What follows belongs to an exercise in optimizing a design on an open flow for small area; a production flow would make more cautious choices. Function was checked by simulation only, so behaviour that the tests miss may differ from the original. Not every run is shown, and edits may drop behaviour that the tests do not exercise. Power figures rest on the tool's default switching activity, not on a simulated workload.

Figure 1. Routed metal per tile (run 1).
The die is cut into 30 by 30 equal tiles; dark blue is low, red is high, scaled to the fullest tile. Values are wire area over tile area, all layers added.
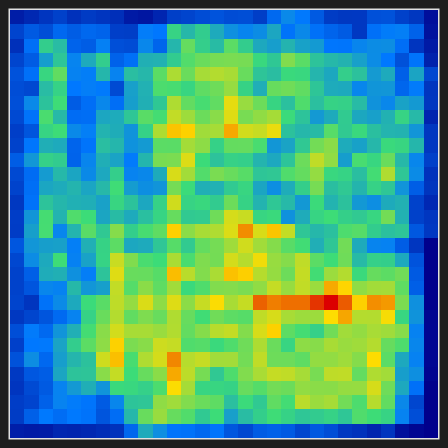
Figure 2. Nets reached from selected ports (run 1).
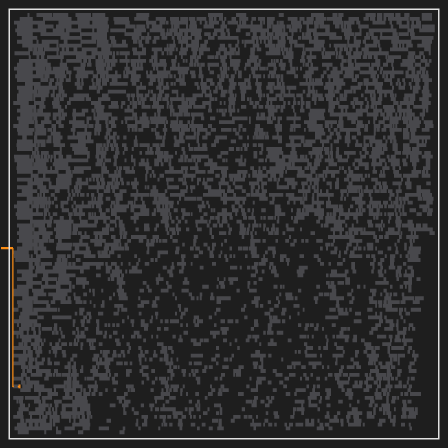
Figure 3. The whole layout, all layers (run 1).
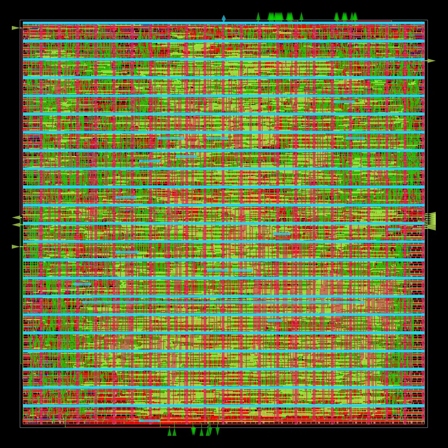
$ cat run.sh
#!/bin/bash
# synth_recipe.tcl (not shown) runs the flow's synth.tcl, then flattens the netlist and writes it again
# the make line also repeats each setting of config.mk as NAME=value (left out here)
make -C /OpenROAD-flow-scripts/flow DESIGN_CONFIG=/design/flow/config.mk WORK_HOME=/design/flow/orfs CLKGATE_MAP_FILE= SYNTH_SCRIPT=/design/flow/synth_recipe.tcl finish
$ cat config.mk
export PLATFORM = sky130hd
export DESIGN_NAME = tv80s
export DESIGN_NICKNAME = tv80s
export VERILOG_FILES = /design/flow/design.v
export SDC_FILE = /design/flow/constraint.sdc
export NUM_CORES = 4
export LEC_CHECK = 0
export CAP_MARGIN = 20
export CORE_MARGIN = 2
export CORE_UTILIZATION = 40
export SLEW_MARGIN = 20
$ cat constraint.sdc
create_clock -name core_clock -period 10.0 [get_ports {clk}]
set_input_delay 2.0000 -clock core_clock [delete_from_list [all_inputs] [get_ports {clk}]]
set_output_delay 2.0000 -clock core_clock [all_outputs]
set_load 0.01 [all_outputs]
$ cat design.v
module tv80_alu ( 
  Q, F_Out, 
  Arith16, Z16, ALU_Op, IR, ISet, BusA, BusB, F_In
  );
  parameter		Mode   = 0;
  parameter		Flag_C = 0;
  parameter		Flag_N = 1;
  parameter		Flag_P = 2;
  parameter		Flag_X = 3;
  parameter		Flag_H = 4;
  parameter		Flag_Y = 5;
  parameter		Flag_Z = 6;
  parameter		Flag_S = 7;
  input 		Arith16;
  input 		Z16;
  input [3:0]           ALU_Op ;
  input [5:0]           IR;
  input [1:0]           ISet;
  input [7:0]           BusA;
  input [7:0]           BusB;
  input [7:0]           F_In;
  output [7:0]          Q;
  output [7:0]          F_Out;
  reg [7:0]             Q;
  reg [7:0]             F_Out;
  function [4:0] AddSub4;
    input [3:0] A;
    input [3:0] B;
    input Sub;
    input Carry_In;
    begin
      AddSub4 = { 1'b0, A } + { 1'b0, (Sub)?~B:B } + Carry_In;
    end
  endfunction  
  function [3:0] AddSub3;
    input [2:0] A;
    input [2:0] B;
    input Sub;
    input Carry_In;
    begin
      AddSub3 = { 1'b0, A } + { 1'b0, (Sub)?~B:B } + Carry_In;
    end
  endfunction  
  function [1:0] AddSub1;
    input A;
    input B;
    input Sub;
    input Carry_In;
    begin
      AddSub1 = { 1'b0, A } + { 1'b0, (Sub)?~B:B } + Carry_In;
    end
  endfunction  
  reg UseCarry;
  reg Carry7_v;
  reg OverFlow_v;
  reg HalfCarry_v;
  reg Carry_v;
  reg [7:0] Q_v;
  reg [7:0] BitMask;
  always @( ALU_Op or BusA or BusB or F_In or IR)
    begin
      case (IR[5:3])
        3'b000 : BitMask = 8'b00000001;
        3'b001 : BitMask = 8'b00000010;
        3'b010 : BitMask = 8'b00000100; 
        3'b011 : BitMask = 8'b00001000; 
        3'b100 : BitMask = 8'b00010000; 
        3'b101 : BitMask = 8'b00100000; 
        3'b110 : BitMask = 8'b01000000; 
        default: BitMask = 8'b10000000; 
      endcase  
      UseCarry = ~ ALU_Op[2] && ALU_Op[0];
      { HalfCarry_v, Q_v[3:0] } = AddSub4(BusA[3:0], BusB[3:0], ALU_Op[1], ALU_Op[1] ^ (UseCarry && F_In[Flag_C]) );
      { Carry7_v, Q_v[6:4]  } = AddSub3(BusA[6:4], BusB[6:4], ALU_Op[1], HalfCarry_v);
      { Carry_v, Q_v[7] } = AddSub1(BusA[7], BusB[7], ALU_Op[1], Carry7_v);
      OverFlow_v = Carry_v ^ Carry7_v;
    end  
  reg [7:0] Q_t;
  reg [8:0] DAA_Q;
  always @ ( ALU_Op or Arith16 or BitMask or BusA or BusB
	    or Carry_v or F_In or HalfCarry_v or IR or ISet
	    or OverFlow_v or Q_v or Z16)
    begin
      Q_t = 8'hxx;
      DAA_Q = {9{1'bx}};
      F_Out = F_In;
      case (ALU_Op)
	4'b0000, 4'b0001,  4'b0010, 4'b0011, 4'b0100, 4'b0101, 4'b0110, 4'b0111 :
          begin
	    F_Out[Flag_N] = 1'b0;
	    F_Out[Flag_C] = 1'b0;
	    case (ALU_Op[2:0])
	      3'b000, 3'b001 :  
                begin
		  Q_t = Q_v;
		  F_Out[Flag_C] = Carry_v;
		  F_Out[Flag_H] = HalfCarry_v;
		  F_Out[Flag_P] = OverFlow_v;
                end
	      3'b010, 3'b011, 3'b111 :  
                begin
		  Q_t = Q_v;
		  F_Out[Flag_N] = 1'b1;
		  F_Out[Flag_C] = ~ Carry_v;
		  F_Out[Flag_H] = ~ HalfCarry_v;
		  F_Out[Flag_P] = OverFlow_v;
                end
	      3'b100 :  
                begin
		  Q_t[7:0] = BusA & BusB;
		  F_Out[Flag_H] = 1'b1;
                end
	      3'b101 :  
                begin
		  Q_t[7:0] = BusA ^ BusB;
		  F_Out[Flag_H] = 1'b0;
                end
	      default :  
                begin
		  Q_t[7:0] = BusA | BusB;
		  F_Out[Flag_H] = 1'b0;
                end
	    endcase  
	    if (ALU_Op[2:0] == 3'b111 ) 
              begin  
		F_Out[Flag_X] = BusB[3];
		F_Out[Flag_Y] = BusB[5];
	      end 
            else 
              begin
		F_Out[Flag_X] = Q_t[3];
		F_Out[Flag_Y] = Q_t[5];
	      end
	    if (Q_t[7:0] == 8'b00000000 ) 
              begin
		F_Out[Flag_Z] = 1'b1;
		if (Z16 == 1'b1 ) 
                  begin
		    F_Out[Flag_Z] = F_In[Flag_Z];	 
		  end
	      end 
            else 
              begin
		F_Out[Flag_Z] = 1'b0;
	      end  
	    F_Out[Flag_S] = Q_t[7];
	    case (ALU_Op[2:0])
	      3'b000, 3'b001, 3'b010, 3'b011, 3'b111 :  
                ;
	      default :
	        F_Out[Flag_P] = ~(^Q_t);                    
	    endcase  
	    if (Arith16 == 1'b1 ) 
              begin
		F_Out[Flag_S] = F_In[Flag_S];
		F_Out[Flag_Z] = F_In[Flag_Z];
		F_Out[Flag_P] = F_In[Flag_P];
	      end
          end  
	4'b1100 :
          begin
	    F_Out[Flag_H] = F_In[Flag_H];
	    F_Out[Flag_C] = F_In[Flag_C];
	    DAA_Q[7:0] = BusA;
	    DAA_Q[8] = 1'b0;
	    if (F_In[Flag_N] == 1'b0 ) 
              begin
		if (DAA_Q[3:0] > 9 || F_In[Flag_H] == 1'b1 ) 
                  begin
		    if ((DAA_Q[3:0] > 9) ) 
                      begin
			F_Out[Flag_H] = 1'b1;
		      end 
                    else 
                      begin
			F_Out[Flag_H] = 1'b0;
		      end
		    DAA_Q = DAA_Q + 6;
		  end  
		if (DAA_Q[8:4] > 9 || F_In[Flag_C] == 1'b1 ) 
                  begin
		    DAA_Q = DAA_Q + 96;  
		  end
	      end 
            else 
              begin
		if (DAA_Q[3:0] > 9 || F_In[Flag_H] == 1'b1 ) 
                  begin
		    if (DAA_Q[3:0] > 5 ) 
                      begin
			F_Out[Flag_H] = 1'b0;
		      end
		    DAA_Q[7:0] = DAA_Q[7:0] - 6;
		  end
		if (BusA > 153 || F_In[Flag_C] == 1'b1 ) 
                  begin
		    DAA_Q = DAA_Q - 352;  
		  end
	      end  
	    F_Out[Flag_X] = DAA_Q[3];
	    F_Out[Flag_Y] = DAA_Q[5];
	    F_Out[Flag_C] = F_In[Flag_C] || DAA_Q[8];
	    Q_t = DAA_Q[7:0];
	    if (DAA_Q[7:0] == 8'b00000000 ) 
              begin
		F_Out[Flag_Z] = 1'b1;
	      end 
            else 
              begin
		F_Out[Flag_Z] = 1'b0;
	      end
	    F_Out[Flag_S] = DAA_Q[7];
	    F_Out[Flag_P] = ~ (^DAA_Q);
          end  
	4'b1101, 4'b1110 :
          begin
	    Q_t[7:4] = BusA[7:4];
	    if (ALU_Op[0] == 1'b1 ) 
              begin
		Q_t[3:0] = BusB[7:4];
	      end 
            else 
              begin
		Q_t[3:0] = BusB[3:0];
	      end
	    F_Out[Flag_H] = 1'b0;
	    F_Out[Flag_N] = 1'b0;
	    F_Out[Flag_X] = Q_t[3];
	    F_Out[Flag_Y] = Q_t[5];
	    if (Q_t[7:0] == 8'b00000000 ) 
              begin
		F_Out[Flag_Z] = 1'b1;
	      end 
            else 
              begin
		F_Out[Flag_Z] = 1'b0;
	      end
	    F_Out[Flag_S] = Q_t[7];
            F_Out[Flag_P] = ~(^Q_t);
          end  
	4'b1001 :
          begin
	    Q_t[7:0] = BusB & BitMask;
	    F_Out[Flag_S] = Q_t[7];
	    if (Q_t[7:0] == 8'b00000000 ) 
              begin
		F_Out[Flag_Z] = 1'b1;
		F_Out[Flag_P] = 1'b1;
	      end 
            else 
              begin
		F_Out[Flag_Z] = 1'b0;
		F_Out[Flag_P] = 1'b0;
	      end
	    F_Out[Flag_H] = 1'b1;
	    F_Out[Flag_N] = 1'b0;
	    F_Out[Flag_X] = 1'b0;
	    F_Out[Flag_Y] = 1'b0;
	    if (IR[2:0] != 3'b110 ) 
              begin
		F_Out[Flag_X] = BusB[3];
		F_Out[Flag_Y] = BusB[5];
	      end
          end  
	4'b1010 :
	  Q_t[7:0] = BusB | BitMask;
	4'b1011 :
	  Q_t[7:0] = BusB & ~ BitMask;
	4'b1000 :
          begin
	    case (IR[5:3])
	      3'b000 :  
                begin
		  Q_t[7:1] = BusA[6:0];
		  Q_t[0] = BusA[7];
		  F_Out[Flag_C] = BusA[7];
                end
	      3'b010 :  
                begin
		  Q_t[7:1] = BusA[6:0];
		  Q_t[0] = F_In[Flag_C];
		  F_Out[Flag_C] = BusA[7];
                end
	      3'b001 :  
                begin
		  Q_t[6:0] = BusA[7:1];
		  Q_t[7] = BusA[0];
		  F_Out[Flag_C] = BusA[0];
                end
	      3'b011 :  
                begin                        
		  Q_t[6:0] = BusA[7:1];
		  Q_t[7] = F_In[Flag_C];
		  F_Out[Flag_C] = BusA[0];
                end
	      3'b100 :  
                begin
		  Q_t[7:1] = BusA[6:0];
		  Q_t[0] = 1'b0;
		  F_Out[Flag_C] = BusA[7];
                end
	      3'b110 :  
                begin
		  if (Mode == 3 ) 
                    begin
		      Q_t[7:4] = BusA[3:0];
		      Q_t[3:0] = BusA[7:4];
		      F_Out[Flag_C] = 1'b0;                            
		    end 
                  else 
                    begin
		      Q_t[7:1] = BusA[6:0];
		      Q_t[0] = 1'b1;
		      F_Out[Flag_C] = BusA[7];
		    end  
                end  
	      3'b101 :  
                begin
		  Q_t[6:0] = BusA[7:1];
		  Q_t[7] = BusA[7];
		  F_Out[Flag_C] = BusA[0];
                end
	      default :  
                begin
		  Q_t[6:0] = BusA[7:1];
		  Q_t[7] = 1'b0;
		  F_Out[Flag_C] = BusA[0];
                end
	    endcase  
	    F_Out[Flag_H] = 1'b0;
	    F_Out[Flag_N] = 1'b0;
	    F_Out[Flag_X] = Q_t[3];
	    F_Out[Flag_Y] = Q_t[5];
	    F_Out[Flag_S] = Q_t[7];
	    if (Q_t[7:0] == 8'b00000000 ) 
              begin
		F_Out[Flag_Z] = 1'b1;
	      end 
            else 
              begin
		F_Out[Flag_Z] = 1'b0;
	      end
            F_Out[Flag_P] = ~(^Q_t);
	    if (ISet == 2'b00 ) 
              begin
		F_Out[Flag_P] = F_In[Flag_P];
		F_Out[Flag_S] = F_In[Flag_S];
		F_Out[Flag_Z] = F_In[Flag_Z];
	      end
          end  
	default :
	  ;
      endcase  
      Q = Q_t;
    end  
endmodule  
module tv80_mcode 
  ( 
   MCycles, TStates, Prefix, Inc_PC, Inc_WZ, IncDec_16, Read_To_Reg, 
   Read_To_Acc, Set_BusA_To, Set_BusB_To, ALU_Op, Save_ALU, PreserveC, 
   Arith16, Set_Addr_To, IORQ, Jump, JumpE, JumpXY, Call, RstP, LDZ, 
   LDW, LDSPHL, Special_LD, ExchangeDH, ExchangeRp, ExchangeAF, 
   ExchangeRS, I_DJNZ, I_CPL, I_CCF, I_SCF, I_RETN, I_BT, I_BC, I_BTR, 
   I_RLD, I_RRD, I_INRC, SetDI, SetEI, IMode, Halt, NoRead, Write, 
   IR, ISet, MCycle, F, NMICycle, IntCycle
   );
  parameter             Mode   = 0;
  parameter             Flag_C = 0;
  parameter             Flag_N = 1;
  parameter             Flag_P = 2;
  parameter             Flag_X = 3;
  parameter             Flag_H = 4;
  parameter             Flag_Y = 5;
  parameter             Flag_Z = 6;
  parameter             Flag_S = 7;
  input [7:0]           IR;
  input [1:0]           ISet                    ;
  input [6:0]           MCycle                  ;
  input [7:0]           F                       ;
  input                 NMICycle                ;
  input                 IntCycle                ;
  output [2:0]          MCycles                 ;
  output [2:0]          TStates                 ;
  output [1:0]          Prefix                  ;  
  output                Inc_PC                  ;
  output                Inc_WZ                  ;
  output [3:0]          IncDec_16               ;  
  output                Read_To_Reg             ;
  output                Read_To_Acc             ;
  output [3:0]          Set_BusA_To     ;  
  output [3:0]          Set_BusB_To     ;  
  output [3:0]          ALU_Op                  ;
  output                Save_ALU                ;
  output                PreserveC               ;
  output                Arith16                 ;
  output [2:0]          Set_Addr_To             ;  
  output                IORQ                    ;
  output                Jump                    ;
  output                JumpE                   ;
  output                JumpXY                  ;
  output                Call                    ;
  output                RstP                    ;
  output                LDZ                     ;
  output                LDW                     ;
  output                LDSPHL                  ;
  output [2:0]          Special_LD              ;  
  output                ExchangeDH              ;
  output                ExchangeRp              ;
  output                ExchangeAF              ;
  output                ExchangeRS              ;
  output                I_DJNZ                  ;
  output                I_CPL                   ;
  output                I_CCF                   ;
  output                I_SCF                   ;
  output                I_RETN                  ;
  output                I_BT                    ;
  output                I_BC                    ;
  output                I_BTR                   ;
  output                I_RLD                   ;
  output                I_RRD                   ;
  output                I_INRC                  ;
  output                SetDI                   ;
  output                SetEI                   ;
  output [1:0]          IMode                   ;
  output                Halt                    ;
  output                NoRead                  ;
  output                Write   ;                
  reg [2:0]             MCycles                 ;
  reg [2:0]             TStates                 ;
  reg [1:0]             Prefix                  ;  
  reg                   Inc_PC                  ;
  reg                   Inc_WZ                  ;
  reg [3:0]             IncDec_16               ;  
  reg                   Read_To_Reg             ;
  reg                   Read_To_Acc             ;
  reg [3:0]             Set_BusA_To     ;  
  reg [3:0]             Set_BusB_To     ;  
  reg [3:0]             ALU_Op                  ;
  reg                   Save_ALU                ;
  reg                   PreserveC               ;
  reg                   Arith16                 ;
  reg [2:0]             Set_Addr_To             ;  
  reg                   IORQ                    ;
  reg                   Jump                    ;
  reg                   JumpE                   ;
  reg                   JumpXY                  ;
  reg                   Call                    ;
  reg                   RstP                    ;
  reg                   LDZ                     ;
  reg                   LDW                     ;
  reg                   LDSPHL                  ;
  reg [2:0]             Special_LD              ;  
  reg                   ExchangeDH              ;
  reg                   ExchangeRp              ;
  reg                   ExchangeAF              ;
  reg                   ExchangeRS              ;
  reg                   I_DJNZ                  ;
  reg                   I_CPL                   ;
  reg                   I_CCF                   ;
  reg                   I_SCF                   ;
  reg                   I_RETN                  ;
  reg                   I_BT                    ;
  reg                   I_BC                    ;
  reg                   I_BTR                   ;
  reg                   I_RLD                   ;
  reg                   I_RRD                   ;
  reg                   I_INRC                  ;
  reg                   SetDI                   ;
  reg                   SetEI                   ;
  reg [1:0]             IMode                   ;
  reg                   Halt                    ;
  reg                   NoRead                  ;
  reg                   Write   ;                
  parameter             aNone   = 3'b111;
  parameter             aBC     = 3'b000;
  parameter             aDE     = 3'b001;
  parameter             aXY     = 3'b010;
  parameter             aIOA    = 3'b100;
  parameter             aSP     = 3'b101;
  parameter             aZI     = 3'b110;
  function is_cc_true;
    input [7:0] F;
    input [2:0] cc;
    begin
      if (Mode == 3 ) 
        begin
          case (cc)
            3'b000  : is_cc_true = F[7] == 1'b0;  
            3'b001  : is_cc_true = F[7] == 1'b1;  
            3'b010  : is_cc_true = F[4] == 1'b0;  
            3'b011  : is_cc_true = F[4] == 1'b1;  
            3'b100  : is_cc_true = 0;
            3'b101  : is_cc_true = 0;
            3'b110  : is_cc_true = 0;
            3'b111  : is_cc_true = 0;
          endcase
        end 
      else 
        begin
          case (cc)
            3'b000  : is_cc_true = F[6] == 1'b0;  
            3'b001  : is_cc_true = F[6] == 1'b1;  
            3'b010  : is_cc_true = F[0] == 1'b0;  
            3'b011  : is_cc_true = F[0] == 1'b1;  
            3'b100  : is_cc_true = F[2] == 1'b0;  
            3'b101  : is_cc_true = F[2] == 1'b1;  
            3'b110  : is_cc_true = F[7] == 1'b0;  
            3'b111  : is_cc_true = F[7] == 1'b1;  
          endcase
        end
    end
  endfunction  
  reg [2:0] DDD;
  reg [2:0] SSS;
  reg [1:0] DPAIR;
  reg [7:0] IRB;
  always @ ( F or IR or ISet or IntCycle or MCycle
            or NMICycle)
    begin
      DDD = IR[5:3];
      SSS = IR[2:0];
      DPAIR = IR[5:4];
      IRB = IR;
      MCycles = 3'b001;
      if (MCycle[0] ) 
        begin
          TStates = 3'b100;
        end 
      else 
        begin
          TStates = 3'b011;
        end
      Prefix = 2'b00;
      Inc_PC = 1'b0;
      Inc_WZ = 1'b0;
      IncDec_16 = 4'b0000;
      Read_To_Acc = 1'b0;
      Read_To_Reg = 1'b0;
      Set_BusB_To = 4'b0000;
      Set_BusA_To = 4'b0000;
      ALU_Op = { 1'b0, IR[5:3] };
      Save_ALU = 1'b0;
      PreserveC = 1'b0;
      Arith16 = 1'b0;
      IORQ = 1'b0;
      Set_Addr_To = aNone;
      Jump = 1'b0;
      JumpE = 1'b0;
      JumpXY = 1'b0;
      Call = 1'b0;
      RstP = 1'b0;
      LDZ = 1'b0;
      LDW = 1'b0;
      LDSPHL = 1'b0;
      Special_LD = 3'b000;
      ExchangeDH = 1'b0;
      ExchangeRp = 1'b0;
      ExchangeAF = 1'b0;
      ExchangeRS = 1'b0;
      I_DJNZ = 1'b0;
      I_CPL = 1'b0;
      I_CCF = 1'b0;
      I_SCF = 1'b0;
      I_RETN = 1'b0;
      I_BT = 1'b0;
      I_BC = 1'b0;
      I_BTR = 1'b0;
      I_RLD = 1'b0;
      I_RRD = 1'b0;
      I_INRC = 1'b0;
      SetDI = 1'b0;
      SetEI = 1'b0;
      IMode = 2'b11;
      Halt = 1'b0;
      NoRead = 1'b0;
      Write = 1'b0;
      case (ISet)
        2'b00  :
          begin
            casex (IRB)
              8'b01xxxxxx :
                begin
                  if (IRB[5:0] == 6'b110110)
                    Halt = 1'b1;
                  else if (IRB[2:0] == 3'b110)
                    begin
                      MCycles = 3'b010;
                      if (MCycle[0])
                        Set_Addr_To = aXY;
                      if (MCycle[1])
                        begin
                          Set_BusA_To[2:0] = DDD;
                          Read_To_Reg = 1'b1;
                        end
                    end  
                  else if (IRB[5:3] == 3'b110)
                    begin
                      MCycles = 3'b010;
                      if (MCycle[0])
                        begin
                          Set_Addr_To = aXY;
                          Set_BusB_To[2:0] = SSS;
                          Set_BusB_To[3] = 1'b0;
                        end
                      if (MCycle[1])
                        Write = 1'b1;
                    end  
                  else
                    begin
                      Set_BusB_To[2:0] = SSS;
                      ExchangeRp = 1'b1;
                      Set_BusA_To[2:0] = DDD;
                      Read_To_Reg = 1'b1;
                    end  
                end  
              8'b00xxx110 :
                begin
                  if (IRB[5:3] == 3'b110)
                    begin
                      MCycles = 3'b011;
                      if (MCycle[1])
                        begin
                          Inc_PC = 1'b1;
                          Set_Addr_To = aXY;
                          Set_BusB_To[2:0] = SSS;
                          Set_BusB_To[3] = 1'b0;
                        end
                      if (MCycle[2])
                        Write = 1'b1;
                    end  
                  else
                    begin
                      MCycles = 3'b010;
                      if (MCycle[1])
                        begin
                          Inc_PC = 1'b1;
                          Set_BusA_To[2:0] = DDD;
                          Read_To_Reg = 1'b1;
                        end
                    end
                end
              8'b00001010  :
                begin
                  MCycles = 3'b010;
                  if (MCycle[0])
                    Set_Addr_To = aBC;
                  if (MCycle[1])
                    Read_To_Acc = 1'b1;
                end  
              8'b00011010  :
                begin
                  MCycles = 3'b010;
                  if (MCycle[0])
                    Set_Addr_To = aDE;
                  if (MCycle[1])
                    Read_To_Acc = 1'b1;
                end  
              8'b00111010  :
                begin
                  if (Mode == 3 ) 
                    begin
                      MCycles = 3'b010;
                      if (MCycle[0])
                        Set_Addr_To = aXY;
                      if (MCycle[1])
                        begin
                          Read_To_Acc = 1'b1;
                          IncDec_16 = 4'b1110;
                        end
                    end 
                  else 
                    begin
                      MCycles = 3'b100;
                      if (MCycle[1])
                        begin
                          Inc_PC = 1'b1;
                          LDZ = 1'b1;
                        end
                      if (MCycle[2])
                        begin
                          Set_Addr_To = aZI;
                          Inc_PC = 1'b1;
                        end
                      if (MCycle[3])
                        begin
                          Read_To_Acc = 1'b1;
                        end
                    end  
                end  
              8'b00000010  :
                begin
                  MCycles = 3'b010;
                  if (MCycle[0])
                    begin
                      Set_Addr_To = aBC;
                      Set_BusB_To = 4'b0111;
                    end
                  if (MCycle[1])
                    begin
                      Write = 1'b1;
                    end
                end  
              8'b00010010  :
                begin
                  MCycles = 3'b010;
                  case (1'b1)  
                    MCycle[0] :
                      begin
                        Set_Addr_To = aDE;
                        Set_BusB_To = 4'b0111;
                      end
                    MCycle[1] :
                      Write = 1'b1;
                    default :;
                  endcase  
                end  
              8'b00110010  :
                begin
                  if (Mode == 3 ) 
                    begin
                      MCycles = 3'b010;
                      case (1'b1)  
                        MCycle[0] :
                          begin
                            Set_Addr_To = aXY;
                            Set_BusB_To = 4'b0111;
                          end
                        MCycle[1] :
                          begin
                            Write = 1'b1;
                            IncDec_16 = 4'b1110;
                          end
                        default :;
                      endcase  
                    end 
                  else 
                    begin
                      MCycles = 3'b100;
                      case (1'b1)  
                        MCycle[1] :
                          begin
                            Inc_PC = 1'b1;
                            LDZ = 1'b1;
                          end
                        MCycle[2] :
                          begin
                            Set_Addr_To = aZI;
                            Inc_PC = 1'b1;
                            Set_BusB_To = 4'b0111;
                          end
                        MCycle[3] :
                          begin
                            Write = 1'b1;
                          end
                        default :;
                      endcase
                    end  
                end  
              8'b00000001,8'b00010001,8'b00100001,8'b00110001  :
                begin
                  MCycles = 3'b011;
                  case (1'b1)  
                    MCycle[1] :
                      begin
                        Inc_PC = 1'b1;
                        Read_To_Reg = 1'b1;
                        if (DPAIR == 2'b11 ) 
                          begin
                            Set_BusA_To[3:0] = 4'b1000;
                          end 
                        else 
                          begin
                            Set_BusA_To[2:1] = DPAIR;
                            Set_BusA_To[0] = 1'b1;
                          end
                      end  
                    MCycle[2] :
                      begin
                        Inc_PC = 1'b1;
                        Read_To_Reg = 1'b1;
                        if (DPAIR == 2'b11 ) 
                          begin
                            Set_BusA_To[3:0] = 4'b1001;
                          end 
                        else 
                          begin
                            Set_BusA_To[2:1] = DPAIR;
                            Set_BusA_To[0] = 1'b0;
                          end
                      end  
                    default :;
                  endcase  
                end  
              8'b00101010  :
                begin
                  if (Mode == 3 ) 
                    begin
                      MCycles = 3'b010;
                      case (1'b1)  
                        MCycle[0] :
                          Set_Addr_To = aXY;
                        MCycle[1] :
                          begin
                            Read_To_Acc = 1'b1;
                            IncDec_16 = 4'b0110;
                          end
                        default :;
                      endcase
                    end 
                  else 
                    begin
                      MCycles = 3'b101;
                      case (1'b1)  
                        MCycle[1] :
                          begin
                            Inc_PC = 1'b1;
                            LDZ = 1'b1;
                          end
                        MCycle[2] :
                          begin
                            Set_Addr_To = aZI;
                            Inc_PC = 1'b1;
                            LDW = 1'b1;
                          end
                        MCycle[3] :
                          begin
                            Set_BusA_To[2:0] = 3'b101;  
                            Read_To_Reg = 1'b1;
                            Inc_WZ = 1'b1;
                            Set_Addr_To = aZI;
                          end
                        MCycle[4] :
                          begin
                            Set_BusA_To[2:0] = 3'b100;  
                            Read_To_Reg = 1'b1;
                          end
                        default :;
                      endcase
                    end  
                end  
              8'b00100010  :
                begin
                  if (Mode == 3 ) 
                    begin
                      MCycles = 3'b010;
                      case (1'b1)  
                        MCycle[0] :
                          begin
                            Set_Addr_To = aXY;
                            Set_BusB_To = 4'b0111;
                          end
                        MCycle[1] :
                          begin
                            Write = 1'b1;
                            IncDec_16 = 4'b0110;
                          end
                        default :;
                      endcase
                    end 
                  else 
                    begin
                      MCycles = 3'b101;
                      case (1'b1)  
                        MCycle[1] :
                          begin
                            Inc_PC = 1'b1;
                            LDZ = 1'b1;
                          end
                        MCycle[2] :
                          begin
                            Set_Addr_To = aZI;
                            Inc_PC = 1'b1;
                            LDW = 1'b1;
                            Set_BusB_To = 4'b0101;  
                          end
                        MCycle[3] :
                          begin
                            Inc_WZ = 1'b1;
                            Set_Addr_To = aZI;
                            Write = 1'b1;
                            Set_BusB_To = 4'b0100;  
                          end
                        MCycle[4] :                          
                          Write = 1'b1;
                        default :;
                      endcase
                    end  
                end  
              8'b11111001  :
                begin
                  TStates = 3'b110;
                  LDSPHL = 1'b1;
                end
              8'b11xx0101 :
                begin
                  MCycles = 3'b011;
                  case (1'b1)  
                    MCycle[0] :
                      begin
                        TStates = 3'b101;
                        IncDec_16 = 4'b1111;
                        Set_Addr_To = aSP;
                        if (DPAIR == 2'b11 ) 
                          begin
                            Set_BusB_To = 4'b0111;
                          end 
                        else
                          begin
                            Set_BusB_To[2:1] = DPAIR;
                            Set_BusB_To[0] = 1'b0;
                            Set_BusB_To[3] = 1'b0;
                          end
                      end  
                    MCycle[1] :
                      begin
                        IncDec_16 = 4'b1111;
                        Set_Addr_To = aSP;
                        if (DPAIR == 2'b11 ) 
                          begin
                            Set_BusB_To = 4'b1011;
                          end 
                        else 
                          begin
                            Set_BusB_To[2:1] = DPAIR;
                            Set_BusB_To[0] = 1'b1;
                            Set_BusB_To[3] = 1'b0;
                          end
                        Write = 1'b1;
                      end  
                    MCycle[2] :
                      Write = 1'b1;
                    default :;
                  endcase  
                end  
              8'b11xx0001 :
                begin
                  MCycles = 3'b011;
                  case (1'b1)  
                    MCycle[0] :
                      Set_Addr_To = aSP;
                    MCycle[1] :
                      begin
                        IncDec_16 = 4'b0111;
                        Set_Addr_To = aSP;
                        Read_To_Reg = 1'b1;
                        if (DPAIR == 2'b11 ) 
                          begin
                            Set_BusA_To[3:0] = 4'b1011;
                          end 
                        else 
                          begin
                            Set_BusA_To[2:1] = DPAIR;
                            Set_BusA_To[0] = 1'b1;
                          end
                      end  
                    MCycle[2] :
                      begin
                        IncDec_16 = 4'b0111;
                        Read_To_Reg = 1'b1;
                        if (DPAIR == 2'b11 ) 
                          begin
                            Set_BusA_To[3:0] = 4'b0111;
                          end 
                        else 
                          begin
                            Set_BusA_To[2:1] = DPAIR;
                            Set_BusA_To[0] = 1'b0;
                          end
                      end  
                    default :;
                  endcase  
                end  
              8'b11101011  :
                begin
                  if (Mode != 3 ) 
                    begin
                      ExchangeDH = 1'b1;
                    end
                end
              8'b00001000  :
                begin
                  if (Mode == 3 ) 
                    begin
                      MCycles = 3'b101;
                      case (1'b1)  
                        MCycle[1] :
                          begin
                            Inc_PC = 1'b1;
                            LDZ = 1'b1;
                          end
                        MCycle[2] :
                          begin
                            Set_Addr_To = aZI;
                            Inc_PC = 1'b1;
                            LDW = 1'b1;
                            Set_BusB_To = 4'b1000;
                          end
                        MCycle[3] :
                          begin
                            Inc_WZ = 1'b1;
                            Set_Addr_To = aZI;
                            Write = 1'b1;
                            Set_BusB_To = 4'b1001;
                          end
                        MCycle[4] :
                          Write = 1'b1;
                        default :;
                      endcase
                    end 
                  else if (Mode < 2 ) 
                    begin
                      ExchangeAF = 1'b1;
                    end
                end  
              8'b11011001  :
                begin
                  if (Mode == 3 ) 
                    begin
                      MCycles = 3'b011;
                      case (1'b1)  
                        MCycle[0] :
                          Set_Addr_To = aSP;
                        MCycle[1] :
                          begin
                            IncDec_16 = 4'b0111;
                            Set_Addr_To = aSP;
                            LDZ = 1'b1;
                          end
                        MCycle[2] :
                          begin
                            Jump = 1'b1;
                            IncDec_16 = 4'b0111;
                            I_RETN = 1'b1;
                            SetEI = 1'b1;
                          end
                        default :;
                      endcase
                    end 
                  else if (Mode < 2 ) 
                    begin
                      ExchangeRS = 1'b1;
                    end
                end  
              8'b11100011  :
                begin
                  if (Mode != 3 ) 
                    begin
                      MCycles = 3'b101;
                      case (1'b1)  
                        MCycle[0] :
                          Set_Addr_To = aSP;
                        MCycle[1] :
                          begin
                            Read_To_Reg = 1'b1;
                            Set_BusA_To = 4'b0101;
                            Set_BusB_To = 4'b0101;
                            Set_Addr_To = aSP;
                          end
                        MCycle[2] :
                          begin
                            IncDec_16 = 4'b0111;
                            Set_Addr_To = aSP;
                            TStates = 3'b100;
                            Write = 1'b1;
                          end
                        MCycle[3] :
                          begin
                            Read_To_Reg = 1'b1;
                            Set_BusA_To = 4'b0100;
                            Set_BusB_To = 4'b0100;
                            Set_Addr_To = aSP;
                          end
                        MCycle[4] :
                          begin
                            IncDec_16 = 4'b1111;
                            TStates = 3'b101;
                            Write = 1'b1;
                          end
                        default :;
                      endcase
                    end  
                end  
              8'b10xxxxxx :
                begin
                  if (IR[2:0] == 3'b110)
                    begin
                      MCycles = 3'b010;
                      case (1'b1)  
                        MCycle[0] :
                          Set_Addr_To = aXY;
                        MCycle[1] :
                          begin
                            Read_To_Reg = 1'b1;
                            Save_ALU = 1'b1;
                            Set_BusB_To[2:0] = SSS;
                            Set_BusA_To[2:0] = 3'b111;
                          end
                        default :;
                      endcase  
                    end  
                  else
                    begin
                      Set_BusB_To[2:0] = SSS;
                      Set_BusA_To[2:0] = 3'b111;
                      Read_To_Reg = 1'b1;
                      Save_ALU = 1'b1;
                    end  
                end  
              8'b11xxx110 :
                begin
                  MCycles = 3'b010;
                  if (MCycle[1] ) 
                    begin
                      Inc_PC = 1'b1;
                      Read_To_Reg = 1'b1;
                      Save_ALU = 1'b1;
                      Set_BusB_To[2:0] = SSS;
                      Set_BusA_To[2:0] = 3'b111;
                    end
                end
              8'b00xxx100 :
                begin
                  if (IRB[5:3] == 3'b110)
                    begin
                      MCycles = 3'b011;
                      case (1'b1)  
                        MCycle[0] :
                          Set_Addr_To = aXY;
                        MCycle[1] :
                          begin
                            TStates = 3'b100;
                            Set_Addr_To = aXY;
                            Read_To_Reg = 1'b1;
                            Save_ALU = 1'b1;
                            PreserveC = 1'b1;
                            ALU_Op = 4'b0000;
                            Set_BusB_To = 4'b1010;
                            Set_BusA_To[2:0] = DDD;
                          end  
                        MCycle[2] :
                          Write = 1'b1;
                        default :;
                      endcase  
                    end  
                  else
                    begin
                      Set_BusB_To = 4'b1010;
                      Set_BusA_To[2:0] = DDD;
                      Read_To_Reg = 1'b1;
                      Save_ALU = 1'b1;
                      PreserveC = 1'b1;
                      ALU_Op = 4'b0000;
                    end
                end
              8'b00xxx101 :
                begin               
                  if (IRB[5:3] == 3'b110)
                    begin
                      MCycles = 3'b011;
                      case (1'b1)  
                        MCycle[0] :
                          Set_Addr_To = aXY;
                        MCycle[1] :
                          begin
                            TStates = 3'b100;
                            Set_Addr_To = aXY;
                            ALU_Op = 4'b0010;
                            Read_To_Reg = 1'b1;
                            Save_ALU = 1'b1;
                            PreserveC = 1'b1;
                            Set_BusB_To = 4'b1010;
                            Set_BusA_To[2:0] = DDD;
                          end  
                        MCycle[2] :
                          Write = 1'b1;
                        default :;
                      endcase  
                    end
                  else
                    begin
                      Set_BusB_To = 4'b1010;
                      Set_BusA_To[2:0] = DDD;
                      Read_To_Reg = 1'b1;
                      Save_ALU = 1'b1;
                      PreserveC = 1'b1;
                      ALU_Op = 4'b0010;
                    end
                end
              8'b00100111  :
                begin
                  Set_BusA_To[2:0] = 3'b111;
                  Read_To_Reg = 1'b1;
                  ALU_Op = 4'b1100;
                  Save_ALU = 1'b1;
                end
              8'b00101111  :
                I_CPL = 1'b1;
              8'b00111111  :
                I_CCF = 1'b1;
              8'b00110111  :
                I_SCF = 1'b1;
              8'b00000000  :
                begin
                  if (NMICycle == 1'b1 ) 
                    begin
                      MCycles = 3'b011;
                      case (1'b1)  
                        MCycle[0] :
                          begin
                            TStates = 3'b101;
                            IncDec_16 = 4'b1111;
                            Set_Addr_To = aSP;
                            Set_BusB_To = 4'b1101;
                          end
                        MCycle[1] :
                          begin
                            TStates = 3'b100;
                            Write = 1'b1;
                            IncDec_16 = 4'b1111;
                            Set_Addr_To = aSP;
                            Set_BusB_To = 4'b1100;
                          end
                        MCycle[2] :
                          begin
                            TStates = 3'b100;
                            Write = 1'b1;
                          end
                        default :;
                      endcase  
                    end 
                  else if (IntCycle == 1'b1 ) 
                    begin
                      MCycles = 3'b101;
                      case (1'b1)  
                        MCycle[0] :
                          begin
                            LDZ = 1'b1;
                            TStates = 3'b101;
                            IncDec_16 = 4'b1111;
                            Set_Addr_To = aSP;
                            Set_BusB_To = 4'b1101;
                          end
                        MCycle[1] :
                          begin
                            TStates = 3'b100;
                            Write = 1'b1;
                            IncDec_16 = 4'b1111;
                            Set_Addr_To = aSP;
                            Set_BusB_To = 4'b1100;
                          end
                        MCycle[2] :
                          begin
                            TStates = 3'b100;
                            Write = 1'b1;
                          end
                        MCycle[3] :
                          begin
                            Inc_PC = 1'b1;
                            LDZ = 1'b1;
                          end
                        MCycle[4] :
                          Jump = 1'b1;
                        default :;
                      endcase
                    end
                end  
              8'b11110011  :
                SetDI = 1'b1;
              8'b11111011  :
                SetEI = 1'b1;
              8'b00001001,8'b00011001,8'b00101001,8'b00111001  :
                begin
                  MCycles = 3'b011;
                  case (1'b1)  
                    MCycle[1] :
                      begin
                        NoRead = 1'b1;
                        ALU_Op = 4'b0000;
                        Read_To_Reg = 1'b1;
                        Save_ALU = 1'b1;
                        Set_BusA_To[2:0] = 3'b101;
                        case (IR[5:4])
                          0,1,2  :
                            begin
                              Set_BusB_To[2:1] = IR[5:4];
                              Set_BusB_To[0] = 1'b1;
                            end
                          default :
                            Set_BusB_To = 4'b1000;
                        endcase  
                        TStates = 3'b100;
                        Arith16 = 1'b1;
                      end  
                    MCycle[2] :
                      begin
                        NoRead = 1'b1;
                        Read_To_Reg = 1'b1;
                        Save_ALU = 1'b1;
                        ALU_Op = 4'b0001;
                        Set_BusA_To[2:0] = 3'b100;
                        case (IR[5:4])
                          0,1,2  :
                            Set_BusB_To[2:1] = IR[5:4];
                          default :
                            Set_BusB_To = 4'b1001;
                        endcase
                        Arith16 = 1'b1;
                      end  
                    default :;
                  endcase  
                end  
              8'b00000011,8'b00010011,8'b00100011,8'b00110011  :
                begin
                  TStates = 3'b110;
                  IncDec_16[3:2] = 2'b01;
                  IncDec_16[1:0] = DPAIR;
                end
              8'b00001011,8'b00011011,8'b00101011,8'b00111011  :
                begin
                  TStates = 3'b110;
                  IncDec_16[3:2] = 2'b11;
                  IncDec_16[1:0] = DPAIR;
                end
              8'b00000111,
                  8'b00010111,
                  8'b00001111,
                  8'b00011111 :
                    begin
                      Set_BusA_To[2:0] = 3'b111;
                      ALU_Op = 4'b1000;
                      Read_To_Reg = 1'b1;
                      Save_ALU = 1'b1;
                    end  
              8'b11000011  :
                begin
                  MCycles = 3'b011;
                  if (MCycle[1])
                    begin
                      Inc_PC = 1'b1;
                      LDZ = 1'b1;
                    end
                  if (MCycle[2])
                    begin
                      Inc_PC = 1'b1;
                      Jump = 1'b1;
                    end
                end  
              8'b11000010,8'b11001010,8'b11010010,8'b11011010,8'b11100010,8'b11101010,8'b11110010,8'b11111010  :
                begin
                  if (IR[5] == 1'b1 && Mode == 3 ) 
                    begin
                      case (IRB[4:3])
                        2'b00  :
                          begin
                            MCycles = 3'b010;
                            case (1'b1)  
                              MCycle[0] :
                                begin
                                  Set_Addr_To = aBC;
                                  Set_BusB_To   = 4'b0111;
                                end
                              MCycle[1] :
                                begin
                                  Write = 1'b1;
                                  IORQ = 1'b1;
                                end
                              default :;
                            endcase  
                          end  
                        2'b01  :
                          begin
                            MCycles = 3'b100;
                            case (1'b1)  
                              MCycle[1] :
                                begin
                                  Inc_PC = 1'b1;
                                  LDZ = 1'b1;
                                end
                              MCycle[2] :
                                begin
                                  Set_Addr_To = aZI;
                                  Inc_PC = 1'b1;
                                  Set_BusB_To = 4'b0111;
                                end
                              MCycle[3] :
                                Write = 1'b1;
                              default :;
                            endcase  
                          end  
                        2'b10  :
                          begin
                            MCycles = 3'b010;
                            case (1'b1)  
                              MCycle[0] :
                                Set_Addr_To = aBC;
                              MCycle[1] :
                                begin
                                  Read_To_Acc = 1'b1;
                                  IORQ = 1'b1;
                                end
                              default :;
                            endcase  
                          end  
                        2'b11  :
                          begin
                            MCycles = 3'b100;
                            case (1'b1)  
                              MCycle[1] :
                                begin
                                  Inc_PC = 1'b1;
                                  LDZ = 1'b1;
                                end
                              MCycle[2] :
                                begin
                                  Set_Addr_To = aZI;
                                  Inc_PC = 1'b1;
                                end
                              MCycle[3] :
                                Read_To_Acc = 1'b1;
                              default :;
                            endcase  
                          end
                      endcase
                    end 
                  else 
                    begin
                      MCycles = 3'b011;
                      case (1'b1)  
                        MCycle[1] :
                          begin
                            Inc_PC = 1'b1;
                            LDZ = 1'b1;
                          end
                        MCycle[2] :
                          begin
                            Inc_PC = 1'b1;
                            if (is_cc_true(F, IR[5:3]) ) 
                              begin
                                Jump = 1'b1;
                              end
                          end
                        default :;
                      endcase
                    end  
                end  
              8'b00011000  :
                begin
                  if (Mode != 2 ) 
                    begin
                      MCycles = 3'b011;
                      case (1'b1)  
                        MCycle[1] :
                          Inc_PC = 1'b1;
                        MCycle[2] :
                          begin
                            NoRead = 1'b1;
                            JumpE = 1'b1;
                            TStates = 3'b101;
                          end
                        default :;
                      endcase
                    end  
                end  
              8'b00111000  :
                begin
                  if (Mode != 2 ) 
                    begin
                      MCycles = 3'b011;
                      case (1'b1)  
                        MCycle[1] :
                          begin
                            Inc_PC = 1'b1;
                            if (F[Flag_C] == 1'b0 ) 
                              begin
                                MCycles = 3'b010;
                              end
                          end
                        MCycle[2] :
                          begin
                            NoRead = 1'b1;
                            JumpE = 1'b1;
                            TStates = 3'b101;
                          end
                        default :;
                      endcase
                    end  
                end  
              8'b00110000  :
                begin
                  if (Mode != 2 ) 
                    begin
                      MCycles = 3'b011;
                      case (1'b1)  
                        MCycle[1] :
                          begin
                            Inc_PC = 1'b1;
                            if (F[Flag_C] == 1'b1 ) 
                              begin
                                MCycles = 3'b010;
                              end
                          end
                        MCycle[2] :
                          begin
                            NoRead = 1'b1;
                            JumpE = 1'b1;
                            TStates = 3'b101;
                          end
                        default :;
                      endcase
                    end  
                end  
              8'b00101000  :
                begin
                  if (Mode != 2 ) 
                    begin
                      MCycles = 3'b011;
                      case (1'b1)  
                        MCycle[1] :
                          begin
                            Inc_PC = 1'b1;
                            if (F[Flag_Z] == 1'b0 ) 
                              begin
                                MCycles = 3'b010;
                              end
                          end
                        MCycle[2] :
                          begin
                            NoRead = 1'b1;
                            JumpE = 1'b1;
                            TStates = 3'b101;
                          end
                        default :;
                      endcase
                    end  
                end  
              8'b00100000  :
                begin
                  if (Mode != 2 ) 
                    begin
                      MCycles = 3'b011;
                      case (1'b1)  
                        MCycle[1] :
                          begin
                            Inc_PC = 1'b1;
                            if (F[Flag_Z] == 1'b1 ) 
                              begin
                                MCycles = 3'b010;
                              end
                          end
                        MCycle[2] :
                          begin                            
                            NoRead = 1'b1;
                            JumpE = 1'b1;
                            TStates = 3'b101;
                          end
                        default :;
                      endcase
                    end  
                end  
              8'b11101001  :
                JumpXY = 1'b1;
              8'b00010000  :
                begin
                  if (Mode == 3 ) 
                    begin
                      I_DJNZ = 1'b1;
                    end 
                  else if (Mode < 2 ) 
                    begin
                      MCycles = 3'b011;
                      case (1'b1)  
                        MCycle[0] :
                          begin
                            TStates = 3'b101;
                            I_DJNZ = 1'b1;
                            Set_BusB_To = 4'b1010;
                            Set_BusA_To[2:0] = 3'b000;
                            Read_To_Reg = 1'b1;
                            Save_ALU = 1'b1;
                            ALU_Op = 4'b0010;
                          end
                        MCycle[1] :
                          begin
                            I_DJNZ = 1'b1;
                            Inc_PC = 1'b1;
                          end
                        MCycle[2] :
                          begin
                            NoRead = 1'b1;
                            JumpE = 1'b1;
                            TStates = 3'b101;
                          end
                        default :;
                      endcase
                    end  
                end  
              8'b11001101  :
                begin
                  MCycles = 3'b101;
                  case (1'b1)  
                    MCycle[1] :
                      begin
                        Inc_PC = 1'b1;
                        LDZ = 1'b1;
                      end
                    MCycle[2] :
                      begin
                        IncDec_16 = 4'b1111;
                        Inc_PC = 1'b1;
                        TStates = 3'b100;
                        Set_Addr_To = aSP;
                        LDW = 1'b1;
                        Set_BusB_To = 4'b1101;
                      end
                    MCycle[3] :
                      begin
                        Write = 1'b1;
                        IncDec_16 = 4'b1111;
                        Set_Addr_To = aSP;
                        Set_BusB_To = 4'b1100;
                      end
                    MCycle[4] :
                      begin
                        Write = 1'b1;
                        Call = 1'b1;
                      end
                    default :;
                  endcase  
                end  
              8'b11000100,8'b11001100,8'b11010100,8'b11011100,8'b11100100,8'b11101100,8'b11110100,8'b11111100  :
                begin
                  if (IR[5] == 1'b0 || Mode != 3 ) 
                    begin
                      MCycles = 3'b101;
                      case (1'b1)  
                        MCycle[1] :
                          begin
                            Inc_PC = 1'b1;
                            LDZ = 1'b1;
                          end
                        MCycle[2] :
                          begin
                            Inc_PC = 1'b1;
                            LDW = 1'b1;
                            if (is_cc_true(F, IR[5:3]) ) 
                              begin
                                IncDec_16 = 4'b1111;
                                Set_Addr_To = aSP;
                                TStates = 3'b100;
                                Set_BusB_To = 4'b1101;
                              end 
                            else 
                              begin
                                MCycles = 3'b011;
                              end  
                          end  
                        MCycle[3] :
                          begin
                            Write = 1'b1;
                            IncDec_16 = 4'b1111;
                            Set_Addr_To = aSP;
                            Set_BusB_To = 4'b1100;
                          end
                        MCycle[4] :
                          begin
                            Write = 1'b1;
                            Call = 1'b1;
                          end
                        default :;
                      endcase
                    end  
                end  
              8'b11001001  :
                begin
                  MCycles = 3'b011;
                  case (1'b1)  
                    MCycle[0] :
                      begin
                        TStates = 3'b101;
                        Set_Addr_To = aSP;
                      end
                    MCycle[1] :
                      begin
                        IncDec_16 = 4'b0111;
                        Set_Addr_To = aSP;
                        LDZ = 1'b1;
                      end
                    MCycle[2] :
                      begin
                        Jump = 1'b1;
                        IncDec_16 = 4'b0111;
                      end
                    default :;
                  endcase  
                end  
              8'b11000000,8'b11001000,8'b11010000,8'b11011000,8'b11100000,8'b11101000,8'b11110000,8'b11111000  :
                begin                  
                  if (IR[5] == 1'b1 && Mode == 3 ) 
                    begin
                      case (IRB[4:3])
                        2'b00  :
                          begin
                            MCycles = 3'b011;
                            case (1'b1)  
                              MCycle[1] :
                                begin
                                  Inc_PC = 1'b1;
                                  Set_Addr_To = aIOA;
                                  Set_BusB_To   = 4'b0111;
                                end
                              MCycle[2] :
                                Write = 1'b1;
                              default :;
                            endcase  
                          end  
                        2'b01  :
                          begin
                            MCycles = 3'b011;
                            case (1'b1)  
                              MCycle[1] :
                                begin
                                  ALU_Op = 4'b0000;
                                  Inc_PC = 1'b1;
                                  Read_To_Reg = 1'b1;
                                  Save_ALU = 1'b1;
                                  Set_BusA_To = 4'b1000;
                                  Set_BusB_To = 4'b0110;
                                end
                              MCycle[2] :
                                begin
                                  NoRead = 1'b1;
                                  Read_To_Reg = 1'b1;
                                  Save_ALU = 1'b1;
                                  ALU_Op = 4'b0001;
                                  Set_BusA_To = 4'b1001;
                                  Set_BusB_To = 4'b1110;         
                                end
                              default :;
                            endcase  
                          end  
                        2'b10  :
                          begin
                            MCycles = 3'b011;
                            case (1'b1)  
                              MCycle[1] :
                                begin
                                  Inc_PC = 1'b1;
                                  Set_Addr_To = aIOA;
                                end
                              MCycle[2] :
                                Read_To_Acc = 1'b1;
                              default :;
                            endcase  
                          end  
                        2'b11  :
                          begin
                            MCycles = 3'b101;
                            case (1'b1)  
                              MCycle[1] :
                                begin
                                  Inc_PC = 1'b1;
                                  LDZ = 1'b1;
                                end
                              MCycle[2] :
                                begin
                                  Set_Addr_To = aZI;
                                  Inc_PC = 1'b1;
                                  LDW = 1'b1;
                                end
                              MCycle[3] :
                                begin
                                  Set_BusA_To[2:0] = 3'b101;  
                                  Read_To_Reg = 1'b1;
                                  Inc_WZ = 1'b1;
                                  Set_Addr_To = aZI;
                                end
                              MCycle[4] :
                                begin
                                  Set_BusA_To[2:0] = 3'b100;  
                                  Read_To_Reg = 1'b1;
                                end
                              default :;
                            endcase  
                          end  
                      endcase  
                    end 
                  else 
                    begin
                      MCycles = 3'b011;
                      case (1'b1)  
                        MCycle[0] :
                          begin
                            if (is_cc_true(F, IR[5:3]) )                              
                              begin
                                Set_Addr_To = aSP;
                              end 
                            else 
                              begin
                                MCycles = 3'b001;
                              end
                            TStates = 3'b101;
                          end  
                        MCycle[1] :
                          begin
                            IncDec_16 = 4'b0111;
                            Set_Addr_To = aSP;
                            LDZ = 1'b1;
                          end
                        MCycle[2] :
                          begin
                            Jump = 1'b1;
                            IncDec_16 = 4'b0111;
                          end
                        default :;
                      endcase
                    end  
                end  
              8'b11000111,8'b11001111,8'b11010111,8'b11011111,8'b11100111,8'b11101111,8'b11110111,8'b11111111  :
                begin
                  MCycles = 3'b011;
                  case (1'b1)  
                    MCycle[0] :
                      begin
                        TStates = 3'b101;
                        IncDec_16 = 4'b1111;
                        Set_Addr_To = aSP;
                        Set_BusB_To = 4'b1101;
                      end
                    MCycle[1] :
                      begin
                        Write = 1'b1;
                        IncDec_16 = 4'b1111;
                        Set_Addr_To = aSP;
                        Set_BusB_To = 4'b1100;
                      end
                    MCycle[2] :
                      begin
                        Write = 1'b1;
                        RstP = 1'b1;
                      end
                    default :;
                  endcase  
                end  
              8'b11011011  :
                begin
                  if (Mode != 3 ) 
                    begin
                      MCycles = 3'b011;
                      case (1'b1)  
                        MCycle[1] :
                          begin
                            Inc_PC = 1'b1;
                            Set_Addr_To = aIOA;
                          end
                        MCycle[2] :
                          begin
                            Read_To_Acc = 1'b1;
                            IORQ = 1'b1;
                          end
                        default :;
                      endcase
                    end  
                end  
              8'b11010011  :
                begin
                  if (Mode != 3 ) 
                    begin
                      MCycles = 3'b011;
                      case (1'b1)  
                        MCycle[1] :
                          begin
                            Inc_PC = 1'b1;
                            Set_Addr_To = aIOA;
                            Set_BusB_To = 4'b0111;
                          end
                        MCycle[2] :
                          begin
                            Write = 1'b1;
                            IORQ = 1'b1;
                          end
                        default :;
                      endcase
                    end  
                end  
              8'b11001011  :
                begin
                  if (Mode != 2 ) 
                    begin
                      Prefix = 2'b01;
                    end
                end              
              8'b11101101  :
                begin
                  if (Mode < 2 ) 
                    begin
                      Prefix = 2'b10;
                    end
                end
              8'b11011101,8'b11111101  :
                begin
                  if (Mode < 2 ) 
                    begin
                      Prefix = 2'b11;
                    end
                end
            endcase  
          end  
        2'b01  :
          begin
            Set_BusA_To[2:0] = IR[2:0];
            Set_BusB_To[2:0] = IR[2:0];
            case (IRB)
              8'b00000000,8'b00000001,8'b00000010,8'b00000011,8'b00000100,8'b00000101,8'b00000111,
              8'b00010000,8'b00010001,8'b00010010,8'b00010011,8'b00010100,8'b00010101,8'b00010111,
              8'b00001000,8'b00001001,8'b00001010,8'b00001011,8'b00001100,8'b00001101,8'b00001111,
              8'b00011000,8'b00011001,8'b00011010,8'b00011011,8'b00011100,8'b00011101,8'b00011111,
              8'b00100000,8'b00100001,8'b00100010,8'b00100011,8'b00100100,8'b00100101,8'b00100111,
              8'b00101000,8'b00101001,8'b00101010,8'b00101011,8'b00101100,8'b00101101,8'b00101111,
              8'b00110000,8'b00110001,8'b00110010,8'b00110011,8'b00110100,8'b00110101,8'b00110111,
              8'b00111000,8'b00111001,8'b00111010,8'b00111011,8'b00111100,8'b00111101,8'b00111111 :
                begin
                  if (MCycle[0] ) begin
                    ALU_Op = 4'b1000;
                    Read_To_Reg = 1'b1;
                    Save_ALU = 1'b1;
                  end
                end  
              8'b00000110,8'b00010110,8'b00001110,8'b00011110,8'b00101110,8'b00111110,8'b00100110,8'b00110110  :
                begin
                  MCycles = 3'b011;
                  case (1'b1)  
                    MCycle[0], MCycle[6] :
                      Set_Addr_To = aXY;
                    MCycle[1] :
                      begin
                        ALU_Op = 4'b1000;
                        Read_To_Reg = 1'b1;
                        Save_ALU = 1'b1;
                        Set_Addr_To = aXY;
                        TStates = 3'b100;
                      end
                    MCycle[2] :
                      Write = 1'b1;
                    default :;
                  endcase  
                end  
              8'b01000000,8'b01000001,8'b01000010,8'b01000011,8'b01000100,8'b01000101,8'b01000111,
                  8'b01001000,8'b01001001,8'b01001010,8'b01001011,8'b01001100,8'b01001101,8'b01001111,
                  8'b01010000,8'b01010001,8'b01010010,8'b01010011,8'b01010100,8'b01010101,8'b01010111,
                  8'b01011000,8'b01011001,8'b01011010,8'b01011011,8'b01011100,8'b01011101,8'b01011111,
                  8'b01100000,8'b01100001,8'b01100010,8'b01100011,8'b01100100,8'b01100101,8'b01100111,
                  8'b01101000,8'b01101001,8'b01101010,8'b01101011,8'b01101100,8'b01101101,8'b01101111,
                  8'b01110000,8'b01110001,8'b01110010,8'b01110011,8'b01110100,8'b01110101,8'b01110111,
                  8'b01111000,8'b01111001,8'b01111010,8'b01111011,8'b01111100,8'b01111101,8'b01111111 :
                    begin
                      if (MCycle[0] )
                        begin
                          Set_BusB_To[2:0] = IR[2:0];
                          ALU_Op = 4'b1001;
                        end
                    end  
              8'b01000110,8'b01001110,8'b01010110,8'b01011110,8'b01100110,8'b01101110,8'b01110110,8'b01111110  :
                begin
                  MCycles = 3'b010;
                  case (1'b1)  
                    MCycle[0], MCycle[6] :
                      Set_Addr_To = aXY;
                    MCycle[1] :
                      begin
                        ALU_Op = 4'b1001;
                        TStates = 3'b100;
                      end
                    default :;
                  endcase  
                end  
              8'b11000000,8'b11000001,8'b11000010,8'b11000011,8'b11000100,8'b11000101,8'b11000111,
                  8'b11001000,8'b11001001,8'b11001010,8'b11001011,8'b11001100,8'b11001101,8'b11001111,
                  8'b11010000,8'b11010001,8'b11010010,8'b11010011,8'b11010100,8'b11010101,8'b11010111,
                  8'b11011000,8'b11011001,8'b11011010,8'b11011011,8'b11011100,8'b11011101,8'b11011111,
                  8'b11100000,8'b11100001,8'b11100010,8'b11100011,8'b11100100,8'b11100101,8'b11100111,
                  8'b11101000,8'b11101001,8'b11101010,8'b11101011,8'b11101100,8'b11101101,8'b11101111,
                  8'b11110000,8'b11110001,8'b11110010,8'b11110011,8'b11110100,8'b11110101,8'b11110111,
                  8'b11111000,8'b11111001,8'b11111010,8'b11111011,8'b11111100,8'b11111101,8'b11111111 :
                    begin
                      if (MCycle[0] ) 
                        begin
                          ALU_Op = 4'b1010;
                          Read_To_Reg = 1'b1;
                          Save_ALU = 1'b1;
                        end
                    end  
              8'b11000110,8'b11001110,8'b11010110,8'b11011110,8'b11100110,8'b11101110,8'b11110110,8'b11111110  :
                begin
                  MCycles = 3'b011;
                  case (1'b1)  
                    MCycle[0], MCycle[6] :
                      Set_Addr_To = aXY;
                    MCycle[1] :
                      begin
                        ALU_Op = 4'b1010;
                        Read_To_Reg = 1'b1;
                        Save_ALU = 1'b1;
                        Set_Addr_To = aXY;
                        TStates = 3'b100;
                      end
                    MCycle[2] :
                      Write = 1'b1;
                    default :;
                  endcase  
                end  
              8'b10000000,8'b10000001,8'b10000010,8'b10000011,8'b10000100,8'b10000101,8'b10000111,
                  8'b10001000,8'b10001001,8'b10001010,8'b10001011,8'b10001100,8'b10001101,8'b10001111,
                  8'b10010000,8'b10010001,8'b10010010,8'b10010011,8'b10010100,8'b10010101,8'b10010111,
                  8'b10011000,8'b10011001,8'b10011010,8'b10011011,8'b10011100,8'b10011101,8'b10011111,
                  8'b10100000,8'b10100001,8'b10100010,8'b10100011,8'b10100100,8'b10100101,8'b10100111,
                  8'b10101000,8'b10101001,8'b10101010,8'b10101011,8'b10101100,8'b10101101,8'b10101111,
                  8'b10110000,8'b10110001,8'b10110010,8'b10110011,8'b10110100,8'b10110101,8'b10110111,
                  8'b10111000,8'b10111001,8'b10111010,8'b10111011,8'b10111100,8'b10111101,8'b10111111 :
                    begin
                      if (MCycle[0] ) 
                        begin
                          ALU_Op = 4'b1011;
                          Read_To_Reg = 1'b1;
                          Save_ALU = 1'b1;
                        end
                    end  
              8'b10000110,8'b10001110,8'b10010110,8'b10011110,8'b10100110,8'b10101110,8'b10110110,8'b10111110  :
                begin
                  MCycles = 3'b011;
                  case (1'b1)  
                    MCycle[0], MCycle[6] :
                      Set_Addr_To = aXY;
                    MCycle[1] :
                      begin
                        ALU_Op = 4'b1011;
                        Read_To_Reg = 1'b1;
                        Save_ALU = 1'b1;
                        Set_Addr_To = aXY;
                        TStates = 3'b100;
                      end
                    MCycle[2] :
                      Write = 1'b1;
                    default :;
                  endcase  
                end  
            endcase  
          end  
        default :
          begin : default_ed_block
            case (IRB)
              8'b00000000,8'b00000001,8'b00000010,8'b00000011,8'b00000100,8'b00000101,8'b00000110,8'b00000111
                ,8'b00001000,8'b00001001,8'b00001010,8'b00001011,8'b00001100,8'b00001101,8'b00001110,8'b00001111
                  ,8'b00010000,8'b00010001,8'b00010010,8'b00010011,8'b00010100,8'b00010101,8'b00010110,8'b00010111
                    ,8'b00011000,8'b00011001,8'b00011010,8'b00011011,8'b00011100,8'b00011101,8'b00011110,8'b00011111
                      ,8'b00100000,8'b00100001,8'b00100010,8'b00100011,8'b00100100,8'b00100101,8'b00100110,8'b00100111
                        ,8'b00101000,8'b00101001,8'b00101010,8'b00101011,8'b00101100,8'b00101101,8'b00101110,8'b00101111
                          ,8'b00110000,8'b00110001,8'b00110010,8'b00110011,8'b00110100,8'b00110101,8'b00110110,8'b00110111
                            ,8'b00111000,8'b00111001,8'b00111010,8'b00111011,8'b00111100,8'b00111101,8'b00111110,8'b00111111
                              ,8'b10000000,8'b10000001,8'b10000010,8'b10000011,8'b10000100,8'b10000101,8'b10000110,8'b10000111
                                ,8'b10001000,8'b10001001,8'b10001010,8'b10001011,8'b10001100,8'b10001101,8'b10001110,8'b10001111
                                  ,8'b10010000,8'b10010001,8'b10010010,8'b10010011,8'b10010100,8'b10010101,8'b10010110,8'b10010111
                                    ,8'b10011000,8'b10011001,8'b10011010,8'b10011011,8'b10011100,8'b10011101,8'b10011110,8'b10011111
                                      ,                                            8'b10100100,8'b10100101,8'b10100110,8'b10100111
                                        ,                                            8'b10101100,8'b10101101,8'b10101110,8'b10101111
                                          ,                                            8'b10110100,8'b10110101,8'b10110110,8'b10110111
                                            ,                                            8'b10111100,8'b10111101,8'b10111110,8'b10111111
                                              ,8'b11000000,8'b11000001,8'b11000010,8'b11000011,8'b11000100,8'b11000101,8'b11000110,8'b11000111
                                                ,8'b11001000,8'b11001001,8'b11001010,8'b11001011,8'b11001100,8'b11001101,8'b11001110,8'b11001111
                                                  ,8'b11010000,8'b11010001,8'b11010010,8'b11010011,8'b11010100,8'b11010101,8'b11010110,8'b11010111
                                                    ,8'b11011000,8'b11011001,8'b11011010,8'b11011011,8'b11011100,8'b11011101,8'b11011110,8'b11011111
                                                      ,8'b11100000,8'b11100001,8'b11100010,8'b11100011,8'b11100100,8'b11100101,8'b11100110,8'b11100111
                                                        ,8'b11101000,8'b11101001,8'b11101010,8'b11101011,8'b11101100,8'b11101101,8'b11101110,8'b11101111
                                                          ,8'b11110000,8'b11110001,8'b11110010,8'b11110011,8'b11110100,8'b11110101,8'b11110110,8'b11110111
                                                            ,8'b11111000,8'b11111001,8'b11111010,8'b11111011,8'b11111100,8'b11111101,8'b11111110,8'b11111111 :
                                                              ;  
              8'b01111110,8'b01111111  :
                ;
              8'b01010111  :
                begin
                  Special_LD = 3'b100;
                  TStates = 3'b101;
                end
              8'b01011111  :
                begin
                  Special_LD = 3'b101;
                  TStates = 3'b101;
                end
              8'b01000111  :
                begin
                  Special_LD = 3'b110;
                  TStates = 3'b101;
                end
              8'b01001111  :
                begin
                  Special_LD = 3'b111;
                  TStates = 3'b101;
                end
              8'b01001011,8'b01011011,8'b01101011,8'b01111011  :
                begin
                  MCycles = 3'b101;
                  case (1'b1)  
                    MCycle[1] :
                      begin
                        Inc_PC = 1'b1;
                        LDZ = 1'b1;
                      end
                    MCycle[2] :
                      begin
                        Set_Addr_To = aZI;
                        Inc_PC = 1'b1;
                        LDW = 1'b1;
                      end
                    MCycle[3] :
                      begin
                        Read_To_Reg = 1'b1;
                        if (IR[5:4] == 2'b11 ) 
                          begin
                            Set_BusA_To = 4'b1000;
                          end 
                        else 
                          begin
                            Set_BusA_To[2:1] = IR[5:4];
                            Set_BusA_To[0] = 1'b1;
                          end
                        Inc_WZ = 1'b1;
                        Set_Addr_To = aZI;
                      end  
                    MCycle[4] :
                      begin
                        Read_To_Reg = 1'b1;
                        if (IR[5:4] == 2'b11 ) 
                          begin
                            Set_BusA_To = 4'b1001;
                          end 
                        else 
                          begin
                            Set_BusA_To[2:1] = IR[5:4];
                            Set_BusA_To[0] = 1'b0;
                          end
                      end  
                    default :;
                  endcase  
                end  
              8'b01000011,8'b01010011,8'b01100011,8'b01110011  :
                begin
                  MCycles = 3'b101;
                  case (1'b1)  
                    MCycle[1] :
                      begin
                        Inc_PC = 1'b1;
                        LDZ = 1'b1;
                      end
                    MCycle[2] :
                      begin
                        Set_Addr_To = aZI;
                        Inc_PC = 1'b1;
                        LDW = 1'b1;
                        if (IR[5:4] == 2'b11 ) 
                          begin
                            Set_BusB_To = 4'b1000;
                          end 
                        else 
                          begin
                            Set_BusB_To[2:1] = IR[5:4];
                            Set_BusB_To[0] = 1'b1;
                            Set_BusB_To[3] = 1'b0;
                          end
                      end  
                    MCycle[3] :
                      begin
                        Inc_WZ = 1'b1;
                        Set_Addr_To = aZI;
                        Write = 1'b1;
                        if (IR[5:4] == 2'b11 ) 
                          begin
                            Set_BusB_To = 4'b1001;
                          end 
                        else 
                          begin
                            Set_BusB_To[2:1] = IR[5:4];
                            Set_BusB_To[0] = 1'b0;
                            Set_BusB_To[3] = 1'b0;
                          end
                      end  
                    MCycle[4] :
                      begin
                        Write = 1'b1;
                      end
                    default :;
                  endcase  
                end  
              8'b10100000 , 8'b10101000 , 8'b10110000 , 8'b10111000  :
                begin
                  MCycles = 3'b100;
                  case (1'b1)  
                    MCycle[0] :
                      begin
                        Set_Addr_To = aXY;
                        IncDec_16 = 4'b1100;  
                      end
                    MCycle[1] :
                      begin
                        Set_BusB_To = 4'b0110;
                        Set_BusA_To[2:0] = 3'b111;
                        ALU_Op = 4'b0000;
                        Set_Addr_To = aDE;
                        if (IR[3] == 1'b0 ) 
                          begin
                            IncDec_16 = 4'b0110;  
                          end 
                        else 
                          begin
                            IncDec_16 = 4'b1110;
                          end
                      end  
                    MCycle[2] :
                      begin
                        I_BT = 1'b1;
                        TStates = 3'b101;
                        Write = 1'b1;
                        if (IR[3] == 1'b0 ) 
                          begin
                            IncDec_16 = 4'b0101;  
                          end 
                        else 
                          begin
                            IncDec_16 = 4'b1101;
                          end
                      end  
                    MCycle[3] :
                      begin
                        NoRead = 1'b1;
                        TStates = 3'b101;
                      end
                    default :;
                  endcase  
                end  
              8'b10100001 , 8'b10101001 , 8'b10110001 , 8'b10111001  :
                begin
                  MCycles = 3'b100;
                  case (1'b1)  
                    MCycle[0] :
                      begin
                        Set_Addr_To = aXY;
                        IncDec_16 = 4'b1100;  
                      end
                    MCycle[1] :
                      begin
                        Set_BusB_To = 4'b0110;
                        Set_BusA_To[2:0] = 3'b111;
                        ALU_Op = 4'b0111;
                        Save_ALU = 1'b1;
                        PreserveC = 1'b1;
                        if (IR[3] == 1'b0 ) 
                          begin
                            IncDec_16 = 4'b0110;
                          end 
                        else 
                          begin
                            IncDec_16 = 4'b1110;
                          end
                      end  
                    MCycle[2] :
                      begin
                        NoRead = 1'b1;
                        I_BC = 1'b1;
                        TStates = 3'b101;
                      end
                    MCycle[3] :
                      begin
                        NoRead = 1'b1;
                        TStates = 3'b101;
                      end
                    default :;
                  endcase  
                end  
              8'b01000100,8'b01001100,8'b01010100,8'b01011100,8'b01100100,8'b01101100,8'b01110100,8'b01111100  :
                begin
                  ALU_Op = 4'b0010;
                  Set_BusB_To = 4'b0111;
                  Set_BusA_To = 4'b1010;
                  Read_To_Acc = 1'b1;
                  Save_ALU = 1'b1;
                end
              8'b01000110,8'b01001110,8'b01100110,8'b01101110  :
                begin
                  IMode = 2'b00;
                end
              8'b01010110,8'b01110110  :
                IMode = 2'b01;
              8'b01011110,8'b01110111  :
                IMode = 2'b10;
              8'b01001010,8'b01011010,8'b01101010,8'b01111010  :
                begin
                  MCycles = 3'b011;
                  case (1'b1)  
                    MCycle[1] :
                      begin
                        NoRead = 1'b1;
                        ALU_Op = 4'b0001;
                        Read_To_Reg = 1'b1;
                        Save_ALU = 1'b1;
                        Set_BusA_To[2:0] = 3'b101;
                        case (IR[5:4])
                          0,1,2  :
                            begin
                              Set_BusB_To[2:1] = IR[5:4];
                              Set_BusB_To[0] = 1'b1;
                            end
                          default :
                            Set_BusB_To = 4'b1000;
                        endcase
                        TStates = 3'b100;
                      end  
                    MCycle[2] :
                      begin
                        NoRead = 1'b1;
                        Read_To_Reg = 1'b1;
                        Save_ALU = 1'b1;
                        ALU_Op = 4'b0001;
                        Set_BusA_To[2:0] = 3'b100;
                        case (IR[5:4])
                          0,1,2  :
                            begin
                              Set_BusB_To[2:1] = IR[5:4];
                              Set_BusB_To[0] = 1'b0;
                            end
                          default :
                            Set_BusB_To = 4'b1001;
                        endcase  
                      end  
                    default :;
                  endcase  
                end  
              8'b01000010,8'b01010010,8'b01100010,8'b01110010  :
                begin
                  MCycles = 3'b011;
                  case (1'b1)  
                    MCycle[1] :
                      begin
                        NoRead = 1'b1;
                        ALU_Op = 4'b0011;
                        Read_To_Reg = 1'b1;
                        Save_ALU = 1'b1;
                        Set_BusA_To[2:0] = 3'b101;
                        case (IR[5:4])
                          0,1,2  :
                            begin
                              Set_BusB_To[2:1] = IR[5:4];
                              Set_BusB_To[0] = 1'b1;
                            end
                          default :
                            Set_BusB_To = 4'b1000;
                        endcase
                        TStates = 3'b100;
                      end  
                    MCycle[2] :
                      begin
                        NoRead = 1'b1;
                        ALU_Op = 4'b0011;
                        Read_To_Reg = 1'b1;
                        Save_ALU = 1'b1;
                        Set_BusA_To[2:0] = 3'b100;
                        case (IR[5:4])
                          0,1,2  :
                            Set_BusB_To[2:1] = IR[5:4];
                          default :
                            Set_BusB_To = 4'b1001;
                        endcase
                      end  
                    default :;
                  endcase  
                end  
              8'b01101111  :
                begin
                  MCycles = 3'b100;
                  case (1'b1)  
                    MCycle[1] :
                      begin
                        NoRead = 1'b1;
                        Set_Addr_To = aXY;
                      end
                    MCycle[2] :
                      begin
                        Read_To_Reg = 1'b1;
                        Set_BusB_To[2:0] = 3'b110;
                        Set_BusA_To[2:0] = 3'b111;
                        ALU_Op = 4'b1101;
                        TStates = 3'b100;
                        Set_Addr_To = aXY;
                        Save_ALU = 1'b1;
                      end
                    MCycle[3] :
                      begin
                        I_RLD = 1'b1;
                        Write = 1'b1;
                      end
                    default :;
                  endcase  
                end  
              8'b01100111  :
                begin
                  MCycles = 3'b100;
                  case (1'b1)  
                    MCycle[1] :
                      Set_Addr_To = aXY;
                    MCycle[2] :
                      begin
                        Read_To_Reg = 1'b1;
                        Set_BusB_To[2:0] = 3'b110;
                        Set_BusA_To[2:0] = 3'b111;
                        ALU_Op = 4'b1110;
                        TStates = 3'b100;
                        Set_Addr_To = aXY;
                        Save_ALU = 1'b1;
                      end
                    MCycle[3] :
                      begin
                        I_RRD = 1'b1;
                        Write = 1'b1;
                      end
                    default :;
                  endcase  
                end  
              8'b01000101,8'b01001101,8'b01010101,8'b01011101,8'b01100101,8'b01101101,8'b01110101,8'b01111101  :
                begin
                  MCycles = 3'b011;
                  case (1'b1)  
                    MCycle[0] :
                      Set_Addr_To = aSP;
                    MCycle[1] :
                      begin
                        IncDec_16 = 4'b0111;
                        Set_Addr_To = aSP;
                        LDZ = 1'b1;
                      end
                    MCycle[2] :
                      begin
                        Jump = 1'b1;
                        IncDec_16 = 4'b0111;
                        I_RETN = 1'b1;
                      end
                    default :;
                  endcase  
                end  
              8'b01000000,8'b01001000,8'b01010000,8'b01011000,8'b01100000,8'b01101000,8'b01110000,8'b01111000  :
                begin
                  MCycles = 3'b010;
                  case (1'b1)  
                    MCycle[0] :
                      Set_Addr_To = aBC;
                    MCycle[1] :
                      begin
                        IORQ = 1'b1;
                        if (IR[5:3] != 3'b110 ) 
                          begin
                            Read_To_Reg = 1'b1;
                            Set_BusA_To[2:0] = IR[5:3];
                          end
                        I_INRC = 1'b1;
                      end
                    default :;
                  endcase  
                end  
              8'b01000001,8'b01001001,8'b01010001,8'b01011001,8'b01100001,8'b01101001,8'b01110001,8'b01111001  :
                begin
                  MCycles = 3'b010;
                  case (1'b1)  
                    MCycle[0] :
                      begin
                        Set_Addr_To = aBC;
                        Set_BusB_To[2:0]        = IR[5:3];
                        if (IR[5:3] == 3'b110 ) 
                          begin
                            Set_BusB_To[3] = 1'b1;
                          end
                      end
                    MCycle[1] :
                      begin
                        Write = 1'b1;
                        IORQ = 1'b1;
                      end
                    default :;
                  endcase  
                end  
              8'b10100010 , 8'b10101010 , 8'b10110010 , 8'b10111010  :
                begin
                  MCycles = 3'b100;
                  case (1'b1)  
                    MCycle[0] :
                      begin
                        Set_Addr_To = aBC;
                        Set_BusB_To = 4'b1010;
                        Set_BusA_To = 4'b0000;
                        Read_To_Reg = 1'b1;
                        Save_ALU = 1'b1;
                        ALU_Op = 4'b0010;
                      end
                    MCycle[1] :
                      begin
                        IORQ = 1'b1;
                        Set_BusB_To = 4'b0110;
                        Set_Addr_To = aXY;
                      end
                    MCycle[2] :
                      begin
                        if (IR[3] == 1'b0 ) 
                          begin
			    IncDec_16 = 4'b0110;
                          end 
                        else 
                          begin
			    IncDec_16 = 4'b1110;
                          end
                        TStates = 3'b100;
                        Write = 1'b1;
                        I_BTR = 1'b1;
                      end  
                    MCycle[3] :
                      begin
                        NoRead = 1'b1;
                        TStates = 3'b101;
                      end
                    default :;
                  endcase  
                end  
              8'b10100011 , 8'b10101011 , 8'b10110011 , 8'b10111011  :
                begin
                  MCycles = 3'b100;
                  case (1'b1)  
                    MCycle[0] :
                      begin
                        TStates = 3'b101;
                        Set_Addr_To = aXY;
                        Set_BusB_To = 4'b1010;
                        Set_BusA_To = 4'b0000;
                        Read_To_Reg = 1'b1;
                        Save_ALU = 1'b1;
                        ALU_Op = 4'b0010;
                      end
                    MCycle[1] :
                      begin
                        Set_BusB_To = 4'b0110;
                        Set_Addr_To = aBC;
                        if (IR[3] == 1'b0 ) 
                          begin
                            IncDec_16 = 4'b0110;
                          end 
                        else 
                          begin
                            IncDec_16 = 4'b1110;
                          end
                      end
                    MCycle[2] :
                      begin
                        if (IR[3] == 1'b0 ) 
                          begin
                            IncDec_16 = 4'b0010;
                          end 
                        else 
                          begin
                            IncDec_16 = 4'b1010;
                          end
                        IORQ = 1'b1;
                        Write = 1'b1;
                        I_BTR = 1'b1;
                      end  
                    MCycle[3] :
                      begin
                        NoRead = 1'b1;
                        TStates = 3'b101;
                      end
                    default :;
                  endcase  
                end  
            endcase  
          end  
      endcase  
      if (Mode == 1 ) 
        begin
          if (MCycle[0] ) 
            begin
            end 
          else 
            begin
              TStates = 3'b011;
            end
        end
      if (Mode == 3 ) 
        begin
          if (MCycle[0] ) 
            begin
            end 
          else 
            begin
              TStates = 3'b100;
            end
        end
      if (Mode < 2 ) 
        begin
          if (MCycle[5] ) 
            begin
              Inc_PC = 1'b1;
              if (Mode == 1 ) 
                begin
                  Set_Addr_To = aXY;
                  TStates = 3'b100;
                  Set_BusB_To[2:0] = SSS;
                  Set_BusB_To[3] = 1'b0;
                end
              if (IRB == 8'b00110110 || IRB == 8'b11001011 ) 
                begin
                  Set_Addr_To = aNone;
                end
            end
          if (MCycle[6] ) 
            begin
              if (Mode == 0 ) 
                begin
                  TStates = 3'b101;
                end
              if (ISet != 2'b01 ) 
                begin
                  Set_Addr_To = aXY;
                end
              Set_BusB_To[2:0] = SSS;
              Set_BusB_To[3] = 1'b0;
              if (IRB == 8'b00110110 || ISet == 2'b01 ) 
                begin
                  Inc_PC = 1'b1;
                end 
              else 
                begin
                  NoRead = 1'b1;
                end
            end
        end  
    end  
endmodule  
module tv80_reg ( 
  DOBH, DOAL, DOCL, DOBL, DOCH, DOAH, 
  AddrC, AddrA, AddrB, DIH, DIL, clk, CEN, WEH, WEL
  );
    input  [2:0] AddrC;
    output [7:0] DOBH;
    input  [2:0] AddrA;
    input  [2:0] AddrB;
    input  [7:0] DIH;
    output [7:0] DOAL;
    output [7:0] DOCL;
    input  [7:0] DIL;
    output [7:0] DOBL;
    output [7:0] DOCH;
    output [7:0] DOAH;
    input  clk, CEN, WEH, WEL;
  reg [7:0] RegsH [0:7];
  reg [7:0] RegsL [0:7];
  always @(posedge clk)
    begin
      if (CEN)
        begin
          if (WEH) RegsH[AddrA] <= DIH;
          if (WEL) RegsL[AddrA] <= DIL;
        end
    end
  assign DOAH = RegsH[AddrA];
  assign DOAL = RegsL[AddrA];
  assign DOBH = RegsH[AddrB];
  assign DOBL = RegsL[AddrB];
  assign DOCH = RegsH[AddrC];
  assign DOCL = RegsL[AddrC];
  wire [7:0] H = RegsH[2];
  wire [7:0] L = RegsL[2];
endmodule
module tv80_core ( 
  m1_n, iorq, no_read, write, rfsh_n, halt_n, busak_n, A, data_out, mc, ts,
  intcycle_n, IntE, stop, 
  reset_n, clk, cen, wait_n, int_n, nmi_n, busrq_n, dinst, data_in
  );
  parameter Mode = 1;    
  parameter IOWait = 1;  
  parameter Flag_C = 0;
  parameter Flag_N = 1;
  parameter Flag_P = 2;
  parameter Flag_X = 3;
  parameter Flag_H = 4;
  parameter Flag_Y = 5;
  parameter Flag_Z = 6;
  parameter Flag_S = 7;
  input     reset_n;            
  input     clk;                
  input     cen;                
  input     wait_n;             
  input     int_n;              
  input     nmi_n;              
  input     busrq_n;            
  output    m1_n;               
  output    iorq;               
  output    no_read;            
  output    write;              
  output    rfsh_n;             
  output    halt_n;             
  output    busak_n;            
  output [15:0] A; 
  input [7:0]   dinst;  
  input [7:0]   data_in;
  output [7:0]  data_out;
  output [6:0]  mc;     
  output [6:0]  ts;     
  output        intcycle_n;     
  output        IntE;           
  output        stop;           
  reg    m1_n;          
  reg    iorq;          
  reg    rfsh_n;                
  reg    halt_n;                
  reg    busak_n;               
  reg [15:0] A; 
  reg [7:0]  data_out;
  reg [6:0]  mc;        
  reg [6:0]  ts;        
  reg   intcycle_n;     
  reg   IntE;           
  reg   stop;           
  parameter     aNone    = 3'b111;
  parameter     aBC      = 3'b000;
  parameter     aDE      = 3'b001;
  parameter     aXY      = 3'b010;
  parameter     aIOA     = 3'b100;
  parameter     aSP      = 3'b101;
  parameter     aZI      = 3'b110;
  reg [7:0]     ACC, F;
  reg [7:0]     Ap, Fp;
  reg [7:0]     I;
  reg [7:0]     R;
  reg [15:0]    SP, PC;
  reg [7:0]     RegDIH;
  reg [7:0]     RegDIL;
  wire [15:0]   RegBusA;
  wire [15:0]   RegBusB;
  wire [15:0]   RegBusC;
  reg [2:0]     RegAddrA_r;
  reg [2:0]     RegAddrA;
  reg [2:0]     RegAddrB_r;
  reg [2:0]     RegAddrB;
  reg [2:0]     RegAddrC;
  reg           RegWEH;
  reg           RegWEL;
  reg           Alternate;
  reg [15:0]    TmpAddr;         
  reg [7:0]     IR;              
  reg [1:0]     ISet;            
  reg [15:0]    RegBusA_r;
  reg [15:0]    ID16;
  reg [7:0]     Save_Mux;
  reg [6:0]     tstate;
  reg [6:0]     mcycle;
  reg           last_mcycle, last_tstate;
  reg           IntE_FF1;
  reg           IntE_FF2;
  reg           Halt_FF;
  reg           BusReq_s;
  reg           BusAck;
  reg           ClkEn;
  reg           NMI_s;
  reg           INT_s;
  reg [1:0]     IStatus;
  reg [7:0]     data_in_reg;
  reg           T_Res;
  reg [1:0]     XY_State;
  reg [2:0]     Pre_XY_F_M;
  reg           NextIs_XY_Fetch;
  reg           XY_Ind;
  reg           No_BTR;
  reg           BTR_r;
  reg           Auto_Wait;
  reg           Auto_Wait_t1;
  reg           Auto_Wait_t2;
  reg           IncDecZ;
  reg [7:0]     BusB;
  reg [7:0]     BusA;
  wire [7:0]    ALU_Q;
  wire [7:0]    F_Out;
  reg [4:0]     Read_To_Reg_r;
  reg           Arith16_r;
  reg           Z16_r;
  reg [3:0]     ALU_Op_r;
  reg           Save_ALU_r;
  reg           PreserveC_r;
  reg [2:0]     mcycles;
  wire [2:0]    mcycles_d;
  wire [2:0]    tstates;
  reg           IntCycle;
  reg           NMICycle;
  wire          Inc_PC;
  wire          Inc_WZ;
  wire [3:0]    IncDec_16;
  wire [1:0]    Prefix;
  wire          Read_To_Acc;
  wire          Read_To_Reg;
  wire [3:0]     Set_BusB_To;
  wire [3:0]     Set_BusA_To;
  wire [3:0]     ALU_Op;
  wire           Save_ALU;
  wire           PreserveC;
  wire           Arith16;
  wire [2:0]     Set_Addr_To;
  wire           Jump;
  wire           JumpE;
  wire           JumpXY;
  wire           Call;
  wire           RstP;
  wire           LDZ;
  wire           LDW;
  wire           LDSPHL;
  wire           iorq_i;
  wire [2:0]     Special_LD;
  wire           ExchangeDH;
  wire           ExchangeRp;
  wire           ExchangeAF;
  wire           ExchangeRS;
  wire           I_DJNZ;
  wire           I_CPL;
  wire           I_CCF;
  wire           I_SCF;
  wire           I_RETN;
  wire           I_BT;
  wire           I_BC;
  wire           I_BTR;
  wire           I_RLD;
  wire           I_RRD;
  wire           I_INRC;
  wire           SetDI;
  wire           SetEI;
  wire [1:0]     IMode;
  wire           Halt;
  reg [15:0]     PC16;
  reg [15:0]     PC16_B;
  reg [15:0]     SP16, SP16_A, SP16_B;
  reg [15:0]     ID16_B;
  reg            Oldnmi_n;
  tv80_mcode #(Mode, Flag_C, Flag_N, Flag_P, Flag_X, Flag_H, Flag_Y, Flag_Z, Flag_S) i_mcode
    (
     .IR                   (IR),
     .ISet                 (ISet),
     .MCycle               (mcycle),
     .F                    (F),
     .NMICycle             (NMICycle),
     .IntCycle             (IntCycle),
     .MCycles              (mcycles_d),
     .TStates              (tstates),
     .Prefix               (Prefix),
     .Inc_PC               (Inc_PC),
     .Inc_WZ               (Inc_WZ),
     .IncDec_16            (IncDec_16),
     .Read_To_Acc          (Read_To_Acc),
     .Read_To_Reg          (Read_To_Reg),
     .Set_BusB_To          (Set_BusB_To),
     .Set_BusA_To          (Set_BusA_To),
     .ALU_Op               (ALU_Op),
     .Save_ALU             (Save_ALU),
     .PreserveC            (PreserveC),
     .Arith16              (Arith16),
     .Set_Addr_To          (Set_Addr_To),
     .IORQ                 (iorq_i),
     .Jump                 (Jump),
     .JumpE                (JumpE),
     .JumpXY               (JumpXY),
     .Call                 (Call),
     .RstP                 (RstP),
     .LDZ                  (LDZ),
     .LDW                  (LDW),
     .LDSPHL               (LDSPHL),
     .Special_LD           (Special_LD),
     .ExchangeDH           (ExchangeDH),
     .ExchangeRp           (ExchangeRp),
     .ExchangeAF           (ExchangeAF),
     .ExchangeRS           (ExchangeRS),
     .I_DJNZ               (I_DJNZ),
     .I_CPL                (I_CPL),
     .I_CCF                (I_CCF),
     .I_SCF                (I_SCF),
     .I_RETN               (I_RETN),
     .I_BT                 (I_BT),
     .I_BC                 (I_BC),
     .I_BTR                (I_BTR),
     .I_RLD                (I_RLD),
     .I_RRD                (I_RRD),
     .I_INRC               (I_INRC),
     .SetDI                (SetDI),
     .SetEI                (SetEI),
     .IMode                (IMode),
     .Halt                 (Halt),
     .NoRead               (no_read),
     .Write                (write)
     );
  tv80_alu #(Mode, Flag_C, Flag_N, Flag_P, Flag_X, Flag_H, Flag_Y, Flag_Z, Flag_S) i_alu
    (
     .Arith16              (Arith16_r),
     .Z16                  (Z16_r),
     .ALU_Op               (ALU_Op_r),
     .IR                   (IR[5:0]),
     .ISet                 (ISet),
     .BusA                 (BusA),
     .BusB                 (BusB),
     .F_In                 (F),
     .Q                    (ALU_Q),
     .F_Out                (F_Out)
     );
  function [6:0] number_to_bitvec;
    input [2:0] num;
    begin
      case (num)
        1 : number_to_bitvec = 7'b0000001;
        2 : number_to_bitvec = 7'b0000010;
        3 : number_to_bitvec = 7'b0000100;
        4 : number_to_bitvec = 7'b0001000;
        5 : number_to_bitvec = 7'b0010000;
        6 : number_to_bitvec = 7'b0100000;
        7 : number_to_bitvec = 7'b1000000;
        default : number_to_bitvec = 7'bx;
      endcase  
    end
  endfunction  
  always @( mcycle or mcycles or tstate or tstates)
    begin
      case (mcycles)
        1 : last_mcycle = mcycle[0];
        2 : last_mcycle = mcycle[1];
        3 : last_mcycle = mcycle[2];
        4 : last_mcycle = mcycle[3];
        5 : last_mcycle = mcycle[4];
        6 : last_mcycle = mcycle[5];
        7 : last_mcycle = mcycle[6];
        default : last_mcycle = 1'bx;
      endcase  
      case (tstates)
        0 : last_tstate = tstate[0];
        1 : last_tstate = tstate[1];
        2 : last_tstate = tstate[2];
        3 : last_tstate = tstate[3];
        4 : last_tstate = tstate[4];
        5 : last_tstate = tstate[5];
        6 : last_tstate = tstate[6];
        default : last_tstate = 1'bx;
      endcase
    end  
  always @( ALU_Q or BusAck or BusB or data_in_reg
           or ExchangeRp or IR or Save_ALU_r or Set_Addr_To or XY_Ind
           or XY_State or cen or last_tstate or mcycle)
    begin
      ClkEn = cen && ~ BusAck;
      if (last_tstate)
        T_Res = 1'b1;
      else T_Res = 1'b0;
      if (XY_State != 2'b00 && XY_Ind == 1'b0 &&
          ((Set_Addr_To == aXY) ||
           (mcycle[0] && IR == 8'b11001011) ||
           (mcycle[0] && IR == 8'b00110110)))
        NextIs_XY_Fetch = 1'b1;
      else 
        NextIs_XY_Fetch = 1'b0;
      if (ExchangeRp)
        Save_Mux = BusB;
      else if (!Save_ALU_r)
        Save_Mux = data_in_reg;
      else
        Save_Mux = ALU_Q;
    end  
  always @ (posedge clk)
    begin
      if (reset_n == 1'b0 ) 
        begin
          PC <= 0;   
          A <= 0;
          TmpAddr <= 0;
          IR <= 8'b00000000;
          ISet <= 2'b00;
          XY_State <= 2'b00;
          IStatus <= 2'b00;
          mcycles <= 3'b000;
          data_out <= 8'b00000000;
          ACC <= 8'hFF;
          F <= 8'hFF;
          Ap <= 8'hFF;
          Fp <= 8'hFF;
          I <= 0;
          R <= 0;
          SP <= 16'hFFFF;
          Alternate <= 1'b0;
          Read_To_Reg_r <= 5'b00000;
          Arith16_r <= 1'b0;
          BTR_r <= 1'b0;
          Z16_r <= 1'b0;
          ALU_Op_r <= 4'b0000;
          Save_ALU_r <= 1'b0;
          PreserveC_r <= 1'b0;
          XY_Ind <= 1'b0;
        end 
      else 
        begin
          if (ClkEn == 1'b1 ) 
            begin
              ALU_Op_r <= 4'b0000;
              Save_ALU_r <= 1'b0;
              Read_To_Reg_r <= 5'b00000;
              mcycles <= mcycles_d;
              if (IMode != 2'b11 ) 
                begin
                  IStatus <= IMode;
                end
              Arith16_r <= Arith16;
              PreserveC_r <= PreserveC;
              if (ISet == 2'b10 && ALU_Op[2] == 1'b0 && ALU_Op[0] == 1'b1 && mcycle[2] ) 
                begin
                  Z16_r <= 1'b1;
                end 
              else 
                begin
                  Z16_r <= 1'b0;
                end
              if (mcycle[0] && (tstate[1] | tstate[2] | tstate[3] )) 
                begin
                  if (tstate[2] && wait_n == 1'b1 ) 
                    begin
                      if (Mode < 2 ) 
                        begin
                          A[7:0] <= R;
                          A[15:8] <= I;
                          R[6:0] <= R[6:0] + 1;
                        end
                      if (Jump == 1'b0 && Call == 1'b0 && NMICycle == 1'b0 && IntCycle == 1'b0 && ~ (Halt_FF == 1'b1 || Halt == 1'b1) ) 
                        begin
                          PC <= PC16;
                        end
                      if (IntCycle == 1'b1 && IStatus == 2'b01 ) 
                        begin
                          IR <= 8'b11111111;
                        end 
                      else if (Halt_FF == 1'b1 || (IntCycle == 1'b1 && IStatus == 2'b10) || NMICycle == 1'b1 ) 
                        begin
                          IR <= 8'b00000000;
                        end 
                      else 
                        begin
                          IR <= dinst;
                        end
                      ISet <= 2'b00;
                      if (Prefix != 2'b00 ) 
                        begin
                          if (Prefix == 2'b11 ) 
                            begin
                              if (IR[5] == 1'b1 ) 
                                begin
                                  XY_State <= 2'b10;
                                end 
                              else 
                                begin
                                  XY_State <= 2'b01;
                                end
                            end 
                          else 
                            begin
                              if (Prefix == 2'b10 ) 
                                begin
                                  XY_State <= 2'b00;
                                  XY_Ind <= 1'b0;
                                end
                              ISet <= Prefix;
                            end
                        end 
                      else 
                        begin
                          XY_State <= 2'b00;
                          XY_Ind <= 1'b0;
                        end
                    end  
                end 
              else 
                begin
                  if (mcycle[5] ) 
                    begin
                      XY_Ind <= 1'b1;
                      if (Prefix == 2'b01 ) 
                        begin
                          ISet <= 2'b01;
                        end
                    end
                  if (T_Res == 1'b1 ) 
                    begin
                      BTR_r <= (I_BT || I_BC || I_BTR) && ~ No_BTR;
                      if (Jump == 1'b1 ) 
                        begin
                          A[15:8] <= data_in_reg;
                          A[7:0] <= TmpAddr[7:0];
                          PC[15:8] <= data_in_reg;
                          PC[7:0] <= TmpAddr[7:0];
                        end 
                      else if (JumpXY == 1'b1 ) 
                        begin
                          A <= RegBusC;
                          PC <= RegBusC;
                        end else if (Call == 1'b1 || RstP == 1'b1 ) 
                          begin
                            A <= TmpAddr;
                            PC <= TmpAddr;
                          end 
                        else if (last_mcycle && NMICycle == 1'b1 ) 
                          begin
                            A <= 16'b0000000001100110;
                            PC <= 16'b0000000001100110;
                          end 
                        else if (mcycle[2] && IntCycle == 1'b1 && IStatus == 2'b10 ) 
                          begin
                            A[15:8] <= I;
                            A[7:0] <= TmpAddr[7:0];
                            PC[15:8] <= I;
                            PC[7:0] <= TmpAddr[7:0];
                          end 
                        else 
                          begin
                            case (Set_Addr_To)
                              aXY :
                                begin
                                  if (XY_State == 2'b00 ) 
                                    begin
                                      A <= RegBusC;
                                    end 
                                  else 
                                    begin
                                      if (NextIs_XY_Fetch == 1'b1 )
                                        begin
                                          A <= PC;
                                        end 
                                      else 
                                        begin
                                          A <= TmpAddr;
                                        end
                                    end  
                                end  
                              aIOA :
                                begin
                                  if (Mode == 3 ) 
                                    begin
                                      A[15:8] <= 8'hFF;
                                    end 
                                  else if (Mode == 2 ) 
                                    begin
                                      A[15:8] <= data_in_reg;
                                    end 
                                  else 
                                    begin
                                      A[15:8] <= ACC;
                                    end
                                  A[7:0] <= data_in_reg;
                                end  
                              aSP :
                                begin
                                  A <= SP;
                                end
                              aBC :
                                begin
                                  if (Mode == 3 && iorq_i == 1'b1 ) 
                                    begin
                                      A[15:8] <= 8'hFF;
                                      A[7:0] <= RegBusC[7:0];
                                    end 
                                  else 
                                    begin
                                      A <= RegBusC;
                                    end
                                end  
                              aDE :
                                begin
                                  A <= RegBusC;
                                end
                              aZI :
                                begin                                  
                                  if (Inc_WZ == 1'b1 ) 
                                    begin
                                      A <= TmpAddr + 1;
                                    end 
                                  else 
                                    begin
                                      A[15:8] <= data_in_reg;
                                      A[7:0] <= TmpAddr[7:0];
                                    end
                                end  
                              default   :
                                begin                                    
                                  A <= PC;
                                end
                            endcase  
                          end  
                      Save_ALU_r <= Save_ALU;
                      ALU_Op_r <= ALU_Op;
                      if (I_CPL == 1'b1 ) 
                        begin
                          ACC <= ~ ACC;
                          F[Flag_Y] <= ~ ACC[5];
                          F[Flag_H] <= 1'b1;
                          F[Flag_X] <= ~ ACC[3];
                          F[Flag_N] <= 1'b1;
                        end
                      if (I_CCF == 1'b1 ) 
                        begin
                          F[Flag_C] <= ~ F[Flag_C];
                          F[Flag_Y] <= ACC[5];
                          F[Flag_H] <= F[Flag_C];
                          F[Flag_X] <= ACC[3];
                          F[Flag_N] <= 1'b0;
                        end
                      if (I_SCF == 1'b1 ) 
                        begin
                          F[Flag_C] <= 1'b1;
                          F[Flag_Y] <= ACC[5];
                          F[Flag_H] <= 1'b0;
                          F[Flag_X] <= ACC[3];
                          F[Flag_N] <= 1'b0;
                        end
                    end  
                  if (tstate[2] && wait_n == 1'b1 ) 
                    begin
                      if (ISet == 2'b01 && mcycle[6] ) 
                        begin
                          IR <= dinst;
                        end
                      if (JumpE == 1'b1 ) 
                        begin
                          PC <= PC16;
                        end 
                      else if (Inc_PC == 1'b1 ) 
                        begin
                          PC <= PC16;
                        end
                      if (BTR_r == 1'b1 ) 
                        begin
                          PC <= PC16;
                        end
                      if (RstP == 1'b1 ) 
                        begin
                          TmpAddr <= { 10'h0, IR[5:3], 3'h0 };
                        end
                    end
                  if (tstate[3] && mcycle[5] ) 
                    begin
                      TmpAddr <= SP16;
                    end
                  if ((tstate[2] && wait_n == 1'b1) || (tstate[4] && mcycle[0]) ) 
                    begin
                      if (IncDec_16[2:0] == 3'b111 ) 
                        begin
                          SP <= SP16;
                        end
                    end
                  if (LDSPHL == 1'b1 ) 
                    begin
                      SP <= RegBusC;
                    end
                  if (ExchangeAF == 1'b1 ) 
                    begin
                      Ap <= ACC;
                      ACC <= Ap;
                      Fp <= F;
                      F <= Fp;
                    end
                  if (ExchangeRS == 1'b1 ) 
                    begin
                      Alternate <= ~ Alternate;
                    end
                end  
              if (tstate[3] ) 
                begin
                  if (LDZ == 1'b1 ) 
                    begin
                      TmpAddr[7:0] <= data_in_reg;
                    end
                  if (LDW == 1'b1 ) 
                    begin
                      TmpAddr[15:8] <= data_in_reg;
                    end
                  if (Special_LD[2] == 1'b1 ) 
                    begin
                      case (Special_LD[1:0])
                        2'b00 :
                          begin
                            ACC <= I;
                            F[Flag_P] <= IntE_FF2;
                          end
                        2'b01 :
                          begin
                            ACC <= R;
                            F[Flag_P] <= IntE_FF2;
                          end
                        2'b10 :
                          I <= ACC;
                        default :
                          R <= ACC;
                      endcase
                    end
                end  
              if ((I_DJNZ == 1'b0 && Save_ALU_r == 1'b1) || ALU_Op_r == 4'b1001 ) 
                begin
                  if (Mode == 3 ) 
                    begin
                      F[6] <= F_Out[6];
                      F[5] <= F_Out[5];
                      F[7] <= F_Out[7];
                      if (PreserveC_r == 1'b0 ) 
                        begin
                          F[4] <= F_Out[4];
                        end
                    end 
                  else 
                    begin
                      F[7:1] <= F_Out[7:1];
                      if (PreserveC_r == 1'b0 ) 
                        begin
                          F[Flag_C] <= F_Out[0];
                        end
                    end
                end  
              if (T_Res == 1'b1 && I_INRC == 1'b1 ) 
                begin
                  F[Flag_H] <= 1'b0;
                  F[Flag_N] <= 1'b0;
                  if (data_in_reg[7:0] == 8'b00000000 )
                    begin
                      F[Flag_Z] <= 1'b1;
                    end 
                  else 
                    begin
                      F[Flag_Z] <= 1'b0;
                    end
                  F[Flag_S] <= data_in_reg[7];
                  F[Flag_P] <= ~ (^data_in_reg[7:0]);
                end  
              if (tstate[1] && Auto_Wait_t1 == 1'b0 ) 
                begin
                  data_out <= BusB;
                  if (I_RLD == 1'b1 ) 
                    begin
                      data_out[3:0] <= BusA[3:0];
                      data_out[7:4] <= BusB[3:0];
                    end
                  if (I_RRD == 1'b1 ) 
                    begin
                      data_out[3:0] <= BusB[7:4];
                      data_out[7:4] <= BusA[3:0];
                    end
                end
              if (T_Res == 1'b1 ) 
                begin
                  Read_To_Reg_r[3:0] <= Set_BusA_To;
                  Read_To_Reg_r[4] <= Read_To_Reg;
                  if (Read_To_Acc == 1'b1 ) 
                    begin
                      Read_To_Reg_r[3:0] <= 4'b0111;
                      Read_To_Reg_r[4] <= 1'b1;
                    end
                end
              if (tstate[1] && I_BT == 1'b1 ) 
                begin
                  F[Flag_X] <= ALU_Q[3];
                  F[Flag_Y] <= ALU_Q[1];
                  F[Flag_H] <= 1'b0;
                  F[Flag_N] <= 1'b0;
                end
              if (I_BC == 1'b1 || I_BT == 1'b1 ) 
                begin
                  F[Flag_P] <= IncDecZ;
                end
              if ((tstate[1] && Save_ALU_r == 1'b0 && Auto_Wait_t1 == 1'b0) ||
                  (Save_ALU_r == 1'b1 && ALU_Op_r != 4'b0111) ) 
                begin
                  case (Read_To_Reg_r)
                    5'b10111 :
                      ACC <= Save_Mux;
                    5'b10110 :
                      data_out <= Save_Mux;
                    5'b11000 :
                      SP[7:0] <= Save_Mux;
                    5'b11001 :
                      SP[15:8] <= Save_Mux;
                    5'b11011 :
                      F <= Save_Mux;
                  endcase
                end  
            end  
        end  
    end
  always @ (posedge clk)
    begin
      if (ClkEn == 1'b1 ) 
        begin
          RegAddrA_r <=  { Alternate, Set_BusA_To[2:1] };
          if (XY_Ind == 1'b0 && XY_State != 2'b00 && Set_BusA_To[2:1] == 2'b10 ) 
            begin
              RegAddrA_r <= { XY_State[1],  2'b11 };
            end
          RegAddrB_r <= { Alternate, Set_BusB_To[2:1] };
          if (XY_Ind == 1'b0 && XY_State != 2'b00 && Set_BusB_To[2:1] == 2'b10 ) 
            begin
              RegAddrB_r <= { XY_State[1],  2'b11 };
            end
          RegAddrC <= { Alternate,  Set_Addr_To[1:0] };
          if ((JumpXY == 1'b1 || LDSPHL == 1'b1) ) 
            begin
              RegAddrC <= { Alternate, 2'b10 };
            end
          if (((JumpXY == 1'b1 || LDSPHL == 1'b1) && XY_State != 2'b00) || (mcycle[5]) ) 
            begin
              RegAddrC <= { XY_State[1],  2'b11 };
            end
          if (I_DJNZ == 1'b1 && Save_ALU_r == 1'b1 && Mode < 2 ) 
            begin
              IncDecZ <= F_Out[Flag_Z];
            end
          if ((tstate[2] || (tstate[3] && mcycle[0])) && IncDec_16[2:0] == 3'b100 ) 
            begin
              if (ID16 == 0 ) 
                begin
                  IncDecZ <= 1'b0;
                end 
              else 
                begin
                  IncDecZ <= 1'b1;
                end
            end
          RegBusA_r <= RegBusA;
        end
    end  
  always @( Alternate or ExchangeDH or IncDec_16
           or RegAddrA_r or RegAddrB_r or XY_State or mcycle or tstate)
    begin
      if ((tstate[2] || (tstate[3] && mcycle[0] && IncDec_16[2] == 1'b1)) && XY_State == 2'b00)
        RegAddrA = { Alternate, IncDec_16[1:0] };
      else if ((tstate[2] || (tstate[3] && mcycle[0] && IncDec_16[2] == 1'b1)) && IncDec_16[1:0] == 2'b10)
        RegAddrA = { XY_State[1], 2'b11 };
      else if (ExchangeDH == 1'b1 && tstate[3])
        RegAddrA = { Alternate, 2'b10 };
      else if (ExchangeDH == 1'b1 && tstate[4])
        RegAddrA = { Alternate, 2'b01 };
      else
        RegAddrA = RegAddrA_r;
      if (ExchangeDH == 1'b1 && tstate[3])
        RegAddrB = { Alternate, 2'b01 };
      else
        RegAddrB = RegAddrB_r;
    end  
  always @( ALU_Op_r or Auto_Wait_t1 or ExchangeDH
           or IncDec_16 or Read_To_Reg_r or Save_ALU_r or mcycle
           or tstate or wait_n)
    begin
      RegWEH = 1'b0;
      RegWEL = 1'b0;
      if ((tstate[1] && Save_ALU_r == 1'b0 && Auto_Wait_t1 == 1'b0) ||
          (Save_ALU_r == 1'b1 && ALU_Op_r != 4'b0111) ) 
        begin
          case (Read_To_Reg_r)
            5'b10000 , 5'b10001 , 5'b10010 , 5'b10011 , 5'b10100 , 5'b10101 :
              begin
                RegWEH = ~ Read_To_Reg_r[0];
                RegWEL = Read_To_Reg_r[0];
              end
          endcase  
        end  
      if (ExchangeDH == 1'b1 && (tstate[3] || tstate[4]) ) 
        begin
          RegWEH = 1'b1;
          RegWEL = 1'b1;
        end
      if (IncDec_16[2] == 1'b1 && ((tstate[2] && wait_n == 1'b1 && mcycle != 3'b001) || (tstate[3] && mcycle[0])) ) 
        begin
          case (IncDec_16[1:0])
            2'b00 , 2'b01 , 2'b10 :
              begin
                RegWEH = 1'b1;
                RegWEL = 1'b1;
              end
          endcase
        end
    end  
  always @( ExchangeDH or ID16 or IncDec_16 or RegBusA_r
           or RegBusB or Save_Mux or mcycle or tstate)
    begin
      RegDIH = Save_Mux;
      RegDIL = Save_Mux;
      if (ExchangeDH == 1'b1 && tstate[3] ) 
        begin
          RegDIH = RegBusB[15:8];
          RegDIL = RegBusB[7:0];
        end
      else if (ExchangeDH == 1'b1 && tstate[4] ) 
        begin
          RegDIH = RegBusA_r[15:8];
          RegDIL = RegBusA_r[7:0];
        end
      else if (IncDec_16[2] == 1'b1 && ((tstate[2] && mcycle != 3'b001) || (tstate[3] && mcycle[0])) ) 
        begin
          RegDIH = ID16[15:8];
          RegDIL = ID16[7:0];
        end
    end
  tv80_reg i_reg
    (
     .clk                  (clk),
     .CEN                  (ClkEn),
     .WEH                  (RegWEH),
     .WEL                  (RegWEL),
     .AddrA                (RegAddrA),
     .AddrB                (RegAddrB),
     .AddrC                (RegAddrC),
     .DIH                  (RegDIH),
     .DIL                  (RegDIL),
     .DOAH                 (RegBusA[15:8]),
     .DOAL                 (RegBusA[7:0]),
     .DOBH                 (RegBusB[15:8]),
     .DOBL                 (RegBusB[7:0]),
     .DOCH                 (RegBusC[15:8]),
     .DOCL                 (RegBusC[7:0])
     );
  always @ (posedge clk)
    begin
      if (ClkEn == 1'b1 ) 
        begin
          case (Set_BusB_To)
            4'b0111 :
              BusB <= ACC;
            4'b0000 , 4'b0001 , 4'b0010 , 4'b0011 , 4'b0100 , 4'b0101 :
              begin
                if (Set_BusB_To[0] == 1'b1 ) 
                  begin
                    BusB <= RegBusB[7:0];
                  end 
                else 
                  begin
                    BusB <= RegBusB[15:8];
                  end
              end
            4'b0110 :
              BusB <= data_in_reg;
            4'b1000 :
              BusB <= SP[7:0];
            4'b1001 :
              BusB <= SP[15:8];
            4'b1010 :
              BusB <= 8'b00000001;
            4'b1011 :
              BusB <= F;
            4'b1100 :
              BusB <= PC[7:0];
            4'b1101 :
              BusB <= PC[15:8];
            4'b1110 :
              BusB <= 8'b00000000;
            default :
              BusB <= 8'hxx;
          endcase
          case (Set_BusA_To)
            4'b0111 :
              BusA <= ACC;
            4'b0000 , 4'b0001 , 4'b0010 , 4'b0011 , 4'b0100 , 4'b0101 :
              begin
                if (Set_BusA_To[0] == 1'b1 )
                  begin
                    BusA <= RegBusA[7:0];
                  end 
                else 
                  begin
                    BusA <= RegBusA[15:8];
                  end
              end
            4'b0110 :
              BusA <= data_in_reg;
            4'b1000 :
              BusA <= SP[7:0];
            4'b1001 :
              BusA <= SP[15:8];
            4'b1010 :
              BusA <= 8'b00000000;
            default :
              BusB <=  8'hxx;
          endcase
        end
    end
  always @ (posedge clk)
    begin
      if (reset_n == 1'b0 ) 
        begin
          rfsh_n <= 1'b1;
        end 
      else
        begin
          if (cen == 1'b1 ) 
            begin
              if (mcycle[0] && ((tstate[2]  && wait_n == 1'b1) || tstate[3]) ) 
                begin
                  rfsh_n <= 1'b0;
                end 
              else 
                begin
                  rfsh_n <= 1'b1;
                end
            end
        end
    end
  always @( BusAck or Halt_FF or I_DJNZ or IntCycle
           or IntE_FF1 or data_in or iorq_i or mcycle or tstate)
    begin
      mc = mcycle;
      ts = tstate;
      data_in_reg = data_in;
      halt_n = ~ Halt_FF;
      busak_n = ~ BusAck;
      intcycle_n = ~ IntCycle;
      IntE = IntE_FF1;
      iorq = iorq_i;
      stop = I_DJNZ;
    end
  always @ (posedge clk)
    begin : sync_inputs
      if (reset_n == 1'b0 ) 
        begin
          BusReq_s <= 1'b0;
          INT_s <= 1'b0;
          NMI_s <= 1'b0;
          Oldnmi_n <= 1'b0;
        end 
      else
        begin
          if (cen == 1'b1 ) 
            begin
              BusReq_s <= ~ busrq_n;
              INT_s <= ~ int_n;
              if (NMICycle == 1'b1 ) 
                begin
                  NMI_s <= 1'b0;
                end 
              else if (nmi_n == 1'b0 && Oldnmi_n == 1'b1 ) 
                begin
                  NMI_s <= 1'b1;
                end
              Oldnmi_n <= nmi_n;
            end
        end
    end
  always @ (posedge clk)
    begin
      if (reset_n == 1'b0 ) 
        begin
          mcycle <= 7'b0000001;
          tstate <= 7'b0000001;
          Pre_XY_F_M <= 3'b000;
          Halt_FF <= 1'b0;
          BusAck <= 1'b0;
          NMICycle <= 1'b0;
          IntCycle <= 1'b0;
          IntE_FF1 <= 1'b0;
          IntE_FF2 <= 1'b0;
          No_BTR <= 1'b0;
          Auto_Wait_t1 <= 1'b0;
          Auto_Wait_t2 <= 1'b0;
          m1_n <= 1'b1;
        end 
      else
        begin
          if (cen == 1'b1 ) 
            begin
              if (T_Res == 1'b1 ) 
                begin
                  Auto_Wait_t1 <= 1'b0;
                end 
              else 
                begin
                  Auto_Wait_t1 <= Auto_Wait || iorq_i;
                end
              Auto_Wait_t2 <= Auto_Wait_t1;
              No_BTR <= (I_BT && (~ IR[4] || ~ F[Flag_P])) ||
                        (I_BC && (~ IR[4] || F[Flag_Z] || ~ F[Flag_P])) ||
                        (I_BTR && (~ IR[4] || F[Flag_Z]));
              if (tstate[2] ) 
                begin
                  if (SetEI == 1'b1 ) 
                    begin
                      IntE_FF1 <= 1'b1;
                      IntE_FF2 <= 1'b1;
                    end
                  if (I_RETN == 1'b1 ) 
                    begin
                      IntE_FF1 <= IntE_FF2;
                    end
                end
              if (tstate[3] ) 
                begin
                  if (SetDI == 1'b1 ) 
                    begin
                      IntE_FF1 <= 1'b0;
                      IntE_FF2 <= 1'b0;
                    end
                end
              if (IntCycle == 1'b1 || NMICycle == 1'b1 ) 
                begin
                  Halt_FF <= 1'b0;
                end
              if (mcycle[0] && tstate[2] && wait_n == 1'b1 ) 
                begin
                  m1_n <= 1'b1;
                end
              if (BusReq_s == 1'b1 && BusAck == 1'b1 ) 
                begin
                end 
              else 
                begin
                  BusAck <= 1'b0;
                  if (tstate[2] && wait_n == 1'b0 ) 
                    begin
                    end 
                  else if (T_Res == 1'b1 ) 
                    begin
                      if (Halt == 1'b1 ) 
                        begin
                          Halt_FF <= 1'b1;
                        end
                      if (BusReq_s == 1'b1 ) 
                        begin
                          BusAck <= 1'b1;
                        end 
                      else 
                        begin
                          tstate <= 7'b0000010;
                          if (NextIs_XY_Fetch == 1'b1 ) 
                            begin
                              mcycle <= 7'b0100000;
                              Pre_XY_F_M <= mcycle;
                              if (IR == 8'b00110110 && Mode == 0 ) 
                                begin
                                  Pre_XY_F_M <= 3'b010;
                                end
                            end 
                          else if ((mcycle[6]) || (mcycle[5] && Mode == 1 && ISet != 2'b01) ) 
                            begin
                              mcycle <= number_to_bitvec(Pre_XY_F_M + 1);
                            end 
                          else if ((last_mcycle) ||
                                   No_BTR == 1'b1 ||
                                   (mcycle[1] && I_DJNZ == 1'b1 && IncDecZ == 1'b1) ) 
                            begin
                              m1_n <= 1'b0;
                              mcycle <= 7'b0000001;
                              IntCycle <= 1'b0;
                              NMICycle <= 1'b0;
                              if (NMI_s == 1'b1 && Prefix == 2'b00 ) 
                                begin
                                  NMICycle <= 1'b1;
                                  IntE_FF1 <= 1'b0;
                                end 
                              else if ((IntE_FF1 == 1'b1 && INT_s == 1'b1) && Prefix == 2'b00 && SetEI == 1'b0 ) 
                                begin
                                  IntCycle <= 1'b1;
                                  IntE_FF1 <= 1'b0;
                                  IntE_FF2 <= 1'b0;
                                end
                            end 
                          else 
                            begin
                              mcycle <= { mcycle[5:0], mcycle[6] };
                            end
                        end
                    end 
                  else 
                    begin    
                      if ( ~(Auto_Wait == 1'b1 && Auto_Wait_t2 == 1'b0) &&
                           ~(IOWait == 1 && iorq_i == 1'b1 && Auto_Wait_t1 == 1'b0) ) 
                        begin
                          tstate <= { tstate[5:0], tstate[6] };
                        end
                    end
                end
              if (tstate[0]) 
                begin
                  m1_n <= 1'b0;
                end
            end
        end
    end
  always @( BTR_r or data_in_reg or IncDec_16 or JumpE or PC
           or RegBusA or RegBusC or SP or tstate)
    begin
      if (JumpE == 1'b1 ) 
        begin
          PC16_B = { {8{data_in_reg[7]}}, data_in_reg };
        end 
      else if (BTR_r == 1'b1 ) 
        begin
          PC16_B = -2;
        end
      else
        begin
          PC16_B = 1;
        end
      if (tstate[3])
        begin
          SP16_A = RegBusC;
          SP16_B = { {8{data_in_reg[7]}}, data_in_reg };
        end
      else
        begin
          SP16_A = SP;
          if (IncDec_16[3] == 1'b1)
            SP16_B = -1;
          else
            SP16_B = 1;
        end
      if (IncDec_16[3])  
        ID16_B = -1;
      else
        ID16_B = 1;
      ID16 = RegBusA + ID16_B;
      PC16 = PC + PC16_B;
      SP16 = SP16_A + SP16_B;
    end  
  always @( IntCycle or NMICycle or mcycle)
    begin
      Auto_Wait = 1'b0;
      if (IntCycle == 1'b1 || NMICycle == 1'b1 ) 
        begin
          if (mcycle[0] ) 
            begin
              Auto_Wait = 1'b1;
            end
        end
    end  
endmodule  
module tv80s ( 
  m1_n, mreq_n, iorq_n, rd_n, wr_n, rfsh_n, halt_n, busak_n, A, data_out,
  reset_n, clk, wait_n, int_n, nmi_n, busrq_n, data_in
  );
  parameter Mode = 0;     
  parameter T2Write = 1;  
  parameter IOWait  = 1;  
  input         reset_n; 
  input         clk; 
  input         wait_n; 
  input         int_n; 
  input         nmi_n; 
  input         busrq_n; 
  output        m1_n; 
  output        mreq_n; 
  output        iorq_n; 
  output        rd_n; 
  output        wr_n; 
  output        rfsh_n; 
  output        halt_n; 
  output        busak_n; 
  output [15:0] A;
  input [7:0]   data_in;
  output [7:0]  data_out;
  reg           mreq_n; 
  reg           iorq_n; 
  reg           rd_n; 
  reg           wr_n; 
  wire          cen;
  wire          intcycle_n;
  wire          no_read;
  wire          write;
  wire          iorq;
  reg [7:0]     data_in_reg;
  wire [6:0]    mcycle;
  wire [6:0]    tstate;
  assign    cen = 1;
  tv80_core #(Mode, IOWait) i_tv80_core
    (
     .cen (cen),
     .m1_n (m1_n),
     .iorq (iorq),
     .no_read (no_read),
     .write (write),
     .rfsh_n (rfsh_n),
     .halt_n (halt_n),
     .wait_n (wait_n),
     .int_n (int_n),
     .nmi_n (nmi_n),
     .reset_n (reset_n),
     .busrq_n (busrq_n),
     .busak_n (busak_n),
     .clk (clk),
     .IntE (),
     .stop (),
     .A (A),
     .dinst (data_in),
     .data_in (data_in_reg),
     .data_out (data_out),
     .mc (mcycle),
     .ts (tstate),
     .intcycle_n (intcycle_n)
     );  
  always @(posedge clk)
    begin
      if (!reset_n)
        begin
          rd_n   <= 1'b1;
          wr_n   <= 1'b1;
          iorq_n <= 1'b1;
          mreq_n <= 1'b1;
          data_in_reg <= 0;
        end
      else
        begin
          rd_n <= 1'b1;
          wr_n <= 1'b1;
          iorq_n <= 1'b1;
          mreq_n <= 1'b1;
          if (mcycle[0])
            begin
              if (tstate[1] || (tstate[2] && wait_n == 1'b0))
                begin
                  rd_n <= ~ intcycle_n;
                  mreq_n <= ~ intcycle_n;
                  iorq_n <= intcycle_n;
                end
              if (tstate[3])
            mreq_n <= 1'b0;
            end  
          else
            begin
              if ((tstate[1] || (tstate[2] && wait_n == 1'b0)) && no_read == 1'b0 && write == 1'b0)
                begin
                  rd_n <= 1'b0;
                  iorq_n <= ~ iorq;
                  mreq_n <= iorq;
                end
              if (T2Write == 0)
                begin                          
                  if (tstate[2] && write == 1'b1)
                    begin
                      wr_n <= 1'b0;
                      iorq_n <= ~ iorq;
                      mreq_n <= iorq;
                    end
                end
              else
                begin
                  if ((tstate[1] || (tstate[2] && wait_n == 1'b0)) && write == 1'b1)
                    begin
                      wr_n <= 1'b0;
                      iorq_n <= ~ iorq;
                      mreq_n <= iorq;
                  end
                end  
            end  
          if (tstate[2] && wait_n == 1'b1)
            data_in_reg <= data_in;
        end  
    end  
endmodule  
==> notes.md, run 1 <==
status finished clean; final hold slack approximately 0.46 ns; Top delay family on crit path compound AO/OA/AOI/OAI gates; Startpoint Class register; Final period util 87.07%; #MultiIn Comb 3,959; leading area contributor after synthesis edfxtp_1; share of the synthesized area in the top cell type approximately 14%; Total Power about 13 mW; Synth Area in Simple Gates a little under a quarter; Finished Cell Area a little under 0.04 sq mm; Net Sw Frac 54.58%; multi-input combinational area share between 60 and 70%; R2R Setup Slk around 1.3 ns; M2 GR Usage approximately two thirds; setup_tns 0 ns; Max-Slew Margin vs Limit a little under a tenth; Num CTS Buffers 45; grt ovf 0; Mapped Cells 4,894; DR iter-0 viols 7,760; post-synthesis mux area share under 10%; Post-DRT Antenna Nets 0; highest-count cells in the layout ignoring fill and taps 588 x nand2_1, 534 x nor2_1, 473 x a21oi_1; die area between 0.09 and 0.1 sq mm; Top Usage Layer GRT met2; P&R area growth vs syn 10.24%; Synth Area in XOR/XNOR 2.622%; Compound-Gate Fraction of Synth Area between 30% and 40%; biggest registers after layout i_tv80_core.i_reg.RegsH (64), i_tv80_core.i_reg.RegsL (64); Distinct cells, synth 120; number of synthesized flops with an enable pin 170; slowest CP cell dfxtp_4; post-synthesis cell area between 0.03 and 0.04 sq mm; clock latency on the worst-skew pair between 0.6 and 0.7 ns; ranking of synthesized cells by area edfxtp_1 14%, dfxtp_1 11%, a21oi_1 6.6%; Main power group combinational cells; worst hold path depth 2; CP dominant cell by count o21ai_0; Seq. cell area 0.009076 sq mm; VDD IR-drop max roughly 0.22 mV; buffering overhead just under 6%; Worst Tran Pin Value roughly 1.4 ns; Hold Path Class register to register; Logic pwr share between 60% and 70%; n_diodes 8; worst-path maximum fanout 53; Post-Synthesis Net Count roughly 5,000; Final Setup Violations 0; inverter count 105; Final Hold Viols 0; most common cell in the synthesized netlist nand2_1; Final WS setup 1.293 ns; fraction of area in registers between 20% and 30%; Clock Power roughly 1.8 mW; layout cells sized above 1 a little over a tenth; max-cap viol count 0
Back to the opening pictures, Figure 1:
1.7% of the tiles are nearly empty. The fullest tile reaches 1.1. The emptiest ninth of the die: north-west. 38% of the tiles are over half the peak. The mean over all tiles is 0.47.
Avg WL per Cell: 39.29 microns
GRT Util Overall: 48.85%
WL final: 235.4 mm

Back to the opening pictures, Figure 2:
busrq_n: drawn in orange, direction input, edge west, end cells 1, wire 101 microns.
IO Pins: 46
IO buf count: 45

Back to the opening pictures, Figure 3:
row cnt: 110
Die Wd: 304.1 microns

==> run 2, diff against run 1 <==
==> flow/run.sh (new file) <==
#!/bin/bash
# Standard synthesis, then an area-oriented re-mapping of the combinational
# logic only (flip-flops keep their names and cell types), then the standard
# layout steps.
set -euo pipefail
HERE=$(pwd)
R=$HERE/orfs/results/$FLOW_PLATFORM/tv80s/base
EXTRA=$(cat flow/extra_make_args 2>/dev/null || true)

bash standard.sh synth > $HERE/1_standard_synth.log 2>&1
cp $R/1_2_yosys.v $HERE/1_2_yosys.standard.v

export REMAP_LIB=$FLOW_HOME/platforms/$FLOW_PLATFORM/lib/sky130_fd_sc_hd__tt_025C_1v80.lib
export REMAP_IN=$HERE/1_2_yosys.standard.v
export REMAP_OUT=$HERE/1_2_yosys.remap.v
export REMAP_TOP=$FLOW_TOP
export REMAP_SCRIPT=$HERE/flow/remap.abc
export REMAP_DONT_USE="$(sed -n '/^export DONT_USE_CELLS += /,/^$/p' $FLOW_HOME/platforms/$FLOW_PLATFORM/config.mk | tr -d '\\' | sed 's/export DONT_USE_CELLS +=//' | grep -o 'sky130_[A-Za-z0-9_]*' | tr '\n' ' ')"
yosys -c flow/remap.tcl > $HERE/1_remap.log 2>&1

# the remapped netlist replaces the standard one; make then rebuilds only 1_synth.odb
cp $REMAP_OUT $R/1_2_yosys.v
rm -f $R/1_synth.odb $R/1_synth.sdc
bash standard.sh $EXTRA synth > $HERE/1_odb.log 2>&1
bash standard.sh $EXTRA finish > $HERE/2_finish.log 2>&1
==> flow/remap.abc (new file) <==
strash
&get -n
&deepsyn -T 120
&put
dch -f
map -D 5000
topo
==> flow/remap.tcl (new file) <==
# Re-map the combinational logic of the standard synthesis netlist with an
# area-oriented ABC script. Flip-flops (and their instance names and cell
# types) are kept exactly as the standard synthesis made them.
yosys -import
set lib $::env(REMAP_LIB)
read_liberty -ignore_miss_func $lib
read_verilog $::env(REMAP_IN)
hierarchy -top $::env(REMAP_TOP)
setattr -mod -set keep_hierarchy 1 sky130_fd_sc_hd__df* sky130_fd_sc_hd__edf* sky130_fd_sc_hd__sdf* sky130_fd_sc_hd__dl* sky130_fd_sc_hd__conb*
tee -o $::env(REMAP_OUT).before.stat stat
flatten
opt_clean -purge
set dontuse {}
foreach c $::env(REMAP_DONT_USE) { lappend dontuse -dont_use $c }
abc -liberty $lib {*}$dontuse -script $::env(REMAP_SCRIPT) $::env(REMAP_TOP)
opt_clean -purge
hilomap -singleton -hicell sky130_fd_sc_hd__conb_1 HI -locell sky130_fd_sc_hd__conb_1 LO $::env(REMAP_TOP)
splitnets
opt_clean -purge
tee -o $::env(REMAP_OUT).after.stat stat
select $::env(REMAP_TOP)
write_verilog -noattr -noexpr -nohex -nodec -selected $::env(REMAP_OUT)
==> standard.sh (new file) <==
#!/bin/bash
# synth_recipe.tcl (not shown) runs the flow's synth.tcl, then flattens the netlist and writes it again
# the make line also repeats each setting of config.mk as NAME=value (left out here)
make -C /OpenROAD-flow-scripts/flow DESIGN_CONFIG=/design/flow/config.mk WORK_HOME=/design/flow/orfs CLKGATE_MAP_FILE= SYNTH_SCRIPT=/design/flow/synth_recipe.tcl "${@:-finish}"
removed: run.sh
==> notes.md, run 2 <==
worst-path maximum fanout 11 (was 53); die area 0.06616 sq mm (was 0.09248 sq mm); CP dominant cell by count clkinv_1 (was o21ai_0); clock latency on the worst-skew pair 0.62 ns (was 0.66 ns); post-synthesis cell area 0.02565 sq mm (was 0.03603 sq mm); worst setup path startpoint i_tv80_core.IR[5]$_SDFFE_PN0P_ (was i_tv80_core.IR[4]$_SDFFE_PN0P_); Top delay family on crit path simple AND/OR/NAND/NOR gates (was compound AO/OA/AOI/OAI gates); Worst Tran Pin Value 1.308 ns (was 1.354 ns); P&R area growth vs syn 16.50% (was 10.24%); Startpoint Class register (unchanged); Clock buf/inv share 4.883% (was 3.948%); Finished Cell Area 0.02988 sq mm (was 0.03971 sq mm); #MultiIn Comb 2,723 (was 3,959); worst hold path depth 2 (unchanged); R2R Setup Slk 1.06 ns (was 1.29 ns); layout cells sized above 1 6.884% (was 10.76%); IO Pins 46 (unchanged); Max-Slew Margin vs Limit 12.14% (was 9.524%); Main power group combinational cells (unchanged); Hold Path Class register to register (unchanged); Num CTS Buffers 43 (was 45); M1 WL 61.91 mm (was 91.66 mm); highest routed layer met5 (unchanged); Final Setup Violations 0 (unchanged); grt ovf 0 (unchanged); final hold slack 0.4534 ns (was 0.4561 ns); Longest Clk Path Bufs 3 (unchanged); Crit path arrival time 9.33 ns (was 9.01 ns); Final period util 89.41% (was 87.07%); slowest CP cell nor2_1 (was dfxtp_4); Worst Reg-to-Reg Cells 39 (was 28); Final WS setup 1.060 ns (was 1.293 ns); n_diodes 7 (was 8); biggest registers after layout i_tv80_core.i_reg.RegsH (64), i_tv80_core.i_reg.RegsL (64) (unchanged); Final Hold Viols 0 (unchanged); highest-count cells in the layout ignoring fill and taps 605 x nor2_1, 583 x clkinv_1, 496 x nand2_1 (was 588 x nand2_1, 534 x nor2_1, 473 x a21oi_1); Mapped Cells 3,670 (was 4,894); multi-input combinational area share 48.48% (was 62.58%); buffering overhead 5.461% (was 5.866%); min cycle time layout 8.941 ns (was 8.707 ns); fmax 0.1119 GHz (was 0.1149 GHz); Post-DRT Antenna Nets 0 (unchanged); fraction of area in registers 30.29% (was 22.85%); Net Sw Frac 49.81% (was 54.58%); VDD IR-drop max 0.1767 mV (was 0.2154 mV); status finished clean (unchanged); Total Power 7.529 mW (was 12.52 mW); worst path bufs/invs 7 (was 1); max-cap viol count 0 (unchanged); Post-Synthesis Net Count 3,684 (was 5,014); Die Wd 257.2 microns (was 304.1 microns); Logic pwr share 51.1% (was 65.5%); inverter count 580 (was 105); Logic power comb 3.85 mW (was 8.20 mW); IO buf count 45 (unchanged); DR iter-0 viols 6,679 (was 7,760); Seq. cell area 0.009049 sq mm (was 0.009076 sq mm); CP Capture Type register (unchanged); row cnt 92 (was 110); setup_tns 0 ns (unchanged)
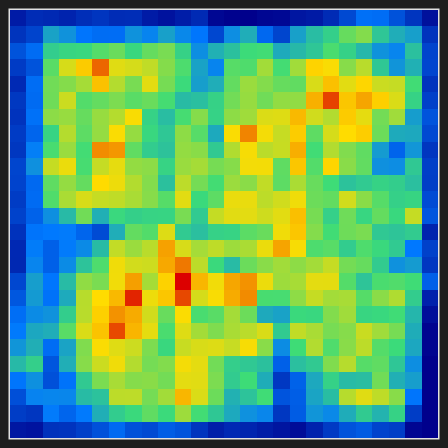
Figure 4: run 2, routed metal per tile.
The die is cut into 26 by 26 equal tiles; dark blue is low, red is high, scaled to the fullest tile. Values are wire area over tile area, all layers added.
53% of the tiles are over half the peak. 1.9% of the tiles are nearly empty. The fullest tile reaches 1.0.
Avg WL per Cell: 35.29 microns
vias after detailed routing: 33,711
WL final: 169.5 mm
GRT Util Overall: 49.50%

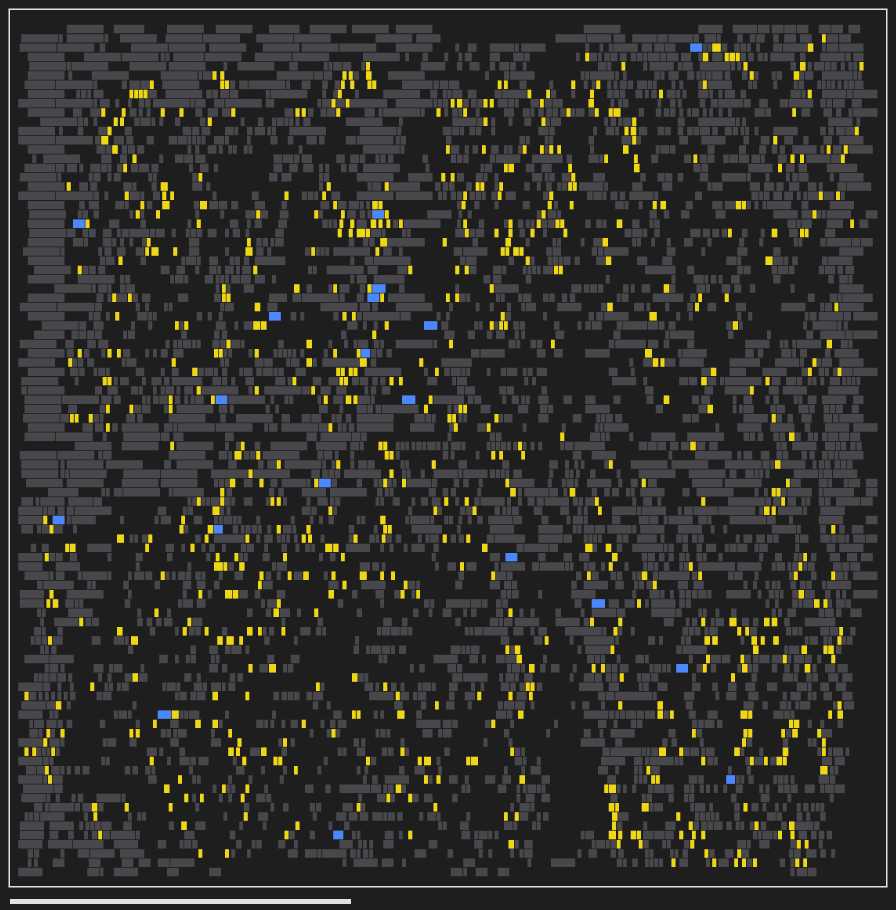
Figure 5: run 2, gate families picked out.
Scale bar: 100 microns.
AND-OR and OR-AND gates: drawn in blue, cells 19, most used a32o_1. NAND gates: drawn in yellow, cells 639, most used nand2_1, where widely spread.

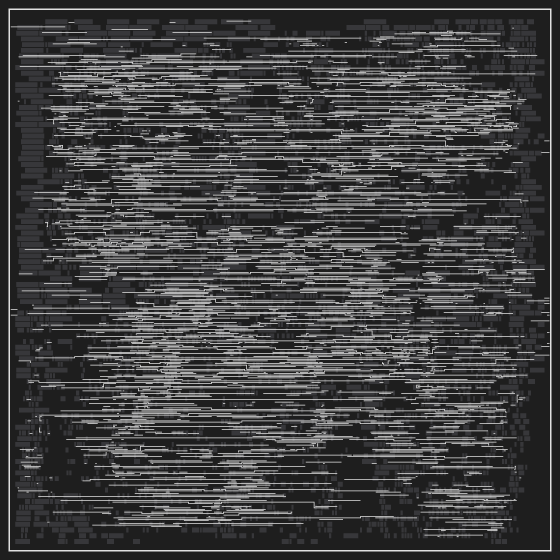
Figure 6: run 2, signal wires on met3.
Cells faint in the background.
The longest straight run is 135 microns. 928 nets have wire on it. The layer holds 16% of the routed length. The layer carries 27.4 mm of wire. The wires run mostly horizontal.

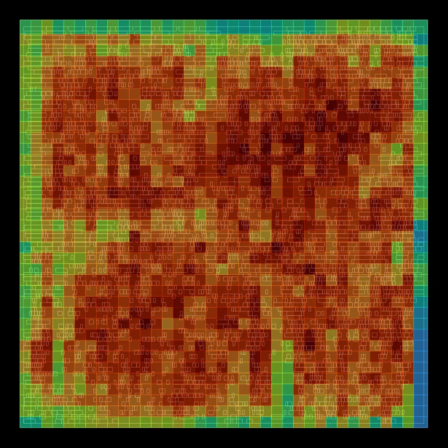
Figure 7: run 2, track usage over the die.
met1 GRT Util: 62.59%
met3 usage: 20.30%
Top Usage Layer GRT: met2
final design utilization: 47.28%
M2 GR Usage: 69.95%

==> run 3, diff against run 2 <==
--- a/design.v
+++ b/design.v
@@ -2750,7 +2750,6 @@
   reg [15:0]    TmpAddr;         
   reg [7:0]     IR;              
   reg [1:0]     ISet;            
-  reg [15:0]    RegBusA_r;
   reg [15:0]    ID16;
   reg [7:0]     Save_Mux;
   reg [6:0]     tstate;
@@ -3427,7 +3426,6 @@
                   IncDecZ <= 1'b1;
                 end
             end
-          RegBusA_r <= RegBusA;
         end
     end  
   always @( Alternate or ExchangeDH or IncDec_16
@@ -3481,7 +3479,7 @@
           endcase
         end
     end  
-  always @( ExchangeDH or ID16 or IncDec_16 or RegBusA_r
+  always @( ExchangeDH or ID16 or IncDec_16 or BusA or BusB
            or RegBusB or Save_Mux or mcycle or tstate)
     begin
       RegDIH = Save_Mux;
@@ -3493,8 +3491,8 @@
         end
       else if (ExchangeDH == 1'b1 && tstate[4] ) 
         begin
-          RegDIH = RegBusA_r[15:8];
-          RegDIL = RegBusA_r[7:0];
+          RegDIH = BusA;
+          RegDIL = BusB;
         end
       else if (IncDec_16[2] == 1'b1 && ((tstate[2] && mcycle != 3'b001) || (tstate[3] && mcycle[0])) ) 
         begin
@@ -3582,6 +3580,11 @@
             default :
               BusB <=  8'hxx;
           endcase
+          if (ExchangeDH == 1'b1 && tstate[3])
+            begin
+              BusA <= RegBusA[15:8];
+              BusB <= RegBusA[7:0];
+            end
         end
     end
   always @ (posedge clk)
--- a/flow/run.sh
+++ b/flow/run.sh
@@ -5,7 +5,9 @@
 set -euo pipefail
 HERE=$(pwd)
 R=$HERE/orfs/results/$FLOW_PLATFORM/tv80s/base
-EXTRA=$(cat flow/extra_make_args 2>/dev/null || true)
+# extra make variables for the layout steps, one per line
+EXTRA=()
+if [[ -f flow/make_args.txt ]]; then mapfile -t EXTRA < flow/make_args.txt; fi
 
 bash standard.sh synth > $HERE/1_standard_synth.log 2>&1
 cp $R/1_2_yosys.v $HERE/1_2_yosys.standard.v
@@ -21,5 +23,5 @@
 # the remapped netlist replaces the standard one; make then rebuilds only 1_synth.odb
 cp $REMAP_OUT $R/1_2_yosys.v
 rm -f $R/1_synth.odb $R/1_synth.sdc
-bash standard.sh $EXTRA synth > $HERE/1_odb.log 2>&1
-bash standard.sh $EXTRA finish > $HERE/2_finish.log 2>&1
+bash standard.sh "${EXTRA[@]}" synth > $HERE/1_odb.log 2>&1
+bash standard.sh "${EXTRA[@]}" finish > $HERE/2_finish.log 2>&1
==> flow/make_args.txt (new file) <==
BUFFER_PORTS_ARGS=-buffer_cell sky130_fd_sc_hd__buf_1
==> flow/remap.abc (replaced) <==
strash
&get -n
&deepsyn -T 600
&put
dch -f
map -D 5000 -F 1
topo
==> notes.md, run 3 <==
Total Power 8.495 mW (was 7.529 mW); highest routed layer met5 (unchanged); Logic power comb 4.94 mW (was 3.85 mW); highest-count cells in the layout ignoring fill and taps 621 x nor2_1, 601 x clkinv_1, 434 x nand2_1 (was 605 x nor2_1, 583 x clkinv_1, 496 x nand2_1); Max-Slew Margin vs Limit 13.06% (was 12.14%); Top delay family on crit path simple AND/OR/NAND/NOR gates (unchanged); Startpoint Class register (unchanged); IO buf count 45 (unchanged); Longest Clk Path Bufs 3 (unchanged); Final WS setup 0.4382 ns (was 1.060 ns); Final period util 95.62% (was 89.41%); Main power group combinational cells (unchanged); fmax 0.1046 GHz (was 0.1119 GHz); Post-DRT Antenna Nets 0 (unchanged); DR iter-0 viols 6,293 (was 6,679); VDD IR-drop max 0.2048 mV (was 0.1767 mV); setup_tns 0 ns (unchanged); n_diodes 14 (was 7); #MultiIn Comb 2,646 (was 2,723); buffering overhead 4.677% (was 5.461%); R2R Setup Slk 0.44 ns (was 1.06 ns); die area 0.06412 sq mm (was 0.06616 sq mm); Final Setup Violations 0 (unchanged); status finished clean (unchanged); Hold Path Class register to register (unchanged); Worst Tran Pin Value 1.271 ns (was 1.308 ns); worst path bufs/invs 7 (unchanged); Clock Power 1.60 mW (was 1.69 mW)
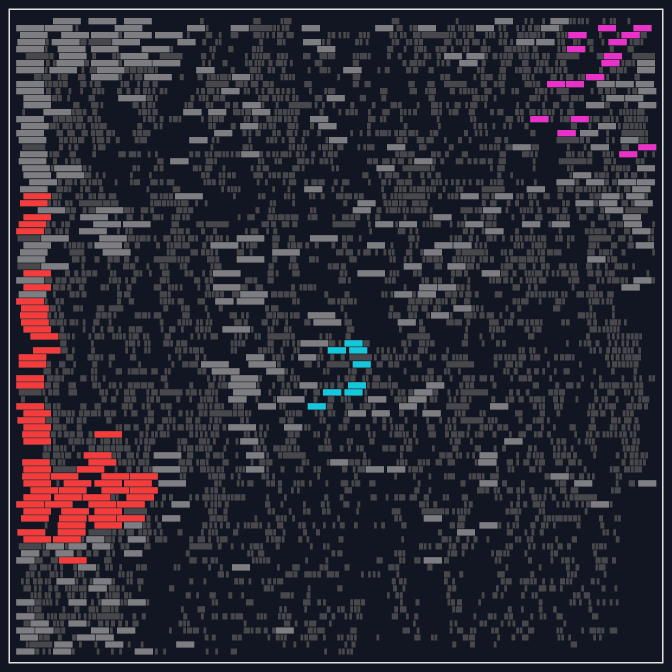
Figure 8: run 3, sequential cells coloured by netlist name.
Other sequential cells in the stronger grey, the rest of the logic in the fainter grey.
data_in_reg: drawn in cyan, placed flops 8, where centre. i_tv80_core.A: drawn in magenta, placed flops 16, where north-east. i_tv80_core.i_reg.RegsL: drawn in red, placed flops 64.
Seq. cell area: 0.008568 sq mm
Seq power: 1.95 mW
fraction of area in registers: 29.88%
final design utilization: 46.56%

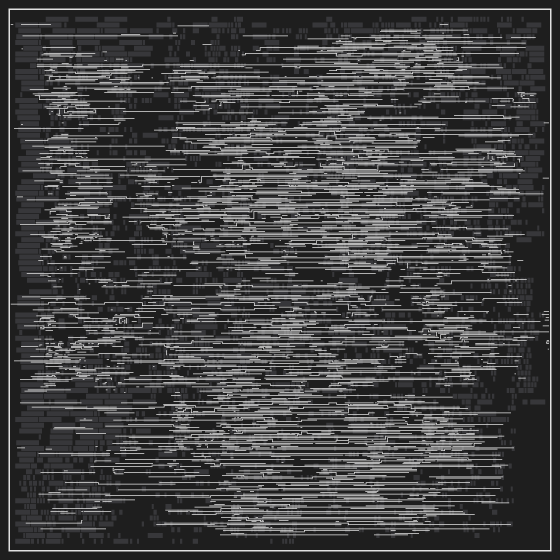
Figure 9: run 3, signal wires on met3.
Cells faint in the background.
941 nets have wire on it. The longest straight run is 128 microns. The layer holds 17% of the routed length. The wires run mostly horizontal. The layer carries 28.2 mm of wire.
vias after detailed routing: 33,265
met3 usage: 23.78%
WL final: 168.8 mm

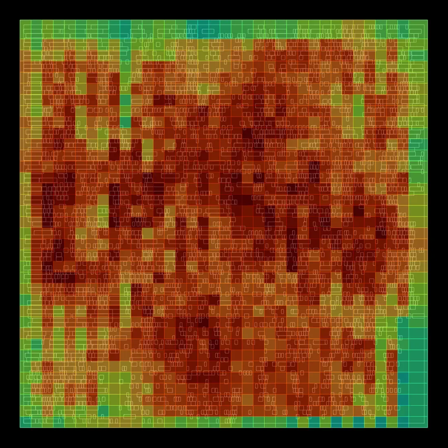
Figure 10: run 3, track usage over the die.
M2 GR Usage: 70.50%
met1 GRT Util: 64.65%

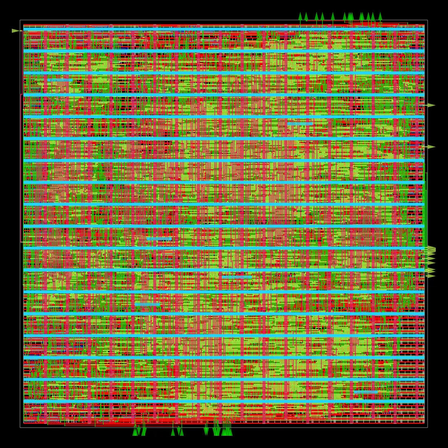
Figure 11: run 3, the whole layout, all layers.
Die Height: 253.2 microns
Die Wd: 253.2 microns
post-route insts no fill: 4,721
Finished Cell Area: 0.02868 sq mm

==> run 4, diff against run 3 <==
--- a/config.mk
+++ b/config.mk
@@ -8,4 +8,5 @@
 export CAP_MARGIN = 20
 export CORE_MARGIN = 2
 export CORE_UTILIZATION = 40
+export SETUP_SLACK_MARGIN = 0.3
 export SLEW_MARGIN = 20
==> notes.md, run 4 <==
VDD IR-drop max 0.2219 mV (was 0.2048 mV); M1 WL 59.01 mm (was 62.00 mm); inverter count 565 (was 598); die area 0.06390 sq mm (was 0.06412 sq mm); Final WS setup 0.9667 ns (was 0.4382 ns); Hold Path Class register to register (unchanged); Logic power comb 5.67 mW (was 4.94 mW); Num CTS Buffers 42 (unchanged); max-cap viol count 0 (unchanged); fmax 0.1107 GHz (was 0.1046 GHz); IO buf count 45 (unchanged); Total Power 9.417 mW (was 8.495 mW); biggest registers after layout i_tv80_core.i_reg.RegsH (64), i_tv80_core.i_reg.RegsL (64) (unchanged); Clock buf/inv share 5.018% (was 4.821%); Startpoint Class register (unchanged); CP Capture Type register (unchanged); Die Height 252.8 microns (was 253.2 microns); post-route insts no fill 4,658 (was 4,721); final design utilization 46.40% (was 46.56%); row cnt 91 (unchanged); Top delay family on crit path simple AND/OR/NAND/NOR gates (unchanged); #MultiIn Comb 2,677 (was 2,646); Post-Synthesis Net Count 3,607 (was 3,609); worst-path maximum fanout 10 (was 13); Final Hold Viols 0 (unchanged); Top Usage Layer GRT met2 (unchanged); final hold slack 0.4605 ns (was 0.4559 ns); highest routed layer met5 (unchanged); Seq power 2.10 mW (was 1.95 mW); Mapped Cells 3,593 (was 3,595); Seq. cell area 0.008568 sq mm (unchanged); fraction of area in registers 30.04% (was 29.88%); multi-input combinational area share 49.58% (was 49.02%); Finished Cell Area 0.02853 sq mm (was 0.02868 sq mm); worst path bufs/invs 7 (unchanged); clock latency on the worst-skew pair 0.62 ns (about the same); Logic pwr share 60.2% (was 58.2%); worst setup path startpoint i_tv80_core.IR[0]$_SDFFE_PN0P_ (was i_tv80_core.IR[4]$_SDFFE_PN0P_); Worst Reg-to-Reg Cells 43 (was 41); Crit path arrival time 9.36 ns (was 9.83 ns); Worst Tran Pin Value 1.405 ns (was 1.271 ns); worst hold path depth 2 (unchanged); R2R Setup Slk 0.97 ns (was 0.44 ns); status finished clean (unchanged); buffering overhead 4.360% (was 4.677%); Max-Slew Margin vs Limit 5.689% (was 13.06%); DR iter-0 viols 5,341 (was 6,293); Post-DRT Antenna Nets 0 (unchanged); Final period util 90.33% (was 95.62%); highest-count cells in the layout ignoring fill and taps 616 x nor2_1, 567 x clkinv_1, 498 x nand2_1 (was 621 x nor2_1, 601 x clkinv_1, 434 x nand2_1); Longest Clk Path Bufs 3 (unchanged); setup_tns 0 ns (unchanged); IO Pins 46 (unchanged); Main power group combinational cells (unchanged); min cycle time layout 9.033 ns (was 9.562 ns); n_diodes 9 (was 14); Final Setup Violations 0 (unchanged)
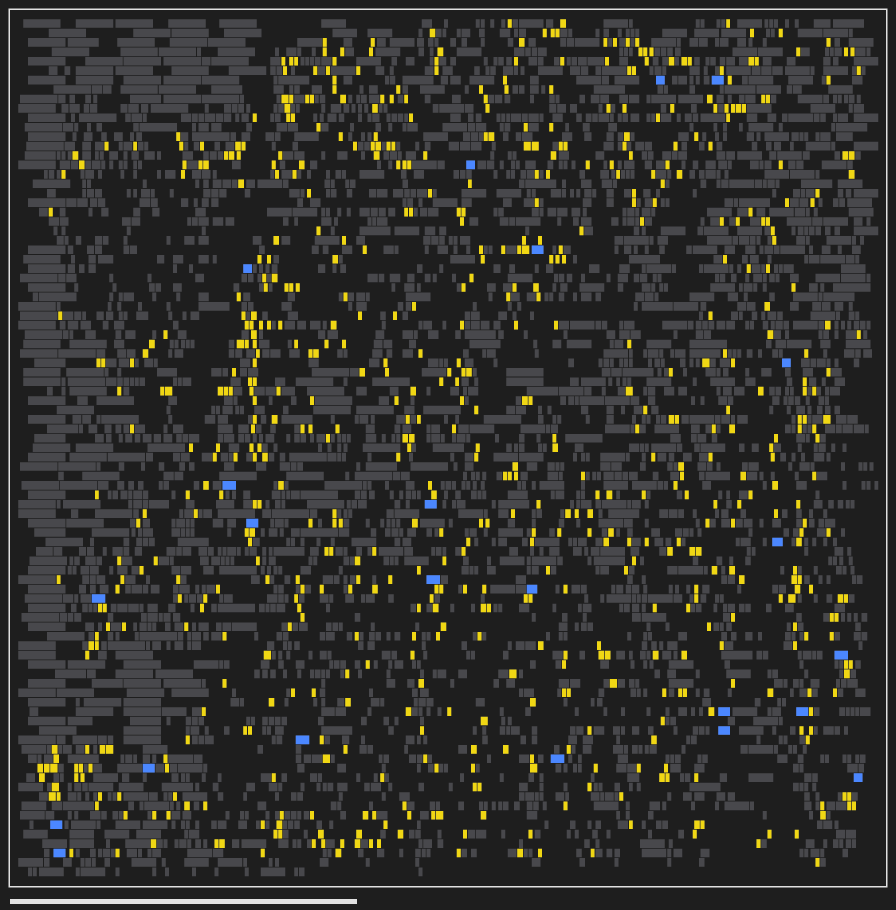
Figure 12: run 4, gate families picked out.
Scale bar: 100 microns.
NAND gates: drawn in yellow, cells 640, most used nand2_1, where widely spread. AND-OR and OR-AND gates: drawn in blue, cells 23, most used a32o_1, where widely spread.

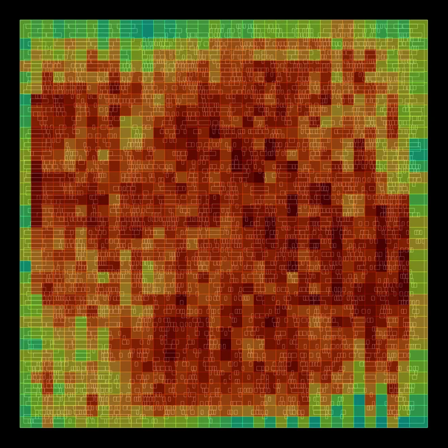
Figure 13: run 4, track usage over the die.
met1 GRT Util: 61.63%
GRT Util Overall: 50.50%
met3 usage: 19.84%
Avg WL per Cell: 35.52 microns
M2 GR Usage: 71.94%

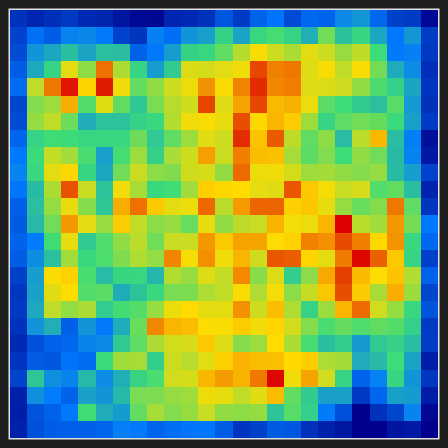
Figure 14: run 4, routed metal per tile.
The die is cut into 25 by 25 equal tiles; dark blue is low, red is high, scaled to the fullest tile. Values are wire area over tile area, all layers added.
57% of the tiles are over half the peak. The fullest tile reaches 0.92. The emptiest ninth of the die: south-west. 1.3% of the tiles are nearly empty. The mean over all tiles is 0.48.
WL final: 165.4 mm
vias after detailed routing: 32,520

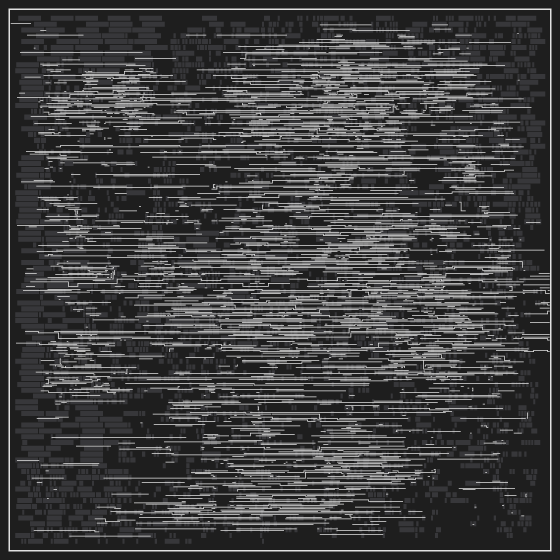
Figure 15: run 4, signal wires on met3.
Cells faint in the background.
The longest straight run is 133 microns. The layer holds 15% of the routed length.

==> run 5, diff against run 4 <==
--- a/config.mk
+++ b/config.mk
@@ -8,5 +8,6 @@
 export CAP_MARGIN = 20
 export CORE_MARGIN = 2
 export CORE_UTILIZATION = 40
+export CTS_BUF_LIST = sky130_fd_sc_hd__clkbuf_8
 export SETUP_SLACK_MARGIN = 0.3
 export SLEW_MARGIN = 20
==> notes.md, run 5 <==
DR iter-0 viols 5,629 (was 5,341); biggest registers after layout i_tv80_core.i_reg.RegsH (64), i_tv80_core.i_reg.RegsL (64) (unchanged); Logic power comb 5.47 mW (was 5.67 mW); setup_tns 0 ns (unchanged); R2R Setup Slk 1.16 ns (was 0.97 ns); CP Capture Type register (unchanged); IO Pins 46 (unchanged); Post-DRT Antenna Nets 0 (unchanged); M1 WL 59.72 mm (was 59.01 mm); Post-Synthesis Net Count 3,549 (was 3,607); Clock buf/inv share 4.429% (was 5.018%); highest routed layer met5 (unchanged); Crit path arrival time 9.14 ns (was 9.36 ns); met1 GRT Util 62.13% (was 61.63%); Top Usage Layer GRT met2 (unchanged); post-synthesis cell area 0.02467 sq mm (was 0.02476 sq mm); GRT Util Overall 49.87% (was 50.50%); Worst Reg-to-Reg Cells 41 (was 43); slowest CP cell dfxtp_2 (was nor2_1); min cycle time layout 8.841 ns (was 9.033 ns); IO buf count 45 (unchanged); Top delay family on crit path compound AO/OA/AOI/OAI gates (was simple AND/OR/NAND/NOR gates); inverter count 563 (was 565); fmax 0.1131 GHz (was 0.1107 GHz); Final WS setup 1.159 ns (was 0.9667 ns); worst hold path depth 2 (unchanged); Longest Clk Path Bufs 3 (unchanged); fraction of area in registers 30.33% (was 30.04%); Max-Slew Margin vs Limit 21.14% (was 5.689%); n_diodes 6 (was 9); Startpoint Class register (unchanged); Clock Power 1.44 mW (was 1.64 mW); Mapped Cells 3,535 (was 3,593); M2 GR Usage 69.90% (was 71.94%); worst path bufs/invs 8 (was 7); buffering overhead 4.526% (was 4.360%); Num CTS Buffers 66 (was 42); final hold slack 0.4430 ns (was 0.4605 ns); Main power group combinational cells (unchanged); grt ovf 0 (unchanged); status finished clean (unchanged); Worst Tran Pin Value 1.178 ns (was 1.405 ns); VDD IR-drop max 0.1387 mV (was 0.2219 mV); Final period util 88.41% (was 90.33%); highest-count cells in the layout ignoring fill and taps 575 x nor2_1, 566 x clkinv_1, 451 x nand2_1 (was 616 x nor2_1, 567 x clkinv_1, 498 x nand2_1); #MultiIn Comb 2,621 (was 2,677)
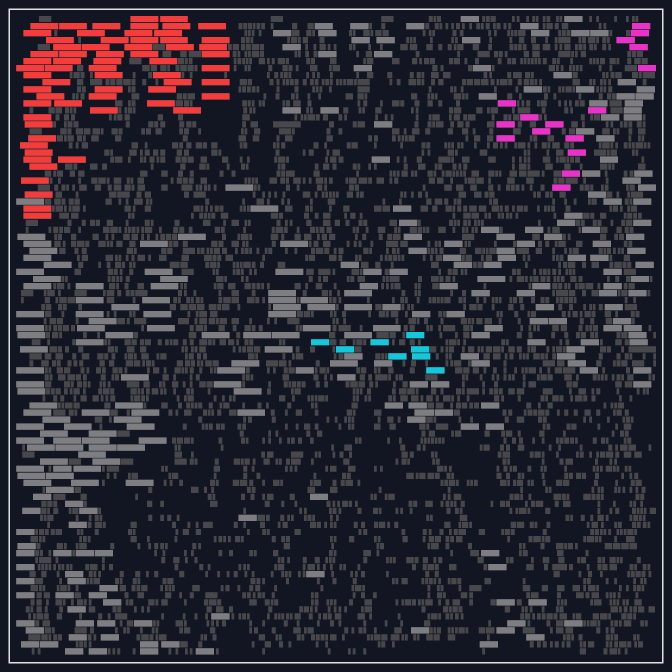
Figure 16: run 5, sequential cells coloured by netlist name.
Other sequential cells in the stronger grey, the rest of the logic in the fainter grey.
data_in_reg: drawn in cyan, placed flops 8, where centre. i_tv80_core.A: drawn in magenta, placed flops 16, where north-east. i_tv80_core.i_reg.RegsL: drawn in red, placed flops 64, where north-west.
final design utilization: 46.03%
Seq power: 2.01 mW

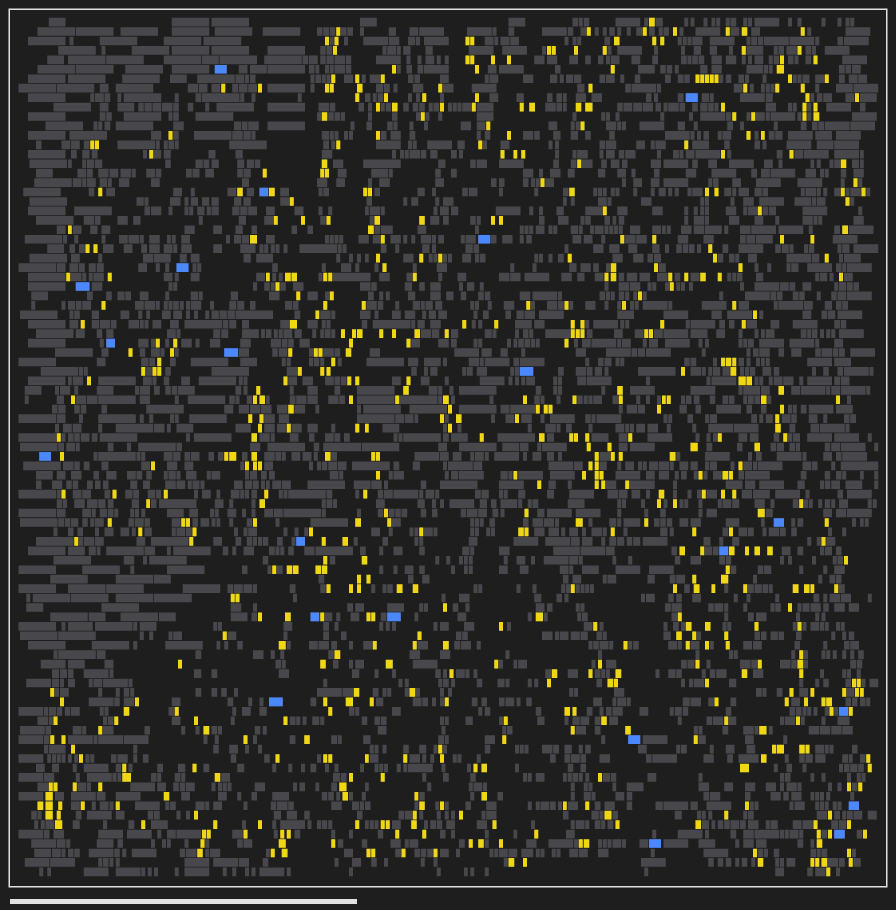
Figure 17: run 5, gate families picked out.
Scale bar: 100 microns.
AND-OR and OR-AND gates: drawn in blue, cells 21, most used o21a_1, where widely spread. NAND gates: drawn in yellow, cells 580, most used nand2_1, where widely spread.
commonest non-fill, non-tap cell in the layout: nor2_1
post-route insts no fill: 4,641
multi-input combinational area share: 49.67%

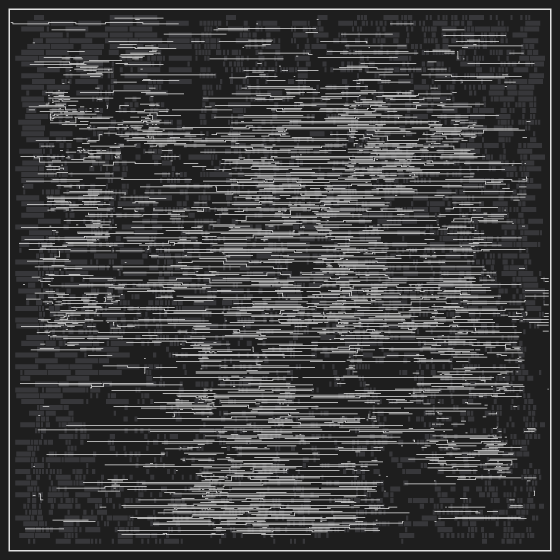
Figure 18: run 5, signal wires on met3.
Cells faint in the background.
The wires run mostly horizontal. The layer holds 15% of the routed length. 855 nets have wire on it.

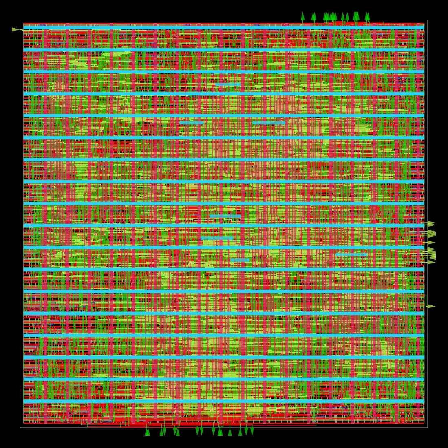
Figure 19: run 5, the whole layout, all layers.
row cnt: 91
die area: 0.06369 sq mm
Finished Cell Area: 0.02825 sq mm
Die Wd: 252.4 microns
WL final: 163.0 mm

==> run 6, diff against run 5 <==
==> flow/remap.abc (replaced) <==
strash
&get -n
&deepsyn -T 600
&put
dch -f
map -D 5000
topo
--- a/config.mk
+++ b/config.mk
@@ -8,6 +8,5 @@
 export CAP_MARGIN = 20
 export CORE_MARGIN = 2
 export CORE_UTILIZATION = 40
-export CTS_BUF_LIST = sky130_fd_sc_hd__clkbuf_8
-export SETUP_SLACK_MARGIN = 0.3
+export SETUP_SLACK_MARGIN = 0.2
 export SLEW_MARGIN = 20
==> notes.md, run 6 <==
CP Capture Type register (unchanged); Logic power comb 5.51 mW (was 5.47 mW); Crit path arrival time 9.29 ns (was 9.14 ns); Max-Slew Margin vs Limit 8.974% (was 21.14%); biggest registers after layout i_tv80_core.i_reg.RegsH (64), i_tv80_core.i_reg.RegsL (64) (unchanged); highest-count cells in the layout ignoring fill and taps 597 x nor2_1, 570 x clkinv_1, 463 x nand2_1 (was 575 x nor2_1, 566 x clkinv_1, 451 x nand2_1); Post-Synthesis Net Count 3,566 (was 3,549); n_diodes 7 (was 6); Clock Power 1.68 mW (was 1.44 mW); Finished Cell Area 0.02864 sq mm (was 0.02825 sq mm); Net Sw Frac 54.45% (was 56.54%); vias after detailed routing 32,406 (was 32,482); Final Setup Violations 0 (unchanged); Seq power 2.03 mW (was 2.01 mW); Top delay family on crit path compound AO/OA/AOI/OAI gates (unchanged); Final Hold Viols 0 (unchanged); layout cells sized above 1 6.976% (was 7.386%); min cycle time layout 8.995 ns (was 8.841 ns); DR iter-0 viols 6,085 (was 5,629); R2R Setup Slk 1.01 ns (was 1.16 ns); post-route insts no fill 4,639 (was 4,641); GRT Util Overall 49.97% (was 49.87%); final hold slack 0.4455 ns (was 0.4430 ns); M1 WL 60.39 mm (was 59.72 mm); Die Wd 252.6 microns (was 252.4 microns); Top Usage Layer GRT met2 (unchanged); Longest Clk Path Bufs 3 (unchanged); Mapped Cells 3,552 (was 3,535); worst hold path depth 2 (unchanged); P&R area growth vs syn 15.88% (was 14.50%); post-synthesis cell area 0.02471 sq mm (was 0.02467 sq mm); met1 GRT Util 62.83% (was 62.13%); met3 usage 20.55% (was 20.42%); #MultiIn Comb 2,632 (was 2,621); CP dominant cell by count clkinv_1; M2 GR Usage 69.27% (was 69.90%); grt ovf 0 (unchanged); Post-DRT Antenna Nets 0 (unchanged); inverter count 569 (was 563); Die Height 252.6 microns (was 252.4 microns); setup_tns 0 ns (unchanged); buffering overhead 4.919% (was 4.526%); status finished clean (unchanged); IO Pins 46 (unchanged); Hold Path Class register to register (unchanged); multi-input combinational area share 49.01% (was 49.67%); max-cap viol count 0 (unchanged); IO buf count 45 (unchanged); worst setup path startpoint i_tv80_core.IR[5]$_SDFFE_PN0P_ (was i_tv80_core.IR[4]$_SDFFE_PN0P_); WL final 163.2 mm (was 163.0 mm)
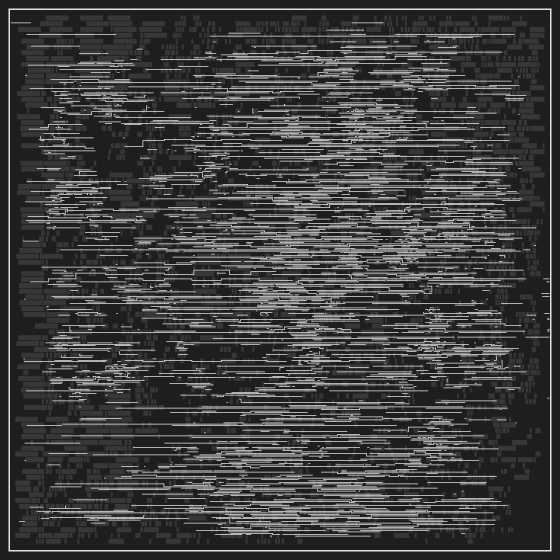
Figure 20: run 6, signal wires on met3.
Cells faint in the background.
814 nets have wire on it. The layer carries 24.9 mm of wire. The longest straight run is 120 microns. The layer holds 15% of the routed length.

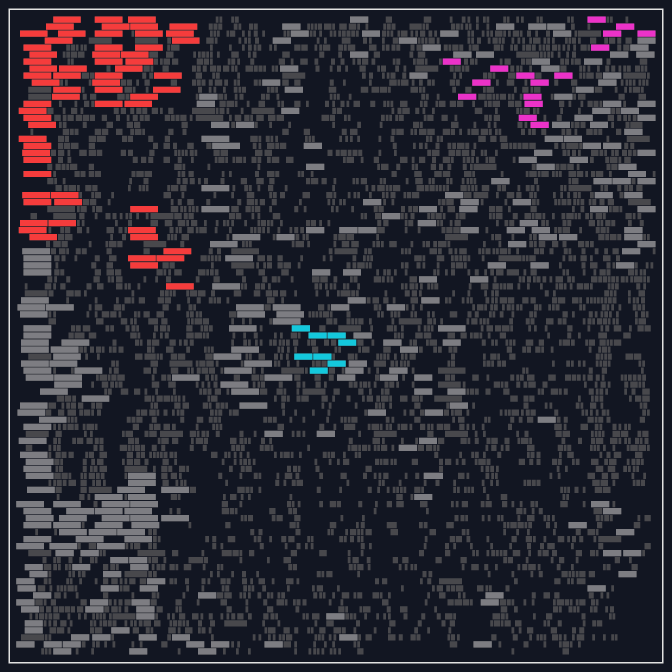
Figure 21: run 6, sequential cells coloured by netlist name.
Other sequential cells in the stronger grey, the rest of the logic in the fainter grey.
i_tv80_core.i_reg.RegsL: drawn in red, placed flops 64, where north-west. data_in_reg: drawn in cyan, placed flops 8, where centre. i_tv80_core.A: drawn in magenta, placed flops 16, where north-east.
Another 263 sequential cells are not coloured.

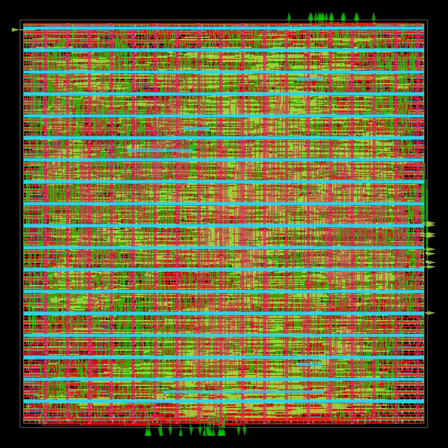
Figure 22: run 6, the whole layout, all layers.
final design utilization: 46.67%
die area: 0.06379 sq mm

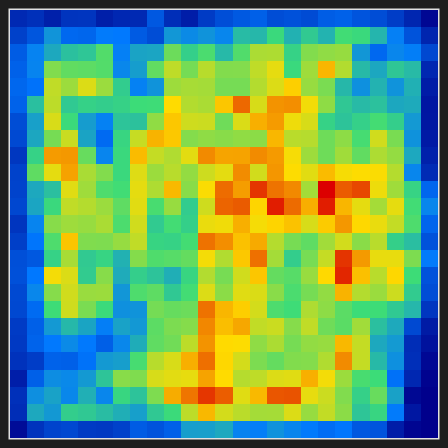
Figure 23: run 6, routed metal per tile.
The die is cut into 25 by 25 equal tiles; dark blue is low, red is high, scaled to the fullest tile. Values are wire area over tile area, all layers added.
The mean over all tiles is 0.48. 1.3% of the tiles are nearly empty. 56% of the tiles are over half the peak. The fullest tile reaches 0.95. The emptiest ninth of the die: south-west.

what the ideal ports hide:
No port has a modelled driver above. Below, the same layouts with a new extraction and two added sets of constraints. Step 1, drivers: a clkbuf_16 drives clk and a buf_2 each remaining input, both assumed. Step 2 also shifts input and output timing later by t, the mid clock arrival at the registers, as if the neighbouring blocks saw the same clock. Slacks: ideal / step 1 / step 2; pairs: ideal / step 1.
run | shift t [ns] | setup WS [ns] | worst setup path after step 2 | clock arrival spread, ns | worst register clock-pin slew, ns
run 1 | 0.697 | 1.293 / 1.293 / 1.293 | register to register | 0.058 / 0.059 | 0.11 / 0.11
run 2 | 0.667 | 1.059 / 1.060 / 1.060 | register to register | 0.033 / 0.033 | 0.07 / 0.07
run 3 | 0.661 | 0.438 / 0.438 / 0.438 | register to register | 0.053 / 0.053 | 0.08 / 0.08
run 4 | 0.669 | 0.967 / 0.967 / 0.967 | register to register | 0.036 / 0.036 | 0.07 / 0.07
run 5 | 0.756 | 1.159 / 1.159 / 1.159 | register to register | 0.052 / 0.052 | 0.08 / 0.08
run 6 | 0.710 | 1.005 / 1.005 / 1.005 | register to register | 0.038 / 0.038 | 0.07 / 0.07
After both steps setup and hold are still met in every run listed.
